From an optimization exercise on the open Yosys and OpenROAD flow, aimed at small area; shortcuts taken in it are not production practice. Only simulation tests tie the RTL to the original design; equivalence was not proved. Not every run is shown, and edits may drop behaviour that the tests do not exercise. Treat power and IR drop as tool artefacts here; the default activity estimate runs too high for this design.

### Met1 routing, run 1

Bar = 50 um. Supply wires on this layer in grey.
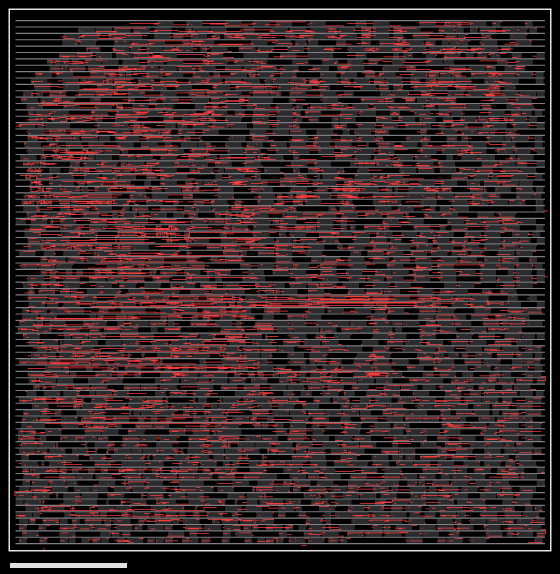
### M2 wires, run 1

Bar = 50 um.
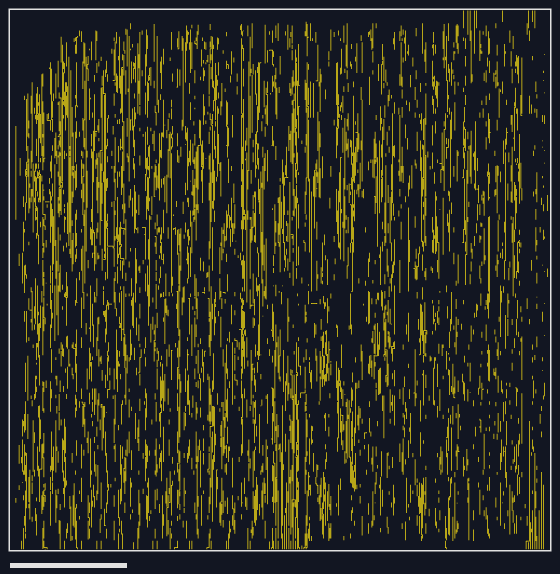
### M3 wires, run 1

Bar = 50 um.
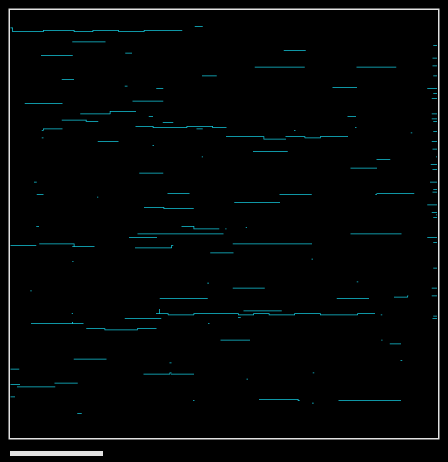
File: flow/run.sh
#!/bin/bash
# synth_recipe.tcl (not shown) runs the flow's synth.tcl, then flattens the netlist and writes it again
# the make line also repeats each setting of config.mk as NAME=value (left out here)
make -C /OpenROAD-flow-scripts/flow DESIGN_CONFIG=/design/flow/config.mk WORK_HOME=/design/flow/orfs CLKGATE_MAP_FILE= SYNTH_SCRIPT=/design/flow/synth_recipe.tcl finish
File: flow/config.mk
export PLATFORM = sky130hd
export DESIGN_NAME = CORDIC_tanInv_sqrt
export DESIGN_NICKNAME = CORDIC_tanInv_sqrt
export VERILOG_FILES = /design/flow/design.v
export SDC_FILE = /design/flow/constraint.sdc
export NUM_CORES = 4
export LEC_CHECK = 0
export ABC_AREA = 1
export CAP_MARGIN = 20
export CORE_MARGIN = 2
export CORE_UTILIZATION = 60
export CTS_BUF_LIST = sky130_fd_sc_hd__clkbuf_8
export CTS_CLUSTER_DIAMETER = 40
export CTS_CLUSTER_SIZE = 20
export SLEW_MARGIN = 20
export SYNTH_HIERARCHICAL = 1
File: flow/constraint.sdc
create_clock -name core_clock -period 7.0 [get_ports {clk}]
set_input_delay 1.4000 -clock core_clock [delete_from_list [all_inputs] [get_ports {clk}]]
set_output_delay 1.4000 -clock core_clock [all_outputs]
set_load 0.01 [all_outputs]
File: flow/design.v
module CORDIC_tanInv_sqrt(
    output [15:0] X0,
    output [15:0] Y0,
    output [15:0] Z0,
    input  [15:0] Xin,
    input  [15:0] Yin,
    input  [15:0] Zin,
    input  clk
);
    wire t1;
    wire t2;
    wire t3;
    wire t4;
    wire t5;
    wire t6;
    wire t7;
    wire t8;
    wire t9;
    wire t10;
    wire t11;
    wire t12;
    wire t13;
    wire t14;
    wire t15;
    wire s16;
    wire c16;
    wire s17;
    wire c17;
    wire s18;
    wire c18;
    wire s19;
    wire c19;
    wire s20;
    wire c20;
    wire s21;
    wire c21;
    wire s22;
    wire c22;
    wire s23;
    wire c23;
    wire s24;
    wire c24;
    wire s25;
    wire c25;
    wire s26;
    wire c26;
    wire s27;
    wire c27;
    wire s28;
    wire c28;
    wire s29;
    wire c29;
    wire s30;
    wire c30;
    wire t31;
    wire t32;
    wire t33;
    wire t34;
    wire t35;
    wire t36;
    wire t37;
    wire t38;
    wire t39;
    wire t40;
    wire t41;
    wire t42;
    wire t43;
    wire t44;
    wire t45;
    wire t46;
    wire s47;
    wire c47;
    wire s48;
    wire c48;
    wire s49;
    wire c49;
    wire s50;
    wire c50;
    wire s51;
    wire c51;
    wire s52;
    wire c52;
    wire s53;
    wire c53;
    wire s54;
    wire c54;
    wire s55;
    wire c55;
    wire s56;
    wire c56;
    wire s57;
    wire c57;
    wire s58;
    wire c58;
    wire s59;
    wire c59;
    wire s60;
    wire c60;
    wire s61;
    wire c61;
    wire t62;
    wire nn63;
    wire s64;
    wire c64;
    wire s65;
    wire c65;
    wire s66;
    wire c66;
    wire s67;
    wire c67;
    wire s68;
    wire c68;
    wire s69;
    wire c69;
    wire s70;
    wire c70;
    wire s71;
    wire c71;
    wire s72;
    wire c72;
    wire s73;
    wire c73;
    wire t74;
    wire t75;
    wire s76;
    wire c76;
    wire s77;
    wire c77;
    wire t78;
    wire t79;
    wire t80;
    wire t81;
    wire t82;
    wire t83;
    wire t84;
    wire t85;
    wire t86;
    wire t87;
    wire t88;
    wire t89;
    wire t90;
    wire t91;
    wire t92;
    wire t93;
    wire t94;
    wire t95;
    wire t96;
    wire s97;
    wire c97;
    wire s98;
    wire c98;
    wire s99;
    wire c99;
    wire s100;
    wire c100;
    wire s101;
    wire c101;
    wire s102;
    wire c102;
    wire s103;
    wire c103;
    wire s104;
    wire c104;
    wire s105;
    wire c105;
    wire s106;
    wire c106;
    wire s107;
    wire c107;
    wire s108;
    wire c108;
    wire s109;
    wire c109;
    wire s110;
    wire c110;
    wire s111;
    wire c111;
    wire t112;
    wire t113;
    wire t114;
    wire t115;
    wire t116;
    wire t117;
    wire t118;
    wire t119;
    wire t120;
    wire t121;
    wire t122;
    wire t123;
    wire t124;
    wire t125;
    wire t126;
    wire t127;
    wire s128;
    wire c128;
    wire s129;
    wire c129;
    wire s130;
    wire c130;
    wire s131;
    wire c131;
    wire s132;
    wire c132;
    wire s133;
    wire c133;
    wire s134;
    wire c134;
    wire s135;
    wire c135;
    wire s136;
    wire c136;
    wire s137;
    wire c137;
    wire s138;
    wire c138;
    wire s139;
    wire c139;
    wire s140;
    wire c140;
    wire s141;
    wire c141;
    wire s142;
    wire c142;
    wire t143;
    wire nn144;
    wire t145;
    wire t146;
    wire t147;
    wire t148;
    wire t149;
    wire t150;
    wire t151;
    wire t152;
    wire t153;
    wire t154;
    wire t155;
    wire t156;
    wire t157;
    wire t158;
    wire t159;
    wire t160;
    wire s161;
    wire c161;
    wire s162;
    wire c162;
    wire s163;
    wire c163;
    wire s164;
    wire c164;
    wire s165;
    wire c165;
    wire s166;
    wire c166;
    wire s167;
    wire c167;
    wire s168;
    wire c168;
    wire s169;
    wire c169;
    wire s170;
    wire c170;
    wire s171;
    wire c171;
    wire s172;
    wire c172;
    wire s173;
    wire c173;
    wire s174;
    wire c174;
    wire s175;
    wire c175;
    wire t176;
    wire t177;
    wire t178;
    wire t179;
    wire t180;
    wire t181;
    wire t182;
    wire t183;
    wire t184;
    wire t185;
    wire t186;
    wire t187;
    wire t188;
    wire t189;
    wire t190;
    wire t191;
    wire s192;
    wire c192;
    wire s193;
    wire c193;
    wire s194;
    wire c194;
    wire s195;
    wire c195;
    wire s196;
    wire c196;
    wire s197;
    wire c197;
    wire s198;
    wire c198;
    wire s199;
    wire c199;
    wire s200;
    wire c200;
    wire s201;
    wire c201;
    wire s202;
    wire c202;
    wire s203;
    wire c203;
    wire s204;
    wire c204;
    wire s205;
    wire c205;
    wire s206;
    wire c206;
    wire t207;
    wire nn208;
    wire t209;
    wire t210;
    wire t211;
    wire t212;
    wire t213;
    wire t214;
    wire t215;
    wire t216;
    wire t217;
    wire t218;
    wire t219;
    wire t220;
    wire t221;
    wire t222;
    wire t223;
    wire t224;
    wire s225;
    wire c225;
    wire s226;
    wire c226;
    wire s227;
    wire c227;
    wire s228;
    wire c228;
    wire s229;
    wire c229;
    wire s230;
    wire c230;
    wire s231;
    wire c231;
    wire s232;
    wire c232;
    wire s233;
    wire c233;
    wire s234;
    wire c234;
    wire s235;
    wire c235;
    wire s236;
    wire c236;
    wire s237;
    wire c237;
    wire s238;
    wire c238;
    wire s239;
    wire c239;
    wire t240;
    wire t241;
    wire t242;
    wire t243;
    wire t244;
    wire t245;
    wire t246;
    wire t247;
    wire t248;
    wire t249;
    wire t250;
    wire t251;
    wire t252;
    wire t253;
    wire t254;
    wire t255;
    wire s256;
    wire c256;
    wire s257;
    wire c257;
    wire s258;
    wire c258;
    wire s259;
    wire c259;
    wire s260;
    wire c260;
    wire s261;
    wire c261;
    wire s262;
    wire c262;
    wire s263;
    wire c263;
    wire s264;
    wire c264;
    wire s265;
    wire c265;
    wire s266;
    wire c266;
    wire s267;
    wire c267;
    wire s268;
    wire c268;
    wire s269;
    wire c269;
    wire s270;
    wire c270;
    wire t271;
    wire nn272;
    wire s273;
    wire c273;
    wire s274;
    wire c274;
    wire s275;
    wire c275;
    wire s276;
    wire c276;
    wire s277;
    wire c277;
    wire s278;
    wire c278;
    wire s279;
    wire c279;
    wire s280;
    wire c280;
    wire s281;
    wire c281;
    wire s282;
    wire c282;
    wire s283;
    wire c283;
    wire s284;
    wire c284;
    wire s285;
    wire c285;
    wire s286;
    wire c286;
    wire s287;
    wire c287;
    wire s288;
    wire c288;
    wire s289;
    wire c289;
    wire s290;
    wire c290;
    wire s291;
    wire c291;
    wire s292;
    wire c292;
    wire s293;
    wire c293;
    wire s294;
    wire c294;
    wire s295;
    wire c295;
    wire s296;
    wire c296;
    wire s297;
    wire c297;
    wire s298;
    wire c298;
    wire s299;
    wire c299;
    wire s300;
    wire c300;
    wire s301;
    wire c301;
    wire s302;
    wire c302;
    wire t303;
    wire t304;
    wire t305;
    wire t306;
    wire t307;
    wire t308;
    wire t309;
    wire t310;
    wire t311;
    wire t312;
    wire t313;
    wire t314;
    wire t315;
    wire t316;
    wire t317;
    wire t318;
    wire t319;
    wire s320;
    wire c320;
    wire s321;
    wire c321;
    wire s322;
    wire c322;
    wire s323;
    wire c323;
    wire s324;
    wire c324;
    wire s325;
    wire c325;
    wire s326;
    wire c326;
    wire s327;
    wire c327;
    wire s328;
    wire c328;
    wire s329;
    wire c329;
    wire s330;
    wire c330;
    wire s331;
    wire c331;
    wire s332;
    wire c332;
    wire s333;
    wire c333;
    wire s334;
    wire c334;
    wire t335;
    wire t336;
    wire t337;
    wire t338;
    wire t339;
    wire t340;
    wire t341;
    wire t342;
    wire t343;
    wire t344;
    wire t345;
    wire t346;
    wire t347;
    wire t348;
    wire t349;
    wire t350;
    wire s351;
    wire c351;
    wire s352;
    wire c352;
    wire s353;
    wire c353;
    wire s354;
    wire c354;
    wire s355;
    wire c355;
    wire s356;
    wire c356;
    wire s357;
    wire c357;
    wire s358;
    wire c358;
    wire s359;
    wire c359;
    wire s360;
    wire c360;
    wire s361;
    wire c361;
    wire s362;
    wire c362;
    wire s363;
    wire c363;
    wire s364;
    wire c364;
    wire s365;
    wire c365;
    wire t366;
    wire nn367;
    wire t368;
    wire t369;
    wire t370;
    wire t371;
    wire t372;
    wire t373;
    wire t374;
    wire t375;
    wire t376;
    wire t377;
    wire t378;
    wire t379;
    wire t380;
    wire t381;
    wire t382;
    wire t383;
    wire s384;
    wire c384;
    wire s385;
    wire c385;
    wire s386;
    wire c386;
    wire s387;
    wire c387;
    wire s388;
    wire c388;
    wire s389;
    wire c389;
    wire s390;
    wire c390;
    wire s391;
    wire c391;
    wire s392;
    wire c392;
    wire s393;
    wire c393;
    wire s394;
    wire c394;
    wire s395;
    wire c395;
    wire s396;
    wire c396;
    wire s397;
    wire c397;
    wire s398;
    wire c398;
    wire t399;
    wire t400;
    wire t401;
    wire t402;
    wire t403;
    wire t404;
    wire t405;
    wire t406;
    wire t407;
    wire t408;
    wire t409;
    wire t410;
    wire t411;
    wire t412;
    wire t413;
    wire t414;
    wire s415;
    wire c415;
    wire s416;
    wire c416;
    wire s417;
    wire c417;
    wire s418;
    wire c418;
    wire s419;
    wire c419;
    wire s420;
    wire c420;
    wire s421;
    wire c421;
    wire s422;
    wire c422;
    wire s423;
    wire c423;
    wire s424;
    wire c424;
    wire s425;
    wire c425;
    wire s426;
    wire c426;
    wire s427;
    wire c427;
    wire s428;
    wire c428;
    wire s429;
    wire c429;
    wire t430;
    wire t431;
    wire t432;
    wire t433;
    wire t434;
    wire t435;
    wire t436;
    wire t437;
    wire t438;
    wire t439;
    wire t440;
    wire t441;
    wire t442;
    wire t443;
    wire t444;
    wire t445;
    wire t446;
    wire nn447;
    wire t448;
    wire t449;
    wire t450;
    wire t451;
    wire t452;
    wire t453;
    wire t454;
    wire t455;
    wire t456;
    wire s457;
    wire c457;
    wire s458;
    wire c458;
    wire s459;
    wire c459;
    wire s460;
    wire c460;
    wire s461;
    wire c461;
    wire s462;
    wire c462;
    wire s463;
    wire c463;
    wire s464;
    wire c464;
    wire s465;
    wire c465;
    wire s466;
    wire c466;
    wire s467;
    wire c467;
    wire s468;
    wire c468;
    wire s469;
    wire c469;
    wire s470;
    wire c470;
    wire s471;
    wire c471;
    wire t472;
    wire nn473;
    wire t474;
    wire t475;
    wire t476;
    wire t477;
    wire t478;
    wire t479;
    wire t480;
    wire t481;
    wire t482;
    wire t483;
    wire s484;
    wire c484;
    wire s485;
    wire c485;
    wire s486;
    wire c486;
    wire s487;
    wire c487;
    wire s488;
    wire c488;
    wire s489;
    wire c489;
    wire s490;
    wire c490;
    wire s491;
    wire c491;
    wire s492;
    wire c492;
    wire s493;
    wire c493;
    wire s494;
    wire c494;
    wire s495;
    wire c495;
    wire s496;
    wire c496;
    wire s497;
    wire c497;
    wire s498;
    wire c498;
    wire s499;
    wire s500;
    wire c500;
    wire s501;
    wire c501;
    wire s502;
    wire c502;
    wire s503;
    wire c503;
    wire s504;
    wire c504;
    wire s505;
    wire c505;
    wire s506;
    wire c506;
    wire s507;
    wire c507;
    wire s508;
    wire c508;
    wire s509;
    wire c509;
    wire s510;
    wire c510;
    wire s511;
    wire c511;
    wire s512;
    wire c512;
    wire s513;
    wire c513;
    wire s514;
    wire c514;
    wire s515;
    wire c515;
    wire s516;
    wire c516;
    wire s517;
    wire c517;
    wire s518;
    wire c518;
    wire s519;
    wire c519;
    wire s520;
    wire c520;
    wire s521;
    wire c521;
    wire s522;
    wire c522;
    wire s523;
    wire c523;
    wire s524;
    wire c524;
    wire s525;
    wire c525;
    wire s526;
    wire c526;
    wire s527;
    wire c527;
    wire s528;
    wire c528;
    wire s529;
    wire c529;
    wire t530;
    wire t531;
    wire t532;
    wire t533;
    wire t534;
    wire t535;
    wire t536;
    wire t537;
    wire t538;
    wire s539;
    wire c539;
    wire s540;
    wire c540;
    wire s541;
    wire c541;
    wire s542;
    wire c542;
    wire s543;
    wire c543;
    wire s544;
    wire c544;
    wire s545;
    wire c545;
    wire s546;
    wire c546;
    wire s547;
    wire c547;
    wire s548;
    wire c548;
    wire s549;
    wire c549;
    wire s550;
    wire c550;
    wire s551;
    wire c551;
    wire s552;
    wire c552;
    wire s553;
    wire c553;
    wire t554;
    wire nn555;
    wire t556;
    wire t557;
    wire t558;
    wire t559;
    wire t560;
    wire t561;
    wire t562;
    wire t563;
    wire t564;
    wire s565;
    wire c565;
    wire s566;
    wire c566;
    wire s567;
    wire c567;
    wire s568;
    wire c568;
    wire s569;
    wire c569;
    wire s570;
    wire c570;
    wire s571;
    wire c571;
    wire s572;
    wire c572;
    wire s573;
    wire c573;
    wire s574;
    wire c574;
    wire s575;
    wire c575;
    wire s576;
    wire c576;
    wire s577;
    wire c577;
    wire s578;
    wire c578;
    wire s579;
    wire c579;
    wire s580;
    wire t581;
    wire t582;
    wire t583;
    wire t584;
    wire t585;
    wire t586;
    wire t587;
    wire s588;
    wire c588;
    wire s589;
    wire c589;
    wire s590;
    wire c590;
    wire s591;
    wire c591;
    wire s592;
    wire c592;
    wire s593;
    wire c593;
    wire s594;
    wire c594;
    wire s595;
    wire c595;
    wire s596;
    wire c596;
    wire s597;
    wire c597;
    wire s598;
    wire c598;
    wire s599;
    wire c599;
    wire s600;
    wire c600;
    wire s601;
    wire c601;
    wire s602;
    wire c602;
    wire t603;
    wire nn604;
    wire t605;
    wire t606;
    wire t607;
    wire t608;
    wire t609;
    wire t610;
    wire t611;
    wire t612;
    wire s613;
    wire c613;
    wire s614;
    wire c614;
    wire s615;
    wire c615;
    wire s616;
    wire c616;
    wire s617;
    wire c617;
    wire s618;
    wire c618;
    wire s619;
    wire c619;
    wire s620;
    wire c620;
    wire s621;
    wire c621;
    wire s622;
    wire c622;
    wire s623;
    wire c623;
    wire s624;
    wire c624;
    wire s625;
    wire c625;
    wire s626;
    wire c626;
    wire s627;
    wire c627;
    wire s628;
    wire t629;
    wire t630;
    wire t631;
    wire t632;
    wire t633;
    wire t634;
    wire s635;
    wire c635;
    wire s636;
    wire c636;
    wire s637;
    wire c637;
    wire s638;
    wire c638;
    wire s639;
    wire c639;
    wire s640;
    wire c640;
    wire s641;
    wire c641;
    wire s642;
    wire c642;
    wire s643;
    wire c643;
    wire s644;
    wire c644;
    wire s645;
    wire c645;
    wire s646;
    wire c646;
    wire s647;
    wire c647;
    wire s648;
    wire c648;
    wire s649;
    wire c649;
    wire t650;
    wire nn651;
    wire t652;
    wire t653;
    wire t654;
    wire t655;
    wire t656;
    wire t657;
    wire t658;
    wire s659;
    wire c659;
    wire s660;
    wire c660;
    wire s661;
    wire c661;
    wire s662;
    wire c662;
    wire s663;
    wire c663;
    wire s664;
    wire c664;
    wire s665;
    wire c665;
    wire s666;
    wire c666;
    wire s667;
    wire c667;
    wire s668;
    wire c668;
    wire s669;
    wire c669;
    wire s670;
    wire c670;
    wire s671;
    wire c671;
    wire s672;
    wire c672;
    wire s673;
    wire c673;
    wire s674;
    wire s675;
    wire c675;
    wire s676;
    wire c676;
    wire s677;
    wire c677;
    wire s678;
    wire c678;
    wire s679;
    wire c679;
    wire s680;
    wire c680;
    wire s681;
    wire c681;
    wire s682;
    wire c682;
    wire s683;
    wire c683;
    wire s684;
    wire c684;
    wire s685;
    wire c685;
    wire s686;
    wire c686;
    wire s687;
    wire c687;
    wire s688;
    wire c688;
    wire s689;
    wire c689;
    wire s690;
    wire c690;
    wire s691;
    wire c691;
    wire s692;
    wire c692;
    wire s693;
    wire c693;
    wire s694;
    wire c694;
    wire s695;
    wire c695;
    wire s696;
    wire c696;
    wire s697;
    wire c697;
    wire s698;
    wire c698;
    wire t699;
    wire t700;
    wire t701;
    wire t702;
    wire t703;
    wire t704;
    wire s705;
    wire c705;
    wire s706;
    wire c706;
    wire s707;
    wire c707;
    wire s708;
    wire c708;
    wire s709;
    wire c709;
    wire s710;
    wire c710;
    wire s711;
    wire c711;
    wire s712;
    wire c712;
    wire s713;
    wire c713;
    wire s714;
    wire c714;
    wire s715;
    wire c715;
    wire s716;
    wire c716;
    wire s717;
    wire c717;
    wire s718;
    wire c718;
    wire s719;
    wire c719;
    wire t720;
    wire nn721;
    wire t722;
    wire t723;
    wire t724;
    wire t725;
    wire t726;
    wire t727;
    wire s728;
    wire c728;
    wire s729;
    wire c729;
    wire s730;
    wire c730;
    wire s731;
    wire c731;
    wire s732;
    wire c732;
    wire s733;
    wire c733;
    wire s734;
    wire c734;
    wire s735;
    wire c735;
    wire s736;
    wire c736;
    wire s737;
    wire c737;
    wire s738;
    wire c738;
    wire s739;
    wire c739;
    wire s740;
    wire c740;
    wire s741;
    wire c741;
    wire s742;
    wire c742;
    wire s743;
    wire t744;
    wire t745;
    wire t746;
    wire t747;
    wire s748;
    wire c748;
    wire s749;
    wire c749;
    wire s750;
    wire c750;
    wire s751;
    wire c751;
    wire s752;
    wire c752;
    wire s753;
    wire c753;
    wire s754;
    wire c754;
    wire s755;
    wire c755;
    wire s756;
    wire c756;
    wire s757;
    wire c757;
    wire s758;
    wire c758;
    wire s759;
    wire c759;
    wire s760;
    wire c760;
    wire s761;
    wire c761;
    wire s762;
    wire c762;
    wire t763;
    wire nn764;
    wire t765;
    wire t766;
    wire t767;
    wire t768;
    wire t769;
    wire s770;
    wire c770;
    wire s771;
    wire c771;
    wire s772;
    wire c772;
    wire s773;
    wire c773;
    wire s774;
    wire c774;
    wire s775;
    wire c775;
    wire s776;
    wire c776;
    wire s777;
    wire c777;
    wire s778;
    wire c778;
    wire s779;
    wire c779;
    wire s780;
    wire c780;
    wire s781;
    wire c781;
    wire s782;
    wire c782;
    wire s783;
    wire c783;
    wire s784;
    wire c784;
    wire s785;
    wire t786;
    wire t787;
    wire t788;
    wire s789;
    wire c789;
    wire s790;
    wire c790;
    wire s791;
    wire c791;
    wire s792;
    wire c792;
    wire s793;
    wire c793;
    wire s794;
    wire c794;
    wire s795;
    wire c795;
    wire s796;
    wire c796;
    wire s797;
    wire c797;
    wire s798;
    wire c798;
    wire s799;
    wire c799;
    wire s800;
    wire c800;
    wire s801;
    wire c801;
    wire s802;
    wire c802;
    wire s803;
    wire c803;
    wire t804;
    wire nn805;
    wire t806;
    wire t807;
    wire t808;
    wire t809;
    wire s810;
    wire c810;
    wire s811;
    wire c811;
    wire s812;
    wire c812;
    wire s813;
    wire c813;
    wire s814;
    wire c814;
    wire s815;
    wire c815;
    wire s816;
    wire c816;
    wire s817;
    wire c817;
    wire s818;
    wire c818;
    wire s819;
    wire c819;
    wire s820;
    wire c820;
    wire s821;
    wire c821;
    wire s822;
    wire c822;
    wire s823;
    wire c823;
    wire s824;
    wire c824;
    wire s825;
    wire t826;
    wire t827;
    wire s828;
    wire c828;
    wire s829;
    wire c829;
    wire s830;
    wire c830;
    wire s831;
    wire c831;
    wire s832;
    wire c832;
    wire s833;
    wire c833;
    wire s834;
    wire c834;
    wire s835;
    wire c835;
    wire s836;
    wire c836;
    wire s837;
    wire c837;
    wire s838;
    wire c838;
    wire s839;
    wire c839;
    wire s840;
    wire c840;
    wire s841;
    wire c841;
    wire s842;
    wire c842;
    wire t843;
    wire nn844;
    wire t845;
    wire t846;
    wire t847;
    wire s848;
    wire c848;
    wire s849;
    wire c849;
    wire s850;
    wire c850;
    wire s851;
    wire c851;
    wire s852;
    wire c852;
    wire s853;
    wire c853;
    wire s854;
    wire c854;
    wire s855;
    wire c855;
    wire s856;
    wire c856;
    wire s857;
    wire c857;
    wire s858;
    wire c858;
    wire s859;
    wire c859;
    wire s860;
    wire c860;
    wire s861;
    wire c861;
    wire s862;
    wire c862;
    wire s863;
    wire t864;
    wire s865;
    wire c865;
    wire s866;
    wire c866;
    wire s867;
    wire c867;
    wire s868;
    wire c868;
    wire s869;
    wire c869;
    wire s870;
    wire c870;
    wire s871;
    wire c871;
    wire s872;
    wire c872;
    wire s873;
    wire c873;
    wire s874;
    wire c874;
    wire s875;
    wire c875;
    wire s876;
    wire c876;
    wire s877;
    wire c877;
    wire s878;
    wire c878;
    wire s879;
    wire c879;
    wire t880;
    wire nn881;
    wire t882;
    wire t883;
    wire s884;
    wire c884;
    wire s885;
    wire c885;
    wire s886;
    wire c886;
    wire s887;
    wire c887;
    wire s888;
    wire c888;
    wire s889;
    wire c889;
    wire s890;
    wire c890;
    wire s891;
    wire c891;
    wire s892;
    wire c892;
    wire s893;
    wire c893;
    wire s894;
    wire c894;
    wire s895;
    wire c895;
    wire s896;
    wire c896;
    wire s897;
    wire c897;
    wire s898;
    wire c898;
    wire s899;
    wire s900;
    wire c900;
    wire s901;
    wire c901;
    wire s902;
    wire c902;
    wire s903;
    wire c903;
    wire s904;
    wire c904;
    wire s905;
    wire c905;
    wire s906;
    wire c906;
    wire s907;
    wire c907;
    wire s908;
    wire c908;
    wire s909;
    wire c909;
    wire s910;
    wire c910;
    wire s911;
    wire c911;
    wire s912;
    wire c912;
    wire s913;
    wire c913;
    wire s914;
    wire c914;
    wire s915;
    wire c915;
    wire s916;
    wire c916;
    wire s917;
    wire c917;
    wire s918;
    wire c918;
    wire t919;
    wire s920;
    wire c920;
    wire s921;
    wire c921;
    wire s922;
    wire c922;
    wire s923;
    wire c923;
    wire s924;
    wire c924;
    wire s925;
    wire c925;
    wire s926;
    wire c926;
    wire s927;
    wire c927;
    wire s928;
    wire c928;
    wire s929;
    wire c929;
    wire s930;
    wire c930;
    wire s931;
    wire c931;
    wire s932;
    wire c932;
    wire s933;
    wire c933;
    wire s934;
    wire c934;
    wire t935;
    wire nn936;
    wire t937;
    wire s938;
    wire c938;
    wire s939;
    wire c939;
    wire s940;
    wire c940;
    wire s941;
    wire c941;
    wire s942;
    wire c942;
    wire s943;
    wire c943;
    wire s944;
    wire c944;
    wire s945;
    wire c945;
    wire s946;
    wire c946;
    wire s947;
    wire c947;
    wire s948;
    wire c948;
    wire s949;
    wire c949;
    wire s950;
    wire c950;
    wire s951;
    wire c951;
    wire s952;
    wire c952;
    wire s953;
    reg x0_0;
    reg x0_1;
    reg x0_2;
    reg x0_3;
    reg x0_4;
    reg x0_5;
    reg x0_6;
    reg x0_7;
    reg x0_8;
    reg x0_9;
    reg x0_10;
    reg x0_11;
    reg x0_12;
    reg x0_13;
    reg x0_14;
    reg x0_15;
    reg z0_0;
    reg z0_1;
    reg z0_2;
    reg z0_3;
    reg z0_4;
    reg z0_5;
    reg z0_6;
    reg z0_7;
    reg z0_8;
    reg z0_9;
    reg z0_10;
    reg z0_11;
    reg z0_12;
    reg z0_13;
    reg z0_14;
    reg z0_15;
    reg e0_0;
    reg e0_1;
    reg e0_2;
    reg e0_3;
    reg e0_4;
    reg e0_5;
    reg e0_6;
    reg e0_7;
    reg e0_8;
    reg e0_9;
    reg e0_10;
    reg e0_11;
    reg e0_12;
    reg e0_13;
    reg e0_14;
    reg e0_15;
    reg x1_0;
    reg x1_1;
    reg x1_2;
    reg x1_3;
    reg x1_4;
    reg x1_5;
    reg x1_6;
    reg x1_7;
    reg x1_8;
    reg x1_9;
    reg x1_10;
    reg x1_11;
    reg x1_12;
    reg x1_13;
    reg x1_14;
    reg x1_15;
    reg z1_0;
    reg z1_1;
    reg z1_2;
    reg z1_3;
    reg z1_4;
    reg z1_5;
    reg z1_6;
    reg z1_7;
    reg z1_8;
    reg z1_9;
    reg z1_10;
    reg z1_11;
    reg z1_12;
    reg z1_13;
    reg z1_14;
    reg z1_15;
    reg e1_0;
    reg e1_1;
    reg e1_2;
    reg e1_3;
    reg e1_4;
    reg e1_5;
    reg e1_6;
    reg e1_7;
    reg e1_8;
    reg e1_9;
    reg e1_10;
    reg e1_11;
    reg e1_12;
    reg e1_13;
    reg e1_14;
    reg e1_15;
    reg p1_0;
    reg x2_0;
    reg x2_1;
    reg x2_2;
    reg x2_3;
    reg x2_4;
    reg x2_5;
    reg x2_6;
    reg x2_7;
    reg x2_8;
    reg x2_9;
    reg x2_10;
    reg x2_11;
    reg x2_12;
    reg x2_13;
    reg x2_14;
    reg x2_15;
    reg z2_0;
    reg z2_1;
    reg z2_2;
    reg z2_3;
    reg z2_4;
    reg z2_5;
    reg z2_6;
    reg z2_7;
    reg z2_8;
    reg z2_9;
    reg z2_10;
    reg z2_11;
    reg z2_12;
    reg z2_13;
    reg z2_14;
    reg z2_15;
    reg e2_0;
    reg e2_1;
    reg e2_2;
    reg e2_3;
    reg e2_4;
    reg e2_5;
    reg e2_6;
    reg e2_7;
    reg e2_8;
    reg e2_9;
    reg e2_10;
    reg e2_11;
    reg e2_12;
    reg e2_13;
    reg e2_14;
    reg e2_15;
    reg p2_0;
    reg b1_2_0;
    reg x3_0;
    reg x3_1;
    reg x3_2;
    reg x3_3;
    reg x3_4;
    reg x3_5;
    reg x3_6;
    reg x3_7;
    reg x3_8;
    reg x3_9;
    reg x3_10;
    reg x3_11;
    reg x3_12;
    reg x3_13;
    reg x3_14;
    reg x3_15;
    reg z3_0;
    reg z3_1;
    reg z3_2;
    reg z3_3;
    reg z3_4;
    reg z3_5;
    reg z3_6;
    reg z3_7;
    reg z3_8;
    reg z3_9;
    reg z3_10;
    reg z3_11;
    reg z3_12;
    reg z3_13;
    reg z3_14;
    reg z3_15;
    reg e3_0;
    reg e3_1;
    reg e3_2;
    reg e3_3;
    reg e3_4;
    reg e3_5;
    reg e3_6;
    reg e3_7;
    reg e3_8;
    reg e3_9;
    reg e3_10;
    reg e3_11;
    reg e3_12;
    reg e3_13;
    reg e3_14;
    reg e3_15;
    reg p3_0;
    reg b1_3_0;
    reg b2_3_0;
    reg x4_0;
    reg x4_1;
    reg x4_2;
    reg x4_3;
    reg x4_4;
    reg x4_5;
    reg x4_6;
    reg x4_7;
    reg x4_8;
    reg x4_9;
    reg x4_10;
    reg x4_11;
    reg x4_12;
    reg x4_13;
    reg x4_14;
    reg x4_15;
    reg z4_0;
    reg z4_1;
    reg z4_2;
    reg z4_3;
    reg z4_4;
    reg z4_5;
    reg z4_6;
    reg z4_7;
    reg z4_8;
    reg z4_9;
    reg z4_10;
    reg z4_11;
    reg z4_12;
    reg z4_13;
    reg z4_14;
    reg z4_15;
    reg e4_0;
    reg e4_1;
    reg e4_2;
    reg e4_3;
    reg e4_4;
    reg e4_5;
    reg e4_6;
    reg e4_7;
    reg e4_8;
    reg e4_9;
    reg e4_10;
    reg e4_11;
    reg e4_12;
    reg e4_13;
    reg e4_14;
    reg e4_15;
    reg p4_0;
    reg x5_0;
    reg x5_1;
    reg x5_2;
    reg x5_3;
    reg x5_4;
    reg x5_5;
    reg x5_6;
    reg x5_7;
    reg x5_8;
    reg x5_9;
    reg x5_10;
    reg x5_11;
    reg x5_12;
    reg x5_13;
    reg x5_14;
    reg x5_15;
    reg z5_0;
    reg z5_1;
    reg z5_2;
    reg z5_3;
    reg z5_4;
    reg z5_5;
    reg z5_6;
    reg z5_7;
    reg z5_8;
    reg z5_9;
    reg z5_10;
    reg z5_11;
    reg z5_12;
    reg z5_13;
    reg z5_14;
    reg z5_15;
    reg e5_0;
    reg e5_1;
    reg e5_2;
    reg e5_3;
    reg e5_4;
    reg e5_5;
    reg e5_6;
    reg e5_7;
    reg e5_8;
    reg e5_9;
    reg e5_10;
    reg e5_11;
    reg e5_12;
    reg e5_13;
    reg e5_14;
    reg e5_15;
    reg p5_0;
    reg b4_5_0;
    reg x6_0;
    reg x6_1;
    reg x6_2;
    reg x6_3;
    reg x6_4;
    reg x6_5;
    reg x6_6;
    reg x6_7;
    reg x6_8;
    reg x6_9;
    reg x6_10;
    reg x6_11;
    reg x6_12;
    reg x6_13;
    reg x6_14;
    reg x6_15;
    reg z6_0;
    reg z6_1;
    reg z6_2;
    reg z6_3;
    reg z6_4;
    reg z6_5;
    reg z6_6;
    reg z6_7;
    reg z6_8;
    reg z6_9;
    reg z6_10;
    reg z6_11;
    reg z6_12;
    reg z6_13;
    reg z6_14;
    reg z6_15;
    reg y6_0;
    reg y6_1;
    reg y6_2;
    reg y6_3;
    reg y6_4;
    reg y6_5;
    reg y6_6;
    reg y6_7;
    reg y6_8;
    reg y6_9;
    reg y6_10;
    reg y6_11;
    reg y6_12;
    reg y6_13;
    reg y6_14;
    reg y6_15;
    reg b4_6_0;
    reg b5_6_0;
    reg x7_0;
    reg x7_1;
    reg x7_2;
    reg x7_3;
    reg x7_4;
    reg x7_5;
    reg x7_6;
    reg x7_7;
    reg x7_8;
    reg x7_9;
    reg x7_10;
    reg x7_11;
    reg x7_12;
    reg x7_13;
    reg x7_14;
    reg x7_15;
    reg z7_0;
    reg z7_1;
    reg z7_2;
    reg z7_3;
    reg z7_4;
    reg z7_5;
    reg z7_6;
    reg z7_7;
    reg z7_8;
    reg z7_9;
    reg z7_10;
    reg z7_11;
    reg z7_12;
    reg z7_13;
    reg z7_14;
    reg z7_15;
    reg y7_0;
    reg y7_1;
    reg y7_2;
    reg y7_3;
    reg y7_4;
    reg y7_5;
    reg y7_6;
    reg y7_7;
    reg y7_8;
    reg y7_9;
    reg y7_10;
    reg y7_11;
    reg y7_12;
    reg y7_13;
    reg y7_14;
    reg y7_15;
    reg x8_0;
    reg x8_1;
    reg x8_2;
    reg x8_3;
    reg x8_4;
    reg x8_5;
    reg x8_6;
    reg x8_7;
    reg x8_8;
    reg x8_9;
    reg x8_10;
    reg x8_11;
    reg x8_12;
    reg x8_13;
    reg x8_14;
    reg x8_15;
    reg z8_0;
    reg z8_1;
    reg z8_2;
    reg z8_3;
    reg z8_4;
    reg z8_5;
    reg z8_6;
    reg z8_7;
    reg z8_8;
    reg z8_9;
    reg z8_10;
    reg z8_11;
    reg z8_12;
    reg z8_13;
    reg z8_14;
    reg z8_15;
    reg y8_0;
    reg y8_1;
    reg y8_2;
    reg y8_3;
    reg y8_4;
    reg y8_5;
    reg y8_6;
    reg y8_7;
    reg y8_8;
    reg y8_9;
    reg y8_10;
    reg y8_11;
    reg y8_12;
    reg y8_13;
    reg y8_14;
    reg y8_15;
    reg b7_8_0;
    reg x9_0;
    reg x9_1;
    reg x9_2;
    reg x9_3;
    reg x9_4;
    reg x9_5;
    reg x9_6;
    reg x9_7;
    reg x9_8;
    reg x9_9;
    reg x9_10;
    reg x9_11;
    reg x9_12;
    reg x9_13;
    reg x9_14;
    reg x9_15;
    reg z9_0;
    reg z9_1;
    reg z9_2;
    reg z9_3;
    reg z9_4;
    reg z9_5;
    reg z9_6;
    reg z9_7;
    reg z9_8;
    reg z9_9;
    reg z9_10;
    reg z9_11;
    reg z9_12;
    reg z9_13;
    reg z9_14;
    reg z9_15;
    reg y9_0;
    reg y9_1;
    reg y9_2;
    reg y9_3;
    reg y9_4;
    reg y9_5;
    reg y9_6;
    reg y9_7;
    reg y9_8;
    reg y9_9;
    reg y9_10;
    reg y9_11;
    reg y9_12;
    reg y9_13;
    reg y9_14;
    reg y9_15;
    reg b7_9_0;
    reg b8_9_0;
    reg x10_0;
    reg x10_1;
    reg x10_2;
    reg x10_3;
    reg x10_4;
    reg x10_5;
    reg x10_6;
    reg x10_7;
    reg x10_8;
    reg x10_9;
    reg x10_10;
    reg x10_11;
    reg x10_12;
    reg x10_13;
    reg x10_14;
    reg x10_15;
    reg z10_0;
    reg z10_1;
    reg z10_2;
    reg z10_3;
    reg z10_4;
    reg z10_5;
    reg z10_6;
    reg z10_7;
    reg z10_8;
    reg z10_9;
    reg z10_10;
    reg z10_11;
    reg z10_12;
    reg z10_13;
    reg z10_14;
    reg z10_15;
    reg y10_0;
    reg y10_1;
    reg y10_2;
    reg y10_3;
    reg y10_4;
    reg y10_5;
    reg y10_6;
    reg y10_7;
    reg y10_8;
    reg y10_9;
    reg y10_10;
    reg y10_11;
    reg y10_12;
    reg y10_13;
    reg y10_14;
    reg y10_15;
    reg x11_0;
    reg x11_1;
    reg x11_2;
    reg x11_3;
    reg x11_4;
    reg x11_5;
    reg x11_6;
    reg x11_7;
    reg x11_8;
    reg x11_9;
    reg x11_10;
    reg x11_11;
    reg x11_12;
    reg x11_13;
    reg x11_14;
    reg x11_15;
    reg z11_0;
    reg z11_1;
    reg z11_2;
    reg z11_3;
    reg z11_4;
    reg z11_5;
    reg z11_6;
    reg z11_7;
    reg z11_8;
    reg z11_9;
    reg z11_10;
    reg z11_11;
    reg z11_12;
    reg z11_13;
    reg z11_14;
    reg z11_15;
    reg y11_0;
    reg y11_1;
    reg y11_2;
    reg y11_3;
    reg y11_4;
    reg y11_5;
    reg y11_6;
    reg y11_7;
    reg y11_8;
    reg y11_9;
    reg y11_10;
    reg y11_11;
    reg y11_12;
    reg y11_13;
    reg y11_14;
    reg y11_15;
    reg b10_11_0;
    reg x12_0;
    reg x12_1;
    reg x12_2;
    reg x12_3;
    reg x12_4;
    reg x12_5;
    reg x12_6;
    reg x12_7;
    reg x12_8;
    reg x12_9;
    reg x12_10;
    reg x12_11;
    reg x12_12;
    reg x12_13;
    reg x12_14;
    reg x12_15;
    reg z12_0;
    reg z12_1;
    reg z12_2;
    reg z12_3;
    reg z12_4;
    reg z12_5;
    reg z12_6;
    reg z12_7;
    reg z12_8;
    reg z12_9;
    reg z12_10;
    reg z12_11;
    reg z12_12;
    reg z12_13;
    reg z12_14;
    reg z12_15;
    reg y12_0;
    reg y12_1;
    reg y12_2;
    reg y12_3;
    reg y12_4;
    reg y12_5;
    reg y12_6;
    reg y12_7;
    reg y12_8;
    reg y12_9;
    reg y12_10;
    reg y12_11;
    reg y12_12;
    reg y12_13;
    reg y12_14;
    reg y12_15;
    reg b10_12_0;
    reg b11_12_0;
    reg x13_0;
    reg x13_1;
    reg x13_2;
    reg x13_3;
    reg x13_4;
    reg x13_5;
    reg x13_6;
    reg x13_7;
    reg x13_8;
    reg x13_9;
    reg x13_10;
    reg x13_11;
    reg x13_12;
    reg x13_13;
    reg x13_14;
    reg x13_15;
    reg z13_0;
    reg z13_1;
    reg z13_2;
    reg z13_3;
    reg z13_4;
    reg z13_5;
    reg z13_6;
    reg z13_7;
    reg z13_8;
    reg z13_9;
    reg z13_10;
    reg z13_11;
    reg z13_12;
    reg z13_13;
    reg z13_14;
    reg z13_15;
    reg y13_0;
    reg y13_1;
    reg y13_2;
    reg y13_3;
    reg y13_4;
    reg y13_5;
    reg y13_6;
    reg y13_7;
    reg y13_8;
    reg y13_9;
    reg y13_10;
    reg y13_11;
    reg y13_12;
    reg y13_13;
    reg y13_14;
    reg y13_15;
    reg b10_13_0;
    reg b11_13_0;
    reg b12_13_0;
    reg x14_0;
    reg x14_1;
    reg x14_2;
    reg x14_3;
    reg x14_4;
    reg x14_5;
    reg x14_6;
    reg x14_7;
    reg x14_8;
    reg x14_9;
    reg x14_10;
    reg x14_11;
    reg x14_12;
    reg x14_13;
    reg x14_14;
    reg x14_15;
    reg z14_0;
    reg z14_1;
    reg z14_2;
    reg z14_3;
    reg z14_4;
    reg z14_5;
    reg z14_6;
    reg z14_7;
    reg z14_8;
    reg z14_9;
    reg z14_10;
    reg z14_11;
    reg z14_12;
    reg z14_13;
    reg z14_14;
    reg z14_15;
    reg y14_0;
    reg y14_1;
    reg y14_2;
    reg y14_3;
    reg y14_4;
    reg y14_5;
    reg y14_6;
    reg y14_7;
    reg y14_8;
    reg y14_9;
    reg y14_10;
    reg y14_11;
    reg y14_12;
    reg y14_13;
    reg y14_14;
    reg y14_15;
    reg b10_14_0;
    reg b11_14_0;
    reg b12_14_0;
    reg b13_14_0;
    reg x15_0;
    reg x15_1;
    reg x15_2;
    reg x15_3;
    reg x15_4;
    reg x15_5;
    reg x15_6;
    reg x15_7;
    reg x15_8;
    reg x15_9;
    reg x15_10;
    reg x15_11;
    reg x15_12;
    reg x15_13;
    reg x15_14;
    reg x15_15;
    reg z15_0;
    reg z15_1;
    reg z15_2;
    reg z15_3;
    reg z15_4;
    reg z15_5;
    reg z15_6;
    reg z15_7;
    reg z15_8;
    reg z15_9;
    reg z15_10;
    reg z15_11;
    reg z15_12;
    reg z15_13;
    reg z15_14;
    reg z15_15;
    reg y15_0;
    reg y15_1;
    reg y15_2;
    reg y15_3;
    reg y15_4;
    reg y15_5;
    reg y15_6;
    reg y15_7;
    reg y15_8;
    reg y15_9;
    reg y15_10;
    reg y15_11;
    reg y15_12;
    reg y15_13;
    reg y15_14;
    reg y15_15;
    reg xo_0;
    reg xo_1;
    reg xo_2;
    reg xo_3;
    reg xo_4;
    reg xo_5;
    reg xo_6;
    reg xo_7;
    reg xo_8;
    reg xo_9;
    reg xo_10;
    reg xo_11;
    reg xo_12;
    reg xo_13;
    reg xo_14;
    reg xo_15;
    reg yo_0;
    reg yo_1;
    reg yo_2;
    reg yo_3;
    reg yo_4;
    reg yo_5;
    reg yo_6;
    reg yo_7;
    reg yo_8;
    reg yo_9;
    reg yo_10;
    reg yo_11;
    reg yo_12;
    reg yo_13;
    reg yo_14;
    reg yo_15;
    reg zo_0;
    reg zo_1;
    reg zo_2;
    reg zo_3;
    reg zo_4;
    reg zo_5;
    reg zo_6;
    reg zo_7;
    reg zo_8;
    reg zo_9;
    reg zo_10;
    reg zo_11;
    reg zo_12;
    reg zo_13;
    reg zo_14;
    reg zo_15;
    assign t1 = e0_0 ^ e0_15;
    assign t2 = e0_1 ^ e0_15;
    assign t3 = e0_2 ^ e0_15;
    assign t4 = e0_3 ^ e0_15;
    assign t5 = e0_4 ^ e0_15;
    assign t6 = e0_5 ^ e0_15;
    assign t7 = e0_6 ^ e0_15;
    assign t8 = e0_7 ^ e0_15;
    assign t9 = e0_8 ^ e0_15;
    assign t10 = e0_9 ^ e0_15;
    assign t11 = e0_10 ^ e0_15;
    assign t12 = e0_11 ^ e0_15;
    assign t13 = e0_12 ^ e0_15;
    assign t14 = e0_13 ^ e0_15;
    assign t15 = e0_14 ^ e0_15;
    fa_m u16 (.a(x0_0), .b(t1), .c(e0_15), .s(s16), .co(c16));
    fa_m u17 (.a(x0_1), .b(t2), .c(c16), .s(s17), .co(c17));
    fa_m u18 (.a(x0_2), .b(t3), .c(c17), .s(s18), .co(c18));
    fa_m u19 (.a(x0_3), .b(t4), .c(c18), .s(s19), .co(c19));
    fa_m u20 (.a(x0_4), .b(t5), .c(c19), .s(s20), .co(c20));
    fa_m u21 (.a(x0_5), .b(t6), .c(c20), .s(s21), .co(c21));
    fa_m u22 (.a(x0_6), .b(t7), .c(c21), .s(s22), .co(c22));
    fa_m u23 (.a(x0_7), .b(t8), .c(c22), .s(s23), .co(c23));
    fa_m u24 (.a(x0_8), .b(t9), .c(c23), .s(s24), .co(c24));
    fa_m u25 (.a(x0_9), .b(t10), .c(c24), .s(s25), .co(c25));
    fa_m u26 (.a(x0_10), .b(t11), .c(c25), .s(s26), .co(c26));
    fa_m u27 (.a(x0_11), .b(t12), .c(c26), .s(s27), .co(c27));
    fa_m u28 (.a(x0_12), .b(t13), .c(c27), .s(s28), .co(c28));
    fa_m u29 (.a(x0_13), .b(t14), .c(c28), .s(s29), .co(c29));
    fa_m u30 (.a(x0_14), .b(t15), .c(c29), .s(s30), .co(c30));
    assign t31 = x0_15 ^ c30;
    assign t32 = ~(e0_0 ^ e0_15);
    assign t33 = ~(e0_1 ^ e0_15);
    assign t34 = ~(e0_2 ^ e0_15);
    assign t35 = ~(e0_3 ^ e0_15);
    assign t36 = ~(e0_4 ^ e0_15);
    assign t37 = ~(e0_5 ^ e0_15);
    assign t38 = ~(e0_6 ^ e0_15);
    assign t39 = ~(e0_7 ^ e0_15);
    assign t40 = ~(e0_8 ^ e0_15);
    assign t41 = ~(e0_9 ^ e0_15);
    assign t42 = ~(e0_10 ^ e0_15);
    assign t43 = ~(e0_11 ^ e0_15);
    assign t44 = ~(e0_12 ^ e0_15);
    assign t45 = ~(e0_13 ^ e0_15);
    assign t46 = ~(e0_14 ^ e0_15);
    ha_m u47 (.a(t32), .b(x0_0), .s(s47), .co(c47));
    fa_m u48 (.a(t33), .b(x0_1), .c(c47), .s(s48), .co(c48));
    fa_m u49 (.a(t34), .b(x0_2), .c(c48), .s(s49), .co(c49));
    fa_m u50 (.a(t35), .b(x0_3), .c(c49), .s(s50), .co(c50));
    fa_m u51 (.a(t36), .b(x0_4), .c(c50), .s(s51), .co(c51));
    fa_m u52 (.a(t37), .b(x0_5), .c(c51), .s(s52), .co(c52));
    fa_m u53 (.a(t38), .b(x0_6), .c(c52), .s(s53), .co(c53));
    fa_m u54 (.a(t39), .b(x0_7), .c(c53), .s(s54), .co(c54));
    fa_m u55 (.a(t40), .b(x0_8), .c(c54), .s(s55), .co(c55));
    fa_m u56 (.a(t41), .b(x0_9), .c(c55), .s(s56), .co(c56));
    fa_m u57 (.a(t42), .b(x0_10), .c(c56), .s(s57), .co(c57));
    fa_m u58 (.a(t43), .b(x0_11), .c(c57), .s(s58), .co(c58));
    fa_m u59 (.a(t44), .b(x0_12), .c(c58), .s(s59), .co(c59));
    fa_m u60 (.a(t45), .b(x0_13), .c(c59), .s(s60), .co(c60));
    fa_m u61 (.a(t46), .b(x0_14), .c(c60), .s(s61), .co(c61));
    assign t62 = ~(x0_15 ^ c61);
    assign nn63 = ~e0_15;
    ha_m u64 (.a(z0_1), .b(e0_15), .s(s64), .co(c64));
    fa_m u65 (.a(z0_2), .b(nn63), .c(c64), .s(s65), .co(c65));
    ha_m u66 (.a(z0_3), .b(c65), .s(s66), .co(c66));
    ha_m u67 (.a(z0_4), .b(c66), .s(s67), .co(c67));
    ha_m u68 (.a(z0_5), .b(c67), .s(s68), .co(c68));
    fa_m u69 (.a(z0_6), .b(e0_15), .c(c68), .s(s69), .co(c69));
    fa_m u70 (.a(z0_7), .b(nn63), .c(c69), .s(s70), .co(c70));
    ha_m u71 (.a(z0_8), .b(c70), .s(s71), .co(c71));
    fa_m u72 (.a(z0_9), .b(nn63), .c(c71), .s(s72), .co(c72));
    ha_m u73 (.a(z0_10), .b(c72), .s(s73), .co(c73));
    assign t74 = ~(z0_11 ^ c73);
    assign t75 = z0_11 | c73;
    fa_m u76 (.a(z0_12), .b(nn63), .c(t75), .s(s76), .co(c76));
    fa_m u77 (.a(z0_13), .b(nn63), .c(c76), .s(s77), .co(c77));
    assign t78 = ~(z0_14 ^ c77);
    assign t79 = z0_14 | c77;
    assign t80 = ~(z0_15 ^ t79);
    assign t81 = e1_15 ^ p1_0;
    assign t82 = e1_0 ^ e1_15;
    assign t83 = e1_1 ^ e1_15;
    assign t84 = e1_2 ^ e1_15;
    assign t85 = e1_3 ^ e1_15;
    assign t86 = e1_4 ^ e1_15;
    assign t87 = e1_5 ^ e1_15;
    assign t88 = e1_6 ^ e1_15;
    assign t89 = e1_7 ^ e1_15;
    assign t90 = e1_8 ^ e1_15;
    assign t91 = e1_9 ^ e1_15;
    assign t92 = e1_10 ^ e1_15;
    assign t93 = e1_11 ^ e1_15;
    assign t94 = e1_12 ^ e1_15;
    assign t95 = e1_13 ^ e1_15;
    assign t96 = e1_14 ^ e1_15;
    fa_m u97 (.a(x1_0), .b(t83), .c(t81), .s(s97), .co(c97));
    fa_m u98 (.a(x1_1), .b(t84), .c(c97), .s(s98), .co(c98));
    fa_m u99 (.a(x1_2), .b(t85), .c(c98), .s(s99), .co(c99));
    fa_m u100 (.a(x1_3), .b(t86), .c(c99), .s(s100), .co(c100));
    fa_m u101 (.a(x1_4), .b(t87), .c(c100), .s(s101), .co(c101));
    fa_m u102 (.a(x1_5), .b(t88), .c(c101), .s(s102), .co(c102));
    fa_m u103 (.a(x1_6), .b(t89), .c(c102), .s(s103), .co(c103));
    fa_m u104 (.a(x1_7), .b(t90), .c(c103), .s(s104), .co(c104));
    fa_m u105 (.a(x1_8), .b(t91), .c(c104), .s(s105), .co(c105));
    fa_m u106 (.a(x1_9), .b(t92), .c(c105), .s(s106), .co(c106));
    fa_m u107 (.a(x1_10), .b(t93), .c(c106), .s(s107), .co(c107));
    fa_m u108 (.a(x1_11), .b(t94), .c(c107), .s(s108), .co(c108));
    fa_m u109 (.a(x1_12), .b(t95), .c(c108), .s(s109), .co(c109));
    fa_m u110 (.a(x1_13), .b(t96), .c(c109), .s(s110), .co(c110));
    ha_m u111 (.a(x1_14), .b(c110), .s(s111), .co(c111));
    assign t112 = x1_15 ^ c111;
    assign t113 = ~(e1_0 ^ e1_15);
    assign t114 = ~(e1_1 ^ e1_15);
    assign t115 = ~(e1_2 ^ e1_15);
    assign t116 = ~(e1_3 ^ e1_15);
    assign t117 = ~(e1_4 ^ e1_15);
    assign t118 = ~(e1_5 ^ e1_15);
    assign t119 = ~(e1_6 ^ e1_15);
    assign t120 = ~(e1_7 ^ e1_15);
    assign t121 = ~(e1_8 ^ e1_15);
    assign t122 = ~(e1_9 ^ e1_15);
    assign t123 = ~(e1_10 ^ e1_15);
    assign t124 = ~(e1_11 ^ e1_15);
    assign t125 = ~(e1_12 ^ e1_15);
    assign t126 = ~(e1_13 ^ e1_15);
    assign t127 = ~(e1_14 ^ e1_15);
    ha_m u128 (.a(t113), .b(x1_1), .s(s128), .co(c128));
    fa_m u129 (.a(t114), .b(x1_2), .c(c128), .s(s129), .co(c129));
    fa_m u130 (.a(t115), .b(x1_3), .c(c129), .s(s130), .co(c130));
    fa_m u131 (.a(t116), .b(x1_4), .c(c130), .s(s131), .co(c131));
    fa_m u132 (.a(t117), .b(x1_5), .c(c131), .s(s132), .co(c132));
    fa_m u133 (.a(t118), .b(x1_6), .c(c132), .s(s133), .co(c133));
    fa_m u134 (.a(t119), .b(x1_7), .c(c133), .s(s134), .co(c134));
    fa_m u135 (.a(t120), .b(x1_8), .c(c134), .s(s135), .co(c135));
    fa_m u136 (.a(t121), .b(x1_9), .c(c135), .s(s136), .co(c136));
    fa_m u137 (.a(t122), .b(x1_10), .c(c136), .s(s137), .co(c137));
    fa_m u138 (.a(t123), .b(x1_11), .c(c137), .s(s138), .co(c138));
    fa_m u139 (.a(t124), .b(x1_12), .c(c138), .s(s139), .co(c139));
    fa_m u140 (.a(t125), .b(x1_13), .c(c139), .s(s140), .co(c140));
    fa_m u141 (.a(t126), .b(x1_14), .c(c140), .s(s141), .co(c141));
    fa_m u142 (.a(t127), .b(x1_15), .c(c141), .s(s142), .co(c142));
    assign t143 = ~(x1_15 ^ c142);
    assign nn144 = ~t81;
    assign t145 = e2_15 ^ p2_0;
    assign t146 = e2_0 ^ e2_15;
    assign t147 = e2_1 ^ e2_15;
    assign t148 = e2_2 ^ e2_15;
    assign t149 = e2_3 ^ e2_15;
    assign t150 = e2_4 ^ e2_15;
    assign t151 = e2_5 ^ e2_15;
    assign t152 = e2_6 ^ e2_15;
    assign t153 = e2_7 ^ e2_15;
    assign t154 = e2_8 ^ e2_15;
    assign t155 = e2_9 ^ e2_15;
    assign t156 = e2_10 ^ e2_15;
    assign t157 = e2_11 ^ e2_15;
    assign t158 = e2_12 ^ e2_15;
    assign t159 = e2_13 ^ e2_15;
    assign t160 = e2_14 ^ e2_15;
    fa_m u161 (.a(x2_0), .b(t148), .c(t145), .s(s161), .co(c161));
    fa_m u162 (.a(x2_1), .b(t149), .c(c161), .s(s162), .co(c162));
    fa_m u163 (.a(x2_2), .b(t150), .c(c162), .s(s163), .co(c163));
    fa_m u164 (.a(x2_3), .b(t151), .c(c163), .s(s164), .co(c164));
    fa_m u165 (.a(x2_4), .b(t152), .c(c164), .s(s165), .co(c165));
    fa_m u166 (.a(x2_5), .b(t153), .c(c165), .s(s166), .co(c166));
    fa_m u167 (.a(x2_6), .b(t154), .c(c166), .s(s167), .co(c167));
    fa_m u168 (.a(x2_7), .b(t155), .c(c167), .s(s168), .co(c168));
    fa_m u169 (.a(x2_8), .b(t156), .c(c168), .s(s169), .co(c169));
    fa_m u170 (.a(x2_9), .b(t157), .c(c169), .s(s170), .co(c170));
    fa_m u171 (.a(x2_10), .b(t158), .c(c170), .s(s171), .co(c171));
    fa_m u172 (.a(x2_11), .b(t159), .c(c171), .s(s172), .co(c172));
    fa_m u173 (.a(x2_12), .b(t160), .c(c172), .s(s173), .co(c173));
    ha_m u174 (.a(x2_13), .b(c173), .s(s174), .co(c174));
    ha_m u175 (.a(x2_14), .b(c174), .s(s175), .co(c175));
    assign t176 = x2_15 ^ c175;
    assign t177 = ~(e2_0 ^ e2_15);
    assign t178 = ~(e2_1 ^ e2_15);
    assign t179 = ~(e2_2 ^ e2_15);
    assign t180 = ~(e2_3 ^ e2_15);
    assign t181 = ~(e2_4 ^ e2_15);
    assign t182 = ~(e2_5 ^ e2_15);
    assign t183 = ~(e2_6 ^ e2_15);
    assign t184 = ~(e2_7 ^ e2_15);
    assign t185 = ~(e2_8 ^ e2_15);
    assign t186 = ~(e2_9 ^ e2_15);
    assign t187 = ~(e2_10 ^ e2_15);
    assign t188 = ~(e2_11 ^ e2_15);
    assign t189 = ~(e2_12 ^ e2_15);
    assign t190 = ~(e2_13 ^ e2_15);
    assign t191 = ~(e2_14 ^ e2_15);
    ha_m u192 (.a(t177), .b(x2_2), .s(s192), .co(c192));
    fa_m u193 (.a(t178), .b(x2_3), .c(c192), .s(s193), .co(c193));
    fa_m u194 (.a(t179), .b(x2_4), .c(c193), .s(s194), .co(c194));
    fa_m u195 (.a(t180), .b(x2_5), .c(c194), .s(s195), .co(c195));
    fa_m u196 (.a(t181), .b(x2_6), .c(c195), .s(s196), .co(c196));
    fa_m u197 (.a(t182), .b(x2_7), .c(c196), .s(s197), .co(c197));
    fa_m u198 (.a(t183), .b(x2_8), .c(c197), .s(s198), .co(c198));
    fa_m u199 (.a(t184), .b(x2_9), .c(c198), .s(s199), .co(c199));
    fa_m u200 (.a(t185), .b(x2_10), .c(c199), .s(s200), .co(c200));
    fa_m u201 (.a(t186), .b(x2_11), .c(c200), .s(s201), .co(c201));
    fa_m u202 (.a(t187), .b(x2_12), .c(c201), .s(s202), .co(c202));
    fa_m u203 (.a(t188), .b(x2_13), .c(c202), .s(s203), .co(c203));
    fa_m u204 (.a(t189), .b(x2_14), .c(c203), .s(s204), .co(c204));
    fa_m u205 (.a(t190), .b(x2_15), .c(c204), .s(s205), .co(c205));
    fa_m u206 (.a(t191), .b(x2_15), .c(c205), .s(s206), .co(c206));
    assign t207 = ~(x2_15 ^ c206);
    assign nn208 = ~t145;
    assign t209 = e3_15 ^ p3_0;
    assign t210 = e3_0 ^ e3_15;
    assign t211 = e3_1 ^ e3_15;
    assign t212 = e3_2 ^ e3_15;
    assign t213 = e3_3 ^ e3_15;
    assign t214 = e3_4 ^ e3_15;
    assign t215 = e3_5 ^ e3_15;
    assign t216 = e3_6 ^ e3_15;
    assign t217 = e3_7 ^ e3_15;
    assign t218 = e3_8 ^ e3_15;
    assign t219 = e3_9 ^ e3_15;
    assign t220 = e3_10 ^ e3_15;
    assign t221 = e3_11 ^ e3_15;
    assign t222 = e3_12 ^ e3_15;
    assign t223 = e3_13 ^ e3_15;
    assign t224 = e3_14 ^ e3_15;
    fa_m u225 (.a(x3_0), .b(t213), .c(t209), .s(s225), .co(c225));
    fa_m u226 (.a(x3_1), .b(t214), .c(c225), .s(s226), .co(c226));
    fa_m u227 (.a(x3_2), .b(t215), .c(c226), .s(s227), .co(c227));
    fa_m u228 (.a(x3_3), .b(t216), .c(c227), .s(s228), .co(c228));
    fa_m u229 (.a(x3_4), .b(t217), .c(c228), .s(s229), .co(c229));
    fa_m u230 (.a(x3_5), .b(t218), .c(c229), .s(s230), .co(c230));
    fa_m u231 (.a(x3_6), .b(t219), .c(c230), .s(s231), .co(c231));
    fa_m u232 (.a(x3_7), .b(t220), .c(c231), .s(s232), .co(c232));
    fa_m u233 (.a(x3_8), .b(t221), .c(c232), .s(s233), .co(c233));
    fa_m u234 (.a(x3_9), .b(t222), .c(c233), .s(s234), .co(c234));
    fa_m u235 (.a(x3_10), .b(t223), .c(c234), .s(s235), .co(c235));
    fa_m u236 (.a(x3_11), .b(t224), .c(c235), .s(s236), .co(c236));
    ha_m u237 (.a(x3_12), .b(c236), .s(s237), .co(c237));
    ha_m u238 (.a(x3_13), .b(c237), .s(s238), .co(c238));
    ha_m u239 (.a(x3_14), .b(c238), .s(s239), .co(c239));
    assign t240 = x3_15 ^ c239;
    assign t241 = ~(e3_0 ^ e3_15);
    assign t242 = ~(e3_1 ^ e3_15);
    assign t243 = ~(e3_2 ^ e3_15);
    assign t244 = ~(e3_3 ^ e3_15);
    assign t245 = ~(e3_4 ^ e3_15);
    assign t246 = ~(e3_5 ^ e3_15);
    assign t247 = ~(e3_6 ^ e3_15);
    assign t248 = ~(e3_7 ^ e3_15);
    assign t249 = ~(e3_8 ^ e3_15);
    assign t250 = ~(e3_9 ^ e3_15);
    assign t251 = ~(e3_10 ^ e3_15);
    assign t252 = ~(e3_11 ^ e3_15);
    assign t253 = ~(e3_12 ^ e3_15);
    assign t254 = ~(e3_13 ^ e3_15);
    assign t255 = ~(e3_14 ^ e3_15);
    ha_m u256 (.a(t241), .b(x3_3), .s(s256), .co(c256));
    fa_m u257 (.a(t242), .b(x3_4), .c(c256), .s(s257), .co(c257));
    fa_m u258 (.a(t243), .b(x3_5), .c(c257), .s(s258), .co(c258));
    fa_m u259 (.a(t244), .b(x3_6), .c(c258), .s(s259), .co(c259));
    fa_m u260 (.a(t245), .b(x3_7), .c(c259), .s(s260), .co(c260));
    fa_m u261 (.a(t246), .b(x3_8), .c(c260), .s(s261), .co(c261));
    fa_m u262 (.a(t247), .b(x3_9), .c(c261), .s(s262), .co(c262));
    fa_m u263 (.a(t248), .b(x3_10), .c(c262), .s(s263), .co(c263));
    fa_m u264 (.a(t249), .b(x3_11), .c(c263), .s(s264), .co(c264));
    fa_m u265 (.a(t250), .b(x3_12), .c(c264), .s(s265), .co(c265));
    fa_m u266 (.a(t251), .b(x3_13), .c(c265), .s(s266), .co(c266));
    fa_m u267 (.a(t252), .b(x3_14), .c(c266), .s(s267), .co(c267));
    fa_m u268 (.a(t253), .b(x3_15), .c(c267), .s(s268), .co(c268));
    fa_m u269 (.a(t254), .b(x3_15), .c(c268), .s(s269), .co(c269));
    fa_m u270 (.a(t255), .b(x3_15), .c(c269), .s(s270), .co(c270));
    assign t271 = ~(x3_15 ^ c270);
    assign nn272 = ~t209;
    fa_m u273 (.a(b1_3_0), .b(b2_3_0), .c(nn272), .s(s273), .co(c273));
    fa_m u274 (.a(b1_3_0), .b(b2_3_0), .c(c273), .s(s274), .co(c274));
    ha_m u275 (.a(nn272), .b(c274), .s(s275), .co(c275));
    fa_m u276 (.a(b1_3_0), .b(b2_3_0), .c(nn272), .s(s276), .co(c276));
    ha_m u277 (.a(c275), .b(s276), .s(s277), .co(c277));
    fa_m u278 (.a(nn272), .b(c276), .c(c277), .s(s278), .co(c278));
    fa_m u279 (.a(b1_3_0), .b(b2_3_0), .c(nn272), .s(s279), .co(c279));
    ha_m u280 (.a(c278), .b(s279), .s(s280), .co(c280));
    fa_m u281 (.a(b1_3_0), .b(b2_3_0), .c(nn272), .s(s281), .co(c281));
    fa_m u282 (.a(c279), .b(c280), .c(s281), .s(s282), .co(c282));
    fa_m u283 (.a(b2_3_0), .b(nn272), .c(c281), .s(s283), .co(c283));
    ha_m u284 (.a(c282), .b(s283), .s(s284), .co(c284));
    fa_m u285 (.a(b1_3_0), .b(b2_3_0), .c(nn272), .s(s285), .co(c285));
    fa_m u286 (.a(c283), .b(c284), .c(s285), .s(s286), .co(c286));
    fa_m u287 (.a(b1_3_0), .b(b2_3_0), .c(c285), .s(s287), .co(c287));
    ha_m u288 (.a(c286), .b(s287), .s(s288), .co(c288));
    fa_m u289 (.a(b1_3_0), .b(c287), .c(c288), .s(s289), .co(c289));
    ha_m u290 (.a(z3_2), .b(s273), .s(s290), .co(c290));
    fa_m u291 (.a(z3_3), .b(s274), .c(c290), .s(s291), .co(c291));
    fa_m u292 (.a(z3_4), .b(s275), .c(c291), .s(s292), .co(c292));
    fa_m u293 (.a(z3_5), .b(s277), .c(c292), .s(s293), .co(c293));
    fa_m u294 (.a(z3_6), .b(s278), .c(c293), .s(s294), .co(c294));
    fa_m u295 (.a(z3_7), .b(s280), .c(c294), .s(s295), .co(c295));
    fa_m u296 (.a(z3_8), .b(s282), .c(c295), .s(s296), .co(c296));
    fa_m u297 (.a(z3_9), .b(s284), .c(c296), .s(s297), .co(c297));
    fa_m u298 (.a(z3_10), .b(s286), .c(c297), .s(s298), .co(c298));
    fa_m u299 (.a(z3_11), .b(s288), .c(c298), .s(s299), .co(c299));
    fa_m u300 (.a(z3_12), .b(s289), .c(c299), .s(s300), .co(c300));
    fa_m u301 (.a(z3_13), .b(c289), .c(c300), .s(s301), .co(c301));
    ha_m u302 (.a(z3_14), .b(c301), .s(s302), .co(c302));
    assign t303 = z3_15 ^ c302;
    assign t304 = e4_15 ^ p4_0;
    assign t305 = e4_0 ^ e4_15;
    assign t306 = e4_1 ^ e4_15;
    assign t307 = e4_2 ^ e4_15;
    assign t308 = e4_3 ^ e4_15;
    assign t309 = e4_4 ^ e4_15;
    assign t310 = e4_5 ^ e4_15;
    assign t311 = e4_6 ^ e4_15;
    assign t312 = e4_7 ^ e4_15;
    assign t313 = e4_8 ^ e4_15;
    assign t314 = e4_9 ^ e4_15;
    assign t315 = e4_10 ^ e4_15;
    assign t316 = e4_11 ^ e4_15;
    assign t317 = e4_12 ^ e4_15;
    assign t318 = e4_13 ^ e4_15;
    assign t319 = e4_14 ^ e4_15;
    fa_m u320 (.a(x4_0), .b(t309), .c(t304), .s(s320), .co(c320));
    fa_m u321 (.a(x4_1), .b(t310), .c(c320), .s(s321), .co(c321));
    fa_m u322 (.a(x4_2), .b(t311), .c(c321), .s(s322), .co(c322));
    fa_m u323 (.a(x4_3), .b(t312), .c(c322), .s(s323), .co(c323));
    fa_m u324 (.a(x4_4), .b(t313), .c(c323), .s(s324), .co(c324));
    fa_m u325 (.a(x4_5), .b(t314), .c(c324), .s(s325), .co(c325));
    fa_m u326 (.a(x4_6), .b(t315), .c(c325), .s(s326), .co(c326));
    fa_m u327 (.a(x4_7), .b(t316), .c(c326), .s(s327), .co(c327));
    fa_m u328 (.a(x4_8), .b(t317), .c(c327), .s(s328), .co(c328));
    fa_m u329 (.a(x4_9), .b(t318), .c(c328), .s(s329), .co(c329));
    fa_m u330 (.a(x4_10), .b(t319), .c(c329), .s(s330), .co(c330));
    ha_m u331 (.a(x4_11), .b(c330), .s(s331), .co(c331));
    ha_m u332 (.a(x4_12), .b(c331), .s(s332), .co(c332));
    ha_m u333 (.a(x4_13), .b(c332), .s(s333), .co(c333));
    ha_m u334 (.a(x4_14), .b(c333), .s(s334), .co(c334));
    assign t335 = x4_15 ^ c334;
    assign t336 = ~(e4_0 ^ e4_15);
    assign t337 = ~(e4_1 ^ e4_15);
    assign t338 = ~(e4_2 ^ e4_15);
    assign t339 = ~(e4_3 ^ e4_15);
    assign t340 = ~(e4_4 ^ e4_15);
    assign t341 = ~(e4_5 ^ e4_15);
    assign t342 = ~(e4_6 ^ e4_15);
    assign t343 = ~(e4_7 ^ e4_15);
    assign t344 = ~(e4_8 ^ e4_15);
    assign t345 = ~(e4_9 ^ e4_15);
    assign t346 = ~(e4_10 ^ e4_15);
    assign t347 = ~(e4_11 ^ e4_15);
    assign t348 = ~(e4_12 ^ e4_15);
    assign t349 = ~(e4_13 ^ e4_15);
    assign t350 = ~(e4_14 ^ e4_15);
    ha_m u351 (.a(t336), .b(x4_4), .s(s351), .co(c351));
    fa_m u352 (.a(t337), .b(x4_5), .c(c351), .s(s352), .co(c352));
    fa_m u353 (.a(t338), .b(x4_6), .c(c352), .s(s353), .co(c353));
    fa_m u354 (.a(t339), .b(x4_7), .c(c353), .s(s354), .co(c354));
    fa_m u355 (.a(t340), .b(x4_8), .c(c354), .s(s355), .co(c355));
    fa_m u356 (.a(t341), .b(x4_9), .c(c355), .s(s356), .co(c356));
    fa_m u357 (.a(t342), .b(x4_10), .c(c356), .s(s357), .co(c357));
    fa_m u358 (.a(t343), .b(x4_11), .c(c357), .s(s358), .co(c358));
    fa_m u359 (.a(t344), .b(x4_12), .c(c358), .s(s359), .co(c359));
    fa_m u360 (.a(t345), .b(x4_13), .c(c359), .s(s360), .co(c360));
    fa_m u361 (.a(t346), .b(x4_14), .c(c360), .s(s361), .co(c361));
    fa_m u362 (.a(t347), .b(x4_15), .c(c361), .s(s362), .co(c362));
    fa_m u363 (.a(t348), .b(x4_15), .c(c362), .s(s363), .co(c363));
    fa_m u364 (.a(t349), .b(x4_15), .c(c363), .s(s364), .co(c364));
    fa_m u365 (.a(t350), .b(x4_15), .c(c364), .s(s365), .co(c365));
    assign t366 = ~(x4_15 ^ c365);
    assign nn367 = ~t304;
    assign t368 = e5_15 ^ p5_0;
    assign t369 = e5_0 ^ e5_15;
    assign t370 = e5_1 ^ e5_15;
    assign t371 = e5_2 ^ e5_15;
    assign t372 = e5_3 ^ e5_15;
    assign t373 = e5_4 ^ e5_15;
    assign t374 = e5_5 ^ e5_15;
    assign t375 = e5_6 ^ e5_15;
    assign t376 = e5_7 ^ e5_15;
    assign t377 = e5_8 ^ e5_15;
    assign t378 = e5_9 ^ e5_15;
    assign t379 = e5_10 ^ e5_15;
    assign t380 = e5_11 ^ e5_15;
    assign t381 = e5_12 ^ e5_15;
    assign t382 = e5_13 ^ e5_15;
    assign t383 = e5_14 ^ e5_15;
    fa_m u384 (.a(x5_0), .b(t374), .c(t368), .s(s384), .co(c384));
    fa_m u385 (.a(x5_1), .b(t375), .c(c384), .s(s385), .co(c385));
    fa_m u386 (.a(x5_2), .b(t376), .c(c385), .s(s386), .co(c386));
    fa_m u387 (.a(x5_3), .b(t377), .c(c386), .s(s387), .co(c387));
    fa_m u388 (.a(x5_4), .b(t378), .c(c387), .s(s388), .co(c388));
    fa_m u389 (.a(x5_5), .b(t379), .c(c388), .s(s389), .co(c389));
    fa_m u390 (.a(x5_6), .b(t380), .c(c389), .s(s390), .co(c390));
    fa_m u391 (.a(x5_7), .b(t381), .c(c390), .s(s391), .co(c391));
    fa_m u392 (.a(x5_8), .b(t382), .c(c391), .s(s392), .co(c392));
    fa_m u393 (.a(x5_9), .b(t383), .c(c392), .s(s393), .co(c393));
    ha_m u394 (.a(x5_10), .b(c393), .s(s394), .co(c394));
    ha_m u395 (.a(x5_11), .b(c394), .s(s395), .co(c395));
    ha_m u396 (.a(x5_12), .b(c395), .s(s396), .co(c396));
    ha_m u397 (.a(x5_13), .b(c396), .s(s397), .co(c397));
    ha_m u398 (.a(x5_14), .b(c397), .s(s398), .co(c398));
    assign t399 = x5_15 ^ c398;
    assign t400 = ~(e5_0 ^ e5_15);
    assign t401 = ~(e5_1 ^ e5_15);
    assign t402 = ~(e5_2 ^ e5_15);
    assign t403 = ~(e5_3 ^ e5_15);
    assign t404 = ~(e5_4 ^ e5_15);
    assign t405 = ~(e5_5 ^ e5_15);
    assign t406 = ~(e5_6 ^ e5_15);
    assign t407 = ~(e5_7 ^ e5_15);
    assign t408 = ~(e5_8 ^ e5_15);
    assign t409 = ~(e5_9 ^ e5_15);
    assign t410 = ~(e5_10 ^ e5_15);
    assign t411 = ~(e5_11 ^ e5_15);
    assign t412 = ~(e5_12 ^ e5_15);
    assign t413 = ~(e5_13 ^ e5_15);
    assign t414 = ~(e5_14 ^ e5_15);
    ha_m u415 (.a(t400), .b(x5_5), .s(s415), .co(c415));
    fa_m u416 (.a(t401), .b(x5_6), .c(c415), .s(s416), .co(c416));
    fa_m u417 (.a(t402), .b(x5_7), .c(c416), .s(s417), .co(c417));
    fa_m u418 (.a(t403), .b(x5_8), .c(c417), .s(s418), .co(c418));
    fa_m u419 (.a(t404), .b(x5_9), .c(c418), .s(s419), .co(c419));
    fa_m u420 (.a(t405), .b(x5_10), .c(c419), .s(s420), .co(c420));
    fa_m u421 (.a(t406), .b(x5_11), .c(c420), .s(s421), .co(c421));
    fa_m u422 (.a(t407), .b(x5_12), .c(c421), .s(s422), .co(c422));
    fa_m u423 (.a(t408), .b(x5_13), .c(c422), .s(s423), .co(c423));
    fa_m u424 (.a(t409), .b(x5_14), .c(c423), .s(s424), .co(c424));
    fa_m u425 (.a(t410), .b(x5_15), .c(c424), .s(s425), .co(c425));
    fa_m u426 (.a(t411), .b(x5_15), .c(c425), .s(s426), .co(c426));
    fa_m u427 (.a(t412), .b(x5_15), .c(c426), .s(s427), .co(c427));
    fa_m u428 (.a(t413), .b(x5_15), .c(c427), .s(s428), .co(c428));
    fa_m u429 (.a(t414), .b(x5_15), .c(c428), .s(s429), .co(c429));
    assign t430 = ~(x5_15 ^ c429);
    assign t431 = ~(s415 ^ t368);
    assign t432 = ~(s416 ^ t368);
    assign t433 = ~(s417 ^ t368);
    assign t434 = ~(s418 ^ t368);
    assign t435 = ~(s419 ^ t368);
    assign t436 = ~(s420 ^ t368);
    assign t437 = ~(s421 ^ t368);
    assign t438 = ~(s422 ^ t368);
    assign t439 = ~(s423 ^ t368);
    assign t440 = ~(s424 ^ t368);
    assign t441 = ~(s425 ^ t368);
    assign t442 = ~(s426 ^ t368);
    assign t443 = ~(s427 ^ t368);
    assign t444 = ~(s428 ^ t368);
    assign t445 = ~(s429 ^ t368);
    assign t446 = ~(t430 ^ t368);
    assign nn447 = ~t368;
    assign t448 = y6_6 ^ y6_15;
    assign t449 = y6_7 ^ y6_15;
    assign t450 = y6_8 ^ y6_15;
    assign t451 = y6_9 ^ y6_15;
    assign t452 = y6_10 ^ y6_15;
    assign t453 = y6_11 ^ y6_15;
    assign t454 = y6_12 ^ y6_15;
    assign t455 = y6_13 ^ y6_15;
    assign t456 = y6_14 ^ y6_15;
    fa_m u457 (.a(x6_0), .b(t448), .c(y6_15), .s(s457), .co(c457));
    fa_m u458 (.a(x6_1), .b(t449), .c(c457), .s(s458), .co(c458));
    fa_m u459 (.a(x6_2), .b(t450), .c(c458), .s(s459), .co(c459));
    fa_m u460 (.a(x6_3), .b(t451), .c(c459), .s(s460), .co(c460));
    fa_m u461 (.a(x6_4), .b(t452), .c(c460), .s(s461), .co(c461));
    fa_m u462 (.a(x6_5), .b(t453), .c(c461), .s(s462), .co(c462));
    fa_m u463 (.a(x6_6), .b(t454), .c(c462), .s(s463), .co(c463));
    fa_m u464 (.a(x6_7), .b(t455), .c(c463), .s(s464), .co(c464));
    fa_m u465 (.a(x6_8), .b(t456), .c(c464), .s(s465), .co(c465));
    ha_m u466 (.a(x6_9), .b(c465), .s(s466), .co(c466));
    ha_m u467 (.a(x6_10), .b(c466), .s(s467), .co(c467));
    ha_m u468 (.a(x6_11), .b(c467), .s(s468), .co(c468));
    ha_m u469 (.a(x6_12), .b(c468), .s(s469), .co(c469));
    ha_m u470 (.a(x6_13), .b(c469), .s(s470), .co(c470));
    ha_m u471 (.a(x6_14), .b(c470), .s(s471), .co(c471));
    assign t472 = x6_15 ^ c471;
    assign nn473 = ~y6_15;
    assign t474 = ~(x6_6 ^ y6_15);
    assign t475 = ~(x6_7 ^ y6_15);
    assign t476 = ~(x6_8 ^ y6_15);
    assign t477 = ~(x6_9 ^ y6_15);
    assign t478 = ~(x6_10 ^ y6_15);
    assign t479 = ~(x6_11 ^ y6_15);
    assign t480 = ~(x6_12 ^ y6_15);
    assign t481 = ~(x6_13 ^ y6_15);
    assign t482 = ~(x6_14 ^ y6_15);
    assign t483 = ~(x6_15 ^ y6_15);
    fa_m u484 (.a(y6_0), .b(t474), .c(nn473), .s(s484), .co(c484));
    fa_m u485 (.a(y6_1), .b(t475), .c(c484), .s(s485), .co(c485));
    fa_m u486 (.a(y6_2), .b(t476), .c(c485), .s(s486), .co(c486));
    fa_m u487 (.a(y6_3), .b(t477), .c(c486), .s(s487), .co(c487));
    fa_m u488 (.a(y6_4), .b(t478), .c(c487), .s(s488), .co(c488));
    fa_m u489 (.a(y6_5), .b(t479), .c(c488), .s(s489), .co(c489));
    fa_m u490 (.a(y6_6), .b(t480), .c(c489), .s(s490), .co(c490));
    fa_m u491 (.a(y6_7), .b(t481), .c(c490), .s(s491), .co(c491));
    fa_m u492 (.a(y6_8), .b(t482), .c(c491), .s(s492), .co(c492));
    fa_m u493 (.a(y6_9), .b(t483), .c(c492), .s(s493), .co(c493));
    fa_m u494 (.a(y6_10), .b(t483), .c(c493), .s(s494), .co(c494));
    fa_m u495 (.a(y6_11), .b(t483), .c(c494), .s(s495), .co(c495));
    fa_m u496 (.a(y6_12), .b(t483), .c(c495), .s(s496), .co(c496));
    fa_m u497 (.a(y6_13), .b(t483), .c(c496), .s(s497), .co(c497));
    fa_m u498 (.a(y6_14), .b(t483), .c(c497), .s(s498), .co(c498));
    assign s499 = y6_15 ^ t483 ^ c498;
    fa_m u500 (.a(b4_6_0), .b(b5_6_0), .c(nn473), .s(s500), .co(c500));
    fa_m u501 (.a(b4_6_0), .b(b5_6_0), .c(nn473), .s(s501), .co(c501));
    ha_m u502 (.a(c500), .b(s501), .s(s502), .co(c502));
    fa_m u503 (.a(b4_6_0), .b(b5_6_0), .c(nn473), .s(s503), .co(c503));
    fa_m u504 (.a(c501), .b(c502), .c(s503), .s(s504), .co(c504));
    fa_m u505 (.a(b4_6_0), .b(b5_6_0), .c(nn473), .s(s505), .co(c505));
    fa_m u506 (.a(c503), .b(c504), .c(s505), .s(s506), .co(c506));
    fa_m u507 (.a(b4_6_0), .b(b5_6_0), .c(nn473), .s(s507), .co(c507));
    fa_m u508 (.a(c505), .b(c506), .c(s507), .s(s508), .co(c508));
    fa_m u509 (.a(b4_6_0), .b(b5_6_0), .c(nn473), .s(s509), .co(c509));
    fa_m u510 (.a(c507), .b(c508), .c(s509), .s(s510), .co(c510));
    fa_m u511 (.a(b4_6_0), .b(b5_6_0), .c(nn473), .s(s511), .co(c511));
    fa_m u512 (.a(c509), .b(c510), .c(s511), .s(s512), .co(c512));
    fa_m u513 (.a(b4_6_0), .b(b5_6_0), .c(c511), .s(s513), .co(c513));
    ha_m u514 (.a(c512), .b(s513), .s(s514), .co(c514));
    fa_m u515 (.a(b4_6_0), .b(c513), .c(c514), .s(s515), .co(c515));
    ha_m u516 (.a(z6_1), .b(s500), .s(s516), .co(c516));
    fa_m u517 (.a(z6_2), .b(s502), .c(c516), .s(s517), .co(c517));
    fa_m u518 (.a(z6_3), .b(s504), .c(c517), .s(s518), .co(c518));
    fa_m u519 (.a(z6_4), .b(s506), .c(c518), .s(s519), .co(c519));
    fa_m u520 (.a(z6_5), .b(s508), .c(c519), .s(s520), .co(c520));
    fa_m u521 (.a(z6_6), .b(s510), .c(c520), .s(s521), .co(c521));
    fa_m u522 (.a(z6_7), .b(s512), .c(c521), .s(s522), .co(c522));
    fa_m u523 (.a(z6_8), .b(s514), .c(c522), .s(s523), .co(c523));
    fa_m u524 (.a(z6_9), .b(s515), .c(c523), .s(s524), .co(c524));
    fa_m u525 (.a(z6_10), .b(c515), .c(c524), .s(s525), .co(c525));
    ha_m u526 (.a(z6_11), .b(c525), .s(s526), .co(c526));
    ha_m u527 (.a(z6_12), .b(c526), .s(s527), .co(c527));
    ha_m u528 (.a(z6_13), .b(c527), .s(s528), .co(c528));
    ha_m u529 (.a(z6_14), .b(c528), .s(s529), .co(c529));
    assign t530 = z6_15 ^ c529;
    assign t531 = y7_7 ^ y7_15;
    assign t532 = y7_8 ^ y7_15;
    assign t533 = y7_9 ^ y7_15;
    assign t534 = y7_10 ^ y7_15;
    assign t535 = y7_11 ^ y7_15;
    assign t536 = y7_12 ^ y7_15;
    assign t537 = y7_13 ^ y7_15;
    assign t538 = y7_14 ^ y7_15;
    fa_m u539 (.a(x7_0), .b(t531), .c(y7_15), .s(s539), .co(c539));
    fa_m u540 (.a(x7_1), .b(t532), .c(c539), .s(s540), .co(c540));
    fa_m u541 (.a(x7_2), .b(t533), .c(c540), .s(s541), .co(c541));
    fa_m u542 (.a(x7_3), .b(t534), .c(c541), .s(s542), .co(c542));
    fa_m u543 (.a(x7_4), .b(t535), .c(c542), .s(s543), .co(c543));
    fa_m u544 (.a(x7_5), .b(t536), .c(c543), .s(s544), .co(c544));
    fa_m u545 (.a(x7_6), .b(t537), .c(c544), .s(s545), .co(c545));
    fa_m u546 (.a(x7_7), .b(t538), .c(c545), .s(s546), .co(c546));
    ha_m u547 (.a(x7_8), .b(c546), .s(s547), .co(c547));
    ha_m u548 (.a(x7_9), .b(c547), .s(s548), .co(c548));
    ha_m u549 (.a(x7_10), .b(c548), .s(s549), .co(c549));
    ha_m u550 (.a(x7_11), .b(c549), .s(s550), .co(c550));
    ha_m u551 (.a(x7_12), .b(c550), .s(s551), .co(c551));
    ha_m u552 (.a(x7_13), .b(c551), .s(s552), .co(c552));
    ha_m u553 (.a(x7_14), .b(c552), .s(s553), .co(c553));
    assign t554 = x7_15 ^ c553;
    assign nn555 = ~y7_15;
    assign t556 = ~(x7_7 ^ y7_15);
    assign t557 = ~(x7_8 ^ y7_15);
    assign t558 = ~(x7_9 ^ y7_15);
    assign t559 = ~(x7_10 ^ y7_15);
    assign t560 = ~(x7_11 ^ y7_15);
    assign t561 = ~(x7_12 ^ y7_15);
    assign t562 = ~(x7_13 ^ y7_15);
    assign t563 = ~(x7_14 ^ y7_15);
    assign t564 = ~(x7_15 ^ y7_15);
    fa_m u565 (.a(y7_0), .b(t556), .c(nn555), .s(s565), .co(c565));
    fa_m u566 (.a(y7_1), .b(t557), .c(c565), .s(s566), .co(c566));
    fa_m u567 (.a(y7_2), .b(t558), .c(c566), .s(s567), .co(c567));
    fa_m u568 (.a(y7_3), .b(t559), .c(c567), .s(s568), .co(c568));
    fa_m u569 (.a(y7_4), .b(t560), .c(c568), .s(s569), .co(c569));
    fa_m u570 (.a(y7_5), .b(t561), .c(c569), .s(s570), .co(c570));
    fa_m u571 (.a(y7_6), .b(t562), .c(c570), .s(s571), .co(c571));
    fa_m u572 (.a(y7_7), .b(t563), .c(c571), .s(s572), .co(c572));
    fa_m u573 (.a(y7_8), .b(t564), .c(c572), .s(s573), .co(c573));
    fa_m u574 (.a(y7_9), .b(t564), .c(c573), .s(s574), .co(c574));
    fa_m u575 (.a(y7_10), .b(t564), .c(c574), .s(s575), .co(c575));
    fa_m u576 (.a(y7_11), .b(t564), .c(c575), .s(s576), .co(c576));
    fa_m u577 (.a(y7_12), .b(t564), .c(c576), .s(s577), .co(c577));
    fa_m u578 (.a(y7_13), .b(t564), .c(c577), .s(s578), .co(c578));
    fa_m u579 (.a(y7_14), .b(t564), .c(c578), .s(s579), .co(c579));
    assign s580 = y7_15 ^ t564 ^ c579;
    assign t581 = y8_8 ^ y8_15;
    assign t582 = y8_9 ^ y8_15;
    assign t583 = y8_10 ^ y8_15;
    assign t584 = y8_11 ^ y8_15;
    assign t585 = y8_12 ^ y8_15;
    assign t586 = y8_13 ^ y8_15;
    assign t587 = y8_14 ^ y8_15;
    fa_m u588 (.a(x8_0), .b(t581), .c(y8_15), .s(s588), .co(c588));
    fa_m u589 (.a(x8_1), .b(t582), .c(c588), .s(s589), .co(c589));
    fa_m u590 (.a(x8_2), .b(t583), .c(c589), .s(s590), .co(c590));
    fa_m u591 (.a(x8_3), .b(t584), .c(c590), .s(s591), .co(c591));
    fa_m u592 (.a(x8_4), .b(t585), .c(c591), .s(s592), .co(c592));
    fa_m u593 (.a(x8_5), .b(t586), .c(c592), .s(s593), .co(c593));
    fa_m u594 (.a(x8_6), .b(t587), .c(c593), .s(s594), .co(c594));
    ha_m u595 (.a(x8_7), .b(c594), .s(s595), .co(c595));
    ha_m u596 (.a(x8_8), .b(c595), .s(s596), .co(c596));
    ha_m u597 (.a(x8_9), .b(c596), .s(s597), .co(c597));
    ha_m u598 (.a(x8_10), .b(c597), .s(s598), .co(c598));
    ha_m u599 (.a(x8_11), .b(c598), .s(s599), .co(c599));
    ha_m u600 (.a(x8_12), .b(c599), .s(s600), .co(c600));
    ha_m u601 (.a(x8_13), .b(c600), .s(s601), .co(c601));
    ha_m u602 (.a(x8_14), .b(c601), .s(s602), .co(c602));
    assign t603 = x8_15 ^ c602;
    assign nn604 = ~y8_15;
    assign t605 = ~(x8_8 ^ y8_15);
    assign t606 = ~(x8_9 ^ y8_15);
    assign t607 = ~(x8_10 ^ y8_15);
    assign t608 = ~(x8_11 ^ y8_15);
    assign t609 = ~(x8_12 ^ y8_15);
    assign t610 = ~(x8_13 ^ y8_15);
    assign t611 = ~(x8_14 ^ y8_15);
    assign t612 = ~(x8_15 ^ y8_15);
    fa_m u613 (.a(y8_0), .b(t605), .c(nn604), .s(s613), .co(c613));
    fa_m u614 (.a(y8_1), .b(t606), .c(c613), .s(s614), .co(c614));
    fa_m u615 (.a(y8_2), .b(t607), .c(c614), .s(s615), .co(c615));
    fa_m u616 (.a(y8_3), .b(t608), .c(c615), .s(s616), .co(c616));
    fa_m u617 (.a(y8_4), .b(t609), .c(c616), .s(s617), .co(c617));
    fa_m u618 (.a(y8_5), .b(t610), .c(c617), .s(s618), .co(c618));
    fa_m u619 (.a(y8_6), .b(t611), .c(c618), .s(s619), .co(c619));
    fa_m u620 (.a(y8_7), .b(t612), .c(c619), .s(s620), .co(c620));
    fa_m u621 (.a(y8_8), .b(t612), .c(c620), .s(s621), .co(c621));
    fa_m u622 (.a(y8_9), .b(t612), .c(c621), .s(s622), .co(c622));
    fa_m u623 (.a(y8_10), .b(t612), .c(c622), .s(s623), .co(c623));
    fa_m u624 (.a(y8_11), .b(t612), .c(c623), .s(s624), .co(c624));
    fa_m u625 (.a(y8_12), .b(t612), .c(c624), .s(s625), .co(c625));
    fa_m u626 (.a(y8_13), .b(t612), .c(c625), .s(s626), .co(c626));
    fa_m u627 (.a(y8_14), .b(t612), .c(c626), .s(s627), .co(c627));
    assign s628 = y8_15 ^ t612 ^ c627;
    assign t629 = y9_9 ^ y9_15;
    assign t630 = y9_10 ^ y9_15;
    assign t631 = y9_11 ^ y9_15;
    assign t632 = y9_12 ^ y9_15;
    assign t633 = y9_13 ^ y9_15;
    assign t634 = y9_14 ^ y9_15;
    fa_m u635 (.a(x9_0), .b(t629), .c(y9_15), .s(s635), .co(c635));
    fa_m u636 (.a(x9_1), .b(t630), .c(c635), .s(s636), .co(c636));
    fa_m u637 (.a(x9_2), .b(t631), .c(c636), .s(s637), .co(c637));
    fa_m u638 (.a(x9_3), .b(t632), .c(c637), .s(s638), .co(c638));
    fa_m u639 (.a(x9_4), .b(t633), .c(c638), .s(s639), .co(c639));
    fa_m u640 (.a(x9_5), .b(t634), .c(c639), .s(s640), .co(c640));
    ha_m u641 (.a(x9_6), .b(c640), .s(s641), .co(c641));
    ha_m u642 (.a(x9_7), .b(c641), .s(s642), .co(c642));
    ha_m u643 (.a(x9_8), .b(c642), .s(s643), .co(c643));
    ha_m u644 (.a(x9_9), .b(c643), .s(s644), .co(c644));
    ha_m u645 (.a(x9_10), .b(c644), .s(s645), .co(c645));
    ha_m u646 (.a(x9_11), .b(c645), .s(s646), .co(c646));
    ha_m u647 (.a(x9_12), .b(c646), .s(s647), .co(c647));
    ha_m u648 (.a(x9_13), .b(c647), .s(s648), .co(c648));
    ha_m u649 (.a(x9_14), .b(c648), .s(s649), .co(c649));
    assign t650 = x9_15 ^ c649;
    assign nn651 = ~y9_15;
    assign t652 = ~(x9_9 ^ y9_15);
    assign t653 = ~(x9_10 ^ y9_15);
    assign t654 = ~(x9_11 ^ y9_15);
    assign t655 = ~(x9_12 ^ y9_15);
    assign t656 = ~(x9_13 ^ y9_15);
    assign t657 = ~(x9_14 ^ y9_15);
    assign t658 = ~(x9_15 ^ y9_15);
    fa_m u659 (.a(y9_0), .b(t652), .c(nn651), .s(s659), .co(c659));
    fa_m u660 (.a(y9_1), .b(t653), .c(c659), .s(s660), .co(c660));
    fa_m u661 (.a(y9_2), .b(t654), .c(c660), .s(s661), .co(c661));
    fa_m u662 (.a(y9_3), .b(t655), .c(c661), .s(s662), .co(c662));
    fa_m u663 (.a(y9_4), .b(t656), .c(c662), .s(s663), .co(c663));
    fa_m u664 (.a(y9_5), .b(t657), .c(c663), .s(s664), .co(c664));
    fa_m u665 (.a(y9_6), .b(t658), .c(c664), .s(s665), .co(c665));
    fa_m u666 (.a(y9_7), .b(t658), .c(c665), .s(s666), .co(c666));
    fa_m u667 (.a(y9_8), .b(t658), .c(c666), .s(s667), .co(c667));
    fa_m u668 (.a(y9_9), .b(t658), .c(c667), .s(s668), .co(c668));
    fa_m u669 (.a(y9_10), .b(t658), .c(c668), .s(s669), .co(c669));
    fa_m u670 (.a(y9_11), .b(t658), .c(c669), .s(s670), .co(c670));
    fa_m u671 (.a(y9_12), .b(t658), .c(c670), .s(s671), .co(c671));
    fa_m u672 (.a(y9_13), .b(t658), .c(c671), .s(s672), .co(c672));
    fa_m u673 (.a(y9_14), .b(t658), .c(c672), .s(s673), .co(c673));
    assign s674 = y9_15 ^ t658 ^ c673;
    fa_m u675 (.a(b7_9_0), .b(b8_9_0), .c(nn651), .s(s675), .co(c675));
    fa_m u676 (.a(b7_9_0), .b(b8_9_0), .c(nn651), .s(s676), .co(c676));
    ha_m u677 (.a(c675), .b(s676), .s(s677), .co(c677));
    fa_m u678 (.a(b7_9_0), .b(b8_9_0), .c(nn651), .s(s678), .co(c678));
    fa_m u679 (.a(c676), .b(c677), .c(s678), .s(s679), .co(c679));
    fa_m u680 (.a(b7_9_0), .b(b8_9_0), .c(nn651), .s(s680), .co(c680));
    fa_m u681 (.a(c678), .b(c679), .c(s680), .s(s681), .co(c681));
    fa_m u682 (.a(b7_9_0), .b(b8_9_0), .c(c680), .s(s682), .co(c682));
    ha_m u683 (.a(c681), .b(s682), .s(s683), .co(c683));
    fa_m u684 (.a(b7_9_0), .b(c682), .c(c683), .s(s684), .co(c684));
    ha_m u685 (.a(z9_1), .b(s675), .s(s685), .co(c685));
    fa_m u686 (.a(z9_2), .b(s677), .c(c685), .s(s686), .co(c686));
    fa_m u687 (.a(z9_3), .b(s679), .c(c686), .s(s687), .co(c687));
    fa_m u688 (.a(z9_4), .b(s681), .c(c687), .s(s688), .co(c688));
    fa_m u689 (.a(z9_5), .b(s683), .c(c688), .s(s689), .co(c689));
    fa_m u690 (.a(z9_6), .b(s684), .c(c689), .s(s690), .co(c690));
    fa_m u691 (.a(z9_7), .b(c684), .c(c690), .s(s691), .co(c691));
    ha_m u692 (.a(z9_8), .b(c691), .s(s692), .co(c692));
    ha_m u693 (.a(z9_9), .b(c692), .s(s693), .co(c693));
    ha_m u694 (.a(z9_10), .b(c693), .s(s694), .co(c694));
    ha_m u695 (.a(z9_11), .b(c694), .s(s695), .co(c695));
    ha_m u696 (.a(z9_12), .b(c695), .s(s696), .co(c696));
    ha_m u697 (.a(z9_13), .b(c696), .s(s697), .co(c697));
    ha_m u698 (.a(z9_14), .b(c697), .s(s698), .co(c698));
    assign t699 = z9_15 ^ c698;
    assign t700 = y10_10 ^ y10_15;
    assign t701 = y10_11 ^ y10_15;
    assign t702 = y10_12 ^ y10_15;
    assign t703 = y10_13 ^ y10_15;
    assign t704 = y10_14 ^ y10_15;
    fa_m u705 (.a(x10_0), .b(t700), .c(y10_15), .s(s705), .co(c705));
    fa_m u706 (.a(x10_1), .b(t701), .c(c705), .s(s706), .co(c706));
    fa_m u707 (.a(x10_2), .b(t702), .c(c706), .s(s707), .co(c707));
    fa_m u708 (.a(x10_3), .b(t703), .c(c707), .s(s708), .co(c708));
    fa_m u709 (.a(x10_4), .b(t704), .c(c708), .s(s709), .co(c709));
    ha_m u710 (.a(x10_5), .b(c709), .s(s710), .co(c710));
    ha_m u711 (.a(x10_6), .b(c710), .s(s711), .co(c711));
    ha_m u712 (.a(x10_7), .b(c711), .s(s712), .co(c712));
    ha_m u713 (.a(x10_8), .b(c712), .s(s713), .co(c713));
    ha_m u714 (.a(x10_9), .b(c713), .s(s714), .co(c714));
    ha_m u715 (.a(x10_10), .b(c714), .s(s715), .co(c715));
    ha_m u716 (.a(x10_11), .b(c715), .s(s716), .co(c716));
    ha_m u717 (.a(x10_12), .b(c716), .s(s717), .co(c717));
    ha_m u718 (.a(x10_13), .b(c717), .s(s718), .co(c718));
    ha_m u719 (.a(x10_14), .b(c718), .s(s719), .co(c719));
    assign t720 = x10_15 ^ c719;
    assign nn721 = ~y10_15;
    assign t722 = ~(x10_10 ^ y10_15);
    assign t723 = ~(x10_11 ^ y10_15);
    assign t724 = ~(x10_12 ^ y10_15);
    assign t725 = ~(x10_13 ^ y10_15);
    assign t726 = ~(x10_14 ^ y10_15);
    assign t727 = ~(x10_15 ^ y10_15);
    fa_m u728 (.a(y10_0), .b(t722), .c(nn721), .s(s728), .co(c728));
    fa_m u729 (.a(y10_1), .b(t723), .c(c728), .s(s729), .co(c729));
    fa_m u730 (.a(y10_2), .b(t724), .c(c729), .s(s730), .co(c730));
    fa_m u731 (.a(y10_3), .b(t725), .c(c730), .s(s731), .co(c731));
    fa_m u732 (.a(y10_4), .b(t726), .c(c731), .s(s732), .co(c732));
    fa_m u733 (.a(y10_5), .b(t727), .c(c732), .s(s733), .co(c733));
    fa_m u734 (.a(y10_6), .b(t727), .c(c733), .s(s734), .co(c734));
    fa_m u735 (.a(y10_7), .b(t727), .c(c734), .s(s735), .co(c735));
    fa_m u736 (.a(y10_8), .b(t727), .c(c735), .s(s736), .co(c736));
    fa_m u737 (.a(y10_9), .b(t727), .c(c736), .s(s737), .co(c737));
    fa_m u738 (.a(y10_10), .b(t727), .c(c737), .s(s738), .co(c738));
    fa_m u739 (.a(y10_11), .b(t727), .c(c738), .s(s739), .co(c739));
    fa_m u740 (.a(y10_12), .b(t727), .c(c739), .s(s740), .co(c740));
    fa_m u741 (.a(y10_13), .b(t727), .c(c740), .s(s741), .co(c741));
    fa_m u742 (.a(y10_14), .b(t727), .c(c741), .s(s742), .co(c742));
    assign s743 = y10_15 ^ t727 ^ c742;
    assign t744 = y11_11 ^ y11_15;
    assign t745 = y11_12 ^ y11_15;
    assign t746 = y11_13 ^ y11_15;
    assign t747 = y11_14 ^ y11_15;
    fa_m u748 (.a(x11_0), .b(t744), .c(y11_15), .s(s748), .co(c748));
    fa_m u749 (.a(x11_1), .b(t745), .c(c748), .s(s749), .co(c749));
    fa_m u750 (.a(x11_2), .b(t746), .c(c749), .s(s750), .co(c750));
    fa_m u751 (.a(x11_3), .b(t747), .c(c750), .s(s751), .co(c751));
    ha_m u752 (.a(x11_4), .b(c751), .s(s752), .co(c752));
    ha_m u753 (.a(x11_5), .b(c752), .s(s753), .co(c753));
    ha_m u754 (.a(x11_6), .b(c753), .s(s754), .co(c754));
    ha_m u755 (.a(x11_7), .b(c754), .s(s755), .co(c755));
    ha_m u756 (.a(x11_8), .b(c755), .s(s756), .co(c756));
    ha_m u757 (.a(x11_9), .b(c756), .s(s757), .co(c757));
    ha_m u758 (.a(x11_10), .b(c757), .s(s758), .co(c758));
    ha_m u759 (.a(x11_11), .b(c758), .s(s759), .co(c759));
    ha_m u760 (.a(x11_12), .b(c759), .s(s760), .co(c760));
    ha_m u761 (.a(x11_13), .b(c760), .s(s761), .co(c761));
    ha_m u762 (.a(x11_14), .b(c761), .s(s762), .co(c762));
    assign t763 = x11_15 ^ c762;
    assign nn764 = ~y11_15;
    assign t765 = ~(x11_11 ^ y11_15);
    assign t766 = ~(x11_12 ^ y11_15);
    assign t767 = ~(x11_13 ^ y11_15);
    assign t768 = ~(x11_14 ^ y11_15);
    assign t769 = ~(x11_15 ^ y11_15);
    fa_m u770 (.a(y11_0), .b(t765), .c(nn764), .s(s770), .co(c770));
    fa_m u771 (.a(y11_1), .b(t766), .c(c770), .s(s771), .co(c771));
    fa_m u772 (.a(y11_2), .b(t767), .c(c771), .s(s772), .co(c772));
    fa_m u773 (.a(y11_3), .b(t768), .c(c772), .s(s773), .co(c773));
    fa_m u774 (.a(y11_4), .b(t769), .c(c773), .s(s774), .co(c774));
    fa_m u775 (.a(y11_5), .b(t769), .c(c774), .s(s775), .co(c775));
    fa_m u776 (.a(y11_6), .b(t769), .c(c775), .s(s776), .co(c776));
    fa_m u777 (.a(y11_7), .b(t769), .c(c776), .s(s777), .co(c777));
    fa_m u778 (.a(y11_8), .b(t769), .c(c777), .s(s778), .co(c778));
    fa_m u779 (.a(y11_9), .b(t769), .c(c778), .s(s779), .co(c779));
    fa_m u780 (.a(y11_10), .b(t769), .c(c779), .s(s780), .co(c780));
    fa_m u781 (.a(y11_11), .b(t769), .c(c780), .s(s781), .co(c781));
    fa_m u782 (.a(y11_12), .b(t769), .c(c781), .s(s782), .co(c782));
    fa_m u783 (.a(y11_13), .b(t769), .c(c782), .s(s783), .co(c783));
    fa_m u784 (.a(y11_14), .b(t769), .c(c783), .s(s784), .co(c784));
    assign s785 = y11_15 ^ t769 ^ c784;
    assign t786 = y12_12 ^ y12_15;
    assign t787 = y12_13 ^ y12_15;
    assign t788 = y12_14 ^ y12_15;
    fa_m u789 (.a(x12_0), .b(t786), .c(y12_15), .s(s789), .co(c789));
    fa_m u790 (.a(x12_1), .b(t787), .c(c789), .s(s790), .co(c790));
    fa_m u791 (.a(x12_2), .b(t788), .c(c790), .s(s791), .co(c791));
    ha_m u792 (.a(x12_3), .b(c791), .s(s792), .co(c792));
    ha_m u793 (.a(x12_4), .b(c792), .s(s793), .co(c793));
    ha_m u794 (.a(x12_5), .b(c793), .s(s794), .co(c794));
    ha_m u795 (.a(x12_6), .b(c794), .s(s795), .co(c795));
    ha_m u796 (.a(x12_7), .b(c795), .s(s796), .co(c796));
    ha_m u797 (.a(x12_8), .b(c796), .s(s797), .co(c797));
    ha_m u798 (.a(x12_9), .b(c797), .s(s798), .co(c798));
    ha_m u799 (.a(x12_10), .b(c798), .s(s799), .co(c799));
    ha_m u800 (.a(x12_11), .b(c799), .s(s800), .co(c800));
    ha_m u801 (.a(x12_12), .b(c800), .s(s801), .co(c801));
    ha_m u802 (.a(x12_13), .b(c801), .s(s802), .co(c802));
    ha_m u803 (.a(x12_14), .b(c802), .s(s803), .co(c803));
    assign t804 = x12_15 ^ c803;
    assign nn805 = ~y12_15;
    assign t806 = ~(x12_12 ^ y12_15);
    assign t807 = ~(x12_13 ^ y12_15);
    assign t808 = ~(x12_14 ^ y12_15);
    assign t809 = ~(x12_15 ^ y12_15);
    fa_m u810 (.a(y12_0), .b(t806), .c(nn805), .s(s810), .co(c810));
    fa_m u811 (.a(y12_1), .b(t807), .c(c810), .s(s811), .co(c811));
    fa_m u812 (.a(y12_2), .b(t808), .c(c811), .s(s812), .co(c812));
    fa_m u813 (.a(y12_3), .b(t809), .c(c812), .s(s813), .co(c813));
    fa_m u814 (.a(y12_4), .b(t809), .c(c813), .s(s814), .co(c814));
    fa_m u815 (.a(y12_5), .b(t809), .c(c814), .s(s815), .co(c815));
    fa_m u816 (.a(y12_6), .b(t809), .c(c815), .s(s816), .co(c816));
    fa_m u817 (.a(y12_7), .b(t809), .c(c816), .s(s817), .co(c817));
    fa_m u818 (.a(y12_8), .b(t809), .c(c817), .s(s818), .co(c818));
    fa_m u819 (.a(y12_9), .b(t809), .c(c818), .s(s819), .co(c819));
    fa_m u820 (.a(y12_10), .b(t809), .c(c819), .s(s820), .co(c820));
    fa_m u821 (.a(y12_11), .b(t809), .c(c820), .s(s821), .co(c821));
    fa_m u822 (.a(y12_12), .b(t809), .c(c821), .s(s822), .co(c822));
    fa_m u823 (.a(y12_13), .b(t809), .c(c822), .s(s823), .co(c823));
    fa_m u824 (.a(y12_14), .b(t809), .c(c823), .s(s824), .co(c824));
    assign s825 = y12_15 ^ t809 ^ c824;
    assign t826 = y13_13 ^ y13_15;
    assign t827 = y13_14 ^ y13_15;
    fa_m u828 (.a(x13_0), .b(t826), .c(y13_15), .s(s828), .co(c828));
    fa_m u829 (.a(x13_1), .b(t827), .c(c828), .s(s829), .co(c829));
    ha_m u830 (.a(x13_2), .b(c829), .s(s830), .co(c830));
    ha_m u831 (.a(x13_3), .b(c830), .s(s831), .co(c831));
    ha_m u832 (.a(x13_4), .b(c831), .s(s832), .co(c832));
    ha_m u833 (.a(x13_5), .b(c832), .s(s833), .co(c833));
    ha_m u834 (.a(x13_6), .b(c833), .s(s834), .co(c834));
    ha_m u835 (.a(x13_7), .b(c834), .s(s835), .co(c835));
    ha_m u836 (.a(x13_8), .b(c835), .s(s836), .co(c836));
    ha_m u837 (.a(x13_9), .b(c836), .s(s837), .co(c837));
    ha_m u838 (.a(x13_10), .b(c837), .s(s838), .co(c838));
    ha_m u839 (.a(x13_11), .b(c838), .s(s839), .co(c839));
    ha_m u840 (.a(x13_12), .b(c839), .s(s840), .co(c840));
    ha_m u841 (.a(x13_13), .b(c840), .s(s841), .co(c841));
    ha_m u842 (.a(x13_14), .b(c841), .s(s842), .co(c842));
    assign t843 = x13_15 ^ c842;
    assign nn844 = ~y13_15;
    assign t845 = ~(x13_13 ^ y13_15);
    assign t846 = ~(x13_14 ^ y13_15);
    assign t847 = ~(x13_15 ^ y13_15);
    fa_m u848 (.a(y13_0), .b(t845), .c(nn844), .s(s848), .co(c848));
    fa_m u849 (.a(y13_1), .b(t846), .c(c848), .s(s849), .co(c849));
    fa_m u850 (.a(y13_2), .b(t847), .c(c849), .s(s850), .co(c850));
    fa_m u851 (.a(y13_3), .b(t847), .c(c850), .s(s851), .co(c851));
    fa_m u852 (.a(y13_4), .b(t847), .c(c851), .s(s852), .co(c852));
    fa_m u853 (.a(y13_5), .b(t847), .c(c852), .s(s853), .co(c853));
    fa_m u854 (.a(y13_6), .b(t847), .c(c853), .s(s854), .co(c854));
    fa_m u855 (.a(y13_7), .b(t847), .c(c854), .s(s855), .co(c855));
    fa_m u856 (.a(y13_8), .b(t847), .c(c855), .s(s856), .co(c856));
    fa_m u857 (.a(y13_9), .b(t847), .c(c856), .s(s857), .co(c857));
    fa_m u858 (.a(y13_10), .b(t847), .c(c857), .s(s858), .co(c858));
    fa_m u859 (.a(y13_11), .b(t847), .c(c858), .s(s859), .co(c859));
    fa_m u860 (.a(y13_12), .b(t847), .c(c859), .s(s860), .co(c860));
    fa_m u861 (.a(y13_13), .b(t847), .c(c860), .s(s861), .co(c861));
    fa_m u862 (.a(y13_14), .b(t847), .c(c861), .s(s862), .co(c862));
    assign s863 = y13_15 ^ t847 ^ c862;
    assign t864 = y14_14 ^ y14_15;
    fa_m u865 (.a(x14_0), .b(t864), .c(y14_15), .s(s865), .co(c865));
    ha_m u866 (.a(x14_1), .b(c865), .s(s866), .co(c866));
    ha_m u867 (.a(x14_2), .b(c866), .s(s867), .co(c867));
    ha_m u868 (.a(x14_3), .b(c867), .s(s868), .co(c868));
    ha_m u869 (.a(x14_4), .b(c868), .s(s869), .co(c869));
    ha_m u870 (.a(x14_5), .b(c869), .s(s870), .co(c870));
    ha_m u871 (.a(x14_6), .b(c870), .s(s871), .co(c871));
    ha_m u872 (.a(x14_7), .b(c871), .s(s872), .co(c872));
    ha_m u873 (.a(x14_8), .b(c872), .s(s873), .co(c873));
    ha_m u874 (.a(x14_9), .b(c873), .s(s874), .co(c874));
    ha_m u875 (.a(x14_10), .b(c874), .s(s875), .co(c875));
    ha_m u876 (.a(x14_11), .b(c875), .s(s876), .co(c876));
    ha_m u877 (.a(x14_12), .b(c876), .s(s877), .co(c877));
    ha_m u878 (.a(x14_13), .b(c877), .s(s878), .co(c878));
    ha_m u879 (.a(x14_14), .b(c878), .s(s879), .co(c879));
    assign t880 = x14_15 ^ c879;
    assign nn881 = ~y14_15;
    assign t882 = ~(x14_14 ^ y14_15);
    assign t883 = ~(x14_15 ^ y14_15);
    fa_m u884 (.a(y14_0), .b(t882), .c(nn881), .s(s884), .co(c884));
    fa_m u885 (.a(y14_1), .b(t883), .c(c884), .s(s885), .co(c885));
    fa_m u886 (.a(y14_2), .b(t883), .c(c885), .s(s886), .co(c886));
    fa_m u887 (.a(y14_3), .b(t883), .c(c886), .s(s887), .co(c887));
    fa_m u888 (.a(y14_4), .b(t883), .c(c887), .s(s888), .co(c888));
    fa_m u889 (.a(y14_5), .b(t883), .c(c888), .s(s889), .co(c889));
    fa_m u890 (.a(y14_6), .b(t883), .c(c889), .s(s890), .co(c890));
    fa_m u891 (.a(y14_7), .b(t883), .c(c890), .s(s891), .co(c891));
    fa_m u892 (.a(y14_8), .b(t883), .c(c891), .s(s892), .co(c892));
    fa_m u893 (.a(y14_9), .b(t883), .c(c892), .s(s893), .co(c893));
    fa_m u894 (.a(y14_10), .b(t883), .c(c893), .s(s894), .co(c894));
    fa_m u895 (.a(y14_11), .b(t883), .c(c894), .s(s895), .co(c895));
    fa_m u896 (.a(y14_12), .b(t883), .c(c895), .s(s896), .co(c896));
    fa_m u897 (.a(y14_13), .b(t883), .c(c896), .s(s897), .co(c897));
    fa_m u898 (.a(y14_14), .b(t883), .c(c897), .s(s898), .co(c898));
    assign s899 = y14_15 ^ t883 ^ c898;
    fa_m u900 (.a(b10_14_0), .b(b11_14_0), .c(b12_14_0), .s(s900), .co(c900));
    fa_m u901 (.a(b13_14_0), .b(nn881), .c(s900), .s(s901), .co(c901));
    fa_m u902 (.a(b10_14_0), .b(b11_14_0), .c(c900), .s(s902), .co(c902));
    ha_m u903 (.a(c901), .b(s902), .s(s903), .co(c903));
    fa_m u904 (.a(b10_14_0), .b(c902), .c(c903), .s(s904), .co(c904));
    ha_m u905 (.a(z14_1), .b(s901), .s(s905), .co(c905));
    fa_m u906 (.a(z14_2), .b(s903), .c(c905), .s(s906), .co(c906));
    fa_m u907 (.a(z14_3), .b(s904), .c(c906), .s(s907), .co(c907));
    fa_m u908 (.a(z14_4), .b(c904), .c(c907), .s(s908), .co(c908));
    ha_m u909 (.a(z14_5), .b(c908), .s(s909), .co(c909));
    ha_m u910 (.a(z14_6), .b(c909), .s(s910), .co(c910));
    ha_m u911 (.a(z14_7), .b(c910), .s(s911), .co(c911));
    ha_m u912 (.a(z14_8), .b(c911), .s(s912), .co(c912));
    ha_m u913 (.a(z14_9), .b(c912), .s(s913), .co(c913));
    ha_m u914 (.a(z14_10), .b(c913), .s(s914), .co(c914));
    ha_m u915 (.a(z14_11), .b(c914), .s(s915), .co(c915));
    ha_m u916 (.a(z14_12), .b(c915), .s(s916), .co(c916));
    ha_m u917 (.a(z14_13), .b(c916), .s(s917), .co(c917));
    ha_m u918 (.a(z14_14), .b(c917), .s(s918), .co(c918));
    assign t919 = z14_15 ^ c918;
    ha_m u920 (.a(x15_0), .b(y15_15), .s(s920), .co(c920));
    ha_m u921 (.a(x15_1), .b(c920), .s(s921), .co(c921));
    ha_m u922 (.a(x15_2), .b(c921), .s(s922), .co(c922));
    ha_m u923 (.a(x15_3), .b(c922), .s(s923), .co(c923));
    ha_m u924 (.a(x15_4), .b(c923), .s(s924), .co(c924));
    ha_m u925 (.a(x15_5), .b(c924), .s(s925), .co(c925));
    ha_m u926 (.a(x15_6), .b(c925), .s(s926), .co(c926));
    ha_m u927 (.a(x15_7), .b(c926), .s(s927), .co(c927));
    ha_m u928 (.a(x15_8), .b(c927), .s(s928), .co(c928));
    ha_m u929 (.a(x15_9), .b(c928), .s(s929), .co(c929));
    ha_m u930 (.a(x15_10), .b(c929), .s(s930), .co(c930));
    ha_m u931 (.a(x15_11), .b(c930), .s(s931), .co(c931));
    ha_m u932 (.a(x15_12), .b(c931), .s(s932), .co(c932));
    ha_m u933 (.a(x15_13), .b(c932), .s(s933), .co(c933));
    ha_m u934 (.a(x15_14), .b(c933), .s(s934), .co(c934));
    assign t935 = x15_15 ^ c934;
    assign nn936 = ~y15_15;
    assign t937 = ~(x15_15 ^ y15_15);
    fa_m u938 (.a(y15_0), .b(t937), .c(nn936), .s(s938), .co(c938));
    fa_m u939 (.a(y15_1), .b(t937), .c(c938), .s(s939), .co(c939));
    fa_m u940 (.a(y15_2), .b(t937), .c(c939), .s(s940), .co(c940));
    fa_m u941 (.a(y15_3), .b(t937), .c(c940), .s(s941), .co(c941));
    fa_m u942 (.a(y15_4), .b(t937), .c(c941), .s(s942), .co(c942));
    fa_m u943 (.a(y15_5), .b(t937), .c(c942), .s(s943), .co(c943));
    fa_m u944 (.a(y15_6), .b(t937), .c(c943), .s(s944), .co(c944));
    fa_m u945 (.a(y15_7), .b(t937), .c(c944), .s(s945), .co(c945));
    fa_m u946 (.a(y15_8), .b(t937), .c(c945), .s(s946), .co(c946));
    fa_m u947 (.a(y15_9), .b(t937), .c(c946), .s(s947), .co(c947));
    fa_m u948 (.a(y15_10), .b(t937), .c(c947), .s(s948), .co(c948));
    fa_m u949 (.a(y15_11), .b(t937), .c(c948), .s(s949), .co(c949));
    fa_m u950 (.a(y15_12), .b(t937), .c(c949), .s(s950), .co(c950));
    fa_m u951 (.a(y15_13), .b(t937), .c(c950), .s(s951), .co(c951));
    fa_m u952 (.a(y15_14), .b(t937), .c(c951), .s(s952), .co(c952));
    assign s953 = y15_15 ^ t937 ^ c952;
    always @(posedge clk) begin
        x0_0 <= Xin[0];
        x0_1 <= Xin[1];
        x0_2 <= Xin[2];
        x0_3 <= Xin[3];
        x0_4 <= Xin[4];
        x0_5 <= Xin[5];
        x0_6 <= Xin[6];
        x0_7 <= Xin[7];
        x0_8 <= Xin[8];
        x0_9 <= Xin[9];
        x0_10 <= Xin[10];
        x0_11 <= Xin[11];
        x0_12 <= Xin[12];
        x0_13 <= Xin[13];
        x0_14 <= Xin[14];
        x0_15 <= Xin[15];
        z0_0 <= Zin[0];
        z0_1 <= Zin[1];
        z0_2 <= Zin[2];
        z0_3 <= Zin[3];
        z0_4 <= Zin[4];
        z0_5 <= Zin[5];
        z0_6 <= Zin[6];
        z0_7 <= Zin[7];
        z0_8 <= Zin[8];
        z0_9 <= Zin[9];
        z0_10 <= Zin[10];
        z0_11 <= Zin[11];
        z0_12 <= Zin[12];
        z0_13 <= Zin[13];
        z0_14 <= Zin[14];
        z0_15 <= Zin[15];
        e0_0 <= Yin[0];
        e0_1 <= Yin[1];
        e0_2 <= Yin[2];
        e0_3 <= Yin[3];
        e0_4 <= Yin[4];
        e0_5 <= Yin[5];
        e0_6 <= Yin[6];
        e0_7 <= Yin[7];
        e0_8 <= Yin[8];
        e0_9 <= Yin[9];
        e0_10 <= Yin[10];
        e0_11 <= Yin[11];
        e0_12 <= Yin[12];
        e0_13 <= Yin[13];
        e0_14 <= Yin[14];
        e0_15 <= Yin[15];
        x1_0 <= s16;
        x1_1 <= s17;
        x1_2 <= s18;
        x1_3 <= s19;
        x1_4 <= s20;
        x1_5 <= s21;
        x1_6 <= s22;
        x1_7 <= s23;
        x1_8 <= s24;
        x1_9 <= s25;
        x1_10 <= s26;
        x1_11 <= s27;
        x1_12 <= s28;
        x1_13 <= s29;
        x1_14 <= s30;
        x1_15 <= t31;
        z1_0 <= z0_0;
        z1_1 <= s64;
        z1_2 <= s65;
        z1_3 <= s66;
        z1_4 <= s67;
        z1_5 <= s68;
        z1_6 <= s69;
        z1_7 <= s70;
        z1_8 <= s71;
        z1_9 <= s72;
        z1_10 <= s73;
        z1_11 <= t74;
        z1_12 <= s76;
        z1_13 <= s77;
        z1_14 <= t78;
        z1_15 <= t80;
        e1_0 <= s47;
        e1_1 <= s48;
        e1_2 <= s49;
        e1_3 <= s50;
        e1_4 <= s51;
        e1_5 <= s52;
        e1_6 <= s53;
        e1_7 <= s54;
        e1_8 <= s55;
        e1_9 <= s56;
        e1_10 <= s57;
        e1_11 <= s58;
        e1_12 <= s59;
        e1_13 <= s60;
        e1_14 <= s61;
        e1_15 <= t62;
        p1_0 <= nn63;
        x2_0 <= s97;
        x2_1 <= s98;
        x2_2 <= s99;
        x2_3 <= s100;
        x2_4 <= s101;
        x2_5 <= s102;
        x2_6 <= s103;
        x2_7 <= s104;
        x2_8 <= s105;
        x2_9 <= s106;
        x2_10 <= s107;
        x2_11 <= s108;
        x2_12 <= s109;
        x2_13 <= s110;
        x2_14 <= s111;
        x2_15 <= t112;
        z2_0 <= z1_0;
        z2_1 <= z1_1;
        z2_2 <= z1_2;
        z2_3 <= z1_3;
        z2_4 <= z1_4;
        z2_5 <= z1_5;
        z2_6 <= z1_6;
        z2_7 <= z1_7;
        z2_8 <= z1_8;
        z2_9 <= z1_9;
        z2_10 <= z1_10;
        z2_11 <= z1_11;
        z2_12 <= z1_12;
        z2_13 <= z1_13;
        z2_14 <= z1_14;
        z2_15 <= z1_15;
        e2_0 <= s128;
        e2_1 <= s129;
        e2_2 <= s130;
        e2_3 <= s131;
        e2_4 <= s132;
        e2_5 <= s133;
        e2_6 <= s134;
        e2_7 <= s135;
        e2_8 <= s136;
        e2_9 <= s137;
        e2_10 <= s138;
        e2_11 <= s139;
        e2_12 <= s140;
        e2_13 <= s141;
        e2_14 <= s142;
        e2_15 <= t143;
        p2_0 <= nn144;
        b1_2_0 <= nn144;
        x3_0 <= s161;
        x3_1 <= s162;
        x3_2 <= s163;
        x3_3 <= s164;
        x3_4 <= s165;
        x3_5 <= s166;
        x3_6 <= s167;
        x3_7 <= s168;
        x3_8 <= s169;
        x3_9 <= s170;
        x3_10 <= s171;
        x3_11 <= s172;
        x3_12 <= s173;
        x3_13 <= s174;
        x3_14 <= s175;
        x3_15 <= t176;
        z3_0 <= z2_0;
        z3_1 <= z2_1;
        z3_2 <= z2_2;
        z3_3 <= z2_3;
        z3_4 <= z2_4;
        z3_5 <= z2_5;
        z3_6 <= z2_6;
        z3_7 <= z2_7;
        z3_8 <= z2_8;
        z3_9 <= z2_9;
        z3_10 <= z2_10;
        z3_11 <= z2_11;
        z3_12 <= z2_12;
        z3_13 <= z2_13;
        z3_14 <= z2_14;
        z3_15 <= z2_15;
        e3_0 <= s192;
        e3_1 <= s193;
        e3_2 <= s194;
        e3_3 <= s195;
        e3_4 <= s196;
        e3_5 <= s197;
        e3_6 <= s198;
        e3_7 <= s199;
        e3_8 <= s200;
        e3_9 <= s201;
        e3_10 <= s202;
        e3_11 <= s203;
        e3_12 <= s204;
        e3_13 <= s205;
        e3_14 <= s206;
        e3_15 <= t207;
        p3_0 <= nn208;
        b1_3_0 <= b1_2_0;
        b2_3_0 <= nn208;
        x4_0 <= s225;
        x4_1 <= s226;
        x4_2 <= s227;
        x4_3 <= s228;
        x4_4 <= s229;
        x4_5 <= s230;
        x4_6 <= s231;
        x4_7 <= s232;
        x4_8 <= s233;
        x4_9 <= s234;
        x4_10 <= s235;
        x4_11 <= s236;
        x4_12 <= s237;
        x4_13 <= s238;
        x4_14 <= s239;
        x4_15 <= t240;
        z4_0 <= z3_0;
        z4_1 <= z3_1;
        z4_2 <= s290;
        z4_3 <= s291;
        z4_4 <= s292;
        z4_5 <= s293;
        z4_6 <= s294;
        z4_7 <= s295;
        z4_8 <= s296;
        z4_9 <= s297;
        z4_10 <= s298;
        z4_11 <= s299;
        z4_12 <= s300;
        z4_13 <= s301;
        z4_14 <= s302;
        z4_15 <= t303;
        e4_0 <= s256;
        e4_1 <= s257;
        e4_2 <= s258;
        e4_3 <= s259;
        e4_4 <= s260;
        e4_5 <= s261;
        e4_6 <= s262;
        e4_7 <= s263;
        e4_8 <= s264;
        e4_9 <= s265;
        e4_10 <= s266;
        e4_11 <= s267;
        e4_12 <= s268;
        e4_13 <= s269;
        e4_14 <= s270;
        e4_15 <= t271;
        p4_0 <= nn272;
        x5_0 <= s320;
        x5_1 <= s321;
        x5_2 <= s322;
        x5_3 <= s323;
        x5_4 <= s324;
        x5_5 <= s325;
        x5_6 <= s326;
        x5_7 <= s327;
        x5_8 <= s328;
        x5_9 <= s329;
        x5_10 <= s330;
        x5_11 <= s331;
        x5_12 <= s332;
        x5_13 <= s333;
        x5_14 <= s334;
        x5_15 <= t335;
        z5_0 <= z4_0;
        z5_1 <= z4_1;
        z5_2 <= z4_2;
        z5_3 <= z4_3;
        z5_4 <= z4_4;
        z5_5 <= z4_5;
        z5_6 <= z4_6;
        z5_7 <= z4_7;
        z5_8 <= z4_8;
        z5_9 <= z4_9;
        z5_10 <= z4_10;
        z5_11 <= z4_11;
        z5_12 <= z4_12;
        z5_13 <= z4_13;
        z5_14 <= z4_14;
        z5_15 <= z4_15;
        e5_0 <= s351;
        e5_1 <= s352;
        e5_2 <= s353;
        e5_3 <= s354;
        e5_4 <= s355;
        e5_5 <= s356;
        e5_6 <= s357;
        e5_7 <= s358;
        e5_8 <= s359;
        e5_9 <= s360;
        e5_10 <= s361;
        e5_11 <= s362;
        e5_12 <= s363;
        e5_13 <= s364;
        e5_14 <= s365;
        e5_15 <= t366;
        p5_0 <= nn367;
        b4_5_0 <= nn367;
        x6_0 <= s384;
        x6_1 <= s385;
        x6_2 <= s386;
        x6_3 <= s387;
        x6_4 <= s388;
        x6_5 <= s389;
        x6_6 <= s390;
        x6_7 <= s391;
        x6_8 <= s392;
        x6_9 <= s393;
        x6_10 <= s394;
        x6_11 <= s395;
        x6_12 <= s396;
        x6_13 <= s397;
        x6_14 <= s398;
        x6_15 <= t399;
        z6_0 <= z5_0;
        z6_1 <= z5_1;
        z6_2 <= z5_2;
        z6_3 <= z5_3;
        z6_4 <= z5_4;
        z6_5 <= z5_5;
        z6_6 <= z5_6;
        z6_7 <= z5_7;
        z6_8 <= z5_8;
        z6_9 <= z5_9;
        z6_10 <= z5_10;
        z6_11 <= z5_11;
        z6_12 <= z5_12;
        z6_13 <= z5_13;
        z6_14 <= z5_14;
        z6_15 <= z5_15;
        y6_0 <= t431;
        y6_1 <= t432;
        y6_2 <= t433;
        y6_3 <= t434;
        y6_4 <= t435;
        y6_5 <= t436;
        y6_6 <= t437;
        y6_7 <= t438;
        y6_8 <= t439;
        y6_9 <= t440;
        y6_10 <= t441;
        y6_11 <= t442;
        y6_12 <= t443;
        y6_13 <= t444;
        y6_14 <= t445;
        y6_15 <= t446;
        b4_6_0 <= b4_5_0;
        b5_6_0 <= nn447;
        x7_0 <= s457;
        x7_1 <= s458;
        x7_2 <= s459;
        x7_3 <= s460;
        x7_4 <= s461;
        x7_5 <= s462;
        x7_6 <= s463;
        x7_7 <= s464;
        x7_8 <= s465;
        x7_9 <= s466;
        x7_10 <= s467;
        x7_11 <= s468;
        x7_12 <= s469;
        x7_13 <= s470;
        x7_14 <= s471;
        x7_15 <= t472;
        z7_0 <= z6_0;
        z7_1 <= s516;
        z7_2 <= s517;
        z7_3 <= s518;
        z7_4 <= s519;
        z7_5 <= s520;
        z7_6 <= s521;
        z7_7 <= s522;
        z7_8 <= s523;
        z7_9 <= s524;
        z7_10 <= s525;
        z7_11 <= s526;
        z7_12 <= s527;
        z7_13 <= s528;
        z7_14 <= s529;
        z7_15 <= t530;
        y7_0 <= s484;
        y7_1 <= s485;
        y7_2 <= s486;
        y7_3 <= s487;
        y7_4 <= s488;
        y7_5 <= s489;
        y7_6 <= s490;
        y7_7 <= s491;
        y7_8 <= s492;
        y7_9 <= s493;
        y7_10 <= s494;
        y7_11 <= s495;
        y7_12 <= s496;
        y7_13 <= s497;
        y7_14 <= s498;
        y7_15 <= s499;
        x8_0 <= s539;
        x8_1 <= s540;
        x8_2 <= s541;
        x8_3 <= s542;
        x8_4 <= s543;
        x8_5 <= s544;
        x8_6 <= s545;
        x8_7 <= s546;
        x8_8 <= s547;
        x8_9 <= s548;
        x8_10 <= s549;
        x8_11 <= s550;
        x8_12 <= s551;
        x8_13 <= s552;
        x8_14 <= s553;
        x8_15 <= t554;
        z8_0 <= z7_0;
        z8_1 <= z7_1;
        z8_2 <= z7_2;
        z8_3 <= z7_3;
        z8_4 <= z7_4;
        z8_5 <= z7_5;
        z8_6 <= z7_6;
        z8_7 <= z7_7;
        z8_8 <= z7_8;
        z8_9 <= z7_9;
        z8_10 <= z7_10;
        z8_11 <= z7_11;
        z8_12 <= z7_12;
        z8_13 <= z7_13;
        z8_14 <= z7_14;
        z8_15 <= z7_15;
        y8_0 <= s565;
        y8_1 <= s566;
        y8_2 <= s567;
        y8_3 <= s568;
        y8_4 <= s569;
        y8_5 <= s570;
        y8_6 <= s571;
        y8_7 <= s572;
        y8_8 <= s573;
        y8_9 <= s574;
        y8_10 <= s575;
        y8_11 <= s576;
        y8_12 <= s577;
        y8_13 <= s578;
        y8_14 <= s579;
        y8_15 <= s580;
        b7_8_0 <= nn555;
        x9_0 <= s588;
        x9_1 <= s589;
        x9_2 <= s590;
        x9_3 <= s591;
        x9_4 <= s592;
        x9_5 <= s593;
        x9_6 <= s594;
        x9_7 <= s595;
        x9_8 <= s596;
        x9_9 <= s597;
        x9_10 <= s598;
        x9_11 <= s599;
        x9_12 <= s600;
        x9_13 <= s601;
        x9_14 <= s602;
        x9_15 <= t603;
        z9_0 <= z8_0;
        z9_1 <= z8_1;
        z9_2 <= z8_2;
        z9_3 <= z8_3;
        z9_4 <= z8_4;
        z9_5 <= z8_5;
        z9_6 <= z8_6;
        z9_7 <= z8_7;
        z9_8 <= z8_8;
        z9_9 <= z8_9;
        z9_10 <= z8_10;
        z9_11 <= z8_11;
        z9_12 <= z8_12;
        z9_13 <= z8_13;
        z9_14 <= z8_14;
        z9_15 <= z8_15;
        y9_0 <= s613;
        y9_1 <= s614;
        y9_2 <= s615;
        y9_3 <= s616;
        y9_4 <= s617;
        y9_5 <= s618;
        y9_6 <= s619;
        y9_7 <= s620;
        y9_8 <= s621;
        y9_9 <= s622;
        y9_10 <= s623;
        y9_11 <= s624;
        y9_12 <= s625;
        y9_13 <= s626;
        y9_14 <= s627;
        y9_15 <= s628;
        b7_9_0 <= b7_8_0;
        b8_9_0 <= nn604;
        x10_0 <= s635;
        x10_1 <= s636;
        x10_2 <= s637;
        x10_3 <= s638;
        x10_4 <= s639;
        x10_5 <= s640;
        x10_6 <= s641;
        x10_7 <= s642;
        x10_8 <= s643;
        x10_9 <= s644;
        x10_10 <= s645;
        x10_11 <= s646;
        x10_12 <= s647;
        x10_13 <= s648;
        x10_14 <= s649;
        x10_15 <= t650;
        z10_0 <= z9_0;
        z10_1 <= s685;
        z10_2 <= s686;
        z10_3 <= s687;
        z10_4 <= s688;
        z10_5 <= s689;
        z10_6 <= s690;
        z10_7 <= s691;
        z10_8 <= s692;
        z10_9 <= s693;
        z10_10 <= s694;
        z10_11 <= s695;
        z10_12 <= s696;
        z10_13 <= s697;
        z10_14 <= s698;
        z10_15 <= t699;
        y10_0 <= s659;
        y10_1 <= s660;
        y10_2 <= s661;
        y10_3 <= s662;
        y10_4 <= s663;
        y10_5 <= s664;
        y10_6 <= s665;
        y10_7 <= s666;
        y10_8 <= s667;
        y10_9 <= s668;
        y10_10 <= s669;
        y10_11 <= s670;
        y10_12 <= s671;
        y10_13 <= s672;
        y10_14 <= s673;
        y10_15 <= s674;
        x11_0 <= s705;
        x11_1 <= s706;
        x11_2 <= s707;
        x11_3 <= s708;
        x11_4 <= s709;
        x11_5 <= s710;
        x11_6 <= s711;
        x11_7 <= s712;
        x11_8 <= s713;
        x11_9 <= s714;
        x11_10 <= s715;
        x11_11 <= s716;
        x11_12 <= s717;
        x11_13 <= s718;
        x11_14 <= s719;
        x11_15 <= t720;
        z11_0 <= z10_0;
        z11_1 <= z10_1;
        z11_2 <= z10_2;
        z11_3 <= z10_3;
        z11_4 <= z10_4;
        z11_5 <= z10_5;
        z11_6 <= z10_6;
        z11_7 <= z10_7;
        z11_8 <= z10_8;
        z11_9 <= z10_9;
        z11_10 <= z10_10;
        z11_11 <= z10_11;
        z11_12 <= z10_12;
        z11_13 <= z10_13;
        z11_14 <= z10_14;
        z11_15 <= z10_15;
        y11_0 <= s728;
        y11_1 <= s729;
        y11_2 <= s730;
        y11_3 <= s731;
        y11_4 <= s732;
        y11_5 <= s733;
        y11_6 <= s734;
        y11_7 <= s735;
        y11_8 <= s736;
        y11_9 <= s737;
        y11_10 <= s738;
        y11_11 <= s739;
        y11_12 <= s740;
        y11_13 <= s741;
        y11_14 <= s742;
        y11_15 <= s743;
        b10_11_0 <= nn721;
        x12_0 <= s748;
        x12_1 <= s749;
        x12_2 <= s750;
        x12_3 <= s751;
        x12_4 <= s752;
        x12_5 <= s753;
        x12_6 <= s754;
        x12_7 <= s755;
        x12_8 <= s756;
        x12_9 <= s757;
        x12_10 <= s758;
        x12_11 <= s759;
        x12_12 <= s760;
        x12_13 <= s761;
        x12_14 <= s762;
        x12_15 <= t763;
        z12_0 <= z11_0;
        z12_1 <= z11_1;
        z12_2 <= z11_2;
        z12_3 <= z11_3;
        z12_4 <= z11_4;
        z12_5 <= z11_5;
        z12_6 <= z11_6;
        z12_7 <= z11_7;
        z12_8 <= z11_8;
        z12_9 <= z11_9;
        z12_10 <= z11_10;
        z12_11 <= z11_11;
        z12_12 <= z11_12;
        z12_13 <= z11_13;
        z12_14 <= z11_14;
        z12_15 <= z11_15;
        y12_0 <= s770;
        y12_1 <= s771;
        y12_2 <= s772;
        y12_3 <= s773;
        y12_4 <= s774;
        y12_5 <= s775;
        y12_6 <= s776;
        y12_7 <= s777;
        y12_8 <= s778;
        y12_9 <= s779;
        y12_10 <= s780;
        y12_11 <= s781;
        y12_12 <= s782;
        y12_13 <= s783;
        y12_14 <= s784;
        y12_15 <= s785;
        b10_12_0 <= b10_11_0;
        b11_12_0 <= nn764;
        x13_0 <= s789;
        x13_1 <= s790;
        x13_2 <= s791;
        x13_3 <= s792;
        x13_4 <= s793;
        x13_5 <= s794;
        x13_6 <= s795;
        x13_7 <= s796;
        x13_8 <= s797;
        x13_9 <= s798;
        x13_10 <= s799;
        x13_11 <= s800;
        x13_12 <= s801;
        x13_13 <= s802;
        x13_14 <= s803;
        x13_15 <= t804;
        z13_0 <= z12_0;
        z13_1 <= z12_1;
        z13_2 <= z12_2;
        z13_3 <= z12_3;
        z13_4 <= z12_4;
        z13_5 <= z12_5;
        z13_6 <= z12_6;
        z13_7 <= z12_7;
        z13_8 <= z12_8;
        z13_9 <= z12_9;
        z13_10 <= z12_10;
        z13_11 <= z12_11;
        z13_12 <= z12_12;
        z13_13 <= z12_13;
        z13_14 <= z12_14;
        z13_15 <= z12_15;
        y13_0 <= s810;
        y13_1 <= s811;
        y13_2 <= s812;
        y13_3 <= s813;
        y13_4 <= s814;
        y13_5 <= s815;
        y13_6 <= s816;
        y13_7 <= s817;
        y13_8 <= s818;
        y13_9 <= s819;
        y13_10 <= s820;
        y13_11 <= s821;
        y13_12 <= s822;
        y13_13 <= s823;
        y13_14 <= s824;
        y13_15 <= s825;
        b10_13_0 <= b10_12_0;
        b11_13_0 <= b11_12_0;
        b12_13_0 <= nn805;
        x14_0 <= s828;
        x14_1 <= s829;
        x14_2 <= s830;
        x14_3 <= s831;
        x14_4 <= s832;
        x14_5 <= s833;
        x14_6 <= s834;
        x14_7 <= s835;
        x14_8 <= s836;
        x14_9 <= s837;
        x14_10 <= s838;
        x14_11 <= s839;
        x14_12 <= s840;
        x14_13 <= s841;
        x14_14 <= s842;
        x14_15 <= t843;
        z14_0 <= z13_0;
        z14_1 <= z13_1;
        z14_2 <= z13_2;
        z14_3 <= z13_3;
        z14_4 <= z13_4;
        z14_5 <= z13_5;
        z14_6 <= z13_6;
        z14_7 <= z13_7;
        z14_8 <= z13_8;
        z14_9 <= z13_9;
        z14_10 <= z13_10;
        z14_11 <= z13_11;
        z14_12 <= z13_12;
        z14_13 <= z13_13;
        z14_14 <= z13_14;
        z14_15 <= z13_15;
        y14_0 <= s848;
        y14_1 <= s849;
        y14_2 <= s850;
        y14_3 <= s851;
        y14_4 <= s852;
        y14_5 <= s853;
        y14_6 <= s854;
        y14_7 <= s855;
        y14_8 <= s856;
        y14_9 <= s857;
        y14_10 <= s858;
        y14_11 <= s859;
        y14_12 <= s860;
        y14_13 <= s861;
        y14_14 <= s862;
        y14_15 <= s863;
        b10_14_0 <= b10_13_0;
        b11_14_0 <= b11_13_0;
        b12_14_0 <= b12_13_0;
        b13_14_0 <= nn844;
        x15_0 <= s865;
        x15_1 <= s866;
        x15_2 <= s867;
        x15_3 <= s868;
        x15_4 <= s869;
        x15_5 <= s870;
        x15_6 <= s871;
        x15_7 <= s872;
        x15_8 <= s873;
        x15_9 <= s874;
        x15_10 <= s875;
        x15_11 <= s876;
        x15_12 <= s877;
        x15_13 <= s878;
        x15_14 <= s879;
        x15_15 <= t880;
        z15_0 <= z14_0;
        z15_1 <= s905;
        z15_2 <= s906;
        z15_3 <= s907;
        z15_4 <= s908;
        z15_5 <= s909;
        z15_6 <= s910;
        z15_7 <= s911;
        z15_8 <= s912;
        z15_9 <= s913;
        z15_10 <= s914;
        z15_11 <= s915;
        z15_12 <= s916;
        z15_13 <= s917;
        z15_14 <= s918;
        z15_15 <= t919;
        y15_0 <= s884;
        y15_1 <= s885;
        y15_2 <= s886;
        y15_3 <= s887;
        y15_4 <= s888;
        y15_5 <= s889;
        y15_6 <= s890;
        y15_7 <= s891;
        y15_8 <= s892;
        y15_9 <= s893;
        y15_10 <= s894;
        y15_11 <= s895;
        y15_12 <= s896;
        y15_13 <= s897;
        y15_14 <= s898;
        y15_15 <= s899;
        xo_0 <= s920;
        xo_1 <= s921;
        xo_2 <= s922;
        xo_3 <= s923;
        xo_4 <= s924;
        xo_5 <= s925;
        xo_6 <= s926;
        xo_7 <= s927;
        xo_8 <= s928;
        xo_9 <= s929;
        xo_10 <= s930;
        xo_11 <= s931;
        xo_12 <= s932;
        xo_13 <= s933;
        xo_14 <= s934;
        xo_15 <= t935;
        yo_0 <= s938;
        yo_1 <= s939;
        yo_2 <= s940;
        yo_3 <= s941;
        yo_4 <= s942;
        yo_5 <= s943;
        yo_6 <= s944;
        yo_7 <= s945;
        yo_8 <= s946;
        yo_9 <= s947;
        yo_10 <= s948;
        yo_11 <= s949;
        yo_12 <= s950;
        yo_13 <= s951;
        yo_14 <= s952;
        yo_15 <= s953;
        zo_0 <= z15_0;
        zo_1 <= z15_1;
        zo_2 <= z15_2;
        zo_3 <= z15_3;
        zo_4 <= z15_4;
        zo_5 <= z15_5;
        zo_6 <= z15_6;
        zo_7 <= z15_7;
        zo_8 <= z15_8;
        zo_9 <= z15_9;
        zo_10 <= z15_10;
        zo_11 <= z15_11;
        zo_12 <= z15_12;
        zo_13 <= z15_13;
        zo_14 <= z15_14;
        zo_15 <= z15_15;
    end
    assign X0 = {xo_15, xo_14, xo_13, xo_12, xo_11, xo_10, xo_9, xo_8, xo_7, xo_6, xo_5, xo_4, xo_3, xo_2, xo_1, xo_0};
    assign Y0 = {yo_15, yo_14, yo_13, yo_12, yo_11, yo_10, yo_9, yo_8, yo_7, yo_6, yo_5, yo_4, yo_3, yo_2, yo_1, yo_0};
    assign Z0 = {zo_15, zo_14, zo_13, zo_12, zo_11, zo_10, zo_9, zo_8, zo_7, zo_6, zo_5, zo_4, zo_3, zo_2, zo_1, zo_0};
endmodule
module fa_m(input a, input b, input c, output s, output co);
    assign s = a ^ b ^ c;
    assign co = (a & b) | (a & c) | (b & c);
endmodule
module ha_m(input a, input b, output s, output co);
    assign s = a ^ b;
    assign co = a & b;
endmodule
==> run notes, run 1 <==
outcome no timing/DRC/antenna violations; die area 53,000 um2; Setup Skew 0.0257 ns; CTS buffer count 105; Crit path max-delay family adder cells; DPL Wire Length 31.7 mm; Routed Antenna Nets 0; total core area 50,400 um2; Clk Latency, worst-skew pair 0.70 ns; Mean Syn Cell Area 16.1 um2; Seq cells 837; Mapped Area 30,700 um2; initial DRC count 259; Synth Area in Adders 0.347; dominant cells by area after synthesis dfxtp_1 55%, fa_1 28%, ha_1 6.9%, xnor2_1 4.7%, xor2_1 1.9%; pre-CTS WS 0.110 ns; Ys Warns 7; Hold/Removal Path Class reg2reg; Routed wire per std cell 14.4 um; Final nets 2,718; post-layout min period 6.76 ns; Mapped Cells 1,914; Core Util, Final 0.691; htree depth 3; Max Fclk 148 MHz; portion of netlist area occupied by mux cells 0; Distinct cells, synth 13; router iterations before antenna repair 4; xor and xnor area share after synthesis 0.0656; highest metal used met4; footprint of the multi-input gates 13,000 um2; max-cap violation count 0; cts hold-fix bufs 0; GR Util met2 0.307; Port Buffers 96; Pins Over Slew Limit 0; biggest cell delay along the critical path 0.43 ns; clock buffer count 111; starting density of the core 0.610; largest family of logic cells by synthesized area adder cells; Cell Chain, Critical Path xnor2_1, fa_1, fa_1, fa_1, fa_1, fa_1, fa_1, fa_1, fa_1, fa_1, fa_1, fa_1, fa_1, fa_1, fa_1, fa_1, xnor2_1; Synth Area in Compound Gates 0; most area-hungry cell type in the Yosys netlist dfxtp_1; crit share post-route 0.965; Largest cell class flip-flops and latches; Placed Area 32,200 um2; post-cts resize count 0; Fill cells 3,540; CP Buf/Inv Count 0; nonclk buf count 125; vias in the first global route 14,809; die extent in x 230 um; post-route cell area 34,800 um2; worst hold slack 0.321 ns; clock-pin slew of the registers on the worst-case setup and hold paths 0.08 ns; clk buf depth 3; Setup Fix Bufs, Post-CTS 0; multi-input combinational area share 0.373; gr busiest metal met2; setup TNS 0 ns; routability cong. 0.772; overall routing resource usage 0.173; top cell type's share of synthesized area 0.545
## Picture notes: 'Met1 routing'
wire length on this layer: 17,000 um
share of all routed wire: 42%
main direction: horizontal
longest straight run: 88.8 um
nets with wire on the layer: 2,576
M1 GR Usage: 0.211
routed vias: 12,751
drt total wl: 40.8 mm

## Picture notes: 'M2 wires'
longest straight run: 83.0 um
nets with wire on the layer: 2,356

## Picture notes: 'M3 wires'
nets with wire on the layer: 49
main direction: horizontal

[run 1: Yosys stat by module, one instance, submodules excluded]
module	cells	flops+latches	area, um2
CORDIC_tanInv_sqrt	1319	837	20100
fa_m	1	0	20.0
ha_m	1	0	12.5
[run 1: Yosys cell counts]
master   count
fa_1       427
buf_2        6
buf_4       54
xnor2_1    164
nand2_4      2
inv_2        2
nand2_2      3
ha_1       170
buf_6       14
nand2_1     55
inv_1      114
xor2_1      66
dfxtp_1    837
[run 1: final timing paths]
path / slack [ns] / cells past startpoint / start / to
worst max-delay path: 0.24 / 17 / y9_15$_DFF_P_ / y10_15$_DFF_P_
worst min-delay path: 0.32 / 0 / z1_4$_DFF_P_ / z2_4$_DFF_P_
worst max register to register: 0.24 / 17 / y9_15$_DFF_P_ / y10_15$_DFF_P_
worst min register to register: 0.32 / 0 / z1_4$_DFF_P_ / z2_4$_DFF_P_
==> inputs of run 2 (changes only) <==
--- a/flow/config.mk
+++ b/flow/config.mk
@@ -10,6 +10,6 @@
 export CORE_MARGIN = 2
-export CORE_UTILIZATION = 60
+export CORE_UTILIZATION = 45
 export CTS_BUF_LIST = sky130_fd_sc_hd__clkbuf_8
-export CTS_CLUSTER_DIAMETER = 40
-export CTS_CLUSTER_SIZE = 20
+export CTS_CLUSTER_DIAMETER = 50
+export CTS_CLUSTER_SIZE = 16
 export SLEW_MARGIN = 20
### The clock network, run 2

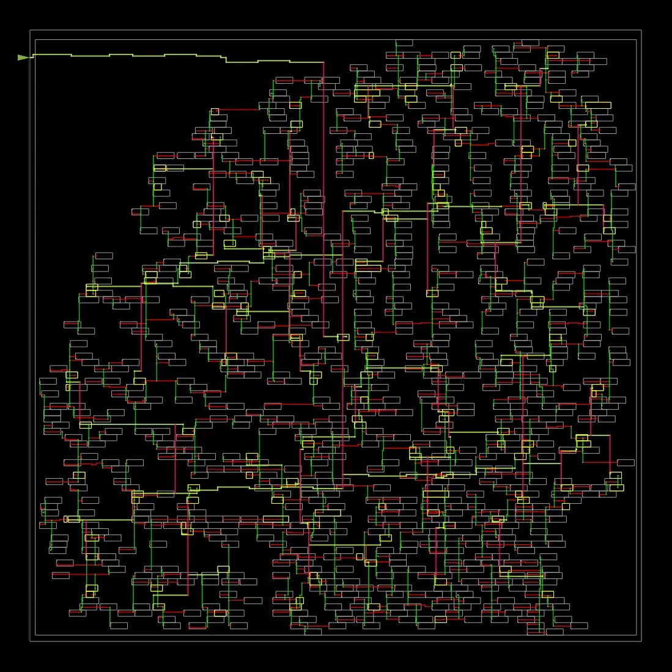
CTS buffer count: 85
clock buffer count: 95
Clk Latency, worst-skew pair: 0.67 ns
CTS Sinks: 837

### M3 wires, run 2

Bar = 100 um.
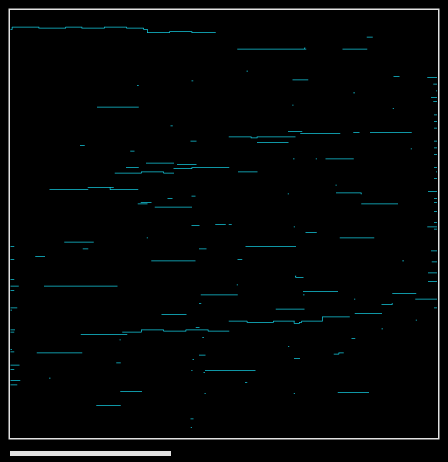
wire length on this layer: 1,380 um
share of all routed wire: 3.5%

==> run 2 against run 1 <==
  * Register-to-register slack got worse by 0.07 ns
  * Clock skew is essentially flat
  * Sequential share of layout area rose by 0.48 points
  * Area after synthesis is the same
  * Design area shrank 0.92%
  * Synthesized cell count unchanged
  * Cell count increased by 5.6%
  * Hold slack got worse by 0.012 ns
  * Maximum frequency shrank 1.0%
  * Non-clock buffer count is 2 higher
  * Critical path type unchanged
  * Largest cell class unchanged
==> run notes, run 2 <==
outcome no timing/DRC/antenna violations; starting density of the core 0.456; placed instance count 2,840; DPL Wire Length 31.2 mm; gr busiest metal met2; #FFs+latches synth 837; max-cap violation count 0; clk buf depth 3; post-synthesis sequential area ratio 0.545; Syn-to-layout area delta 12.2%; Cell Chain, Critical Path xnor2_1, fa_1, fa_1, fa_1, fa_1, fa_1, fa_1, fa_1, fa_1, fa_1, fa_1, fa_1, fa_1, fa_1, fa_1, fa_2, xnor2_2; M1 GR Usage 0.132; Post-synth top cells 837 x dfxtp_1, 427 x fa_1, 170 x ha_1, 164 x xnor2_1, 114 x inv_1; WP data arrival 7.35 ns; crit share post-route 0.975; Final nets 2,700; top cell type's share of synthesized area 0.545; final worst setup slack 0.173 ns; overall routing resource usage 0.123; Max transition margin 0.411; Mean Syn Cell Area 16.1 um2; total gr overflow 0; first-pass GRT wire length 69.4 mm; routability cong. 0.745; nonclk buf count 127; count leader, synth dfxtp_1; Hold Crit Start z10_8$_DFF_P_; asr flop ratio synth 0; CP max-delay cell fa_1; initial DRC count 284; Routed Antenna Nets 0; Distinct cells, synth 13; Setup Fix Bufs, Post-CTS 0; RSZ-0062 raised after global routing no; CP dominant cell by count fa_1; Fill cells 5,560; Ys Warns 7; die extent in x 265 um; initial antenna violation count 1; FF-to-FF setup slack 0.17 ns; drt total wl 39.7 mm; WHS Path Cells 0; routed vias 12,557; post-route cell area 34,500 um2; vias in the first global route 14,760; biggest cell delay along the critical path 0.42 ns; die area 70,400 um2; GR Util met2 0.235; routed length on met2 21.7 mm; I/O pins 97; EDFF count, synth 0; area occupied by registers 16,800 um2; Mapped Area 30,700 um2; DRC 0; worst hold slack 0.308 ns; post-cts resize count 3; post-layout min period 6.83 ns; Routed wire per std cell 13.3 um; footprint of the multi-input gates 13,000 um2; Cell Count, Final, Fillers Out 2,993; most area-hungry cell type in the Yosys netlist dfxtp_1; Top FF cell, synth dfxtp_1; most common cell after layout, fill and taps aside dfxtp_1; Mapped Cells 1,914; Pins Over Slew Limit 0; router iterations before antenna repair 4; FP Rows 95; R2R Path End y9_15$_DFF_P_; startpoint types flop; Placed Area 32,500 um2; Port Buffers 96; Largest cell class flip-flops and latches; total core area 67,400 um2; FF-to-FF path depth 17; Seq area share 0.487; dominant cells by area after synthesis dfxtp_1 55%, fa_1 28%, ha_1 6.9%, xnor2_1 4.7%, xor2_1 1.9%; htree depth 3; pre-CTS WS -0.104 ns; signal buffers share of area 0.0351; element type at the critical path end flop; diodes inserted 1; Reg-to-Reg Start y8_15$_DFF_P_; Seq cells 837; Crit Path Class reg2reg; Core Util, Final 0.511; Worst Tran Pin Value 0.877 ns; clock-pin slew of the registers on the worst-case setup and hold paths 0.09 ns; hold path endpoint z11_8$_DFF_P_; hold violation count in the final report 0; Max Fclk 146 MHz; highest metal used met4; multi-input combinational area share 0.378; most frequent cells in the layout 826 x dfxtp_1, 420 x fa_1, 170 x ha_1, 155 x xnor2_1, 117 x inv_1; Setup Skew 0.0255 ns; setup TNS 0 ns; largest net degree at the start of global routing 19; Hold/Removal Path Class reg2reg; cts hold-fix bufs 0; drt via density 4.20
### Met4 routing, run 2

Bar = 100 um. Supply wires on this layer in grey.
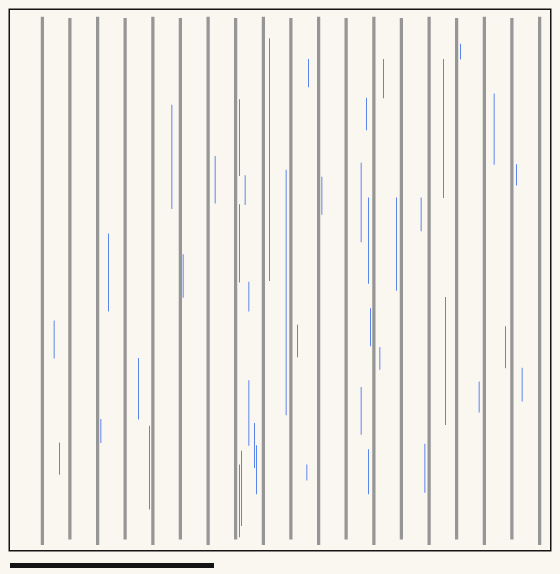
share of all routed wire: 3.3%
wire length on this layer: 1,310 um

run 2: cell counts after synthesis:
Identical to the previous run, type by type.
run 2: cell families (layout without fill, tap and decap cells):
group,after synthesis,in the layout,synth area share
buf+inv,190,395,0.0335
fa+ha+maj,597,597,0.347
simple gates,60,60,0.00806
flops,837,837,0.545
other cells,0,1,0
xor+xnor,230,230,0.0656
run 2: how the worst max path moves through the flow:
stage	slack (ns)	from	endpoint
after floorplan	0.11	e0_15$_DFF_P_	x1_15$_DFF_P_
after global placement	-0.12	y8_15$_DFF_P_	y9_15$_DFF_P_
after detailed placement	-0.10	y8_15$_DFF_P_	y9_15$_DFF_P_
after CTS	0.03	x8_8$_DFF_P_	y9_15$_DFF_P_
after global routing	0.005	y8_15$_DFF_P_	y9_15$_DFF_P_
final	0.17	y8_15$_DFF_P_	y9_15$_DFF_P_
run 2: Yosys stat by module (local to each module, per instance):
module,flip-flops and latches,copies in the design,cells inside
CORDIC_tanInv_sqrt,837,1,1319
fa_m,0,427,1
ha_m,0,168,1
run 2: critical path: cells and delay by family (launching register included):
family     cells  cell delay [ns]
flops          1             0.37
xor+xnor       2             0.31
fa+ha+maj     15             6.03
==> inputs of run 3 (changes only) <==
==> flow/flow/run.sh (new file) <==
#!/bin/bash
# Own flow: the standard layout, but with the smallest buffer as the port buffer.
set -euo pipefail
bash standard.sh BUFFER_PORTS_ARGS="-buffer_cell sky130_fd_sc_hd__buf_1" finish > standard_flow.log 2>&1
==> flow/standard.sh (new file) <==
#!/bin/bash
# synth_recipe.tcl (not shown) runs the flow's synth.tcl, then flattens the netlist and writes it again
# the make line also repeats each setting of config.mk as NAME=value (left out here)
make -C /OpenROAD-flow-scripts/flow DESIGN_CONFIG=/design/flow/config.mk WORK_HOME=/design/flow/orfs CLKGATE_MAP_FILE= SYNTH_SCRIPT=/design/flow/synth_recipe.tcl "${@:-finish}"
removed: flow/run.sh
### Met4 routing, run 3

Bar = 100 um. Supply wires on this layer in grey.
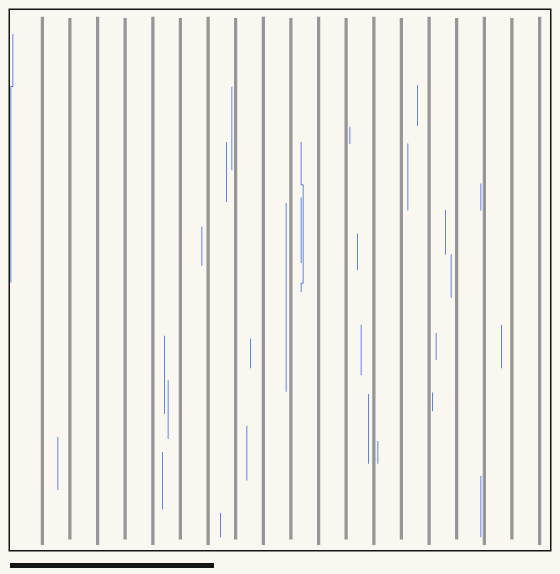
routed vias: 12,477
drt total wl: 39.4 mm

### M2 wires, run 3

Bar = 100 um.
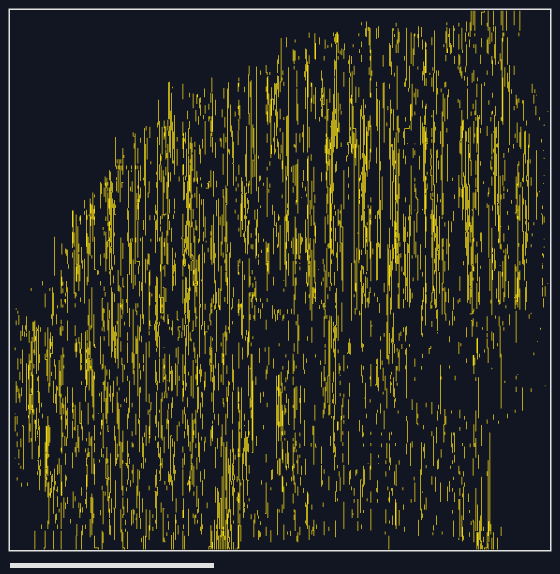
nets with wire on the layer: 2,300
share of all routed wire: 55%
longest straight run: 73.1 um
GR Util met2: 0.236

==> run 3 against run 2 <==
  * Design area is 2.6% lower
  * Sequential share of layout area is 1.3 points higher
  * Global-route usage hardly changed
  * Clock-buffer cell count is 8 lower
  * Area after synthesis stayed put
  * Clock skew is 0.0066 ns higher
  * Critical path type unchanged
==> run notes, run 3 <==
outcome no timing/DRC/antenna violations; initial antenna violation count 2; starting density of the core 0.456; share of cells above drive strength 1 0.0884; xor and xnor area share after synthesis 0.0656; cts hold-fix bufs 0; CP max FO 3; die area 70,400 um2; WP data arrival 7.34 ns; Worst setup startpoint y9_15$_DFF_P_; total gr overflow 0; CP endpoint y10_15$_DFF_P_; Reg-to-Reg Start y9_15$_DFF_P_; Max transition margin 0.430; hold violation count in the final report 0; Crit Path Class reg2reg; DRC 0; FP Rows 95; Synth Area in Adders 0.347; Mean Syn Cell Area 16.1 um2; placed instance count 2,840; final setup fails 0; vias in the first global route 14,660; Cell Count, Final, Fillers Out 2,979; Hold Crit Start z5_11$_DFF_P_; Final nets 2,693; crit share post-route 0.970; Hold/Removal Path Class reg2reg; routability cong. 0.763; clock-pin slew of the registers on the worst-case setup and hold paths 0.09 ns; Clk Latency, worst-skew pair 0.67 ns; portion of netlist area occupied by mux cells 0; max-cap violation count 0; count leader, synth dfxtp_1; Cell Chain, Critical Path xnor2_1, fa_1, fa_1, fa_1, fa_1, fa_1, fa_1, fa_1, fa_1, fa_1, fa_1, fa_1, fa_1, fa_1, fa_1, fa_2, xnor2_2; most frequent cells in the layout 829 x dfxtp_1, 423 x fa_1, 170 x ha_1, 156 x xnor2_1, 122 x inv_1; WHS Path Cells 0; worst hold slack 0.312 ns; Worst Tran Pin Value 0.850 ns; startpoint types flop; Syn-to-layout area delta 9.32%; router iterations before antenna repair 6; element type at the critical path end flop; Core Util, Final 0.498; FF-to-FF path depth 17; post-layout min period 6.79 ns; total core area 67,400 um2; htree depth 3; Max Fclk 147 MHz; Post-Synth Simple-Gate Area 0.00806; most common cell after layout, fill and taps aside dfxtp_1; hold path endpoint z6_11$_DFF_P_; initial DRC count 294; top cell type's share of synthesized area 0.545; dominant cells by area after synthesis dfxtp_1 55%, fa_1 28%, ha_1 6.9%, xnor2_1 4.7%, xor2_1 1.9%; post-route cell area 33,600 um2; Die H 265 um; Synth Area in Compound Gates 0; Post-synth top cells 837 x dfxtp_1, 427 x fa_1, 170 x ha_1, 164 x xnor2_1, 114 x inv_1; #FFs+latches synth 837; Ys Warns 7; CP max-delay cell fa_1; first-pass GRT wire length 69.2 mm; CTS Sinks 837; CP dominant cell by count fa_1; final worst setup slack 0.210 ns; CTS buffer count 78; drt via density 4.19; Mapped Cells 1,914; EDFF count, synth 0; asr flop ratio synth 0; Crit path max-delay family adder cells; Routed Antenna Nets 0; Port Buffers 96; Pins Over Slew Limit 0; overall routing resource usage 0.123; Setup Skew 0.0321 ns; die extent in x 265 um; TritonCTS clock tree done; largest family of logic cells by synthesized area adder cells; Mapped Area 30,700 um2; biggest cell delay along the critical path 0.41 ns; setup TNS 0 ns; Placed Area 31,900 um2; CP Buf/Inv Count 0; DPL Wire Length 31.3 mm; Top FF cell, synth dfxtp_1; CTS Root Cell clkbuf_8; post-synthesis sequential area ratio 0.545; I/O pins 97; Setup Fix Bufs, Post-CTS 0; pre-CTS WS -0.129 ns; R2R Path End y10_15$_DFF_P_; Syn Nets 2,560; Routed wire per std cell 13.2 um; clk buf depth 3; most area-hungry cell type in the Yosys netlist dfxtp_1; Worst EP required 7.55 ns; Worst path depth 17; Distinct cells, synth 13; FF-to-FF setup slack 0.21 ns; largest net degree at the start of global routing 19
### Met1 routing, run 3

Bar = 100 um. Supply wires on this layer in grey.
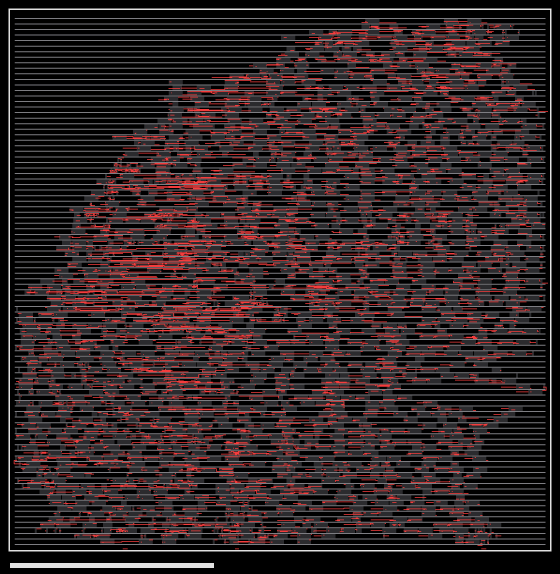
M1 GR Usage: 0.131

## run 3: cell types whose count changed in the layout (fill, tap and decap cells not counted), moves of 3 or more
cell	before	now
buf_1	0	96
clkdlybuf4s50_1	96	0
clkbuf_8	95	87
inv_6	17	9
inv_1	117	122
bufinv_16	6	2
dfxtp_1	826	829
fa_1	420	423
fa_2	7	4
## run 3: cells by family after synthesis
group         after synthesis
buf+inv                   190
simple gates               60
fa+ha+maj                 597
flops                     837
xor+xnor                  230
## run 3: timing repair
item | 4_1_cts | 5_1_grt
pin swaps | 0 | 1
gates resized for setup | 2 | 15
setup endpoints to repair | 2 | 10
## run 3: routing by layer
| metal | part of all wire | global-route usage |
|---|---|---|
| met1 | 0.38 | 0.131 |
| met2 | 0.55 | 0.236 |
| met3 | 0.045 | 0.0303 |
| met4 | 0.022 | 0.0399 |
| met5 | 0 | 0 |
## run 3: cell type report
cell class,instances,area [um2]
multi-input cells,887,13000
inverters,116,435
clock buffers,87,1200
repair buffers,127,626
flip-flops and latches,837,16800
clock inverters,49,454
well taps,873,1090
fillers,5747,33800
diodes,3,7.51
==> inputs of run 4 (changes only) <==
==> flow/flow/run.sh (replaced) <==
#!/bin/bash
# Own flow: the standard layout with the smallest buffer as the port buffer and
# a clock tree without dummy loads.
set -euo pipefail
bash standard.sh BUFFER_PORTS_ARGS="-buffer_cell sky130_fd_sc_hd__buf_1" \
  CTS_ARGS="-sink_clustering_enable -repair_clock_nets -buf_list sky130_fd_sc_hd__clkbuf_8 -sink_clustering_size 16 -sink_clustering_max_diameter 50 -dont_use_dummy_load" finish > standard_flow.log 2>&1
### M2 wires, run 4

Bar = 100 um.
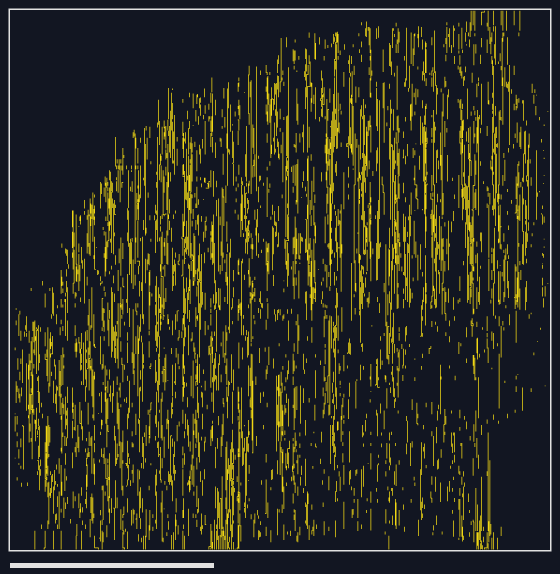
main direction: vertical
share of all routed wire: 55%
wire length on this layer: 21.6 mm
routed vias: 12,363
drt total wl: 39.2 mm

### Met4 routing, run 4

Bar = 100 um. Supply wires on this layer in grey.
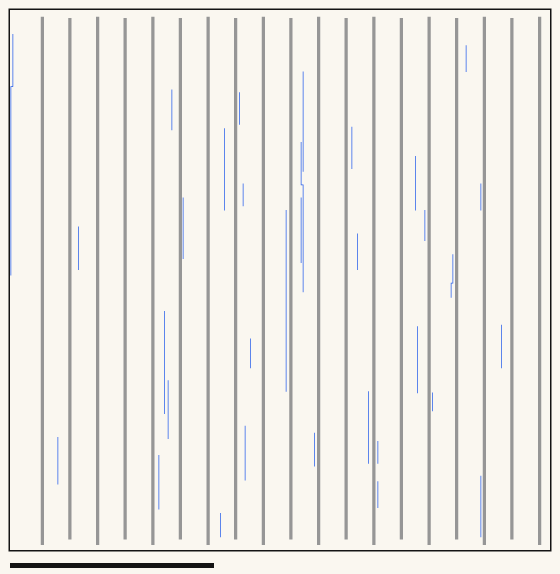
main direction: vertical
nets with wire on the layer: 14
wire length on this layer: 977 um
share of all routed wire: 2.5%

==> run 4 against run 3 <==
  * Area after synthesis unchanged
  * Setup slack gained 0.0023 ns
  * Maximum frequency about the same
  * Sequential share of layout area rose by 0.88 points
  * Highest routed layer unchanged
==> run notes, run 4 <==
outcome no timing/DRC/antenna violations; Setup Fix Bufs, Post-CTS 0; initial antenna violation count 2; dominant cells by area after synthesis dfxtp_1 55%, fa_1 28%, ha_1 6.9%, xnor2_1 4.7%, xor2_1 1.9%; Port Buffers 96; most common cell after layout, fill and taps aside dfxtp_1; Clk Latency, worst-skew pair 0.66 ns; I/O pins 97; post-cts resize count 2; die area 70,400 um2; largest family of logic cells by synthesized area adder cells; cts hold-fix bufs 0; crit share post-route 0.970; initial DRC count 305; nonclk buf count 127; worst hold slack 0.279 ns; WP data arrival 7.32 ns; xor and xnor area share after synthesis 0.0656; Mapped Area 30,700 um2; area occupied by registers 16,800 um2; Setup Skew 0.0719 ns; Routed Antenna Nets 0; drt via density 4.23; Fill cells 5,775; WL met1 14.9 mm; DRC 0; Post-synth top cells 837 x dfxtp_1, 427 x fa_1, 170 x ha_1, 164 x xnor2_1, 114 x inv_1; clock-pin slew of the registers on the worst-case setup and hold paths 0.09 ns; routed length on met2 21.6 mm; met3 global-route usage 0.0294; startpoint types flop; portion of netlist area occupied by mux cells 0; biggest cell delay along the critical path 0.43 ns; Synth Area in Compound Gates 0; Ys Warns 7; htree depth 3; Cell Chain, Critical Path xnor2_1, fa_1, fa_1, fa_1, fa_1, fa_1, fa_1, fa_1, fa_1, fa_1, fa_1, fa_1, fa_1, fa_1, fa_1, fa_1, xnor2_1; FP Rows 95; Hold/Removal Path Class reg2reg; Mapped Cells 1,914; Core Util, Final 0.490; hold violation count in the final report 0; Synth Area in Adders 0.347; final setup fails 0; EDFF count, synth 0; max-cap violation count 0; CP max-delay cell fa_1; #FFs+latches synth 837; Mean Syn Cell Area 16.1 um2; Syn Nets 2,560; routability cong. 0.763; top cell type's share of synthesized area 0.545; pre-CTS WS -0.129 ns; Routed wire per std cell 13.4 um; post-layout min period 6.79 ns; total core area 67,400 um2; inverter count 116; Largest cell class flip-flops and latches; footprint of the multi-input gates 13,000 um2; Seq cells 837; CTS Sinks 837; multi-input combinational area share 0.394; asr flop ratio synth 0; element type at the critical path end flop; GR Util met2 0.236; Worst EP required 7.53 ns; router iterations before antenna repair 6; multi-input combinational cell count 887; CP max FO 2; most area-hungry cell type in the Yosys netlist dfxtp_1; signal buffers share of area 0.0188; FF-to-FF path depth 17; CTS Root Cell clkbuf_8; Die H 265 um; WHS Path Cells 0; share of cells above drive strength 1 0.0665; TritonCTS clock tree done; Max transition margin 0.430; post-synthesis sequential area ratio 0.545; Max Fclk 147 MHz; gr busiest metal met2; Final nets 2,693; well-tap cell count 873; clk buf depth 3; most frequent cells in the layout 829 x dfxtp_1, 423 x fa_1, 170 x ha_1, 156 x xnor2_1, 114 x inv_1; Cell Count, Final, Fillers Out 2,921; total gr overflow 0; Crit Path Class reg2reg; Syn-to-layout area delta 7.44%; Distinct cells, synth 13; M1 GR Usage 0.130; largest net degree at the start of global routing 19; first-pass GRT wire length 68.8 mm; CTS buffer count 78; Pins Over Slew Limit 0; Worst Tran Pin Value 0.850 ns; clock-cell share of area 0.0325; CP dominant cell by count fa_1; WL met3 1.72 mm; diodes inserted 3; final worst setup slack 0.212 ns; placed instance count 2,840; DPL Wire Length 31.3 mm; die extent in x 265 um; clock buffer count 78; overall routing resource usage 0.123; vias in the first global route 14,585; Placed Area 31,900 um2; setup TNS 0 ns; post-route cell area 33,000 um2
### M3 wires, run 4

Bar = 100 um.
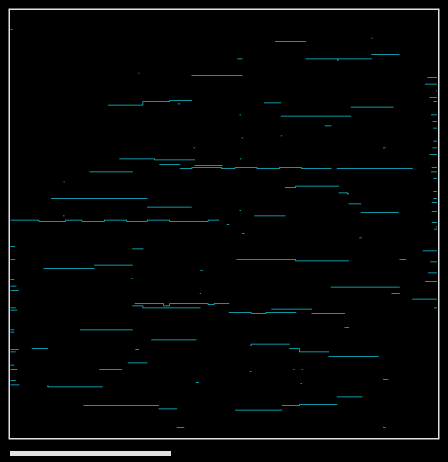
main direction: horizontal
wire length on this layer: 1,720 um
nets with wire on the layer: 58

-- run 4: cell counts after synthesis --
No cell type changed its count.
-- run 4: final timing paths --
kind / endpoint / startpoint / slack (ns)
setup / recovery: y13_15$_DFF_P_ / x12_12$_DFF_P_ / 0.21
hold / removal: z6_11$_DFF_P_ / z5_11$_DFF_P_ / 0.28
setup reg to reg: y13_15$_DFF_P_ / x12_12$_DFF_P_ / 0.21
hold reg to reg: z6_11$_DFF_P_ / z5_11$_DFF_P_ / 0.28
-- run 4: Yosys stat by module (local to each module, per instance) --
module              cell area (um2)  flops+latches  cells inside  times used
CORDIC_tanInv_sqrt            20100            837          1319           1
fa_m                           20.0              0             1         427
ha_m                           12.5              0             1         168
-- run 4: worst max-delay path: cells and delay by family (launching register included) --
family | cells | cell delay, ns
adders and majority gates | 15 | 5.99
DFF | 1 | 0.41
xor gates and xnor gates | 2 | 0.25
==> inputs of run 5 (changes only) <==
==> flow/flow/run.sh (replaced) <==
#!/bin/bash
# Own flow: the standard layout with the smallest buffer as the port buffer and
# a clock tree without dummy loads.
set -euo pipefail
bash standard.sh BUFFER_PORTS_ARGS="-buffer_cell sky130_fd_sc_hd__buf_1" \
  CTS_ARGS="-sink_clustering_enable -repair_clock_nets -buf_list {sky130_fd_sc_hd__clkbuf_2 sky130_fd_sc_hd__clkbuf_4} -sink_clustering_size 10 -sink_clustering_max_diameter 40 -dont_use_dummy_load" finish > standard_flow.log 2>&1
### M2 wires, run 5

Bar = 100 um.
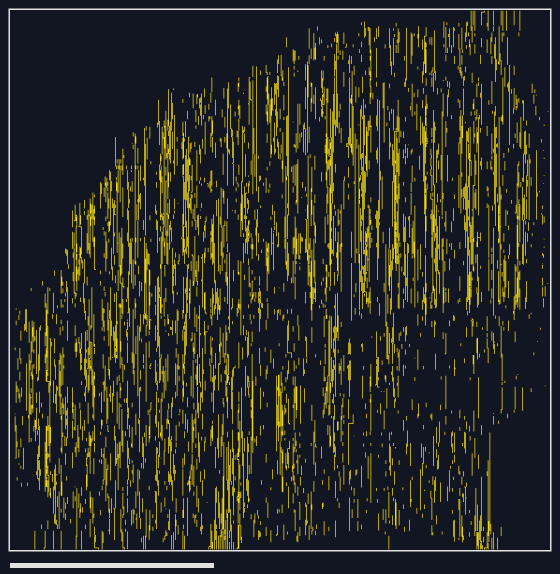
longest straight run: 76.2 um
nets with wire on the layer: 2,337
main direction: vertical
routed vias: 12,605
GR Util met2: 0.235
drt total wl: 39.5 mm

### M3 wires, run 5

Bar = 100 um.
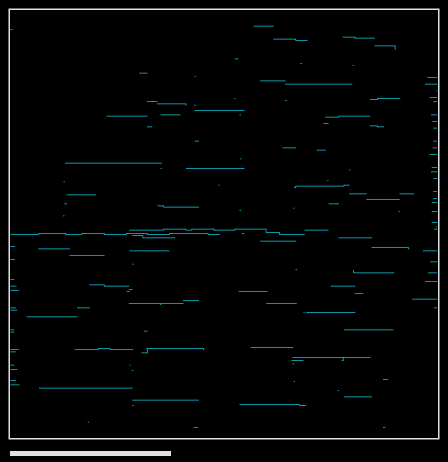
nets with wire on the layer: 57
longest straight run: 59.8 um
met3 global-route usage: 0.0283

==> run 5 against run 4 <==
  * Maximum frequency decreased by 0.20%
  * Utilization decreased by 0.28 points
  * Area after synthesis unchanged
  * Design area decreased by 0.58%
  * Sequential share of layout area increased by 0.30 points
  * Via count increased by 2.0%
  * Synthesized cell count unchanged
  * Die area unchanged
==> run notes, run 5 <==
outcome no timing/DRC/antenna violations; signal buffers share of area 0.0189; DRC 0; Mean Syn Cell Area 16.1 um2; portion of netlist area occupied by mux cells 0; Ys Warns 7; Top FF cell, synth dfxtp_1; well-tap cell count 873; Clk Latency, worst-skew pair 0.87 ns; most frequent cells in the layout 829 x dfxtp_1, 424 x fa_1, 170 x ha_1, 156 x xnor2_1, 117 x clkbuf_4; gr busiest metal met2; clk buf depth 3; TritonCTS clock tree done; DPL Wire Length 31.3 mm; Synth Area in Adders 0.347; Syn-to-layout area delta 6.81%; highest metal used met4; WL met3 1.70 mm; die area 70,400 um2; placed instance count 2,840; Routed Antenna Nets 0; Syn Nets 2,560; starting density of the core 0.456; clock-cell share of area 0.0268; FF-to-FF setup slack 0.20 ns; setup TNS 0 ns; cts hold-fix bufs 0; initial DRC count 230; Port Buffers 96; Post-synth top cells 837 x dfxtp_1, 427 x fa_1, 170 x ha_1, 164 x xnor2_1, 114 x inv_1; post-layout min period 6.80 ns; Final nets 2,732; CP max FO 2; Crit path max-delay family adder cells; share of cells above drive strength 1 0.0835; post-synthesis sequential area ratio 0.545; clock-pin slew of the registers on the worst-case setup and hold paths 0.10 ns; area occupied by registers 16,800 um2; nonclk buf count 127; Cell Count, Final, Fillers Out 2,958; biggest cell delay along the critical path 0.44 ns; I/O pins 97; Crit Path Class reg2reg; FF-to-FF path depth 17; die extent in x 265 um; WP data arrival 7.59 ns; Setup Fix Bufs, Post-CTS 0; Hold/Removal Path Class reg2reg; Largest cell class flip-flops and latches; max-cap violation count 0; multi-input combinational cell count 887; Post-Synth Simple-Gate Area 0.00806; asr flop ratio synth 0; drt via density 4.26; first-pass GRT wire length 69.6 mm; most area-hungry cell type in the Yosys netlist dfxtp_1; Pins Over Slew Limit 0; Max Fclk 147 MHz; Max transition margin 0.429; Routed wire per std cell 13.3 um; total core area 67,400 um2; final setup fails 0; count leader, synth dfxtp_1; Setup Skew 0.111 ns; post-route cell area 32,800 um2; inverter count 116; CP Buf/Inv Count 0; diodes inserted 1; CTS buffer count 117; RSZ-0062 raised after global routing yes; htree depth 3; xor and xnor area share after synthesis 0.0656; CTS Root Cell clkbuf_4; overall routing resource usage 0.124; WHS Path Cells 0; most common cell after layout, fill and taps aside dfxtp_1; clock buffer count 117; total gr overflow 0; worst hold slack 0.280 ns; router iterations before antenna repair 6; Cell Chain, Critical Path xnor2_1, fa_1, fa_1, fa_1, fa_1, fa_1, fa_1, fa_1, fa_1, fa_1, fa_1, fa_1, fa_1, fa_1, fa_1, fa_1, xnor2_1; Placed Area 31,900 um2; vias in the first global route 14,885; Seq cells 837; CTS Sinks 837; largest net degree at the start of global routing 19; Distinct cells, synth 13; #FFs+latches synth 837; routed length on met2 21.6 mm; WL met1 15.0 mm; dominant cells by area after synthesis dfxtp_1 55%, fa_1 28%, ha_1 6.9%, xnor2_1 4.7%, xor2_1 1.9%; EDFF count, synth 0; startpoint types flop; final worst setup slack 0.198 ns; Synth Area in Compound Gates 0; Worst EP required 7.79 ns; Mapped Cells 1,914; pre-CTS WS -0.129 ns; initial antenna violation count 1; largest family of logic cells by synthesized area adder cells; hold violation count in the final report 0; FP Rows 95; CP max-delay cell fa_1; routability cong. 0.763; CP dominant cell by count fa_1; crit share post-route 0.972; post-cts resize count 1; hold path endpoint z5_9$_DFF_P_; Die H 265 um; M1 GR Usage 0.131; footprint of the multi-input gates 13,000 um2; R2R Path End y14_15$_DFF_P_; Reg-to-Reg Start x13_13$_DFF_P_; multi-input combinational area share 0.397; top cell type's share of synthesized area 0.545; Seq area share 0.511; Mapped Area 30,700 um2; Fill cells 5,840; Hold Crit Start z4_9$_DFF_P_; Worst Tran Pin Value 0.851 ns; element type at the critical path end flop; Core Util, Final 0.487
### Static IR drop, run 5

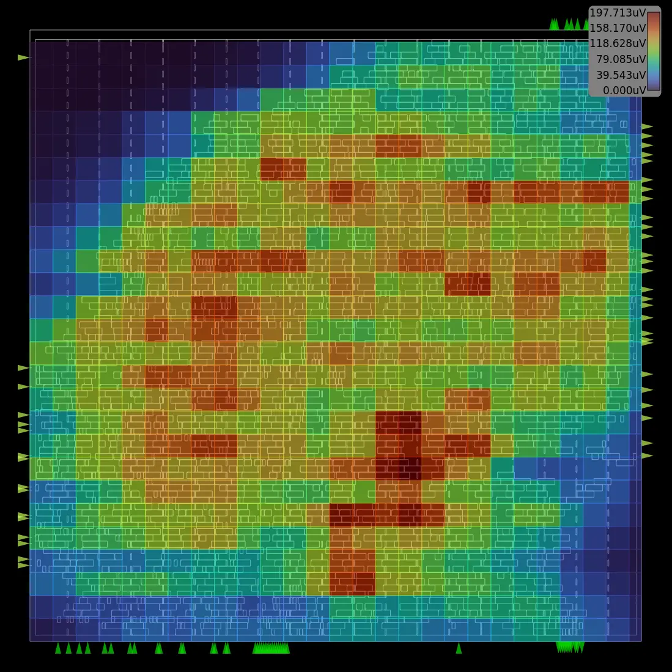

==> run 5: changes by cell type in the layout (fill, tap and decap cells not counted), sizes merged <==
| cell | previous run | this run |
|---|---|---|
| clkbuf | 78 | 117 |
| diode | 3 | 1 |
==> run 5: how the worst max path moves through the flow <==
stage | from | to | cells after the start | slack [ns]
3_5_place_dp | e0_15$_DFF_P_ | e1_15$_DFF_P_ | 17 | -0.13
6_report | x13_13$_DFF_P_ | y14_15$_DFF_P_ | 17 | 0.20
5_1_grt | e0_15$_DFF_P_ | e1_15$_DFF_P_ | 17 | -0.03
4_1_cts | e0_15$_DFF_P_ | e1_15$_DFF_P_ | 17 | 0.01
3_3_place_gp | e0_15$_DFF_P_ | e1_15$_DFF_P_ | 17 | -0.11
2_1_floorplan | e0_15$_DFF_P_ | x1_15$_DFF_P_ | 20 | 0.11
==> run 5: kinds of logic (layout without fill, tap and decap cells) <==
logic type	after synthesis	after routing
and+or+nand+nor	60	60
buffers and inverters	190	360
adders and majority gates	597	597
DFF	837	837
xor gates and xnor gates	230	230
other	0	1
==> inputs of run 6 (changes only) <==
==> flow/flow/run.sh (replaced) <==
#!/bin/bash
# Own flow: the standard layout with the smallest buffer as the port buffer and
# a clock tree without dummy loads.
set -euo pipefail
bash standard.sh BUFFER_PORTS_ARGS="-buffer_cell sky130_fd_sc_hd__buf_1" \
  CTS_ARGS="-sink_clustering_enable -repair_clock_nets -buf_list sky130_fd_sc_hd__clkbuf_4 -sink_clustering_size 10 -sink_clustering_max_diameter 40 -dont_use_dummy_load" finish > standard_flow.log 2>&1
==> run 6 against run 5 <==
  * Still clean on timing, DRC and antenna
  * First-iteration DRC count is the same
  * Maximum frequency is the same
  * Sequential cell count is the same
  * Setup slack is the same
  * Clock-buffer cell count is the same
  * Non-clock buffer count is the same
  * Critical path type unchanged
  * Largest cell class unchanged
==> run notes, run 6 <==
crit share post-route 0.972; share of cells above drive strength 1 0.0835; max-cap violation count 0; hold path endpoint z5_9$_DFF_P_; Post-synth top cells 837 x dfxtp_1, 427 x fa_1, 170 x ha_1, 164 x xnor2_1, 114 x inv_1; I/O pins 97; Cell Chain, Critical Path xnor2_1, fa_1, fa_1, fa_1, fa_1, fa_1, fa_1, fa_1, fa_1, fa_1, fa_1, fa_1, fa_1, fa_1, fa_1, fa_1, xnor2_1; Clk Latency, worst-skew pair 0.87 ns; Mapped Area 30,700 um2; overall routing resource usage 0.124; Worst Tran Pin Value 0.851 ns; Synth Area in Adders 0.347; total gr overflow 0; most area-hungry cell type in the Yosys netlist dfxtp_1; biggest cell delay along the critical path 0.44 ns; cts hold-fix bufs 0; worst hold slack 0.280 ns; top cell type's share of synthesized area 0.545; RSZ-0062 raised after global routing yes; htree depth 3; Port Buffers 96; initial antenna violation count 1; Hold Crit Start z4_9$_DFF_P_; CP max FO 2; CP max-delay cell fa_1; Syn-to-layout area delta 6.81%; R2R Path End y14_15$_DFF_P_; WL met1 15.0 mm; Crit Path Class reg2reg; Reg-to-Reg Start x13_13$_DFF_P_; Pins Over Slew Limit 0; routed length on met2 21.6 mm; clock-pin slew of the registers on the worst-case setup and hold paths 0.10 ns; initial DRC count 230; WP data arrival 7.59 ns; element type at the critical path end flop; Setup Skew 0.111 ns; met3 global-route usage 0.0283; highest metal used met4; die area 70,400 um2; die extent in x 265 um; outcome no timing/DRC/antenna violations; DPL Wire Length 31.3 mm; largest net degree at the start of global routing 19; Crit path max-delay family adder cells; router iterations before antenna repair 6; WHS Path Cells 0; final setup fails 0; CP endpoint y14_15$_DFF_P_; Top FF cell, synth dfxtp_1; pre-CTS WS -0.129 ns; drt total wl 39.5 mm; Routed wire per std cell 13.3 um; asr flop ratio synth 0; dominant cells by area after synthesis dfxtp_1 55%, fa_1 28%, ha_1 6.9%, xnor2_1 4.7%, xor2_1 1.9%; Setup Fix Bufs, Post-CTS 0; Syn Nets 2,560; Post-Synth Simple-Gate Area 0.00806; EDFF count, synth 0
## run 6: cell counts after synthesis
No cell type changed its count.
## run 6: area by class of cell
class                      count  area [um2]
antenna                        1        2.50
multi-input combinational    887       13000
inverter                     116         435
tap                          873        1090
sequential                   837       16800
clock buffer                 117         878
timing repair buffer         127         622
fill                        5840       34600
## run 6: worst reg2reg max path, delay by kind of cell (launching register included)
family,cells,cell delay [ns]
flip-flops,1,0.36
adder cells (fa/ha/maj),15,6.07
XOR/XNOR,2,0.29
## run 6: per-stage QoR
stage,cell area (um2),utilization
after floorplan,30700,-
after global placement,31900,0.473
after detailed placement,31900,0.473
after CTS,32800,0.486
after global routing,32800,0.487
final,32800,0.487
## run 6: per-module statistics from Yosys (local to each module, per instance)
module	cells	flip-flops and latches
ha_m	1	0
fa_m	1	0
CORDIC_tanInv_sqrt	1319	837
## run 6: repair_timing
| item | 4_1_cts | 5_1_grt |
|---|---|---|
| gates resized for setup | 1 | 16 |
| endpoints found under the setup margin | 1 | 12 |
| pin swaps | 0 | 1 |
### The clock network, run 6

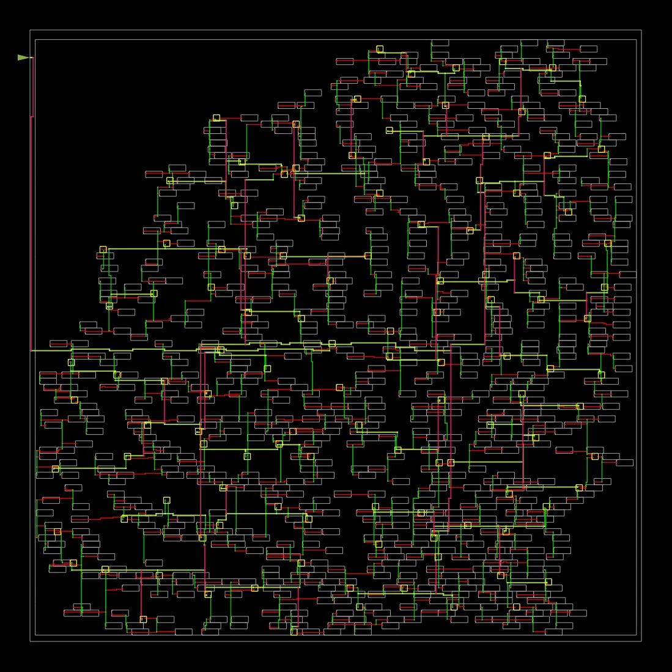
CTS buffer count: 117
clock buffer count: 117

### Met4 routing, run 6

Bar = 100 um. Supply wires on this layer in grey.
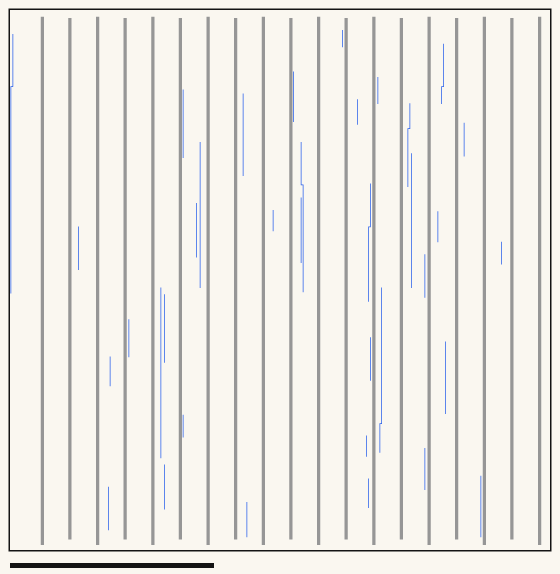

### Met1 routing, run 6

Bar = 100 um. Supply wires on this layer in grey.
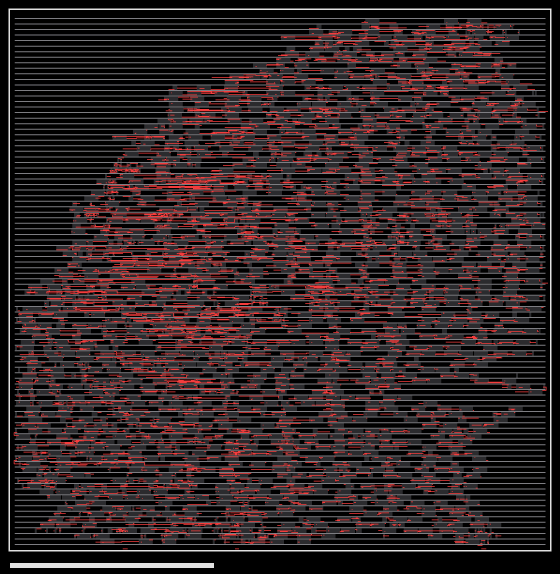
main direction: horizontal
share of all routed wire: 38%
wire length on this layer: 15,000 um

==> inputs of run 7 (changes only) <==
--- a/flow/config.mk
+++ b/flow/config.mk
@@ -7,3 +7,2 @@
 export LEC_CHECK = 0
-export ABC_AREA = 1
 export CAP_MARGIN = 20
@@ -11,5 +10,3 @@
 export CORE_UTILIZATION = 45
-export CTS_BUF_LIST = sky130_fd_sc_hd__clkbuf_8
-export CTS_CLUSTER_DIAMETER = 50
-export CTS_CLUSTER_SIZE = 16
+export GPL_TIMING_DRIVEN = 0
 export SLEW_MARGIN = 20
==> run 7 against run 6 <==
  * Maximum frequency grew 0.11%
  * Still clean
  * Critical path type unchanged
  * Critical path depth is the same
==> run notes, run 7 <==
biggest cell delay along the critical path 0.42 ns; setup TNS 0 ns; router iterations before antenna repair 3; Distinct cells, synth 12; Worst Tran Pin Value 0.888 ns; first-pass GRT wire length 68.1 mm; DPL Wire Length 29.7 mm; Crit path max-delay family adder cells; footprint of the multi-input gates 13,100 um2; most area-hungry cell type in the Yosys netlist dfxtp_1; Syn Nets 2,499; total gr overflow 0; crit share post-route 0.971; most common cell after layout, fill and taps aside dfxtp_1; initial antenna violation count 1; final setup fails 0; outcome no timing/DRC/antenna violations; top cell type's share of synthesized area 0.549; die area 69,900 um2; Syn-to-layout area delta 9.65%; Ys Warns 7; total core area 67,200 um2; max-cap violation count 0; portion of netlist area occupied by mux cells 0; Placed Area 32,100 um2; Synth Area in Compound Gates 0; clock-pin slew of the registers on the worst-case setup and hold paths 0.09 ns; count leader, synth dfxtp_1; dominant cells by area after synthesis dfxtp_1 55%, fa_1 28%, ha_1 7.0%, xor2_1 4.2%, xnor2_1 2.9%; Fill cells 5,782; Final nets 2,738; share of cells above drive strength 1 0.135; placed instance count 2,827; area occupied by registers 16,800 um2; WP data arrival 7.56 ns; Worst EP required 7.77 ns; CTS buffer count 116; asr flop ratio synth 0; die extent in x 264 um; worst hold slack 0.289 ns; clk buf depth 3; TritonCTS clock tree done; largest net degree at the start of global routing 17; Mean Syn Cell Area 16.5 um2; post-layout min period 6.79 ns; Die H 264 um; routability cong. 0.757; Max transition margin 0.403; #FFs+latches synth 837; vias in the first global route 14,851; EDFF count, synth 0; xor and xnor area share after synthesis 0.0718; most frequent cells in the layout 823 x dfxtp_1, 389 x fa_1, 170 x ha_1, 142 x xor2_1, 118 x clkbuf_4; CTS Root Cell clkbuf_4; post-route cell area 33,400 um2; pre-CTS WS -0.628 ns; DRC 0; Mapped Cells 1,853; Routed wire per std cell 13.0 um; htree depth 3; CP dominant cell by count fa_1; post-synthesis sequential area ratio 0.549; Port Buffers 96; FP Rows 95; Max Fclk 147 MHz; element type at the critical path end flop; Pins Over Slew Limit 0; initial DRC count 209; Post-synth top cells 837 x dfxtp_1, 427 x fa_1, 170 x ha_1, 145 x xor2_1, 102 x xnor2_1; CP max FO 7; largest family of logic cells by synthesized area adder cells; overall routing resource usage 0.122; Hold/Removal Path Class reg2reg; final worst setup slack 0.206 ns; Post-Synth Simple-Gate Area 0; CP max-delay cell fa_1; I/O pins 97; starting density of the core 0.454; Cell Count, Final, Fillers Out 2,964; startpoint types flop; CP Buf/Inv Count 0; Mapped Area 30,500 um2; Routed Antenna Nets 0; Top FF cell, synth dfxtp_1; drt via density 4.24; hold violation count in the final report 0; Synth Area in Adders 0.350; Crit Path Class reg2reg; Core Util, Final 0.498; CTS Sinks 837; Cell Chain, Critical Path xnor2_1, fa_1, fa_1, fa_1, fa_1, fa_1, fa_1, fa_1, fa_1, fa_1, fa_1, fa_1, fa_1, fa_1, fa_1, fa_1, xnor2_1
[run 7: final cells by class]
class,count,area share
sequential,837,0.502
multi-input combinational,845,0.391
tap,873,0.0327
clock buffer,116,0.0260
buffer,70,0.0190
timing repair buffer,124,0.0177
inverter,98,0.0112
antenna,1,0.0000748
[run 7: repair_timing]
action / CTS / global route
setup buffers: 7 / 16
endpoints found under the setup margin: 29 / 34
resized for setup: 47 / 66
pin swaps: 1 / 1
hold buffers: 0 / 0
[run 7: worst paths after layout]
path | startpoint | endpoint | slack (ns) | cells past startpoint
setup / recovery | y13_15$_DFF_P_ | y14_15$_DFF_P_ | 0.21 | 17
hold / removal | z15_0$_DFF_P_ | zo_0$_DFF_P_ | 0.29 | 0
setup reg to reg | y13_15$_DFF_P_ | y14_15$_DFF_P_ | 0.21 | 17
hold reg to reg | z15_0$_DFF_P_ | zo_0$_DFF_P_ | 0.29 | 0
[run 7: cells by family after synthesis]
group and count (synthesis):
flops 837, fa+ha+maj 597, xor+xnor 248, buf+inv 171
[run 7: layer usage]
layer	wire, um	GRT usage	vias to the layer above
met3	1670	0.0281	100
li1	-	-	6106
met4	1220	0.0542	0
met2	22600	0.245	177
met5	0	0	-
met1	13100	0.116	6189
### M2 wires, run 7

Bar = 100 um.
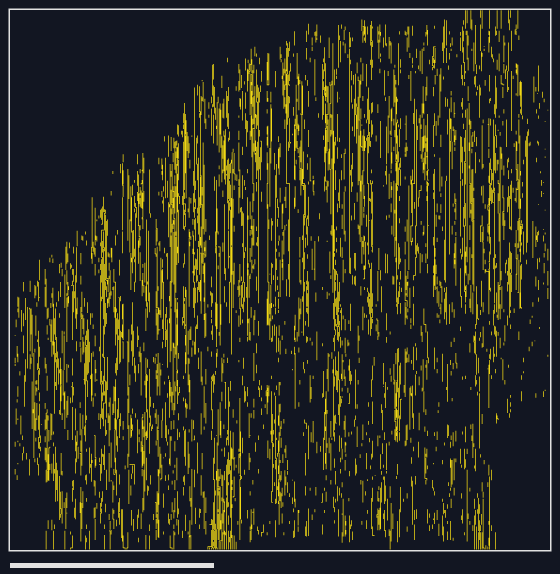
main direction: vertical
nets with wire on the layer: 2,322
routed vias: 12,572
GR Util met2: 0.245
drt total wl: 38.6 mm

### The clock network, run 7

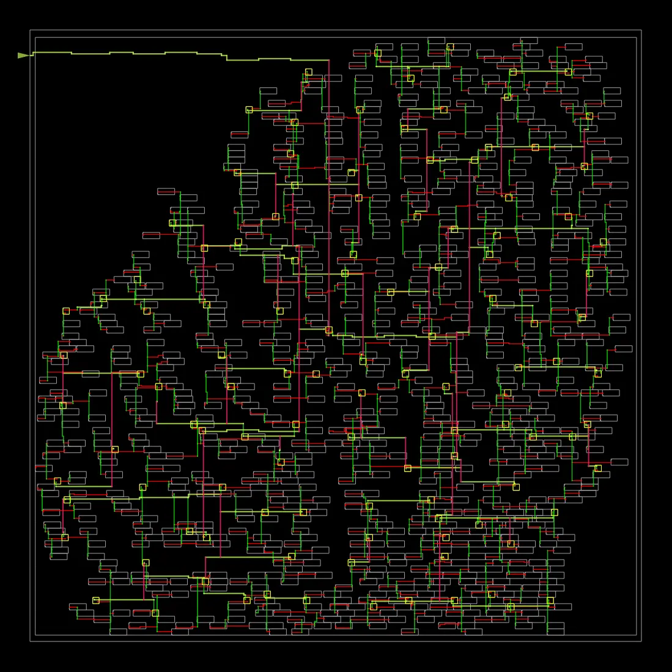
Seq cells: 837
Clk Latency, worst-skew pair: 0.87 ns
Setup Skew: 0.113 ns

### M3 wires, run 7

Bar = 100 um.
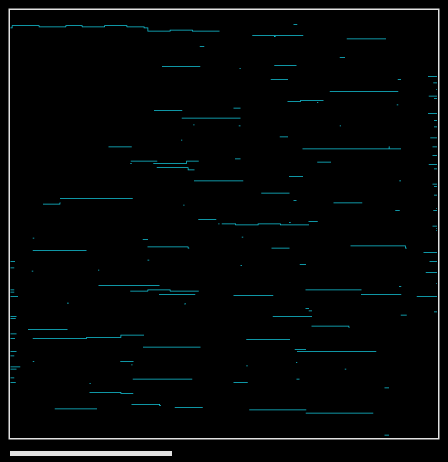
met3 global-route usage: 0.0281

==> inputs of run 8 (changes only) <==
--- a/flow/config.mk
+++ b/flow/config.mk
@@ -9,4 +9,3 @@
 export CORE_MARGIN = 2
-export CORE_UTILIZATION = 45
-export GPL_TIMING_DRIVEN = 0
+export CORE_UTILIZATION = 60
 export SLEW_MARGIN = 20
### M2 wires, run 8

Bar = 50 um.
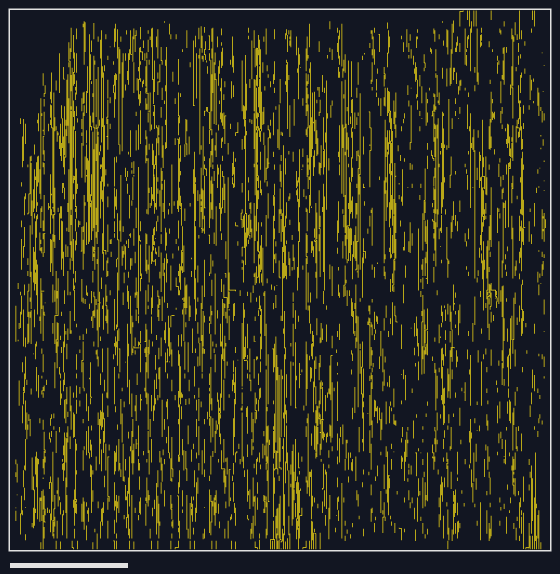
drt total wl: 39.1 mm
routed vias: 12,298

### The clock network, run 8

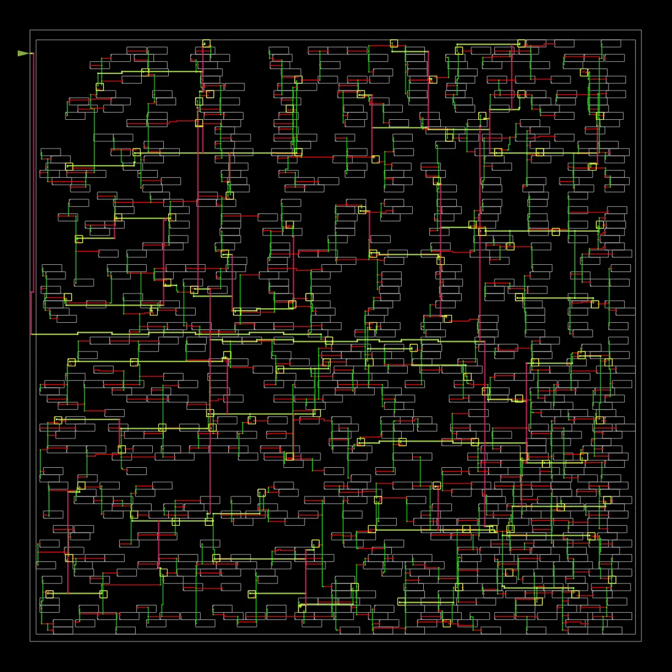
Setup Skew: 0.0835 ns
CTS buffer count: 110
clock buffer count: 110

### M3 wires, run 8

Bar = 50 um.
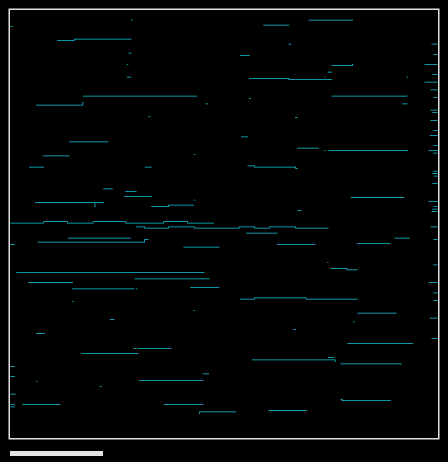
longest straight run: 101 um
nets with wire on the layer: 53
met3 global-route usage: 0.0346

==> run 8 against run 7 <==
  * Wire length up 1.3%
  * Still clean on timing, DRC and antenna
  * Critical path depth unchanged
  * Area after synthesis unchanged
  * Via count down 2.2%
  * Clock skew down 0.029 ns
  * Cell count down 9.1%
  * Highest routed layer unchanged
  * Sequential cell count unchanged
  * Design area down 3.4%
  * Utilization up 15 points
==> run notes, run 8 <==
total gr overflow 0; most common cell after layout, fill and taps aside dfxtp_1; Top FF cell, synth dfxtp_1; post-synthesis sequential area ratio 0.549; Mapped Area 30,500 um2; Max transition margin 0.402; Crit Path Class reg2reg; router iterations before antenna repair 4; CP endpoint y12_15$_DFF_P_; cts hold-fix bufs 0; max-cap violation count 0; R2R Path End y12_15$_DFF_P_; Hold Crit Start z4_6$_DFF_P_; die extent in x 229 um; element type at the critical path end flop; Ys Warns 7; DRC 0; WHS Path Cells 0; drt via density 4.57; Final nets 2,667; Post-synth top cells 837 x dfxtp_1, 427 x fa_1, 170 x ha_1, 145 x xor2_1, 102 x xnor2_1; Cell Count, Final, Fillers Out 2,693; outcome no timing/DRC/antenna violations; count leader, synth dfxtp_1; placed instance count 2,581; pre-CTS WS 0.149 ns; Core Util, Final 0.644; Syn-to-layout area delta 5.93%; CTS Sinks 837; largest net degree at the start of global routing 19; Mapped Cells 1,853; RSZ-0062 raised after global routing no; hold violation count in the final report 0; initial DRC count 264; Placed Area 31,500 um2; Worst EP required 7.66 ns; Distinct cells, synth 12; most frequent cells in the layout 832 x dfxtp_1, 427 x fa_1, 170 x ha_1, 145 x xor2_1, 110 x clkbuf_4; Worst Tran Pin Value 0.890 ns; clk buf depth 3; final worst setup slack 0.244 ns; post-layout min period 6.76 ns; htree depth 3; starting density of the core 0.608; Hold/Removal Path Class reg2reg; worst hold slack 0.259 ns; total core area 50,200 um2; FF-to-FF path depth 17; most area-hungry cell type in the Yosys netlist dfxtp_1; Syn Nets 2,499; CP Buf/Inv Count 0; CP dominant cell by count fa_1; post-route cell area 32,300 um2; Cell Chain, Critical Path xnor2_1, fa_1, fa_1, fa_1, fa_1, fa_1, fa_1, fa_1, fa_1, fa_1, fa_1, fa_1, fa_1, fa_1, fa_1, fa_1, xnor2_1; setup TNS 0 ns; Die H 229 um; Port Buffers 96; TritonCTS clock tree done; FP Rows 82; clock-pin slew of the registers on the worst-case setup and hold paths 0.10 ns; first-pass GRT wire length 69.2 mm; asr flop ratio synth 0; CTS Root Cell clkbuf_4; Max Fclk 148 MHz; Routed Antenna Nets 0; Crit path max-delay family adder cells; CP max FO 3; vias in the first global route 14,455; #FFs+latches synth 837; share of cells above drive strength 1 0.0763; Mean Syn Cell Area 16.5 um2; hold path endpoint z5_6$_DFF_P_; top cell type's share of synthesized area 0.549; dominant cells by area after synthesis dfxtp_1 55%, fa_1 28%, ha_1 7.0%, xor2_1 4.2%, xnor2_1 2.9%; Pins Over Slew Limit 0; I/O pins 97; startpoint types flop; DPL Wire Length 31.1 mm; FF-to-FF setup slack 0.24 ns; Worst path depth 17; initial antenna violation count 1; biggest cell delay along the critical path 0.43 ns; final setup fails 0; crit share post-route 0.965; routability cong. 0.755; overall routing resource usage 0.166; Routed wire per std cell 14.5 um; WP data arrival 7.42 ns; Reg-to-Reg Start y11_15$_DFF_P_; die area 52,600 um2; Clk Latency, worst-skew pair 0.85 ns; CP max-delay cell fa_1; EDFF count, synth 0; Worst setup startpoint y11_15$_DFF_P_
==> run 8: metal layers <==
metal	wire [um]	vias up	global-route usage
met5	0	-	0
met4	896	0	0.0599
met3	1670	76	0.0346
met2	20500	170	0.294
met1	16100	6098	0.201
li1	-	5954	-
==> run 8: cell type report <==
cell class,count,area (um2)
clock buffers,110,826
flip-flops and latches,837,16800
fillers,3727,17900
diodes,2,5.00
inverters,98,368
well taps,672,841
repair buffers,129,608
multi-input cells,845,12900
==> run 8: cell families (layout without fill, tap and decap cells) <==
| group | count (synthesis) | after routing | share of synthesized area |
|---|---|---|---|
| flops | 837 | 837 | 0.549 |
| fa+ha+maj | 597 | 597 | 0.350 |
| xor+xnor | 248 | 248 | 0.0718 |
| buf+inv | 171 | 337 | 0.0287 |
| other cells | 0 | 2 | 0 |
==> run 8: modules after synthesis (local to each module, per instance) <==
module	cells	area [um2]	copies in the design	flops+latches
CORDIC_tanInv_sqrt	1258	19800	1	837
fa_m	1	20.0	427	0
ha_m	1	12.5	168	0
==> run 8: repair_timing <==
item / 4_1_cts / 5_1_grt
buffers inserted: 0 / 0
setup endpoints to repair: 0 / 6
gates resized for setup: 0 / 6
==> inputs of run 9 (changes only) <==
--- a/flow/config.mk
+++ b/flow/config.mk
@@ -9,3 +9,3 @@
 export CORE_MARGIN = 2
-export CORE_UTILIZATION = 60
+export CORE_UTILIZATION = 30
 export SLEW_MARGIN = 20
### Met1 routing, run 9

Bar = 100 um. Supply wires on this layer in grey.
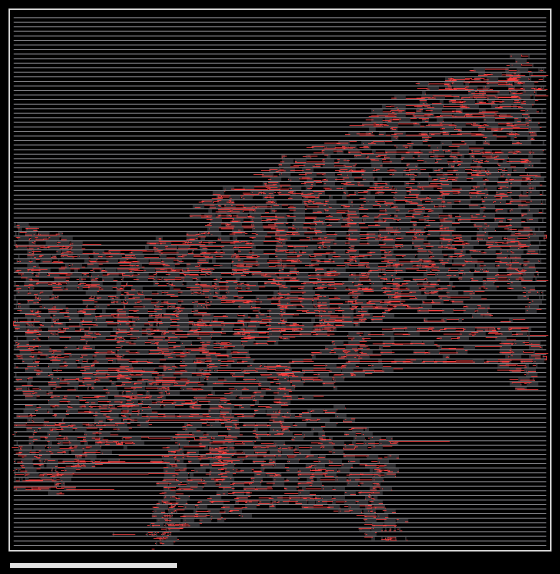
nets with wire on the layer: 2,520
wire length on this layer: 14,600 um
share of all routed wire: 37%
M1 GR Usage: 0.0809
drt total wl: 39.1 mm
routed vias: 12,234

### M2 wires, run 9

Bar = 100 um.
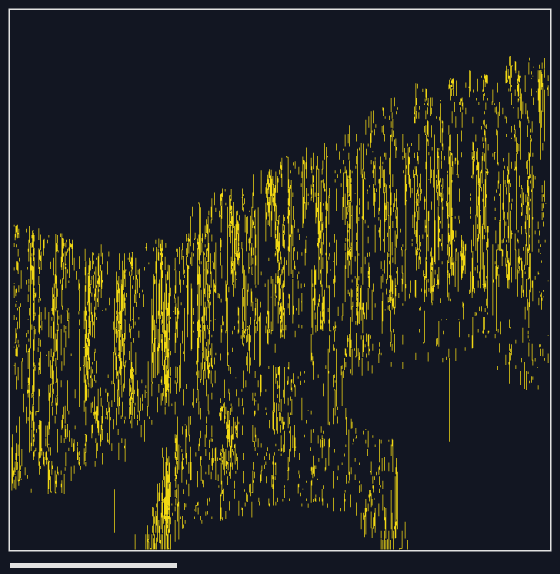
share of all routed wire: 55%
longest straight run: 100 um
GR Util met2: 0.157

==> run 9 against run 8 <==
  * Critical path depth grew 1
  * Still clean
  * Clock skew rose by 0.045 ns
  * Critical path type unchanged
==> run notes, run 9 <==
clock-cell share of area 0.0247; FF-to-FF setup slack 0.23 ns; Crit Path Class reg2reg; Pins Over Slew Limit 0; FF-to-FF path depth 18; total gr overflow 0; most frequent cells in the layout 830 x dfxtp_1, 427 x fa_1, 170 x ha_1, 144 x xor2_1, 109 x clkbuf_4; largest net degree at the start of global routing 19; final worst setup slack 0.231 ns; Final nets 2,667; WHS Path Cells 0; post-route cell area 33,200 um2; setup TNS 0 ns; drt via density 3.62; #FFs+latches synth 837; CP endpoint e2_15$_DFF_P_; cts hold-fix bufs 0; RSZ-0062 raised after global routing no; starting density of the core 0.304; crit share post-route 0.967; element type at the critical path end flop; Cell Count, Final, Fillers Out 3,378; initial DRC count 186; post-cts resize count 0; htree depth 3; Ys Warns 7; Mapped Area 30,500 um2; Fill cells 9,847; CTS Sinks 837; Syn-to-layout area delta 8.81%; Hold/Removal Path Class reg2reg; Routed Antenna Nets 0; Worst setup startpoint e1_15$_DFF_P_; I/O pins 97; total core area 100,000 um2; multi-input combinational area share 0.389; count leader, synth dfxtp_1; worst hold slack 0.303 ns; top cell type's share of synthesized area 0.549; Max transition margin 0.383; Seq area share 0.505; Mean Syn Cell Area 16.5 um2; EDFF count, synth 0; Core Util, Final 0.330; Max Fclk 148 MHz; R2R Path End e2_15$_DFF_P_; clock-pin slew of the registers on the worst-case setup and hold paths 0.10 ns; dominant cells by area after synthesis dfxtp_1 55%, fa_1 28%, ha_1 7.0%, xor2_1 4.2%, xnor2_1 2.9%; die extent in x 323 um; overall routing resource usage 0.0813; DRC 0; final setup fails 0; Top FF cell, synth dfxtp_1; multi-input combinational cell count 845; well-tap cell count 1,357; post-layout min period 6.77 ns; Worst Tran Pin Value 0.919 ns; Mapped Cells 1,853; placed instance count 3,267; Reg-to-Reg Start e1_15$_DFF_P_; WP data arrival 7.55 ns; Syn Nets 2,499; Setup Fix Bufs, Post-CTS 0; post-synthesis sequential area ratio 0.549; inverter count 98; hold violation count in the final report 0; diodes inserted 2; CP max FO 16; pre-CTS WS 0.138 ns; Placed Area 32,300 um2; Routed wire per std cell 11.6 um; startpoint types flop; initial antenna violation count 2; TritonCTS clock tree done; asr flop ratio synth 0; nonclk buf count 130; Distinct cells, synth 12; first-pass GRT wire length 68.6 mm; Post-synth top cells 837 x dfxtp_1, 427 x fa_1, 170 x ha_1, 145 x xor2_1, 102 x xnor2_1; outcome no timing/DRC/antenna violations; CTS Root Cell clkbuf_4; vias in the first global route 14,819; Worst EP required 7.78 ns; share of cells above drive strength 1 0.0778; clk buf depth 3; FP Rows 116; Largest cell class flip-flops and latches; Die H 323 um; routability cong. 0.757; die area 104,000 um2; signal buffers share of area 0.0189; most area-hungry cell type in the Yosys netlist dfxtp_1; most common cell after layout, fill and taps aside dfxtp_1; DPL Wire Length 30.8 mm; hold path endpoint zo_3$_DFF_P_; router iterations before antenna repair 3; max-cap violation count 0; Hold Crit Start z15_3$_DFF_P_; Seq cells 837; footprint of the multi-input gates 12,900 um2; Port Buffers 96; area occupied by registers 16,800 um2
### The clock network, run 9

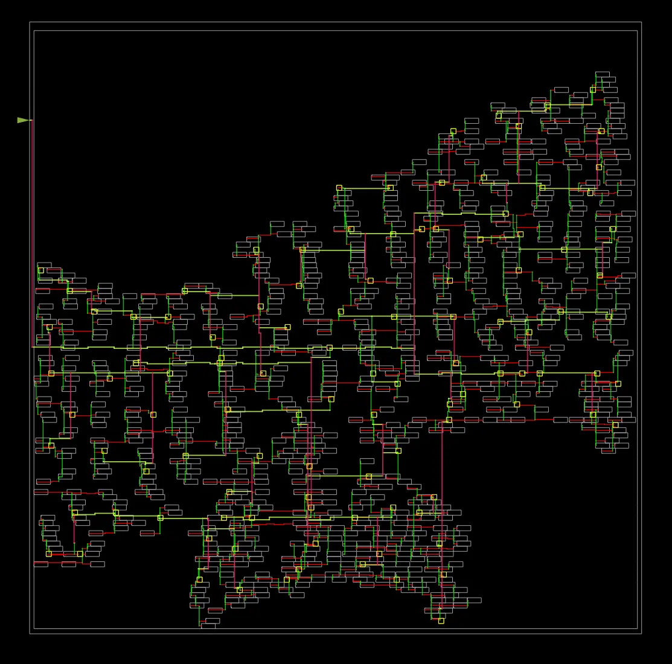
clock buffer count: 109
CTS buffer count: 109
Clk Latency, worst-skew pair: 0.90 ns
Setup Skew: 0.128 ns

run 9: worst max-delay path, stage by stage (launching register included):
cell,delay [ns]
dfxtp_1,0.37
buf_12,0.17
xor2_1,0.25
inv_1,0.10
fa_1,0.44
fa_1,0.39
fa_1,0.40
fa_1,0.39
fa_1,0.40
fa_1,0.40
fa_1,0.41
fa_1,0.40
fa_1,0.39
fa_1,0.40
fa_1,0.40
fa_1,0.42
fa_1,0.39
fa_1,0.39
xnor2_1,0.13
run 9: kinds of logic (layout without fill, tap and decap cells):
kind of cell | after synthesis | count (layout) | share of synthesized area
XOR/XNOR | 248 | 248 | 0.0718
other | 0 | 2 | 0
flip-flops | 837 | 837 | 0.549
buffers and inverters | 171 | 337 | 0.0287
adder cells (fa/ha/maj) | 597 | 597 | 0.350
run 9: metal layers:
metal,track usage,share of wire,wire (um),up-vias
met3,0.0225,0.045,1780,97
met4,0.0335,0.033,1290,0
met2,0.157,0.55,21400,194
met1,0.0809,0.37,14600,5994
met5,0,0,0,-
li1,-,-,-,5949
### Static IR drop, run 9

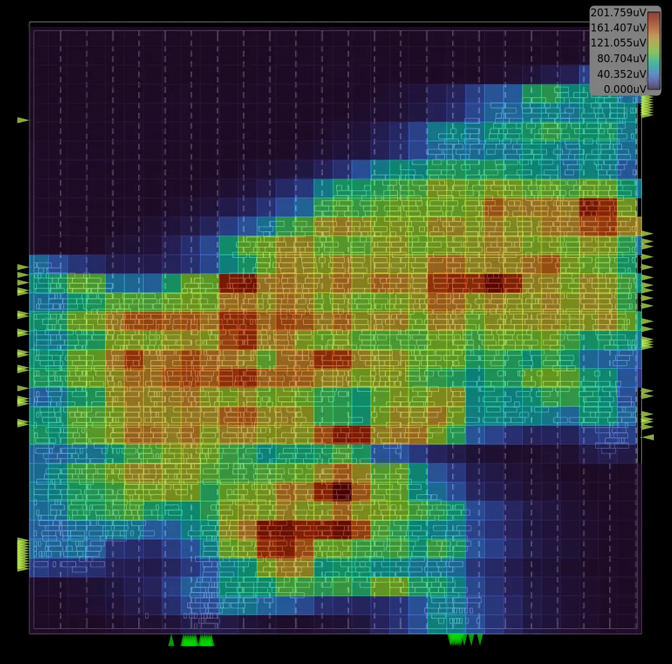

==> inputs of run 10 (changes only) <==
--- a/flow/config.mk
+++ b/flow/config.mk
@@ -9,3 +9,3 @@
 export CORE_MARGIN = 2
-export CORE_UTILIZATION = 30
+export CORE_UTILIZATION = 80
 export SLEW_MARGIN = 20
### Static IR drop, run 10

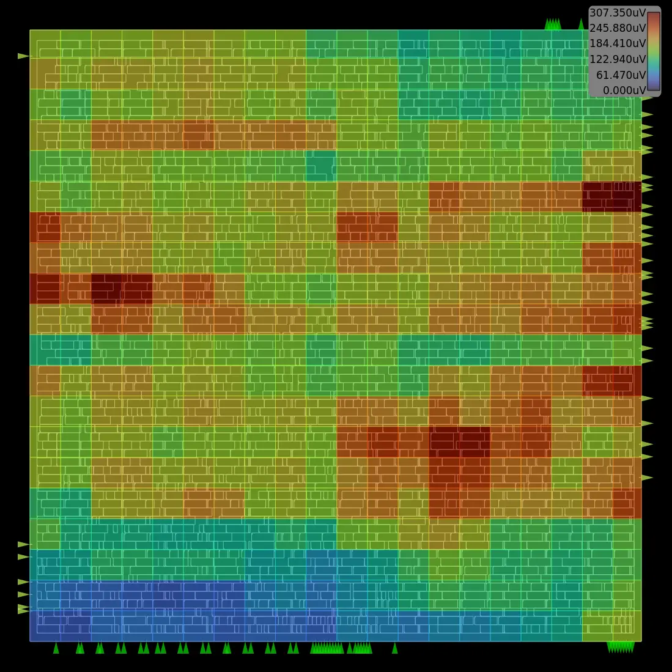

### M2 wires, run 10

Bar = 50 um.
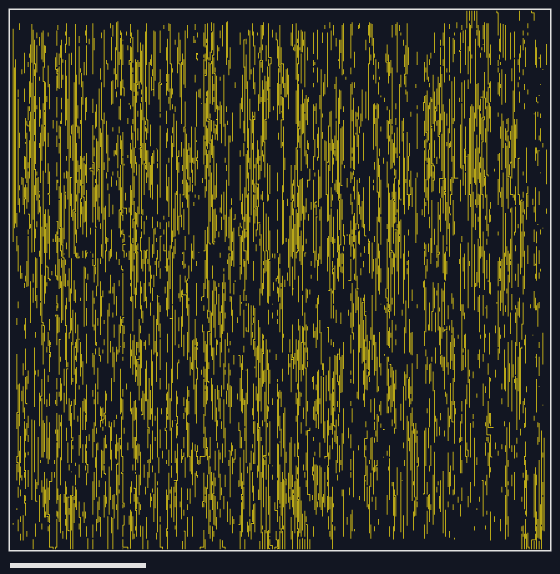
drt total wl: 42.2 mm
GR Util met2: 0.445

### The clock network, run 10

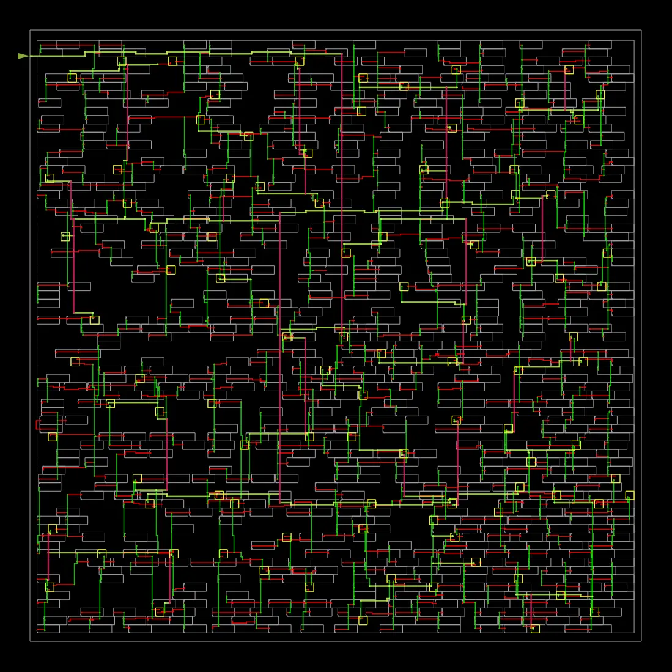
Clk Latency, worst-skew pair: 0.82 ns
CTS buffer count: 99
clock buffer count: 99

==> run 10 against run 9 <==
  * Still clean
  * Utilization is 52 points higher
  * Sequential share of layout area rose by 1.8 points
  * Synthesized cell count stayed put
  * Die area fell by 62%
  * Via count grew 2.5%
  * Wire length increased by 8.0%
  * Critical path type unchanged
==> run notes, run 10 <==
initial DRC count 291; xor and xnor area share after synthesis 0.0718; Setup Skew 0.0827 ns; starting density of the core 0.812; most common cell after layout, fill and taps aside dfxtp_1; routed length on met2 23.6 mm; Core Util, Final 0.853; Port Buffers 96; #FFs+latches synth 837; met3 global-route usage 0.0510; startpoint types flop; Hold/Removal Path Class reg2reg; Synth Area in Adders 0.350; Routed Antenna Nets 0; cts hold-fix bufs 0; post-cts resize count 1; placed instance count 2,418; Mapped Area 30,500 um2; Mean Syn Cell Area 16.5 um2; Fill cells 1,783; Routed wire per std cell 16.7 um; Worst EP required 7.65 ns; WL met1 15.8 mm; Crit path max-delay family adder cells; Mapped Cells 1,853; final setup fails 0; post-layout min period 6.82 ns; overall routing resource usage 0.239; asr flop ratio synth 0; Max Fclk 147 MHz; DRC 0; Cell Chain, Critical Path xnor2_1, fa_1, fa_1, fa_1, fa_1, fa_1, fa_1, fa_1, fa_1, fa_1, fa_1, fa_1, fa_1, fa_1, fa_1, fa_1, xnor2_1; most frequent cells in the layout 829 x dfxtp_1, 423 x fa_1, 170 x ha_1, 145 x xor2_1, 99 x clkbuf_4; footprint of the multi-input gates 12,900 um2; total gr overflow 0; Placed Area 31,300 um2; CP Buf/Inv Count 0; EDFF count, synth 0; Worst Tran Pin Value 1.02 ns; first-pass GRT wire length 71.4 mm; die area 39,700 um2; htree depth 3; share of cells above drive strength 1 0.0738; CTS Root Cell clkbuf_4; total core area 37,600 um2; clock-pin slew of the registers on the worst-case setup and hold paths 0.10 ns; FP Rows 71; outcome no timing/DRC/antenna violations; Post-synth top cells 837 x dfxtp_1, 427 x fa_1, 170 x ha_1, 145 x xor2_1, 102 x xnor2_1; Pins Over Slew Limit 0; CP dominant cell by count fa_1; highest metal used met4; worst hold slack 0.272 ns; Post-Synth Simple-Gate Area 0; max-cap violation count 0; Synth Area in Compound Gates 0; vias in the first global route 14,903; Die H 199 um; WL met3 1.68 mm; WP data arrival 7.47 ns; dominant cells by area after synthesis dfxtp_1 55%, fa_1 28%, ha_1 7.0%, xor2_1 4.2%, xnor2_1 2.9%; largest family of logic cells by synthesized area adder cells; final worst setup slack 0.175 ns; setup TNS 0 ns; crit share post-route 0.975; CTS Sinks 837; hold violation count in the final report 0; routed vias 12,545; Syn-to-layout area delta 5.05%; M1 GR Usage 0.271; CP max FO 3; CP max-delay cell fa_1; portion of netlist area occupied by mux cells 0; DPL Wire Length 34.0 mm; Max transition margin 0.314; Cell Count, Final, Fillers Out 2,520; biggest cell delay along the critical path 0.42 ns; Top FF cell, synth dfxtp_1; router iterations before antenna repair 4; routability cong. 0.819; drt via density 4.98; TritonCTS clock tree done; Ys Warns 7; die extent in x 199 um; Setup Fix Bufs, Post-CTS 0; Distinct cells, synth 12; clk buf depth 3; element type at the critical path end flop; Crit Path Class reg2reg; pre-CTS WS -0.0206 ns; post-synthesis sequential area ratio 0.549; Final nets 2,654; area occupied by registers 16,800 um2; gr busiest metal met2; Syn Nets 2,499; top cell type's share of synthesized area 0.549; initial antenna violation count 3; I/O pins 97; most area-hungry cell type in the Yosys netlist dfxtp_1; largest net degree at the start of global routing 19
-- run 10: cell counts after synthesis --
No cell type changed its count.
-- run 10: cells by family (layout without fill, tap and decap cells) --
group / Yosys count / count (layout)
flip-flops: 837 / 837
adder cells (fa/ha/maj): 597 / 597
XOR/XNOR: 248 / 248
buffers and inverters: 171 / 324
other: 0 / 3
-- run 10: worst paths after layout --
| check | from | to | slack, ns | depth (start not counted) |
|---|---|---|---|---|
| max | y7_15$_DFF_P_ | y8_15$_DFF_P_ | 0.18 | 17 |
| min | z15_1$_DFF_P_ | zo_1$_DFF_P_ | 0.27 | 0 |
| max reg2reg | y7_15$_DFF_P_ | y8_15$_DFF_P_ | 0.18 | 17 |
| min reg2reg | z15_1$_DFF_P_ | zo_1$_DFF_P_ | 0.27 | 0 |
-- run 10: area by class of cell --
| type | instances | share of cell area |
|---|---|---|
| Multi-Input combinational cell | 845 | 0.403 |
| Antenna cell | 3 | 0.000234 |
| Clock buffer | 99 | 0.0232 |
| Sequential cell | 837 | 0.523 |
| Timing Repair Buffer | 127 | 0.0186 |
| Inverter | 98 | 0.0115 |
| Tap cell | 511 | 0.0200 |
==> inputs of run 11 (changes only) <==
--- a/flow/config.mk
+++ b/flow/config.mk
@@ -9,3 +9,3 @@
 export CORE_MARGIN = 2
-export CORE_UTILIZATION = 80
+export CORE_UTILIZATION = 75
 export SLEW_MARGIN = 20
### Met4 routing, run 11

Bar = 50 um. Supply wires on this layer in grey.
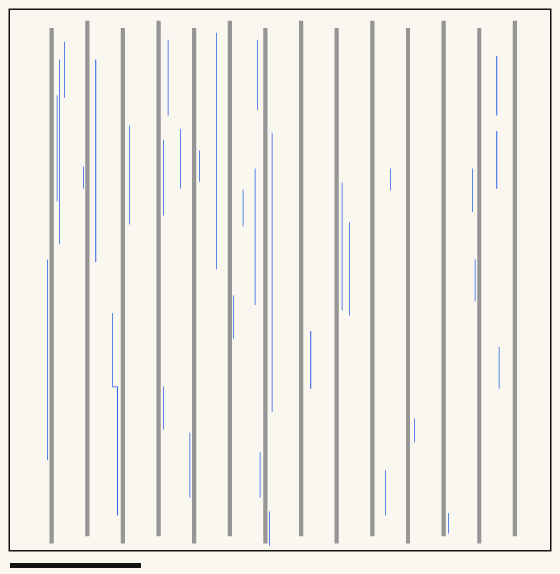
routed vias: 12,309
drt total wl: 39.6 mm

### M3 wires, run 11

Bar = 50 um.
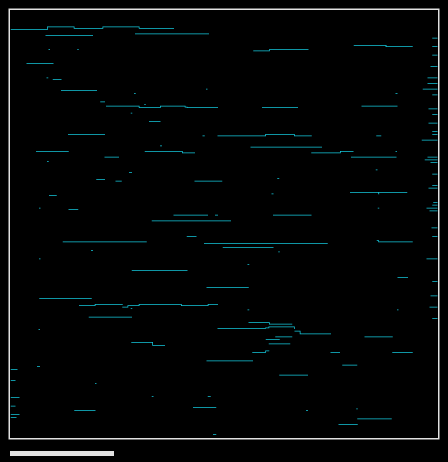
met3 global-route usage: 0.0447

### M2 wires, run 11

Bar = 50 um.
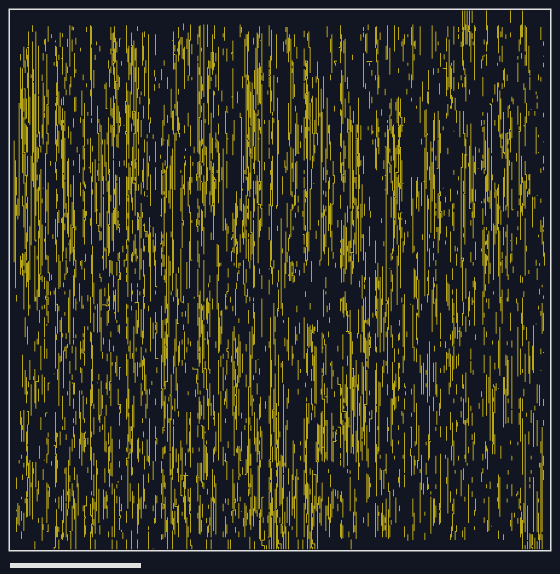
GR Util met2: 0.379

==> run 11 against run 10 <==
  * Maximum frequency up 0.67%
  * Largest cell class unchanged
  * Design area about the same
  * Wire length down 6.1%
  * Synthesized cell count unchanged
  * Sequential share of layout area about the same
  * Via count down 1.9%
  * Global-route usage down 2.9 points
  * Critical path type unchanged
==> run notes, run 11 <==
outcome no timing/DRC/antenna violations; WP data arrival 7.47 ns; Crit path max-delay family adder cells; gr busiest metal met2; setup TNS 0 ns; biggest cell delay along the critical path 0.43 ns; count leader, synth dfxtp_1; WL met1 15.9 mm; CP max-delay cell dfxtp_1; Routed wire per std cell 15.6 um; htree depth 3; crit share post-route 0.969; Clk Latency, worst-skew pair 0.84 ns; Worst path depth 17; Worst EP required 7.69 ns; CP endpoint yo_15$_DFF_P_; final setup fails 0; clock-pin slew of the registers on the worst-case setup and hold paths 0.09 ns; startpoint types flop; initial antenna violation count 3; Fill cells 2,241; total gr overflow 0; Post-Synth Simple-Gate Area 0; drt via density 4.86; largest net degree at the start of global routing 19; TritonCTS clock tree done; CTS Sinks 837; Distinct cells, synth 12; DPL Wire Length 31.5 mm; CP max FO 3; post-layout min period 6.78 ns; Mapped Area 30,500 um2; Cell Chain, Critical Path xnor2_2, fa_1, fa_1, fa_1, fa_1, fa_1, fa_1, fa_1, fa_1, fa_1, fa_1, fa_1, fa_1, fa_1, fa_1, fa_1, xnor2_1; max-cap violation count 0; Synth Area in Adders 0.350; most area-hungry cell type in the Yosys netlist dfxtp_1; Top FF cell, synth dfxtp_1; FF-to-FF setup slack 0.22 ns; routability cong. 0.818; Port Buffers 96; Routed Antenna Nets 0; Hold/Removal Path Class reg2reg; Die H 206 um; Setup Fix Bufs, Post-CTS 0; R2R Path End yo_15$_DFF_P_; FF-to-FF path depth 17; Setup Skew 0.121 ns; Hold Crit Start z4_0$_DFF_P_; Crit Path Class reg2reg; RSZ-0062 raised after global routing no; Pins Over Slew Limit 0; most frequent cells in the layout 833 x dfxtp_1, 427 x fa_1, 170 x ha_1, 144 x xor2_1, 99 x clkbuf_4; highest metal used met4; #FFs+latches synth 837; Synth Area in Compound Gates 0; CP Buf/Inv Count 0; dominant cells by area after synthesis dfxtp_1 55%, fa_1 28%, ha_1 7.0%, xor2_1 4.2%, xnor2_1 2.9%; share of cells above drive strength 1 0.0703; element type at the critical path end flop; CTS buffer count 99; asr flop ratio synth 0; WL met3 1.34 mm; routed length on met2 21.2 mm; first-pass GRT wire length 68.0 mm; most common cell after layout, fill and taps aside dfxtp_1; Max Fclk 148 MHz; Max transition margin 0.410; die area 42,300 um2; starting density of the core 0.764; Syn-to-layout area delta 5.08%; post-synthesis sequential area ratio 0.549; hold violation count in the final report 0; total core area 39,900 um2; Mapped Cells 1,853; Cell Count, Final, Fillers Out 2,534; CTS Root Cell clkbuf_4; Mean Syn Cell Area 16.5 um2; router iterations before antenna repair 4; I/O pins 97; WHS Path Cells 0; die extent in x 206 um; DRC 0; Final nets 2,654; post-cts resize count 0; top cell type's share of synthesized area 0.549; final worst setup slack 0.220 ns; hold path endpoint z5_0$_DFF_P_; placed instance count 2,432; pre-CTS WS 0.136 ns; Ys Warns 7; portion of netlist area occupied by mux cells 0; EDFF count, synth 0; Reg-to-Reg Start x15_15$_DFF_P_; Worst setup startpoint x15_15$_DFF_P_; initial DRC count 316; Worst Tran Pin Value 0.879 ns; CP dominant cell by count fa_1; largest family of logic cells by synthesized area adder cells; xor and xnor area share after synthesis 0.0718; cts hold-fix bufs 0; vias in the first global route 14,535; overall routing resource usage 0.210; M1 GR Usage 0.246; clk buf depth 3; FP Rows 73; Post-synth top cells 837 x dfxtp_1, 427 x fa_1, 170 x ha_1, 145 x xor2_1, 102 x xnor2_1; Syn Nets 2,499
run 11: changes by cell type in the layout (fill, tap and decap cells not counted):
cell / previous run / this run
dfxtp_2: 7 / 3
dfxtp_1: 829 / 833
xor2_1: 145 / 144
xor2_2: 0 / 1
fa_1: 423 / 427
fa_2: 4 / 0
run 11: final cells by class:
| type | instances | area [um2] | area share |
|---|---|---|---|
| Inverter | 98 | 368 | 0.0115 |
| Antenna cell | 3 | 7.51 | 0.000234 |
| Multi-Input combinational cell | 845 | 12900 | 0.403 |
| Tap cell | 525 | 657 | 0.0205 |
| Clock buffer | 99 | 743 | 0.0232 |
| Timing Repair Buffer | 127 | 597 | 0.0186 |
| Sequential cell | 837 | 16800 | 0.523 |
run 11: Yosys stat by module (local to each module, per instance):
module              flops+latches  times used
CORDIC_tanInv_sqrt            837           1
fa_m                            0         427
ha_m                            0         168
run 11: per-stage QoR:
stage / instance area, um2 / hold WS, ns / utilization
after global routing: 32000 / 0.304 / 0.803
after CTS: 32000 / 0.290 / 0.802
after detailed placement: 31300 / 0.312 / 0.783
after global placement: 31300 / 0.310 / 0.783
final: 32000 / 0.282 / 0.803
after floorplan: 30500 / 0.310 / -
==> inputs of run 12 (changes only) <==
--- a/flow/config.mk
+++ b/flow/config.mk
@@ -9,3 +9,3 @@
 export CORE_MARGIN = 2
-export CORE_UTILIZATION = 75
+export CORE_UTILIZATION = 70
 export SLEW_MARGIN = 20
### M2 wires, run 12

Bar = 50 um.
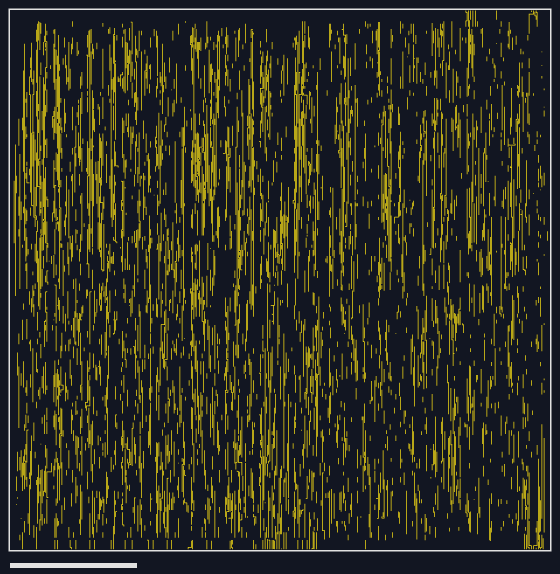
share of all routed wire: 52%
nets with wire on the layer: 2,293
wire length on this layer: 20.2 mm
longest straight run: 87.4 um
drt total wl: 38.7 mm
routed vias: 12,285
GR Util met2: 0.343

### Met1 routing, run 12

Bar = 50 um. Supply wires on this layer in grey.
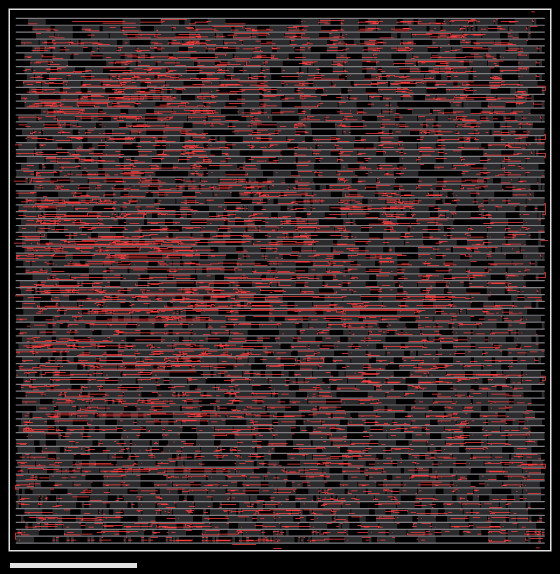
main direction: horizontal
nets with wire on the layer: 2,511
share of all routed wire: 41%
wire length on this layer: 15,900 um
longest straight run: 65.3 um
M1 GR Usage: 0.234

### The clock network, run 12

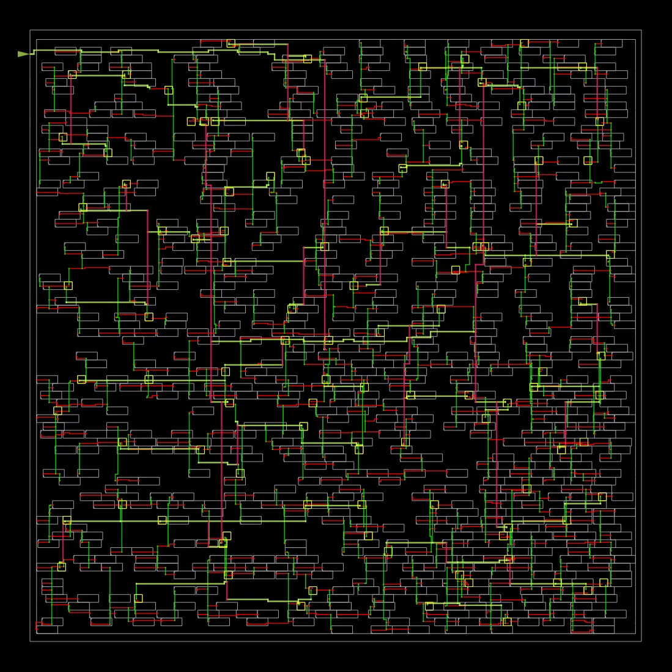
CTS buffer count: 103
clock buffer count: 103
Clk Latency, worst-skew pair: 0.81 ns
Setup Skew: 0.0730 ns

==> run 12 against run 11 <==
  * Clock skew decreased by 0.048 ns
  * Wire length down 2.2%
  * Non-clock buffer count is the same
  * Utilization is 5.7 points lower
  * Synthesized cell count unchanged
  * Highest routed layer unchanged
  * Global-route usage down 1.6 points
  * Still clean on timing, DRC and antenna
  * Sequential cell count unchanged
==> run notes, run 12 <==
Hold/Removal Path Class reg2reg; die area 45,300 um2; Post-synth top cells 837 x dfxtp_1, 427 x fa_1, 170 x ha_1, 145 x xor2_1, 102 x xnor2_1; Worst Tran Pin Value 1.01 ns; placed instance count 2,492; worst hold slack 0.310 ns; clk buf depth 3; Synth Area in Adders 0.350; Mean Syn Cell Area 16.5 um2; initial antenna violation count 1; FP Rows 76; Cell Count, Final, Fillers Out 2,596; outcome no timing/DRC/antenna violations; initial DRC count 288; CP max FO 4; dominant cells by area after synthesis dfxtp_1 55%, fa_1 28%, ha_1 7.0%, xor2_1 4.2%, xnor2_1 2.9%; #FFs+latches synth 837; largest family of logic cells by synthesized area adder cells; Mapped Cells 1,853; htree depth 3; EDFF count, synth 0; startpoint types flop; portion of netlist area occupied by mux cells 0; CP max-delay cell fa_1; Syn Nets 2,499; CTS Sinks 837; die extent in x 213 um; vias in the first global route 14,245; Mapped Area 30,500 um2; Fill cells 2,800; Worst setup startpoint y8_15$_DFF_P_; Port Buffers 96; TritonCTS clock tree done; Final nets 2,658; most common cell after layout, fill and taps aside dfxtp_1; xor and xnor area share after synthesis 0.0718; crit share post-route 0.965; max-cap violation count 0; Hold Crit Start z1_3$_DFF_P_; WL met1 15.9 mm; Crit path max-delay family adder cells; met3 global-route usage 0.0396; post-layout min period 6.75 ns; drt via density 4.73; setup TNS 0 ns; Max transition margin 0.319; overall routing resource usage 0.194; Distinct cells, synth 12; highest metal used met4; count leader, synth dfxtp_1; hold violation count in the final report 0; Reg-to-Reg Start y8_15$_DFF_P_; clock-pin slew of the registers on the worst-case setup and hold paths 0.11 ns; Core Util, Final 0.746; pre-CTS WS 0.0926 ns; element type at the critical path end flop; Routed Antenna Nets 0; Die H 213 um; Crit Path Class reg2reg; starting density of the core 0.708; gr busiest metal met2; most frequent cells in the layout 831 x dfxtp_1, 425 x fa_1, 170 x ha_1, 144 x xor2_1, 103 x clkbuf_4; CP Buf/Inv Count 0; Top FF cell, synth dfxtp_1; share of cells above drive strength 1 0.0736; Routed wire per std cell 14.9 um; router iterations before antenna repair 4; top cell type's share of synthesized area 0.549; final setup fails 0; routability cong. 0.783; cts hold-fix bufs 0; Post-Synth Simple-Gate Area 0; first-pass GRT wire length 67.3 mm; Synth Area in Compound Gates 0; post-synthesis sequential area ratio 0.549; Worst EP required 7.71 ns; Syn-to-layout area delta 5.39%; Pins Over Slew Limit 0; I/O pins 97; total core area 43,100 um2; DPL Wire Length 30.9 mm; post-route cell area 32,100 um2; Max Fclk 148 MHz; WP data arrival 7.47 ns; Placed Area 31,300 um2; final worst setup slack 0.246 ns; Ys Warns 7; CP dominant cell by count fa_1; total gr overflow 0
[run 12: cell type report]
cell class,instances,area (um2),area share
flip-flops and latches,837,16800,0.522
multi-input cells,845,12900,0.402
clock buffers,103,773,0.0241
well taps,585,732,0.0228
repair buffers,127,593,0.0185
inverters,98,368,0.0114
diodes,1,2.50,0.0000779
[run 12: final timing paths]
kind / to / cells past startpoint / slack [ns]
worst min register to register: z2_3$_DFF_P_ / 0 / 0.31
worst min-delay path: z2_3$_DFF_P_ / 0 / 0.31
worst max register to register: y9_15$_DFF_P_ / 17 / 0.25
worst max-delay path: y9_15$_DFF_P_ / 17 / 0.25
[run 12: logic make-up after synthesis]
family	count (synthesis)
fa+ha+maj	597
buf+inv	171
xor+xnor	248
flops	837
[run 12: repair_timing]
item | CTS | global route
gates resized for setup | 0 | 10
hold endpoints to repair | 0 | 0
endpoints found under the setup margin | 0 | 7
[run 12: Yosys stat by module, one instance, submodules excluded]
module              flip-flops and latches  times used
CORDIC_tanInv_sqrt                     837           1
fa_m                                     0         427
ha_m                                     0         168
==> inputs of run 13 (changes only) <==
--- a/flow/config.mk
+++ b/flow/config.mk
@@ -7,6 +7,6 @@
 export LEC_CHECK = 0
-export CAP_MARGIN = 20
+export CAP_MARGIN = 0
 export CORE_MARGIN = 2
 export CORE_UTILIZATION = 70
-export SLEW_MARGIN = 20
+export SLEW_MARGIN = 0
 export SYNTH_HIERARCHICAL = 1
==> run 13 against run 12 <==
  * Clock skew is the same
  * Largest cell class unchanged
  * First-iteration DRC count is the same
  * Highest routed layer unchanged
  * Wire length is the same
  * Critical path type unchanged
  * Sequential share of layout area is the same
  * Non-clock buffer count is the same
  * Register-to-register slack is essentially flat
==> run notes, run 13 <==
outcome no timing/DRC/antenna violations; cts hold-fix bufs 0; clock-pin slew of the registers on the worst-case setup and hold paths 0.11 ns; Setup Skew 0.0730 ns; Synth Area in Adders 0.350; crit share post-route 0.965; die extent in x 213 um; initial antenna violation count 1; TritonCTS clock tree done; biggest cell delay along the critical path 0.43 ns; Die H 213 um; #FFs+latches synth 837; htree depth 3; CTS buffer count 103; Syn Nets 2,499; FF-to-FF setup slack 0.25 ns; starting density of the core 0.708; CTS Root Cell clkbuf_4; CP Buf/Inv Count 0; Core Util, Final 0.746; routed vias 12,285; vias in the first global route 14,245; Mean Syn Cell Area 16.5 um2; Worst setup startpoint y8_15$_DFF_P_; CTS Sinks 837; element type at the critical path end flop; Ys Warns 7; setup TNS 0 ns; Worst EP required 7.71 ns; die area 45,300 um2; initial DRC count 288; share of cells above drive strength 1 0.0736; hold violation count in the final report 0; CP dominant cell by count fa_1; Final nets 2,658; Routed Antenna Nets 0; router iterations before antenna repair 4; DPL Wire Length 30.9 mm; FF-to-FF path depth 17; top cell type's share of synthesized area 0.549; drt via density 4.73; routability cong. 0.783; Hold/Removal Path Class reg2reg; Pins Over Slew Limit 0; R2R Path End y9_15$_DFF_P_; Max transition margin 0.319; Max Fclk 148 MHz; Crit path max-delay family adder cells; GR Util met2 0.343; overall routing resource usage 0.194; startpoint types flop; Post-synth top cells 837 x dfxtp_1, 427 x fa_1, 170 x ha_1, 145 x xor2_1, 102 x xnor2_1; largest family of logic cells by synthesized area adder cells; Reg-to-Reg Start y8_15$_DFF_P_; Mapped Area 30,500 um2; xor and xnor area share after synthesis 0.0718; final setup fails 0; count leader, synth dfxtp_1; WHS Path Cells 0; drt total wl 38.7 mm; RSZ-0062 raised after global routing no; I/O pins 97; WP data arrival 7.47 ns; portion of netlist area occupied by mux cells 0; most common cell after layout, fill and taps aside dfxtp_1; FP Rows 76; DRC 0; hold path endpoint z2_3$_DFF_P_; Post-Synth Simple-Gate Area 0; max-cap violation count 0; Top FF cell, synth dfxtp_1; clk buf depth 3; Cell Chain, Critical Path xnor2_1, fa_1, fa_1, fa_1, fa_1, fa_1, fa_1, fa_1, fa_1, fa_1, fa_1, fa_1, fa_1, fa_1, fa_1, fa_1, xnor2_1; post-synthesis sequential area ratio 0.549; largest net degree at the start of global routing 19; most frequent cells in the layout 831 x dfxtp_1, 425 x fa_1, 170 x ha_1, 144 x xor2_1, 103 x clkbuf_4; dominant cells by area after synthesis dfxtp_1 55%, fa_1 28%, ha_1 7.0%, xor2_1 4.2%, xnor2_1 2.9%; Distinct cells, synth 12; Clk Latency, worst-skew pair 0.81 ns; Routed wire per std cell 14.9 um; Worst path depth 17; total core area 43,100 um2; total gr overflow 0; Hold Crit Start z1_3$_DFF_P_; EDFF count, synth 0; Setup Fix Bufs, Post-CTS 0; CP max FO 4; CP endpoint y9_15$_DFF_P_; Port Buffers 96; Crit Path Class reg2reg; Worst Tran Pin Value 1.01 ns; asr flop ratio synth 0; most area-hungry cell type in the Yosys netlist dfxtp_1; CP max-delay cell fa_1; first-pass GRT wire length 67.3 mm; M1 GR Usage 0.234; Syn-to-layout area delta 5.39%; post-layout min period 6.75 ns; Synth Area in Compound Gates 0; gr busiest metal met2; Mapped Cells 1,853
run 13: stage by stage:
stage | hold slack [ns] | area (um2) | setup slack, ns | cells
floorplan | 0.310 | 30500 | 0.0346 | 1853
global placement | 0.310 | 31300 | 0.232 | 2492
detailed placement | 0.312 | 31300 | 0.0926 | 2492
CTS | 0.322 | 32100 | 0.0689 | 2595
global route | 0.317 | 32100 | 0.00865 | 2596
finish | 0.310 | 32100 | 0.246 | 2596
run 13: timing repair:
action,in CTS,in global routing
resized for setup,0,10
setup endpoints to repair,0,7
hold endpoints to repair,0,0
run 13: cell type report:
cell class	instances	area, um2
inverters	98	368
clock buffers	103	773
repair buffers	127	593
multi-input cells	845	12900
flip-flops and latches	837	16800
fillers	2800	10900
diodes	1	2.50
well taps	585	732
run 13: layer usage:
metal / wire length, um / vias up
met1: 15900 / 6126
met2: 20200 / 167
met5: 0 / -
met4: 1050 / 0
met3: 1570 / 72
li1: - / 5920
### Met4 routing, run 13

Bar = 50 um. Supply wires on this layer in grey.
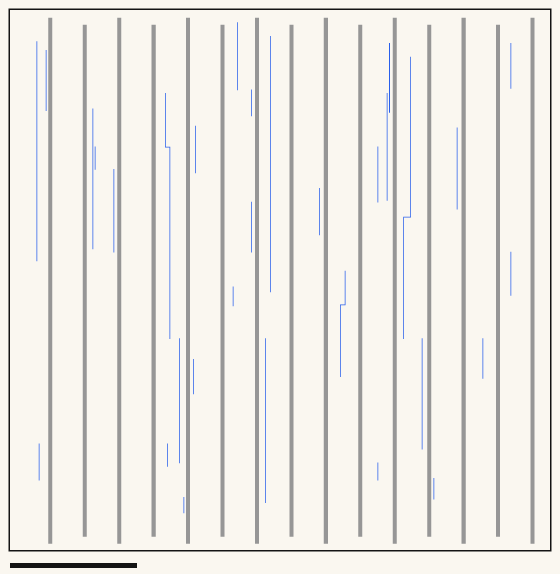

### M3 wires, run 13

Bar = 50 um.
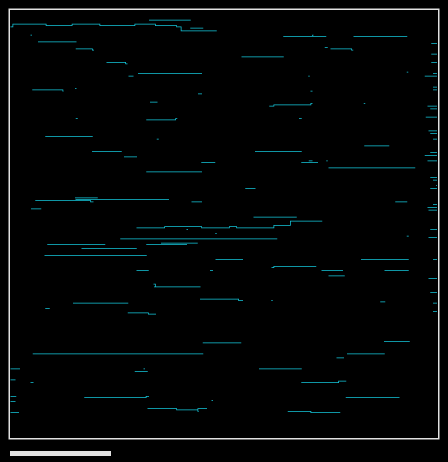
met3 global-route usage: 0.0396

### Static IR drop, run 13

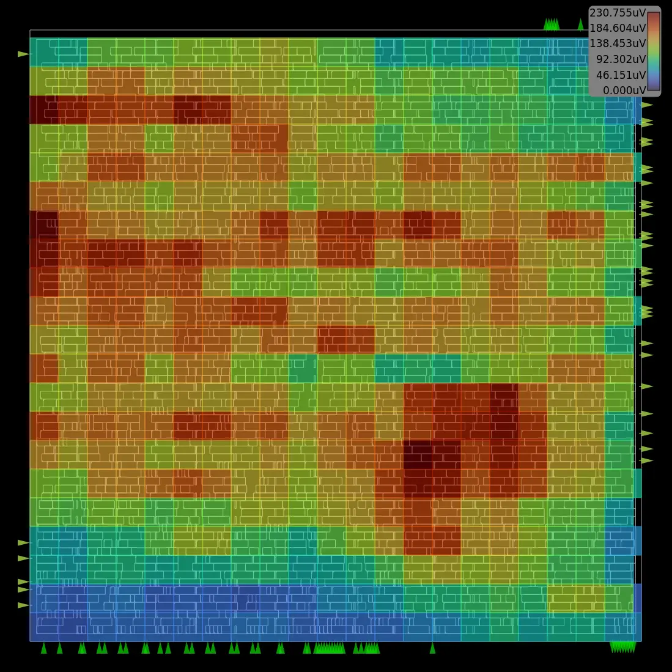

==> inputs of run 14 (changes only) <==
--- a/flow/config.mk
+++ b/flow/config.mk
@@ -7,6 +7,6 @@
 export LEC_CHECK = 0
-export CAP_MARGIN = 0
+export CAP_MARGIN = 10
 export CORE_MARGIN = 2
 export CORE_UTILIZATION = 70
-export SLEW_MARGIN = 0
+export SLEW_MARGIN = 10
 export SYNTH_HIERARCHICAL = 1
==> run 14 against run 13 <==
  * Still clean on timing, DRC and antenna
  * Wire length unchanged
  * Register-to-register slack about the same
  * Sequential cell count unchanged
  * Via count unchanged
  * Global-route usage unchanged
  * Clock skew unchanged
  * Non-clock buffer count unchanged
  * Sequential share of layout area unchanged
  * Critical path type unchanged
  * Critical endpoint unchanged
  * Largest cell class unchanged
==> run notes, run 14 <==
Worst setup startpoint y8_15$_DFF_P_; final worst setup slack 0.246 ns; Worst EP required 7.71 ns; biggest cell delay along the critical path 0.43 ns; CP endpoint y9_15$_DFF_P_; Placed Area 31,300 um2; initial antenna violation count 1; Hold/Removal Path Class reg2reg; CP dominant cell by count fa_1; most frequent cells in the layout 831 x dfxtp_1, 425 x fa_1, 170 x ha_1, 144 x xor2_1, 103 x clkbuf_4; final setup fails 0; CTS buffer count 103; routability cong. 0.783; top cell type's share of synthesized area 0.549; asr flop ratio synth 0; Syn-to-layout area delta 5.39%; Clk Latency, worst-skew pair 0.81 ns; crit share post-route 0.965; Hold Crit Start z1_3$_DFF_P_; FP Rows 76; R2R Path End y9_15$_DFF_P_; Synth Area in Compound Gates 0; pre-CTS WS 0.0926 ns; largest net degree at the start of global routing 19; worst hold slack 0.310 ns; Reg-to-Reg Start y8_15$_DFF_P_; Post-synth top cells 837 x dfxtp_1, 427 x fa_1, 170 x ha_1, 145 x xor2_1, 102 x xnor2_1; element type at the critical path end flop; Ys Warns 7; post-route cell area 32,100 um2; EDFF count, synth 0; post-cts resize count 0; Port Buffers 96; Die H 213 um; FF-to-FF setup slack 0.25 ns; Crit path max-delay family adder cells; outcome no timing/DRC/antenna violations; CTS Root Cell clkbuf_4; Routed Antenna Nets 0; DPL Wire Length 30.9 mm; count leader, synth dfxtp_1; portion of netlist area occupied by mux cells 0; overall routing resource usage 0.194; Syn Nets 2,499; total gr overflow 0; max-cap violation count 0; largest family of logic cells by synthesized area adder cells; Setup Fix Bufs, Post-CTS 0; I/O pins 97; Setup Skew 0.0730 ns; startpoint types flop; total core area 43,100 um2; Post-Synth Simple-Gate Area 0; router iterations before antenna repair 4; Final nets 2,658; routed vias 12,285; CP max FO 4; Pins Over Slew Limit 0; xor and xnor area share after synthesis 0.0718; drt via density 4.73; drt total wl 38.7 mm; most area-hungry cell type in the Yosys netlist dfxtp_1; Worst Tran Pin Value 1.01 ns; Distinct cells, synth 12; clock-pin slew of the registers on the worst-case setup and hold paths 0.11 ns; Max Fclk 148 MHz
==> run 14: cell counts after synthesis <==
No cell type changed its count.
==> run 14: final cells by class <==
type | count | area [um2]
sequential | 837 | 16800
fill | 2800 | 10900
clock buffer | 103 | 773
inverter | 98 | 368
antenna | 1 | 2.50
tap | 585 | 732
multi-input combinational | 845 | 12900
timing repair buffer | 127 | 593
==> run 14: per-module statistics from Yosys, one instance, submodules excluded <==
module,area (um2),times used
CORDIC_tanInv_sqrt,19800,1
fa_m,20.0,427
ha_m,12.5,168
==> run 14: kinds of logic (layout without fill, tap and decap cells) <==
| family | Yosys count | count (layout) |
|---|---|---|
| DFF | 837 | 837 |
| other | 0 | 1 |
| buffers and inverters | 171 | 328 |
| xor gates and xnor gates | 248 | 248 |
| adders and majority gates | 597 | 597 |
==> run 14: metal layers <==
metal,GRT usage,share of wire,vias up
met2,0.343,0.52,167
met5,0,0,-
met3,0.0396,0.040,72
li1,-,-,5920
met1,0.234,0.41,6126
met4,0.0769,0.027,0
==> inputs of run 15 (changes only) <==
--- a/flow/config.mk
+++ b/flow/config.mk
@@ -7,6 +7,9 @@
 export LEC_CHECK = 0
-export CAP_MARGIN = 10
+export CAP_MARGIN = 20
 export CORE_MARGIN = 2
-export CORE_UTILIZATION = 70
-export SLEW_MARGIN = 10
+export CORE_UTILIZATION = 45
+export CTS_BUF_LIST = sky130_fd_sc_hd__clkbuf_4
+export CTS_CLUSTER_DIAMETER = 40
+export CTS_CLUSTER_SIZE = 10
+export SLEW_MARGIN = 20
 export SYNTH_HIERARCHICAL = 1
### Met4 routing, run 15

Bar = 100 um. Supply wires on this layer in grey.
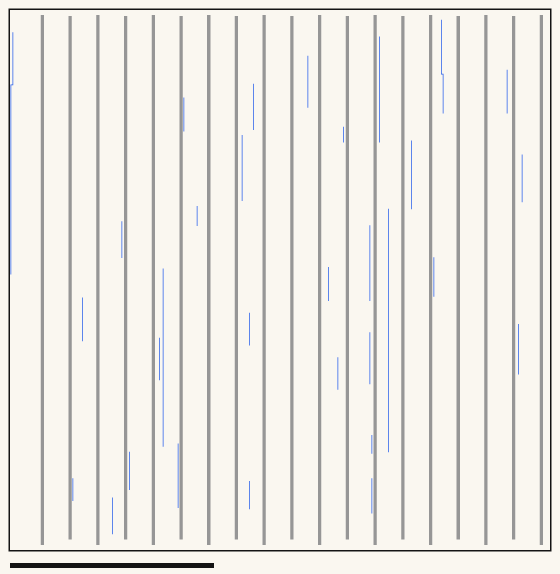
share of all routed wire: 2.4%
main direction: vertical
longest straight run: 119 um
routed vias: 12,355
drt total wl: 39.3 mm

### M3 wires, run 15

Bar = 100 um.
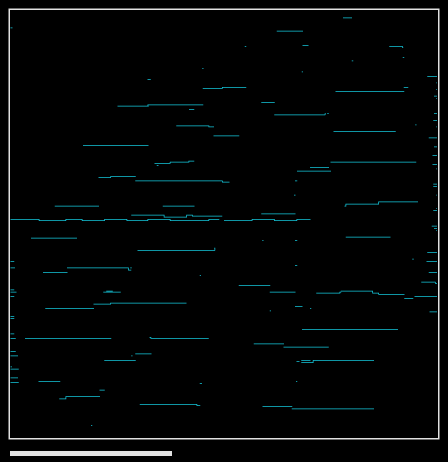
wire length on this layer: 1,800 um
longest straight run: 58.9 um
share of all routed wire: 4.6%
nets with wire on the layer: 54
met3 global-route usage: 0.0309

### M2 wires, run 15

Bar = 100 um.
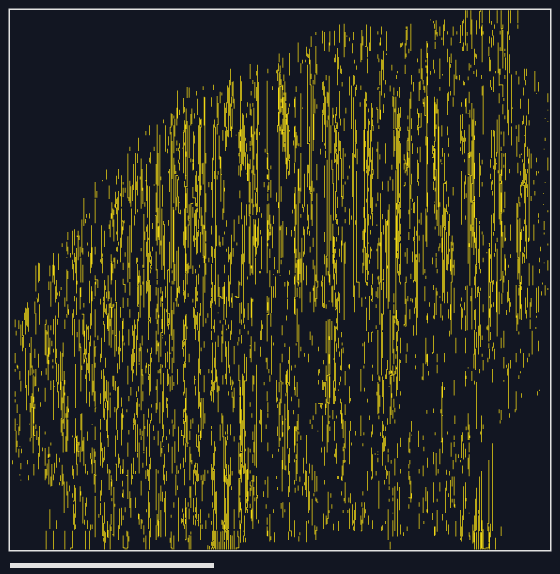
longest straight run: 101 um
main direction: vertical
share of all routed wire: 56%
nets with wire on the layer: 2,284
wire length on this layer: 22.0 mm

==> run 15 against run 14 <==
  * Still clean
  * Critical path depth did not move
  * Register-to-register slack got worse by 0.04 ns
  * Hold slack got worse by 0.051 ns
  * Highest routed layer unchanged
==> run notes, run 15 <==
Ys Warns 7; Top FF cell, synth dfxtp_1; signal buffers share of area 0.0189; Clk Latency, worst-skew pair 0.90 ns; die area 69,900 um2; FF-to-FF setup slack 0.21 ns; Fill cells 5,814; DRC 0; Largest cell class flip-flops and latches; GR Util met2 0.240; Max Fclk 147 MHz; CTS Root Cell clkbuf_4; Crit path max-delay family adder cells; FF-to-FF path depth 17; Pins Over Slew Limit 0; die extent in x 264 um; post-layout min period 6.79 ns; htree depth 3; most area-hungry cell type in the Yosys netlist dfxtp_1; total core area 67,200 um2; multi-input combinational area share 0.396; RSZ-0062 raised after global routing no; cts hold-fix bufs 0; Seq area share 0.514; crit share post-route 0.970; WL met3 1.80 mm; multi-input combinational cell count 845; setup TNS 0 ns; final setup fails 0; Setup Fix Bufs, Post-CTS 0; TritonCTS clock tree done; router iterations before antenna repair 4; Worst path depth 17; Final nets 2,669; outcome no timing/DRC/antenna violations; clock buffer count 114; routability cong. 0.765; largest net degree at the start of global routing 19; Syn Nets 2,499; initial DRC count 238; DPL Wire Length 31.1 mm; Reg-to-Reg Start y10_15$_DFF_P_; element type at the critical path end flop; WP data arrival 7.53 ns; R2R Path End y11_15$_DFF_P_; inverter count 98; starting density of the core 0.454; I/O pins 97; nonclk buf count 127; CTS Sinks 837; Syn-to-layout area delta 7.01%; first-pass GRT wire length 68.6 mm; biggest cell delay along the critical path 0.42 ns; highest metal used met4; Hold/Removal Path Class reg2reg; Worst EP required 7.73 ns; post-synthesis sequential area ratio 0.549; Routed Antenna Nets 0; diodes inserted 1; share of cells above drive strength 1 0.0821; #FFs+latches synth 837; most common cell after layout, fill and taps aside dfxtp_1; footprint of the multi-input gates 12,900 um2; initial antenna violation count 1; Die H 264 um; Mapped Cells 1,853; Cell Chain, Critical Path xnor2_1, fa_1, fa_1, fa_1, fa_1, fa_1, fa_1, fa_1, fa_1, fa_1, fa_1, fa_1, fa_1, fa_1, fa_1, fa_1, xnor2_1; clk buf depth 3; CP max-delay cell fa_1; well-tap cell count 873; hold violation count in the final report 0; hold path endpoint z14_0$_DFF_P_; M1 GR Usage 0.125; WHS Path Cells 0; Mapped Area 30,500 um2; drt via density 4.27; CTS buffer count 114; Port Buffers 96; startpoint types flop; Worst Tran Pin Value 0.886 ns; EDFF count, synth 0; post-cts resize count 0; Crit Path Class reg2reg; gr busiest metal met2; asr flop ratio synth 0; Max transition margin 0.405; WL met1 14.6 mm; Hold Crit Start z13_0$_DFF_P_; clock-cell share of area 0.0262; routed length on met2 22.0 mm; FP Rows 95; CP max FO 3; Seq cells 837; total gr overflow 0; CP endpoint y11_15$_DFF_P_; Mean Syn Cell Area 16.5 um2; Setup Skew 0.122 ns; clock-pin slew of the registers on the worst-case setup and hold paths 0.10 ns; overall routing resource usage 0.123; Routed wire per std cell 13.6 um; most frequent cells in the layout 828 x dfxtp_1, 424 x fa_1, 170 x ha_1, 143 x xor2_1, 114 x clkbuf_4; Post-synth top cells 837 x dfxtp_1, 427 x fa_1, 170 x ha_1, 145 x xor2_1, 102 x xnor2_1; Worst setup startpoint y10_15$_DFF_P_; max-cap violation count 0; dominant cells by area after synthesis dfxtp_1 55%, fa_1 28%, ha_1 7.0%, xor2_1 4.2%, xnor2_1 2.9%; count leader, synth dfxtp_1; CP Buf/Inv Count 0; area occupied by registers 16,800 um2; top cell type's share of synthesized area 0.549; CP dominant cell by count fa_1; Distinct cells, synth 12; vias in the first global route 14,574
## run 15: modules after synthesis, one instance, submodules excluded
module / flops+latches / cells inside / area, um2 / times used
CORDIC_tanInv_sqrt: 837 / 1258 / 19800 / 1
fa_m: 0 / 1 / 20.0 / 427
ha_m: 0 / 1 / 12.5 / 168
## run 15: cells by family after synthesis
logic type | synth area share
xor gates and xnor gates | 0.0718
buffers and inverters | 0.0287
adders and majority gates | 0.350
DFF | 0.549
## run 15: through the flow
step                      std cells  setup WS (ns)  hold slack [ns]  instance area, um2   util
after CTS                      2893         0.0922            0.260               32600  0.485
final                          2895          0.208            0.259               32600  0.486
after floorplan                1853         0.0346            0.310               30500      -
after global routing           2895        0.00703            0.250               32600  0.486
after global placement         2779          0.127            0.310               31700  0.472
after detailed placement       2779          0.107            0.312               31700  0.472
==> inputs of run 16 (changes only) <==
==> flow/flow/run.sh (replaced) <==
#!/bin/bash
# Own flow: the standard layout with the smallest buffer as the port buffer and
# a clock tree without dummy loads.
set -euo pipefail
bash standard.sh BUFFER_PORTS_ARGS="-buffer_cell sky130_fd_sc_hd__buf_1" \
  CTS_ARGS="-sink_clustering_enable -repair_clock_nets -buf_list sky130_fd_sc_hd__clkbuf_4 -sink_clustering_size 12 -sink_clustering_max_diameter 40 -dont_use_dummy_load" finish > standard_flow.log 2>&1
==> run 16 against run 15 <==
  * Still clean
  * Design area barely moved
  * Sequential share of layout area barely moved
  * Sequential cell count did not move
  * Critical endpoint unchanged
==> run notes, run 16 <==
outcome no timing/DRC/antenna violations; largest family of logic cells by synthesized area adder cells; most frequent cells in the layout 829 x dfxtp_1, 423 x fa_1, 170 x ha_1, 143 x xor2_1, 109 x clkbuf_4; Mean Syn Cell Area 16.5 um2; Worst EP required 7.73 ns; htree depth 3; Port Buffers 96; CTS Root Cell clkbuf_4; starting density of the core 0.454; final worst setup slack 0.220 ns; WP data arrival 7.51 ns; post-synthesis sequential area ratio 0.549; routed length on met2 21.7 mm; I/O pins 97; Mapped Cells 1,853; post-cts resize count 0; biggest cell delay along the critical path 0.42 ns; Routed wire per std cell 13.5 um; highest metal used met4; Max Fclk 147 MHz; Pins Over Slew Limit 0; Routed Antenna Nets 0; cts hold-fix bufs 0; Die H 264 um; post-route cell area 32,600 um2; drt total wl 39.2 mm; WL met1 14.6 mm; total core area 67,200 um2; Core Util, Final 0.486; placed instance count 2,779; Worst Tran Pin Value 0.872 ns; Cell Count, Final, Fillers Out 2,894; hold violation count in the final report 0; pre-CTS WS 0.107 ns; share of cells above drive strength 1 0.0799; Post-Synth Simple-Gate Area 0; Setup Fix Bufs, Post-CTS 0; top cell type's share of synthesized area 0.549; setup TNS 0 ns; Synth Area in Compound Gates 0; xor and xnor area share after synthesis 0.0718; Fill cells 5,816; Placed Area 31,700 um2; Distinct cells, synth 12; Post-synth top cells 837 x dfxtp_1, 427 x fa_1, 170 x ha_1, 145 x xor2_1, 102 x xnor2_1; dominant cells by area after synthesis dfxtp_1 55%, fa_1 28%, ha_1 7.0%, xor2_1 4.2%, xnor2_1 2.9%; Cell Chain, Critical Path xnor2_1, fa_1, fa_1, fa_1, fa_1, fa_1, fa_1, fa_1, fa_1, fa_1, fa_1, fa_1, fa_1, fa_1, fa_1, fa_1, xnor2_1; total gr overflow 0; initial antenna violation count 2; DRC 0; final setup fails 0; element type at the critical path end flop; largest net degree at the start of global routing 19; worst hold slack 0.282 ns; CP max FO 3; overall routing resource usage 0.123; die extent in x 264 um; clock-pin slew of the registers on the worst-case setup and hold paths 0.11 ns; Final nets 2,664; drt via density 4.26; clk buf depth 3; RSZ-0062 raised after global routing no; crit share post-route 0.969; Syn Nets 2,499; DPL Wire Length 31.1 mm; Syn-to-layout area delta 6.98%; CTS Sinks 837; most common cell after layout, fill and taps aside dfxtp_1; Hold/Removal Path Class reg2reg; post-layout min period 6.78 ns; Synth Area in Adders 0.350; #FFs+latches synth 837; CP dominant cell by count fa_1; Max transition margin 0.414; asr flop ratio synth 0; Mapped Area 30,500 um2; CP max-delay cell fa_1; portion of netlist area occupied by mux cells 0; max-cap violation count 0; vias in the first global route 14,544; die area 69,900 um2; Ys Warns 7; first-pass GRT wire length 68.5 mm
run 16: layer usage:
layer / track usage / vias up
li1: - / 5962
met1: 0.126 / 6097
met2: 0.238 / 177
met3: 0.0302 / 105
met4: 0.0478 / 0
met5: 0 / -
run 16: worst max-delay path: cells and delay by family (launching register included):
family / cells / cell delay (ns)
XOR/XNOR: 2 / 0.28
flip-flops: 1 / 0.35
adder cells (fa/ha/maj): 15 / 5.98
run 16: cell type report:
class / instances / area, um2 / share of cell area
Antenna cell: 5 / 12.5 / 0.000383
Sequential cell: 837 / 16800 / 0.514
Clock buffer: 109 / 818 / 0.0251
Tap cell: 873 / 1090 / 0.0335
Inverter: 98 / 368 / 0.0113
Timing Repair Buffer: 127 / 619 / 0.0190
Multi-Input combinational cell: 845 / 12900 / 0.397
run 16: worst paths after layout:
kind / cells past startpoint / slack [ns] / to / from
max: 17 / 0.22 / y11_15$_DFF_P_ / y10_15$_DFF_P_
min reg2reg: 0 / 0.28 / z9_4$_DFF_P_ / z8_4$_DFF_P_
max reg2reg: 17 / 0.22 / y11_15$_DFF_P_ / y10_15$_DFF_P_
min: 0 / 0.28 / z9_4$_DFF_P_ / z8_4$_DFF_P_
### Met4 routing, run 16

Bar = 100 um. Supply wires on this layer in grey.
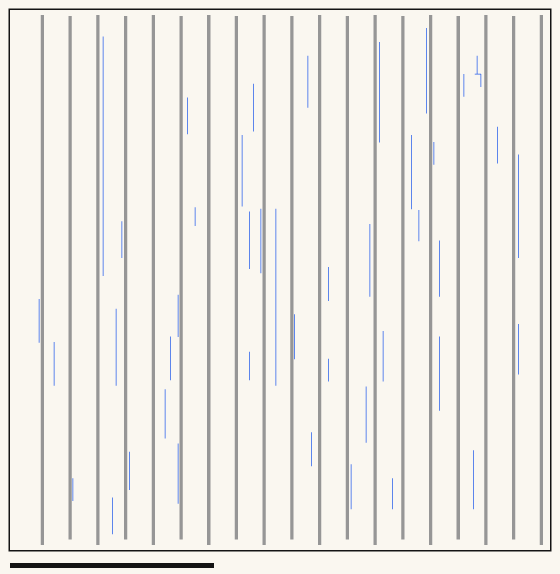
wire length on this layer: 1,180 um
share of all routed wire: 3.0%

### M3 wires, run 16

Bar = 100 um.
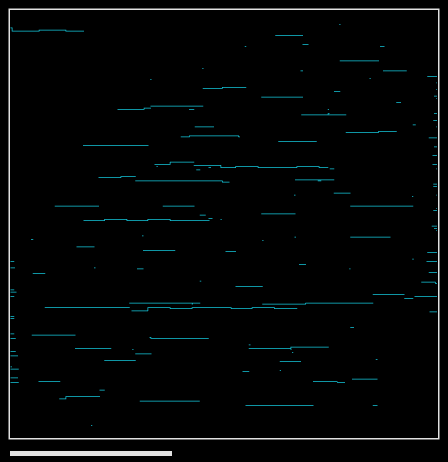
main direction: horizontal
nets with wire on the layer: 55
share of all routed wire: 4.3%
longest straight run: 53.6 um

### The clock network, run 16

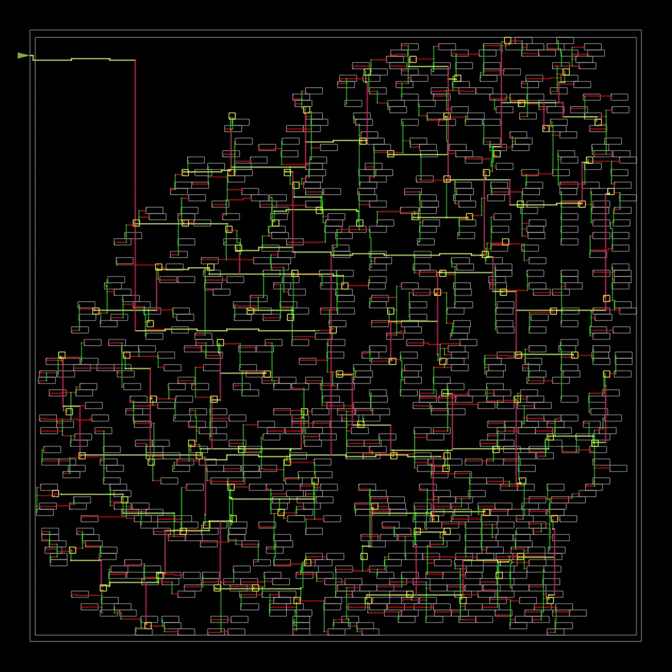
Clk Latency, worst-skew pair: 0.89 ns
Setup Skew: 0.117 ns
CTS buffer count: 109
clock buffer count: 109


## Gallery

Met1 routing.
picture 1
Bar = 100 um. Supply wires on this layer in grey.
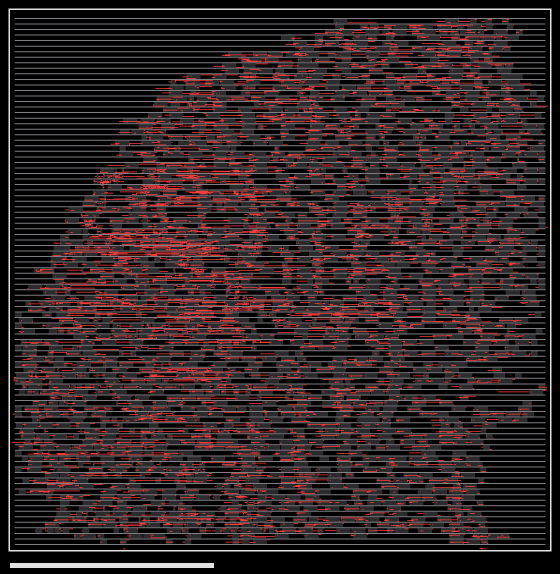
picture 2
Bar = 50 um. Supply wires on this layer in grey.
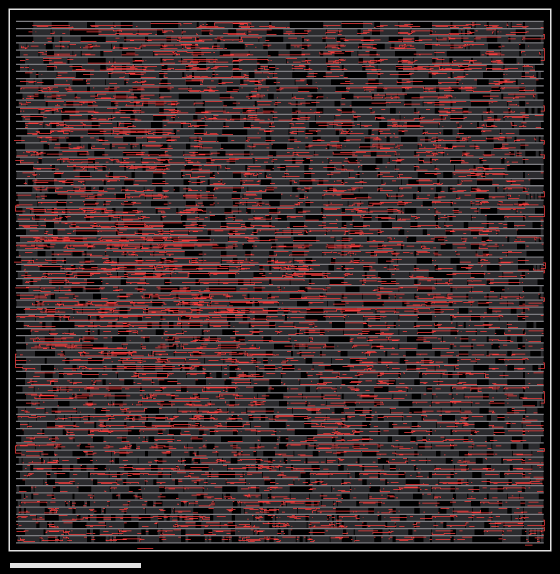
| from | picture |
|---|---|
| run 2 | picture 1 |
| run 11 | picture 2 |
Of these, largest die: picture 1


==> screenshots <==
Static IR drop.
image #1
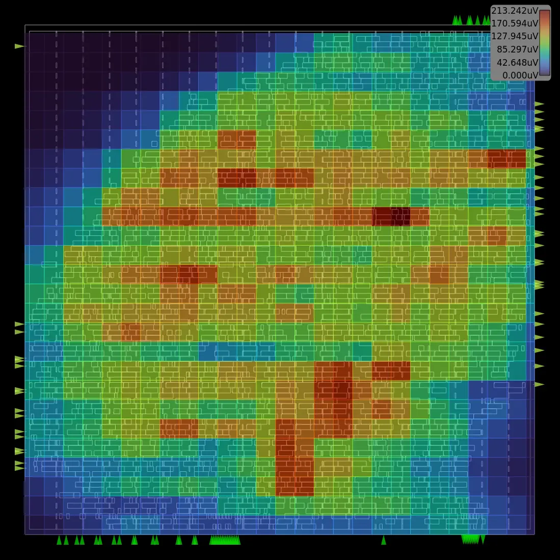
image #2
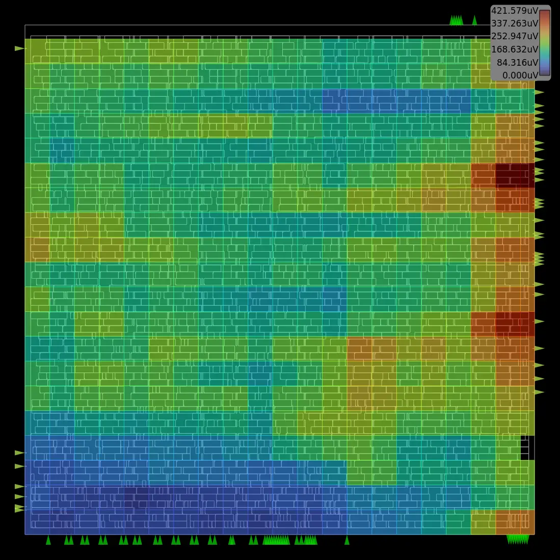
image #2 -> run 11
image #1 -> run 15

-- port drivers added, routing unchanged --
In the flow no input, the clock included, has a driving cell. The finished layouts below were timed again as built, in two steps. Step 1: set_driving_cell puts a clkbuf_16 on clk and a buf_2 on each other input, an assumption about the parent block. Step 2 times the ports against the registers' clock, not the clock port: input delays grow and output delays shrink by t, the midpoint of the rising clock arrivals with the driver on. a / b / c = no drivers / after step 1 / after step 2; a / b = the first two.
run	shift t [ns]	slack for setup (ns)	worst setup path after step 2	cell pins on the clock port's net
run 1	0.736	0.244 / 0.244 / 0.244	register to register	1
run 2	0.710	0.173 / 0.173 / 0.173	register to register	1
run 3	0.712	0.210 / 0.210 / 0.210	register to register	1
run 4	0.680	0.212 / 0.212 / 0.212	register to register	1
run 5	0.879	0.198 / 0.198 / 0.198	register to register	1
run 6	0.879	0.198 / 0.198 / 0.198	register to register	1
run 7	0.879	0.206 / 0.206 / 0.206	register to register	1
run 8	0.842	0.244 / 0.244 / 0.244	register to register	1
run 9	0.893	0.231 / 0.231 / 0.231	register to register	1
run 10	0.837	0.175 / 0.175 / 0.175	register to register	1
run 11	0.831	0.220 / 0.220 / 0.220	register to register	1
run 12	0.838	0.246 / 0.246 / 0.246	register to register	1
run 13	0.838	0.246 / 0.246 / 0.246	register to register	1
run 14	0.838	0.246 / 0.246 / 0.246	register to register	1
run 15	0.881	0.208 / 0.208 / 0.208	register to register	1
run 16	0.885	0.220 / 0.220 / 0.220	register to register	1
After both steps setup and hold are still met in every run listed.
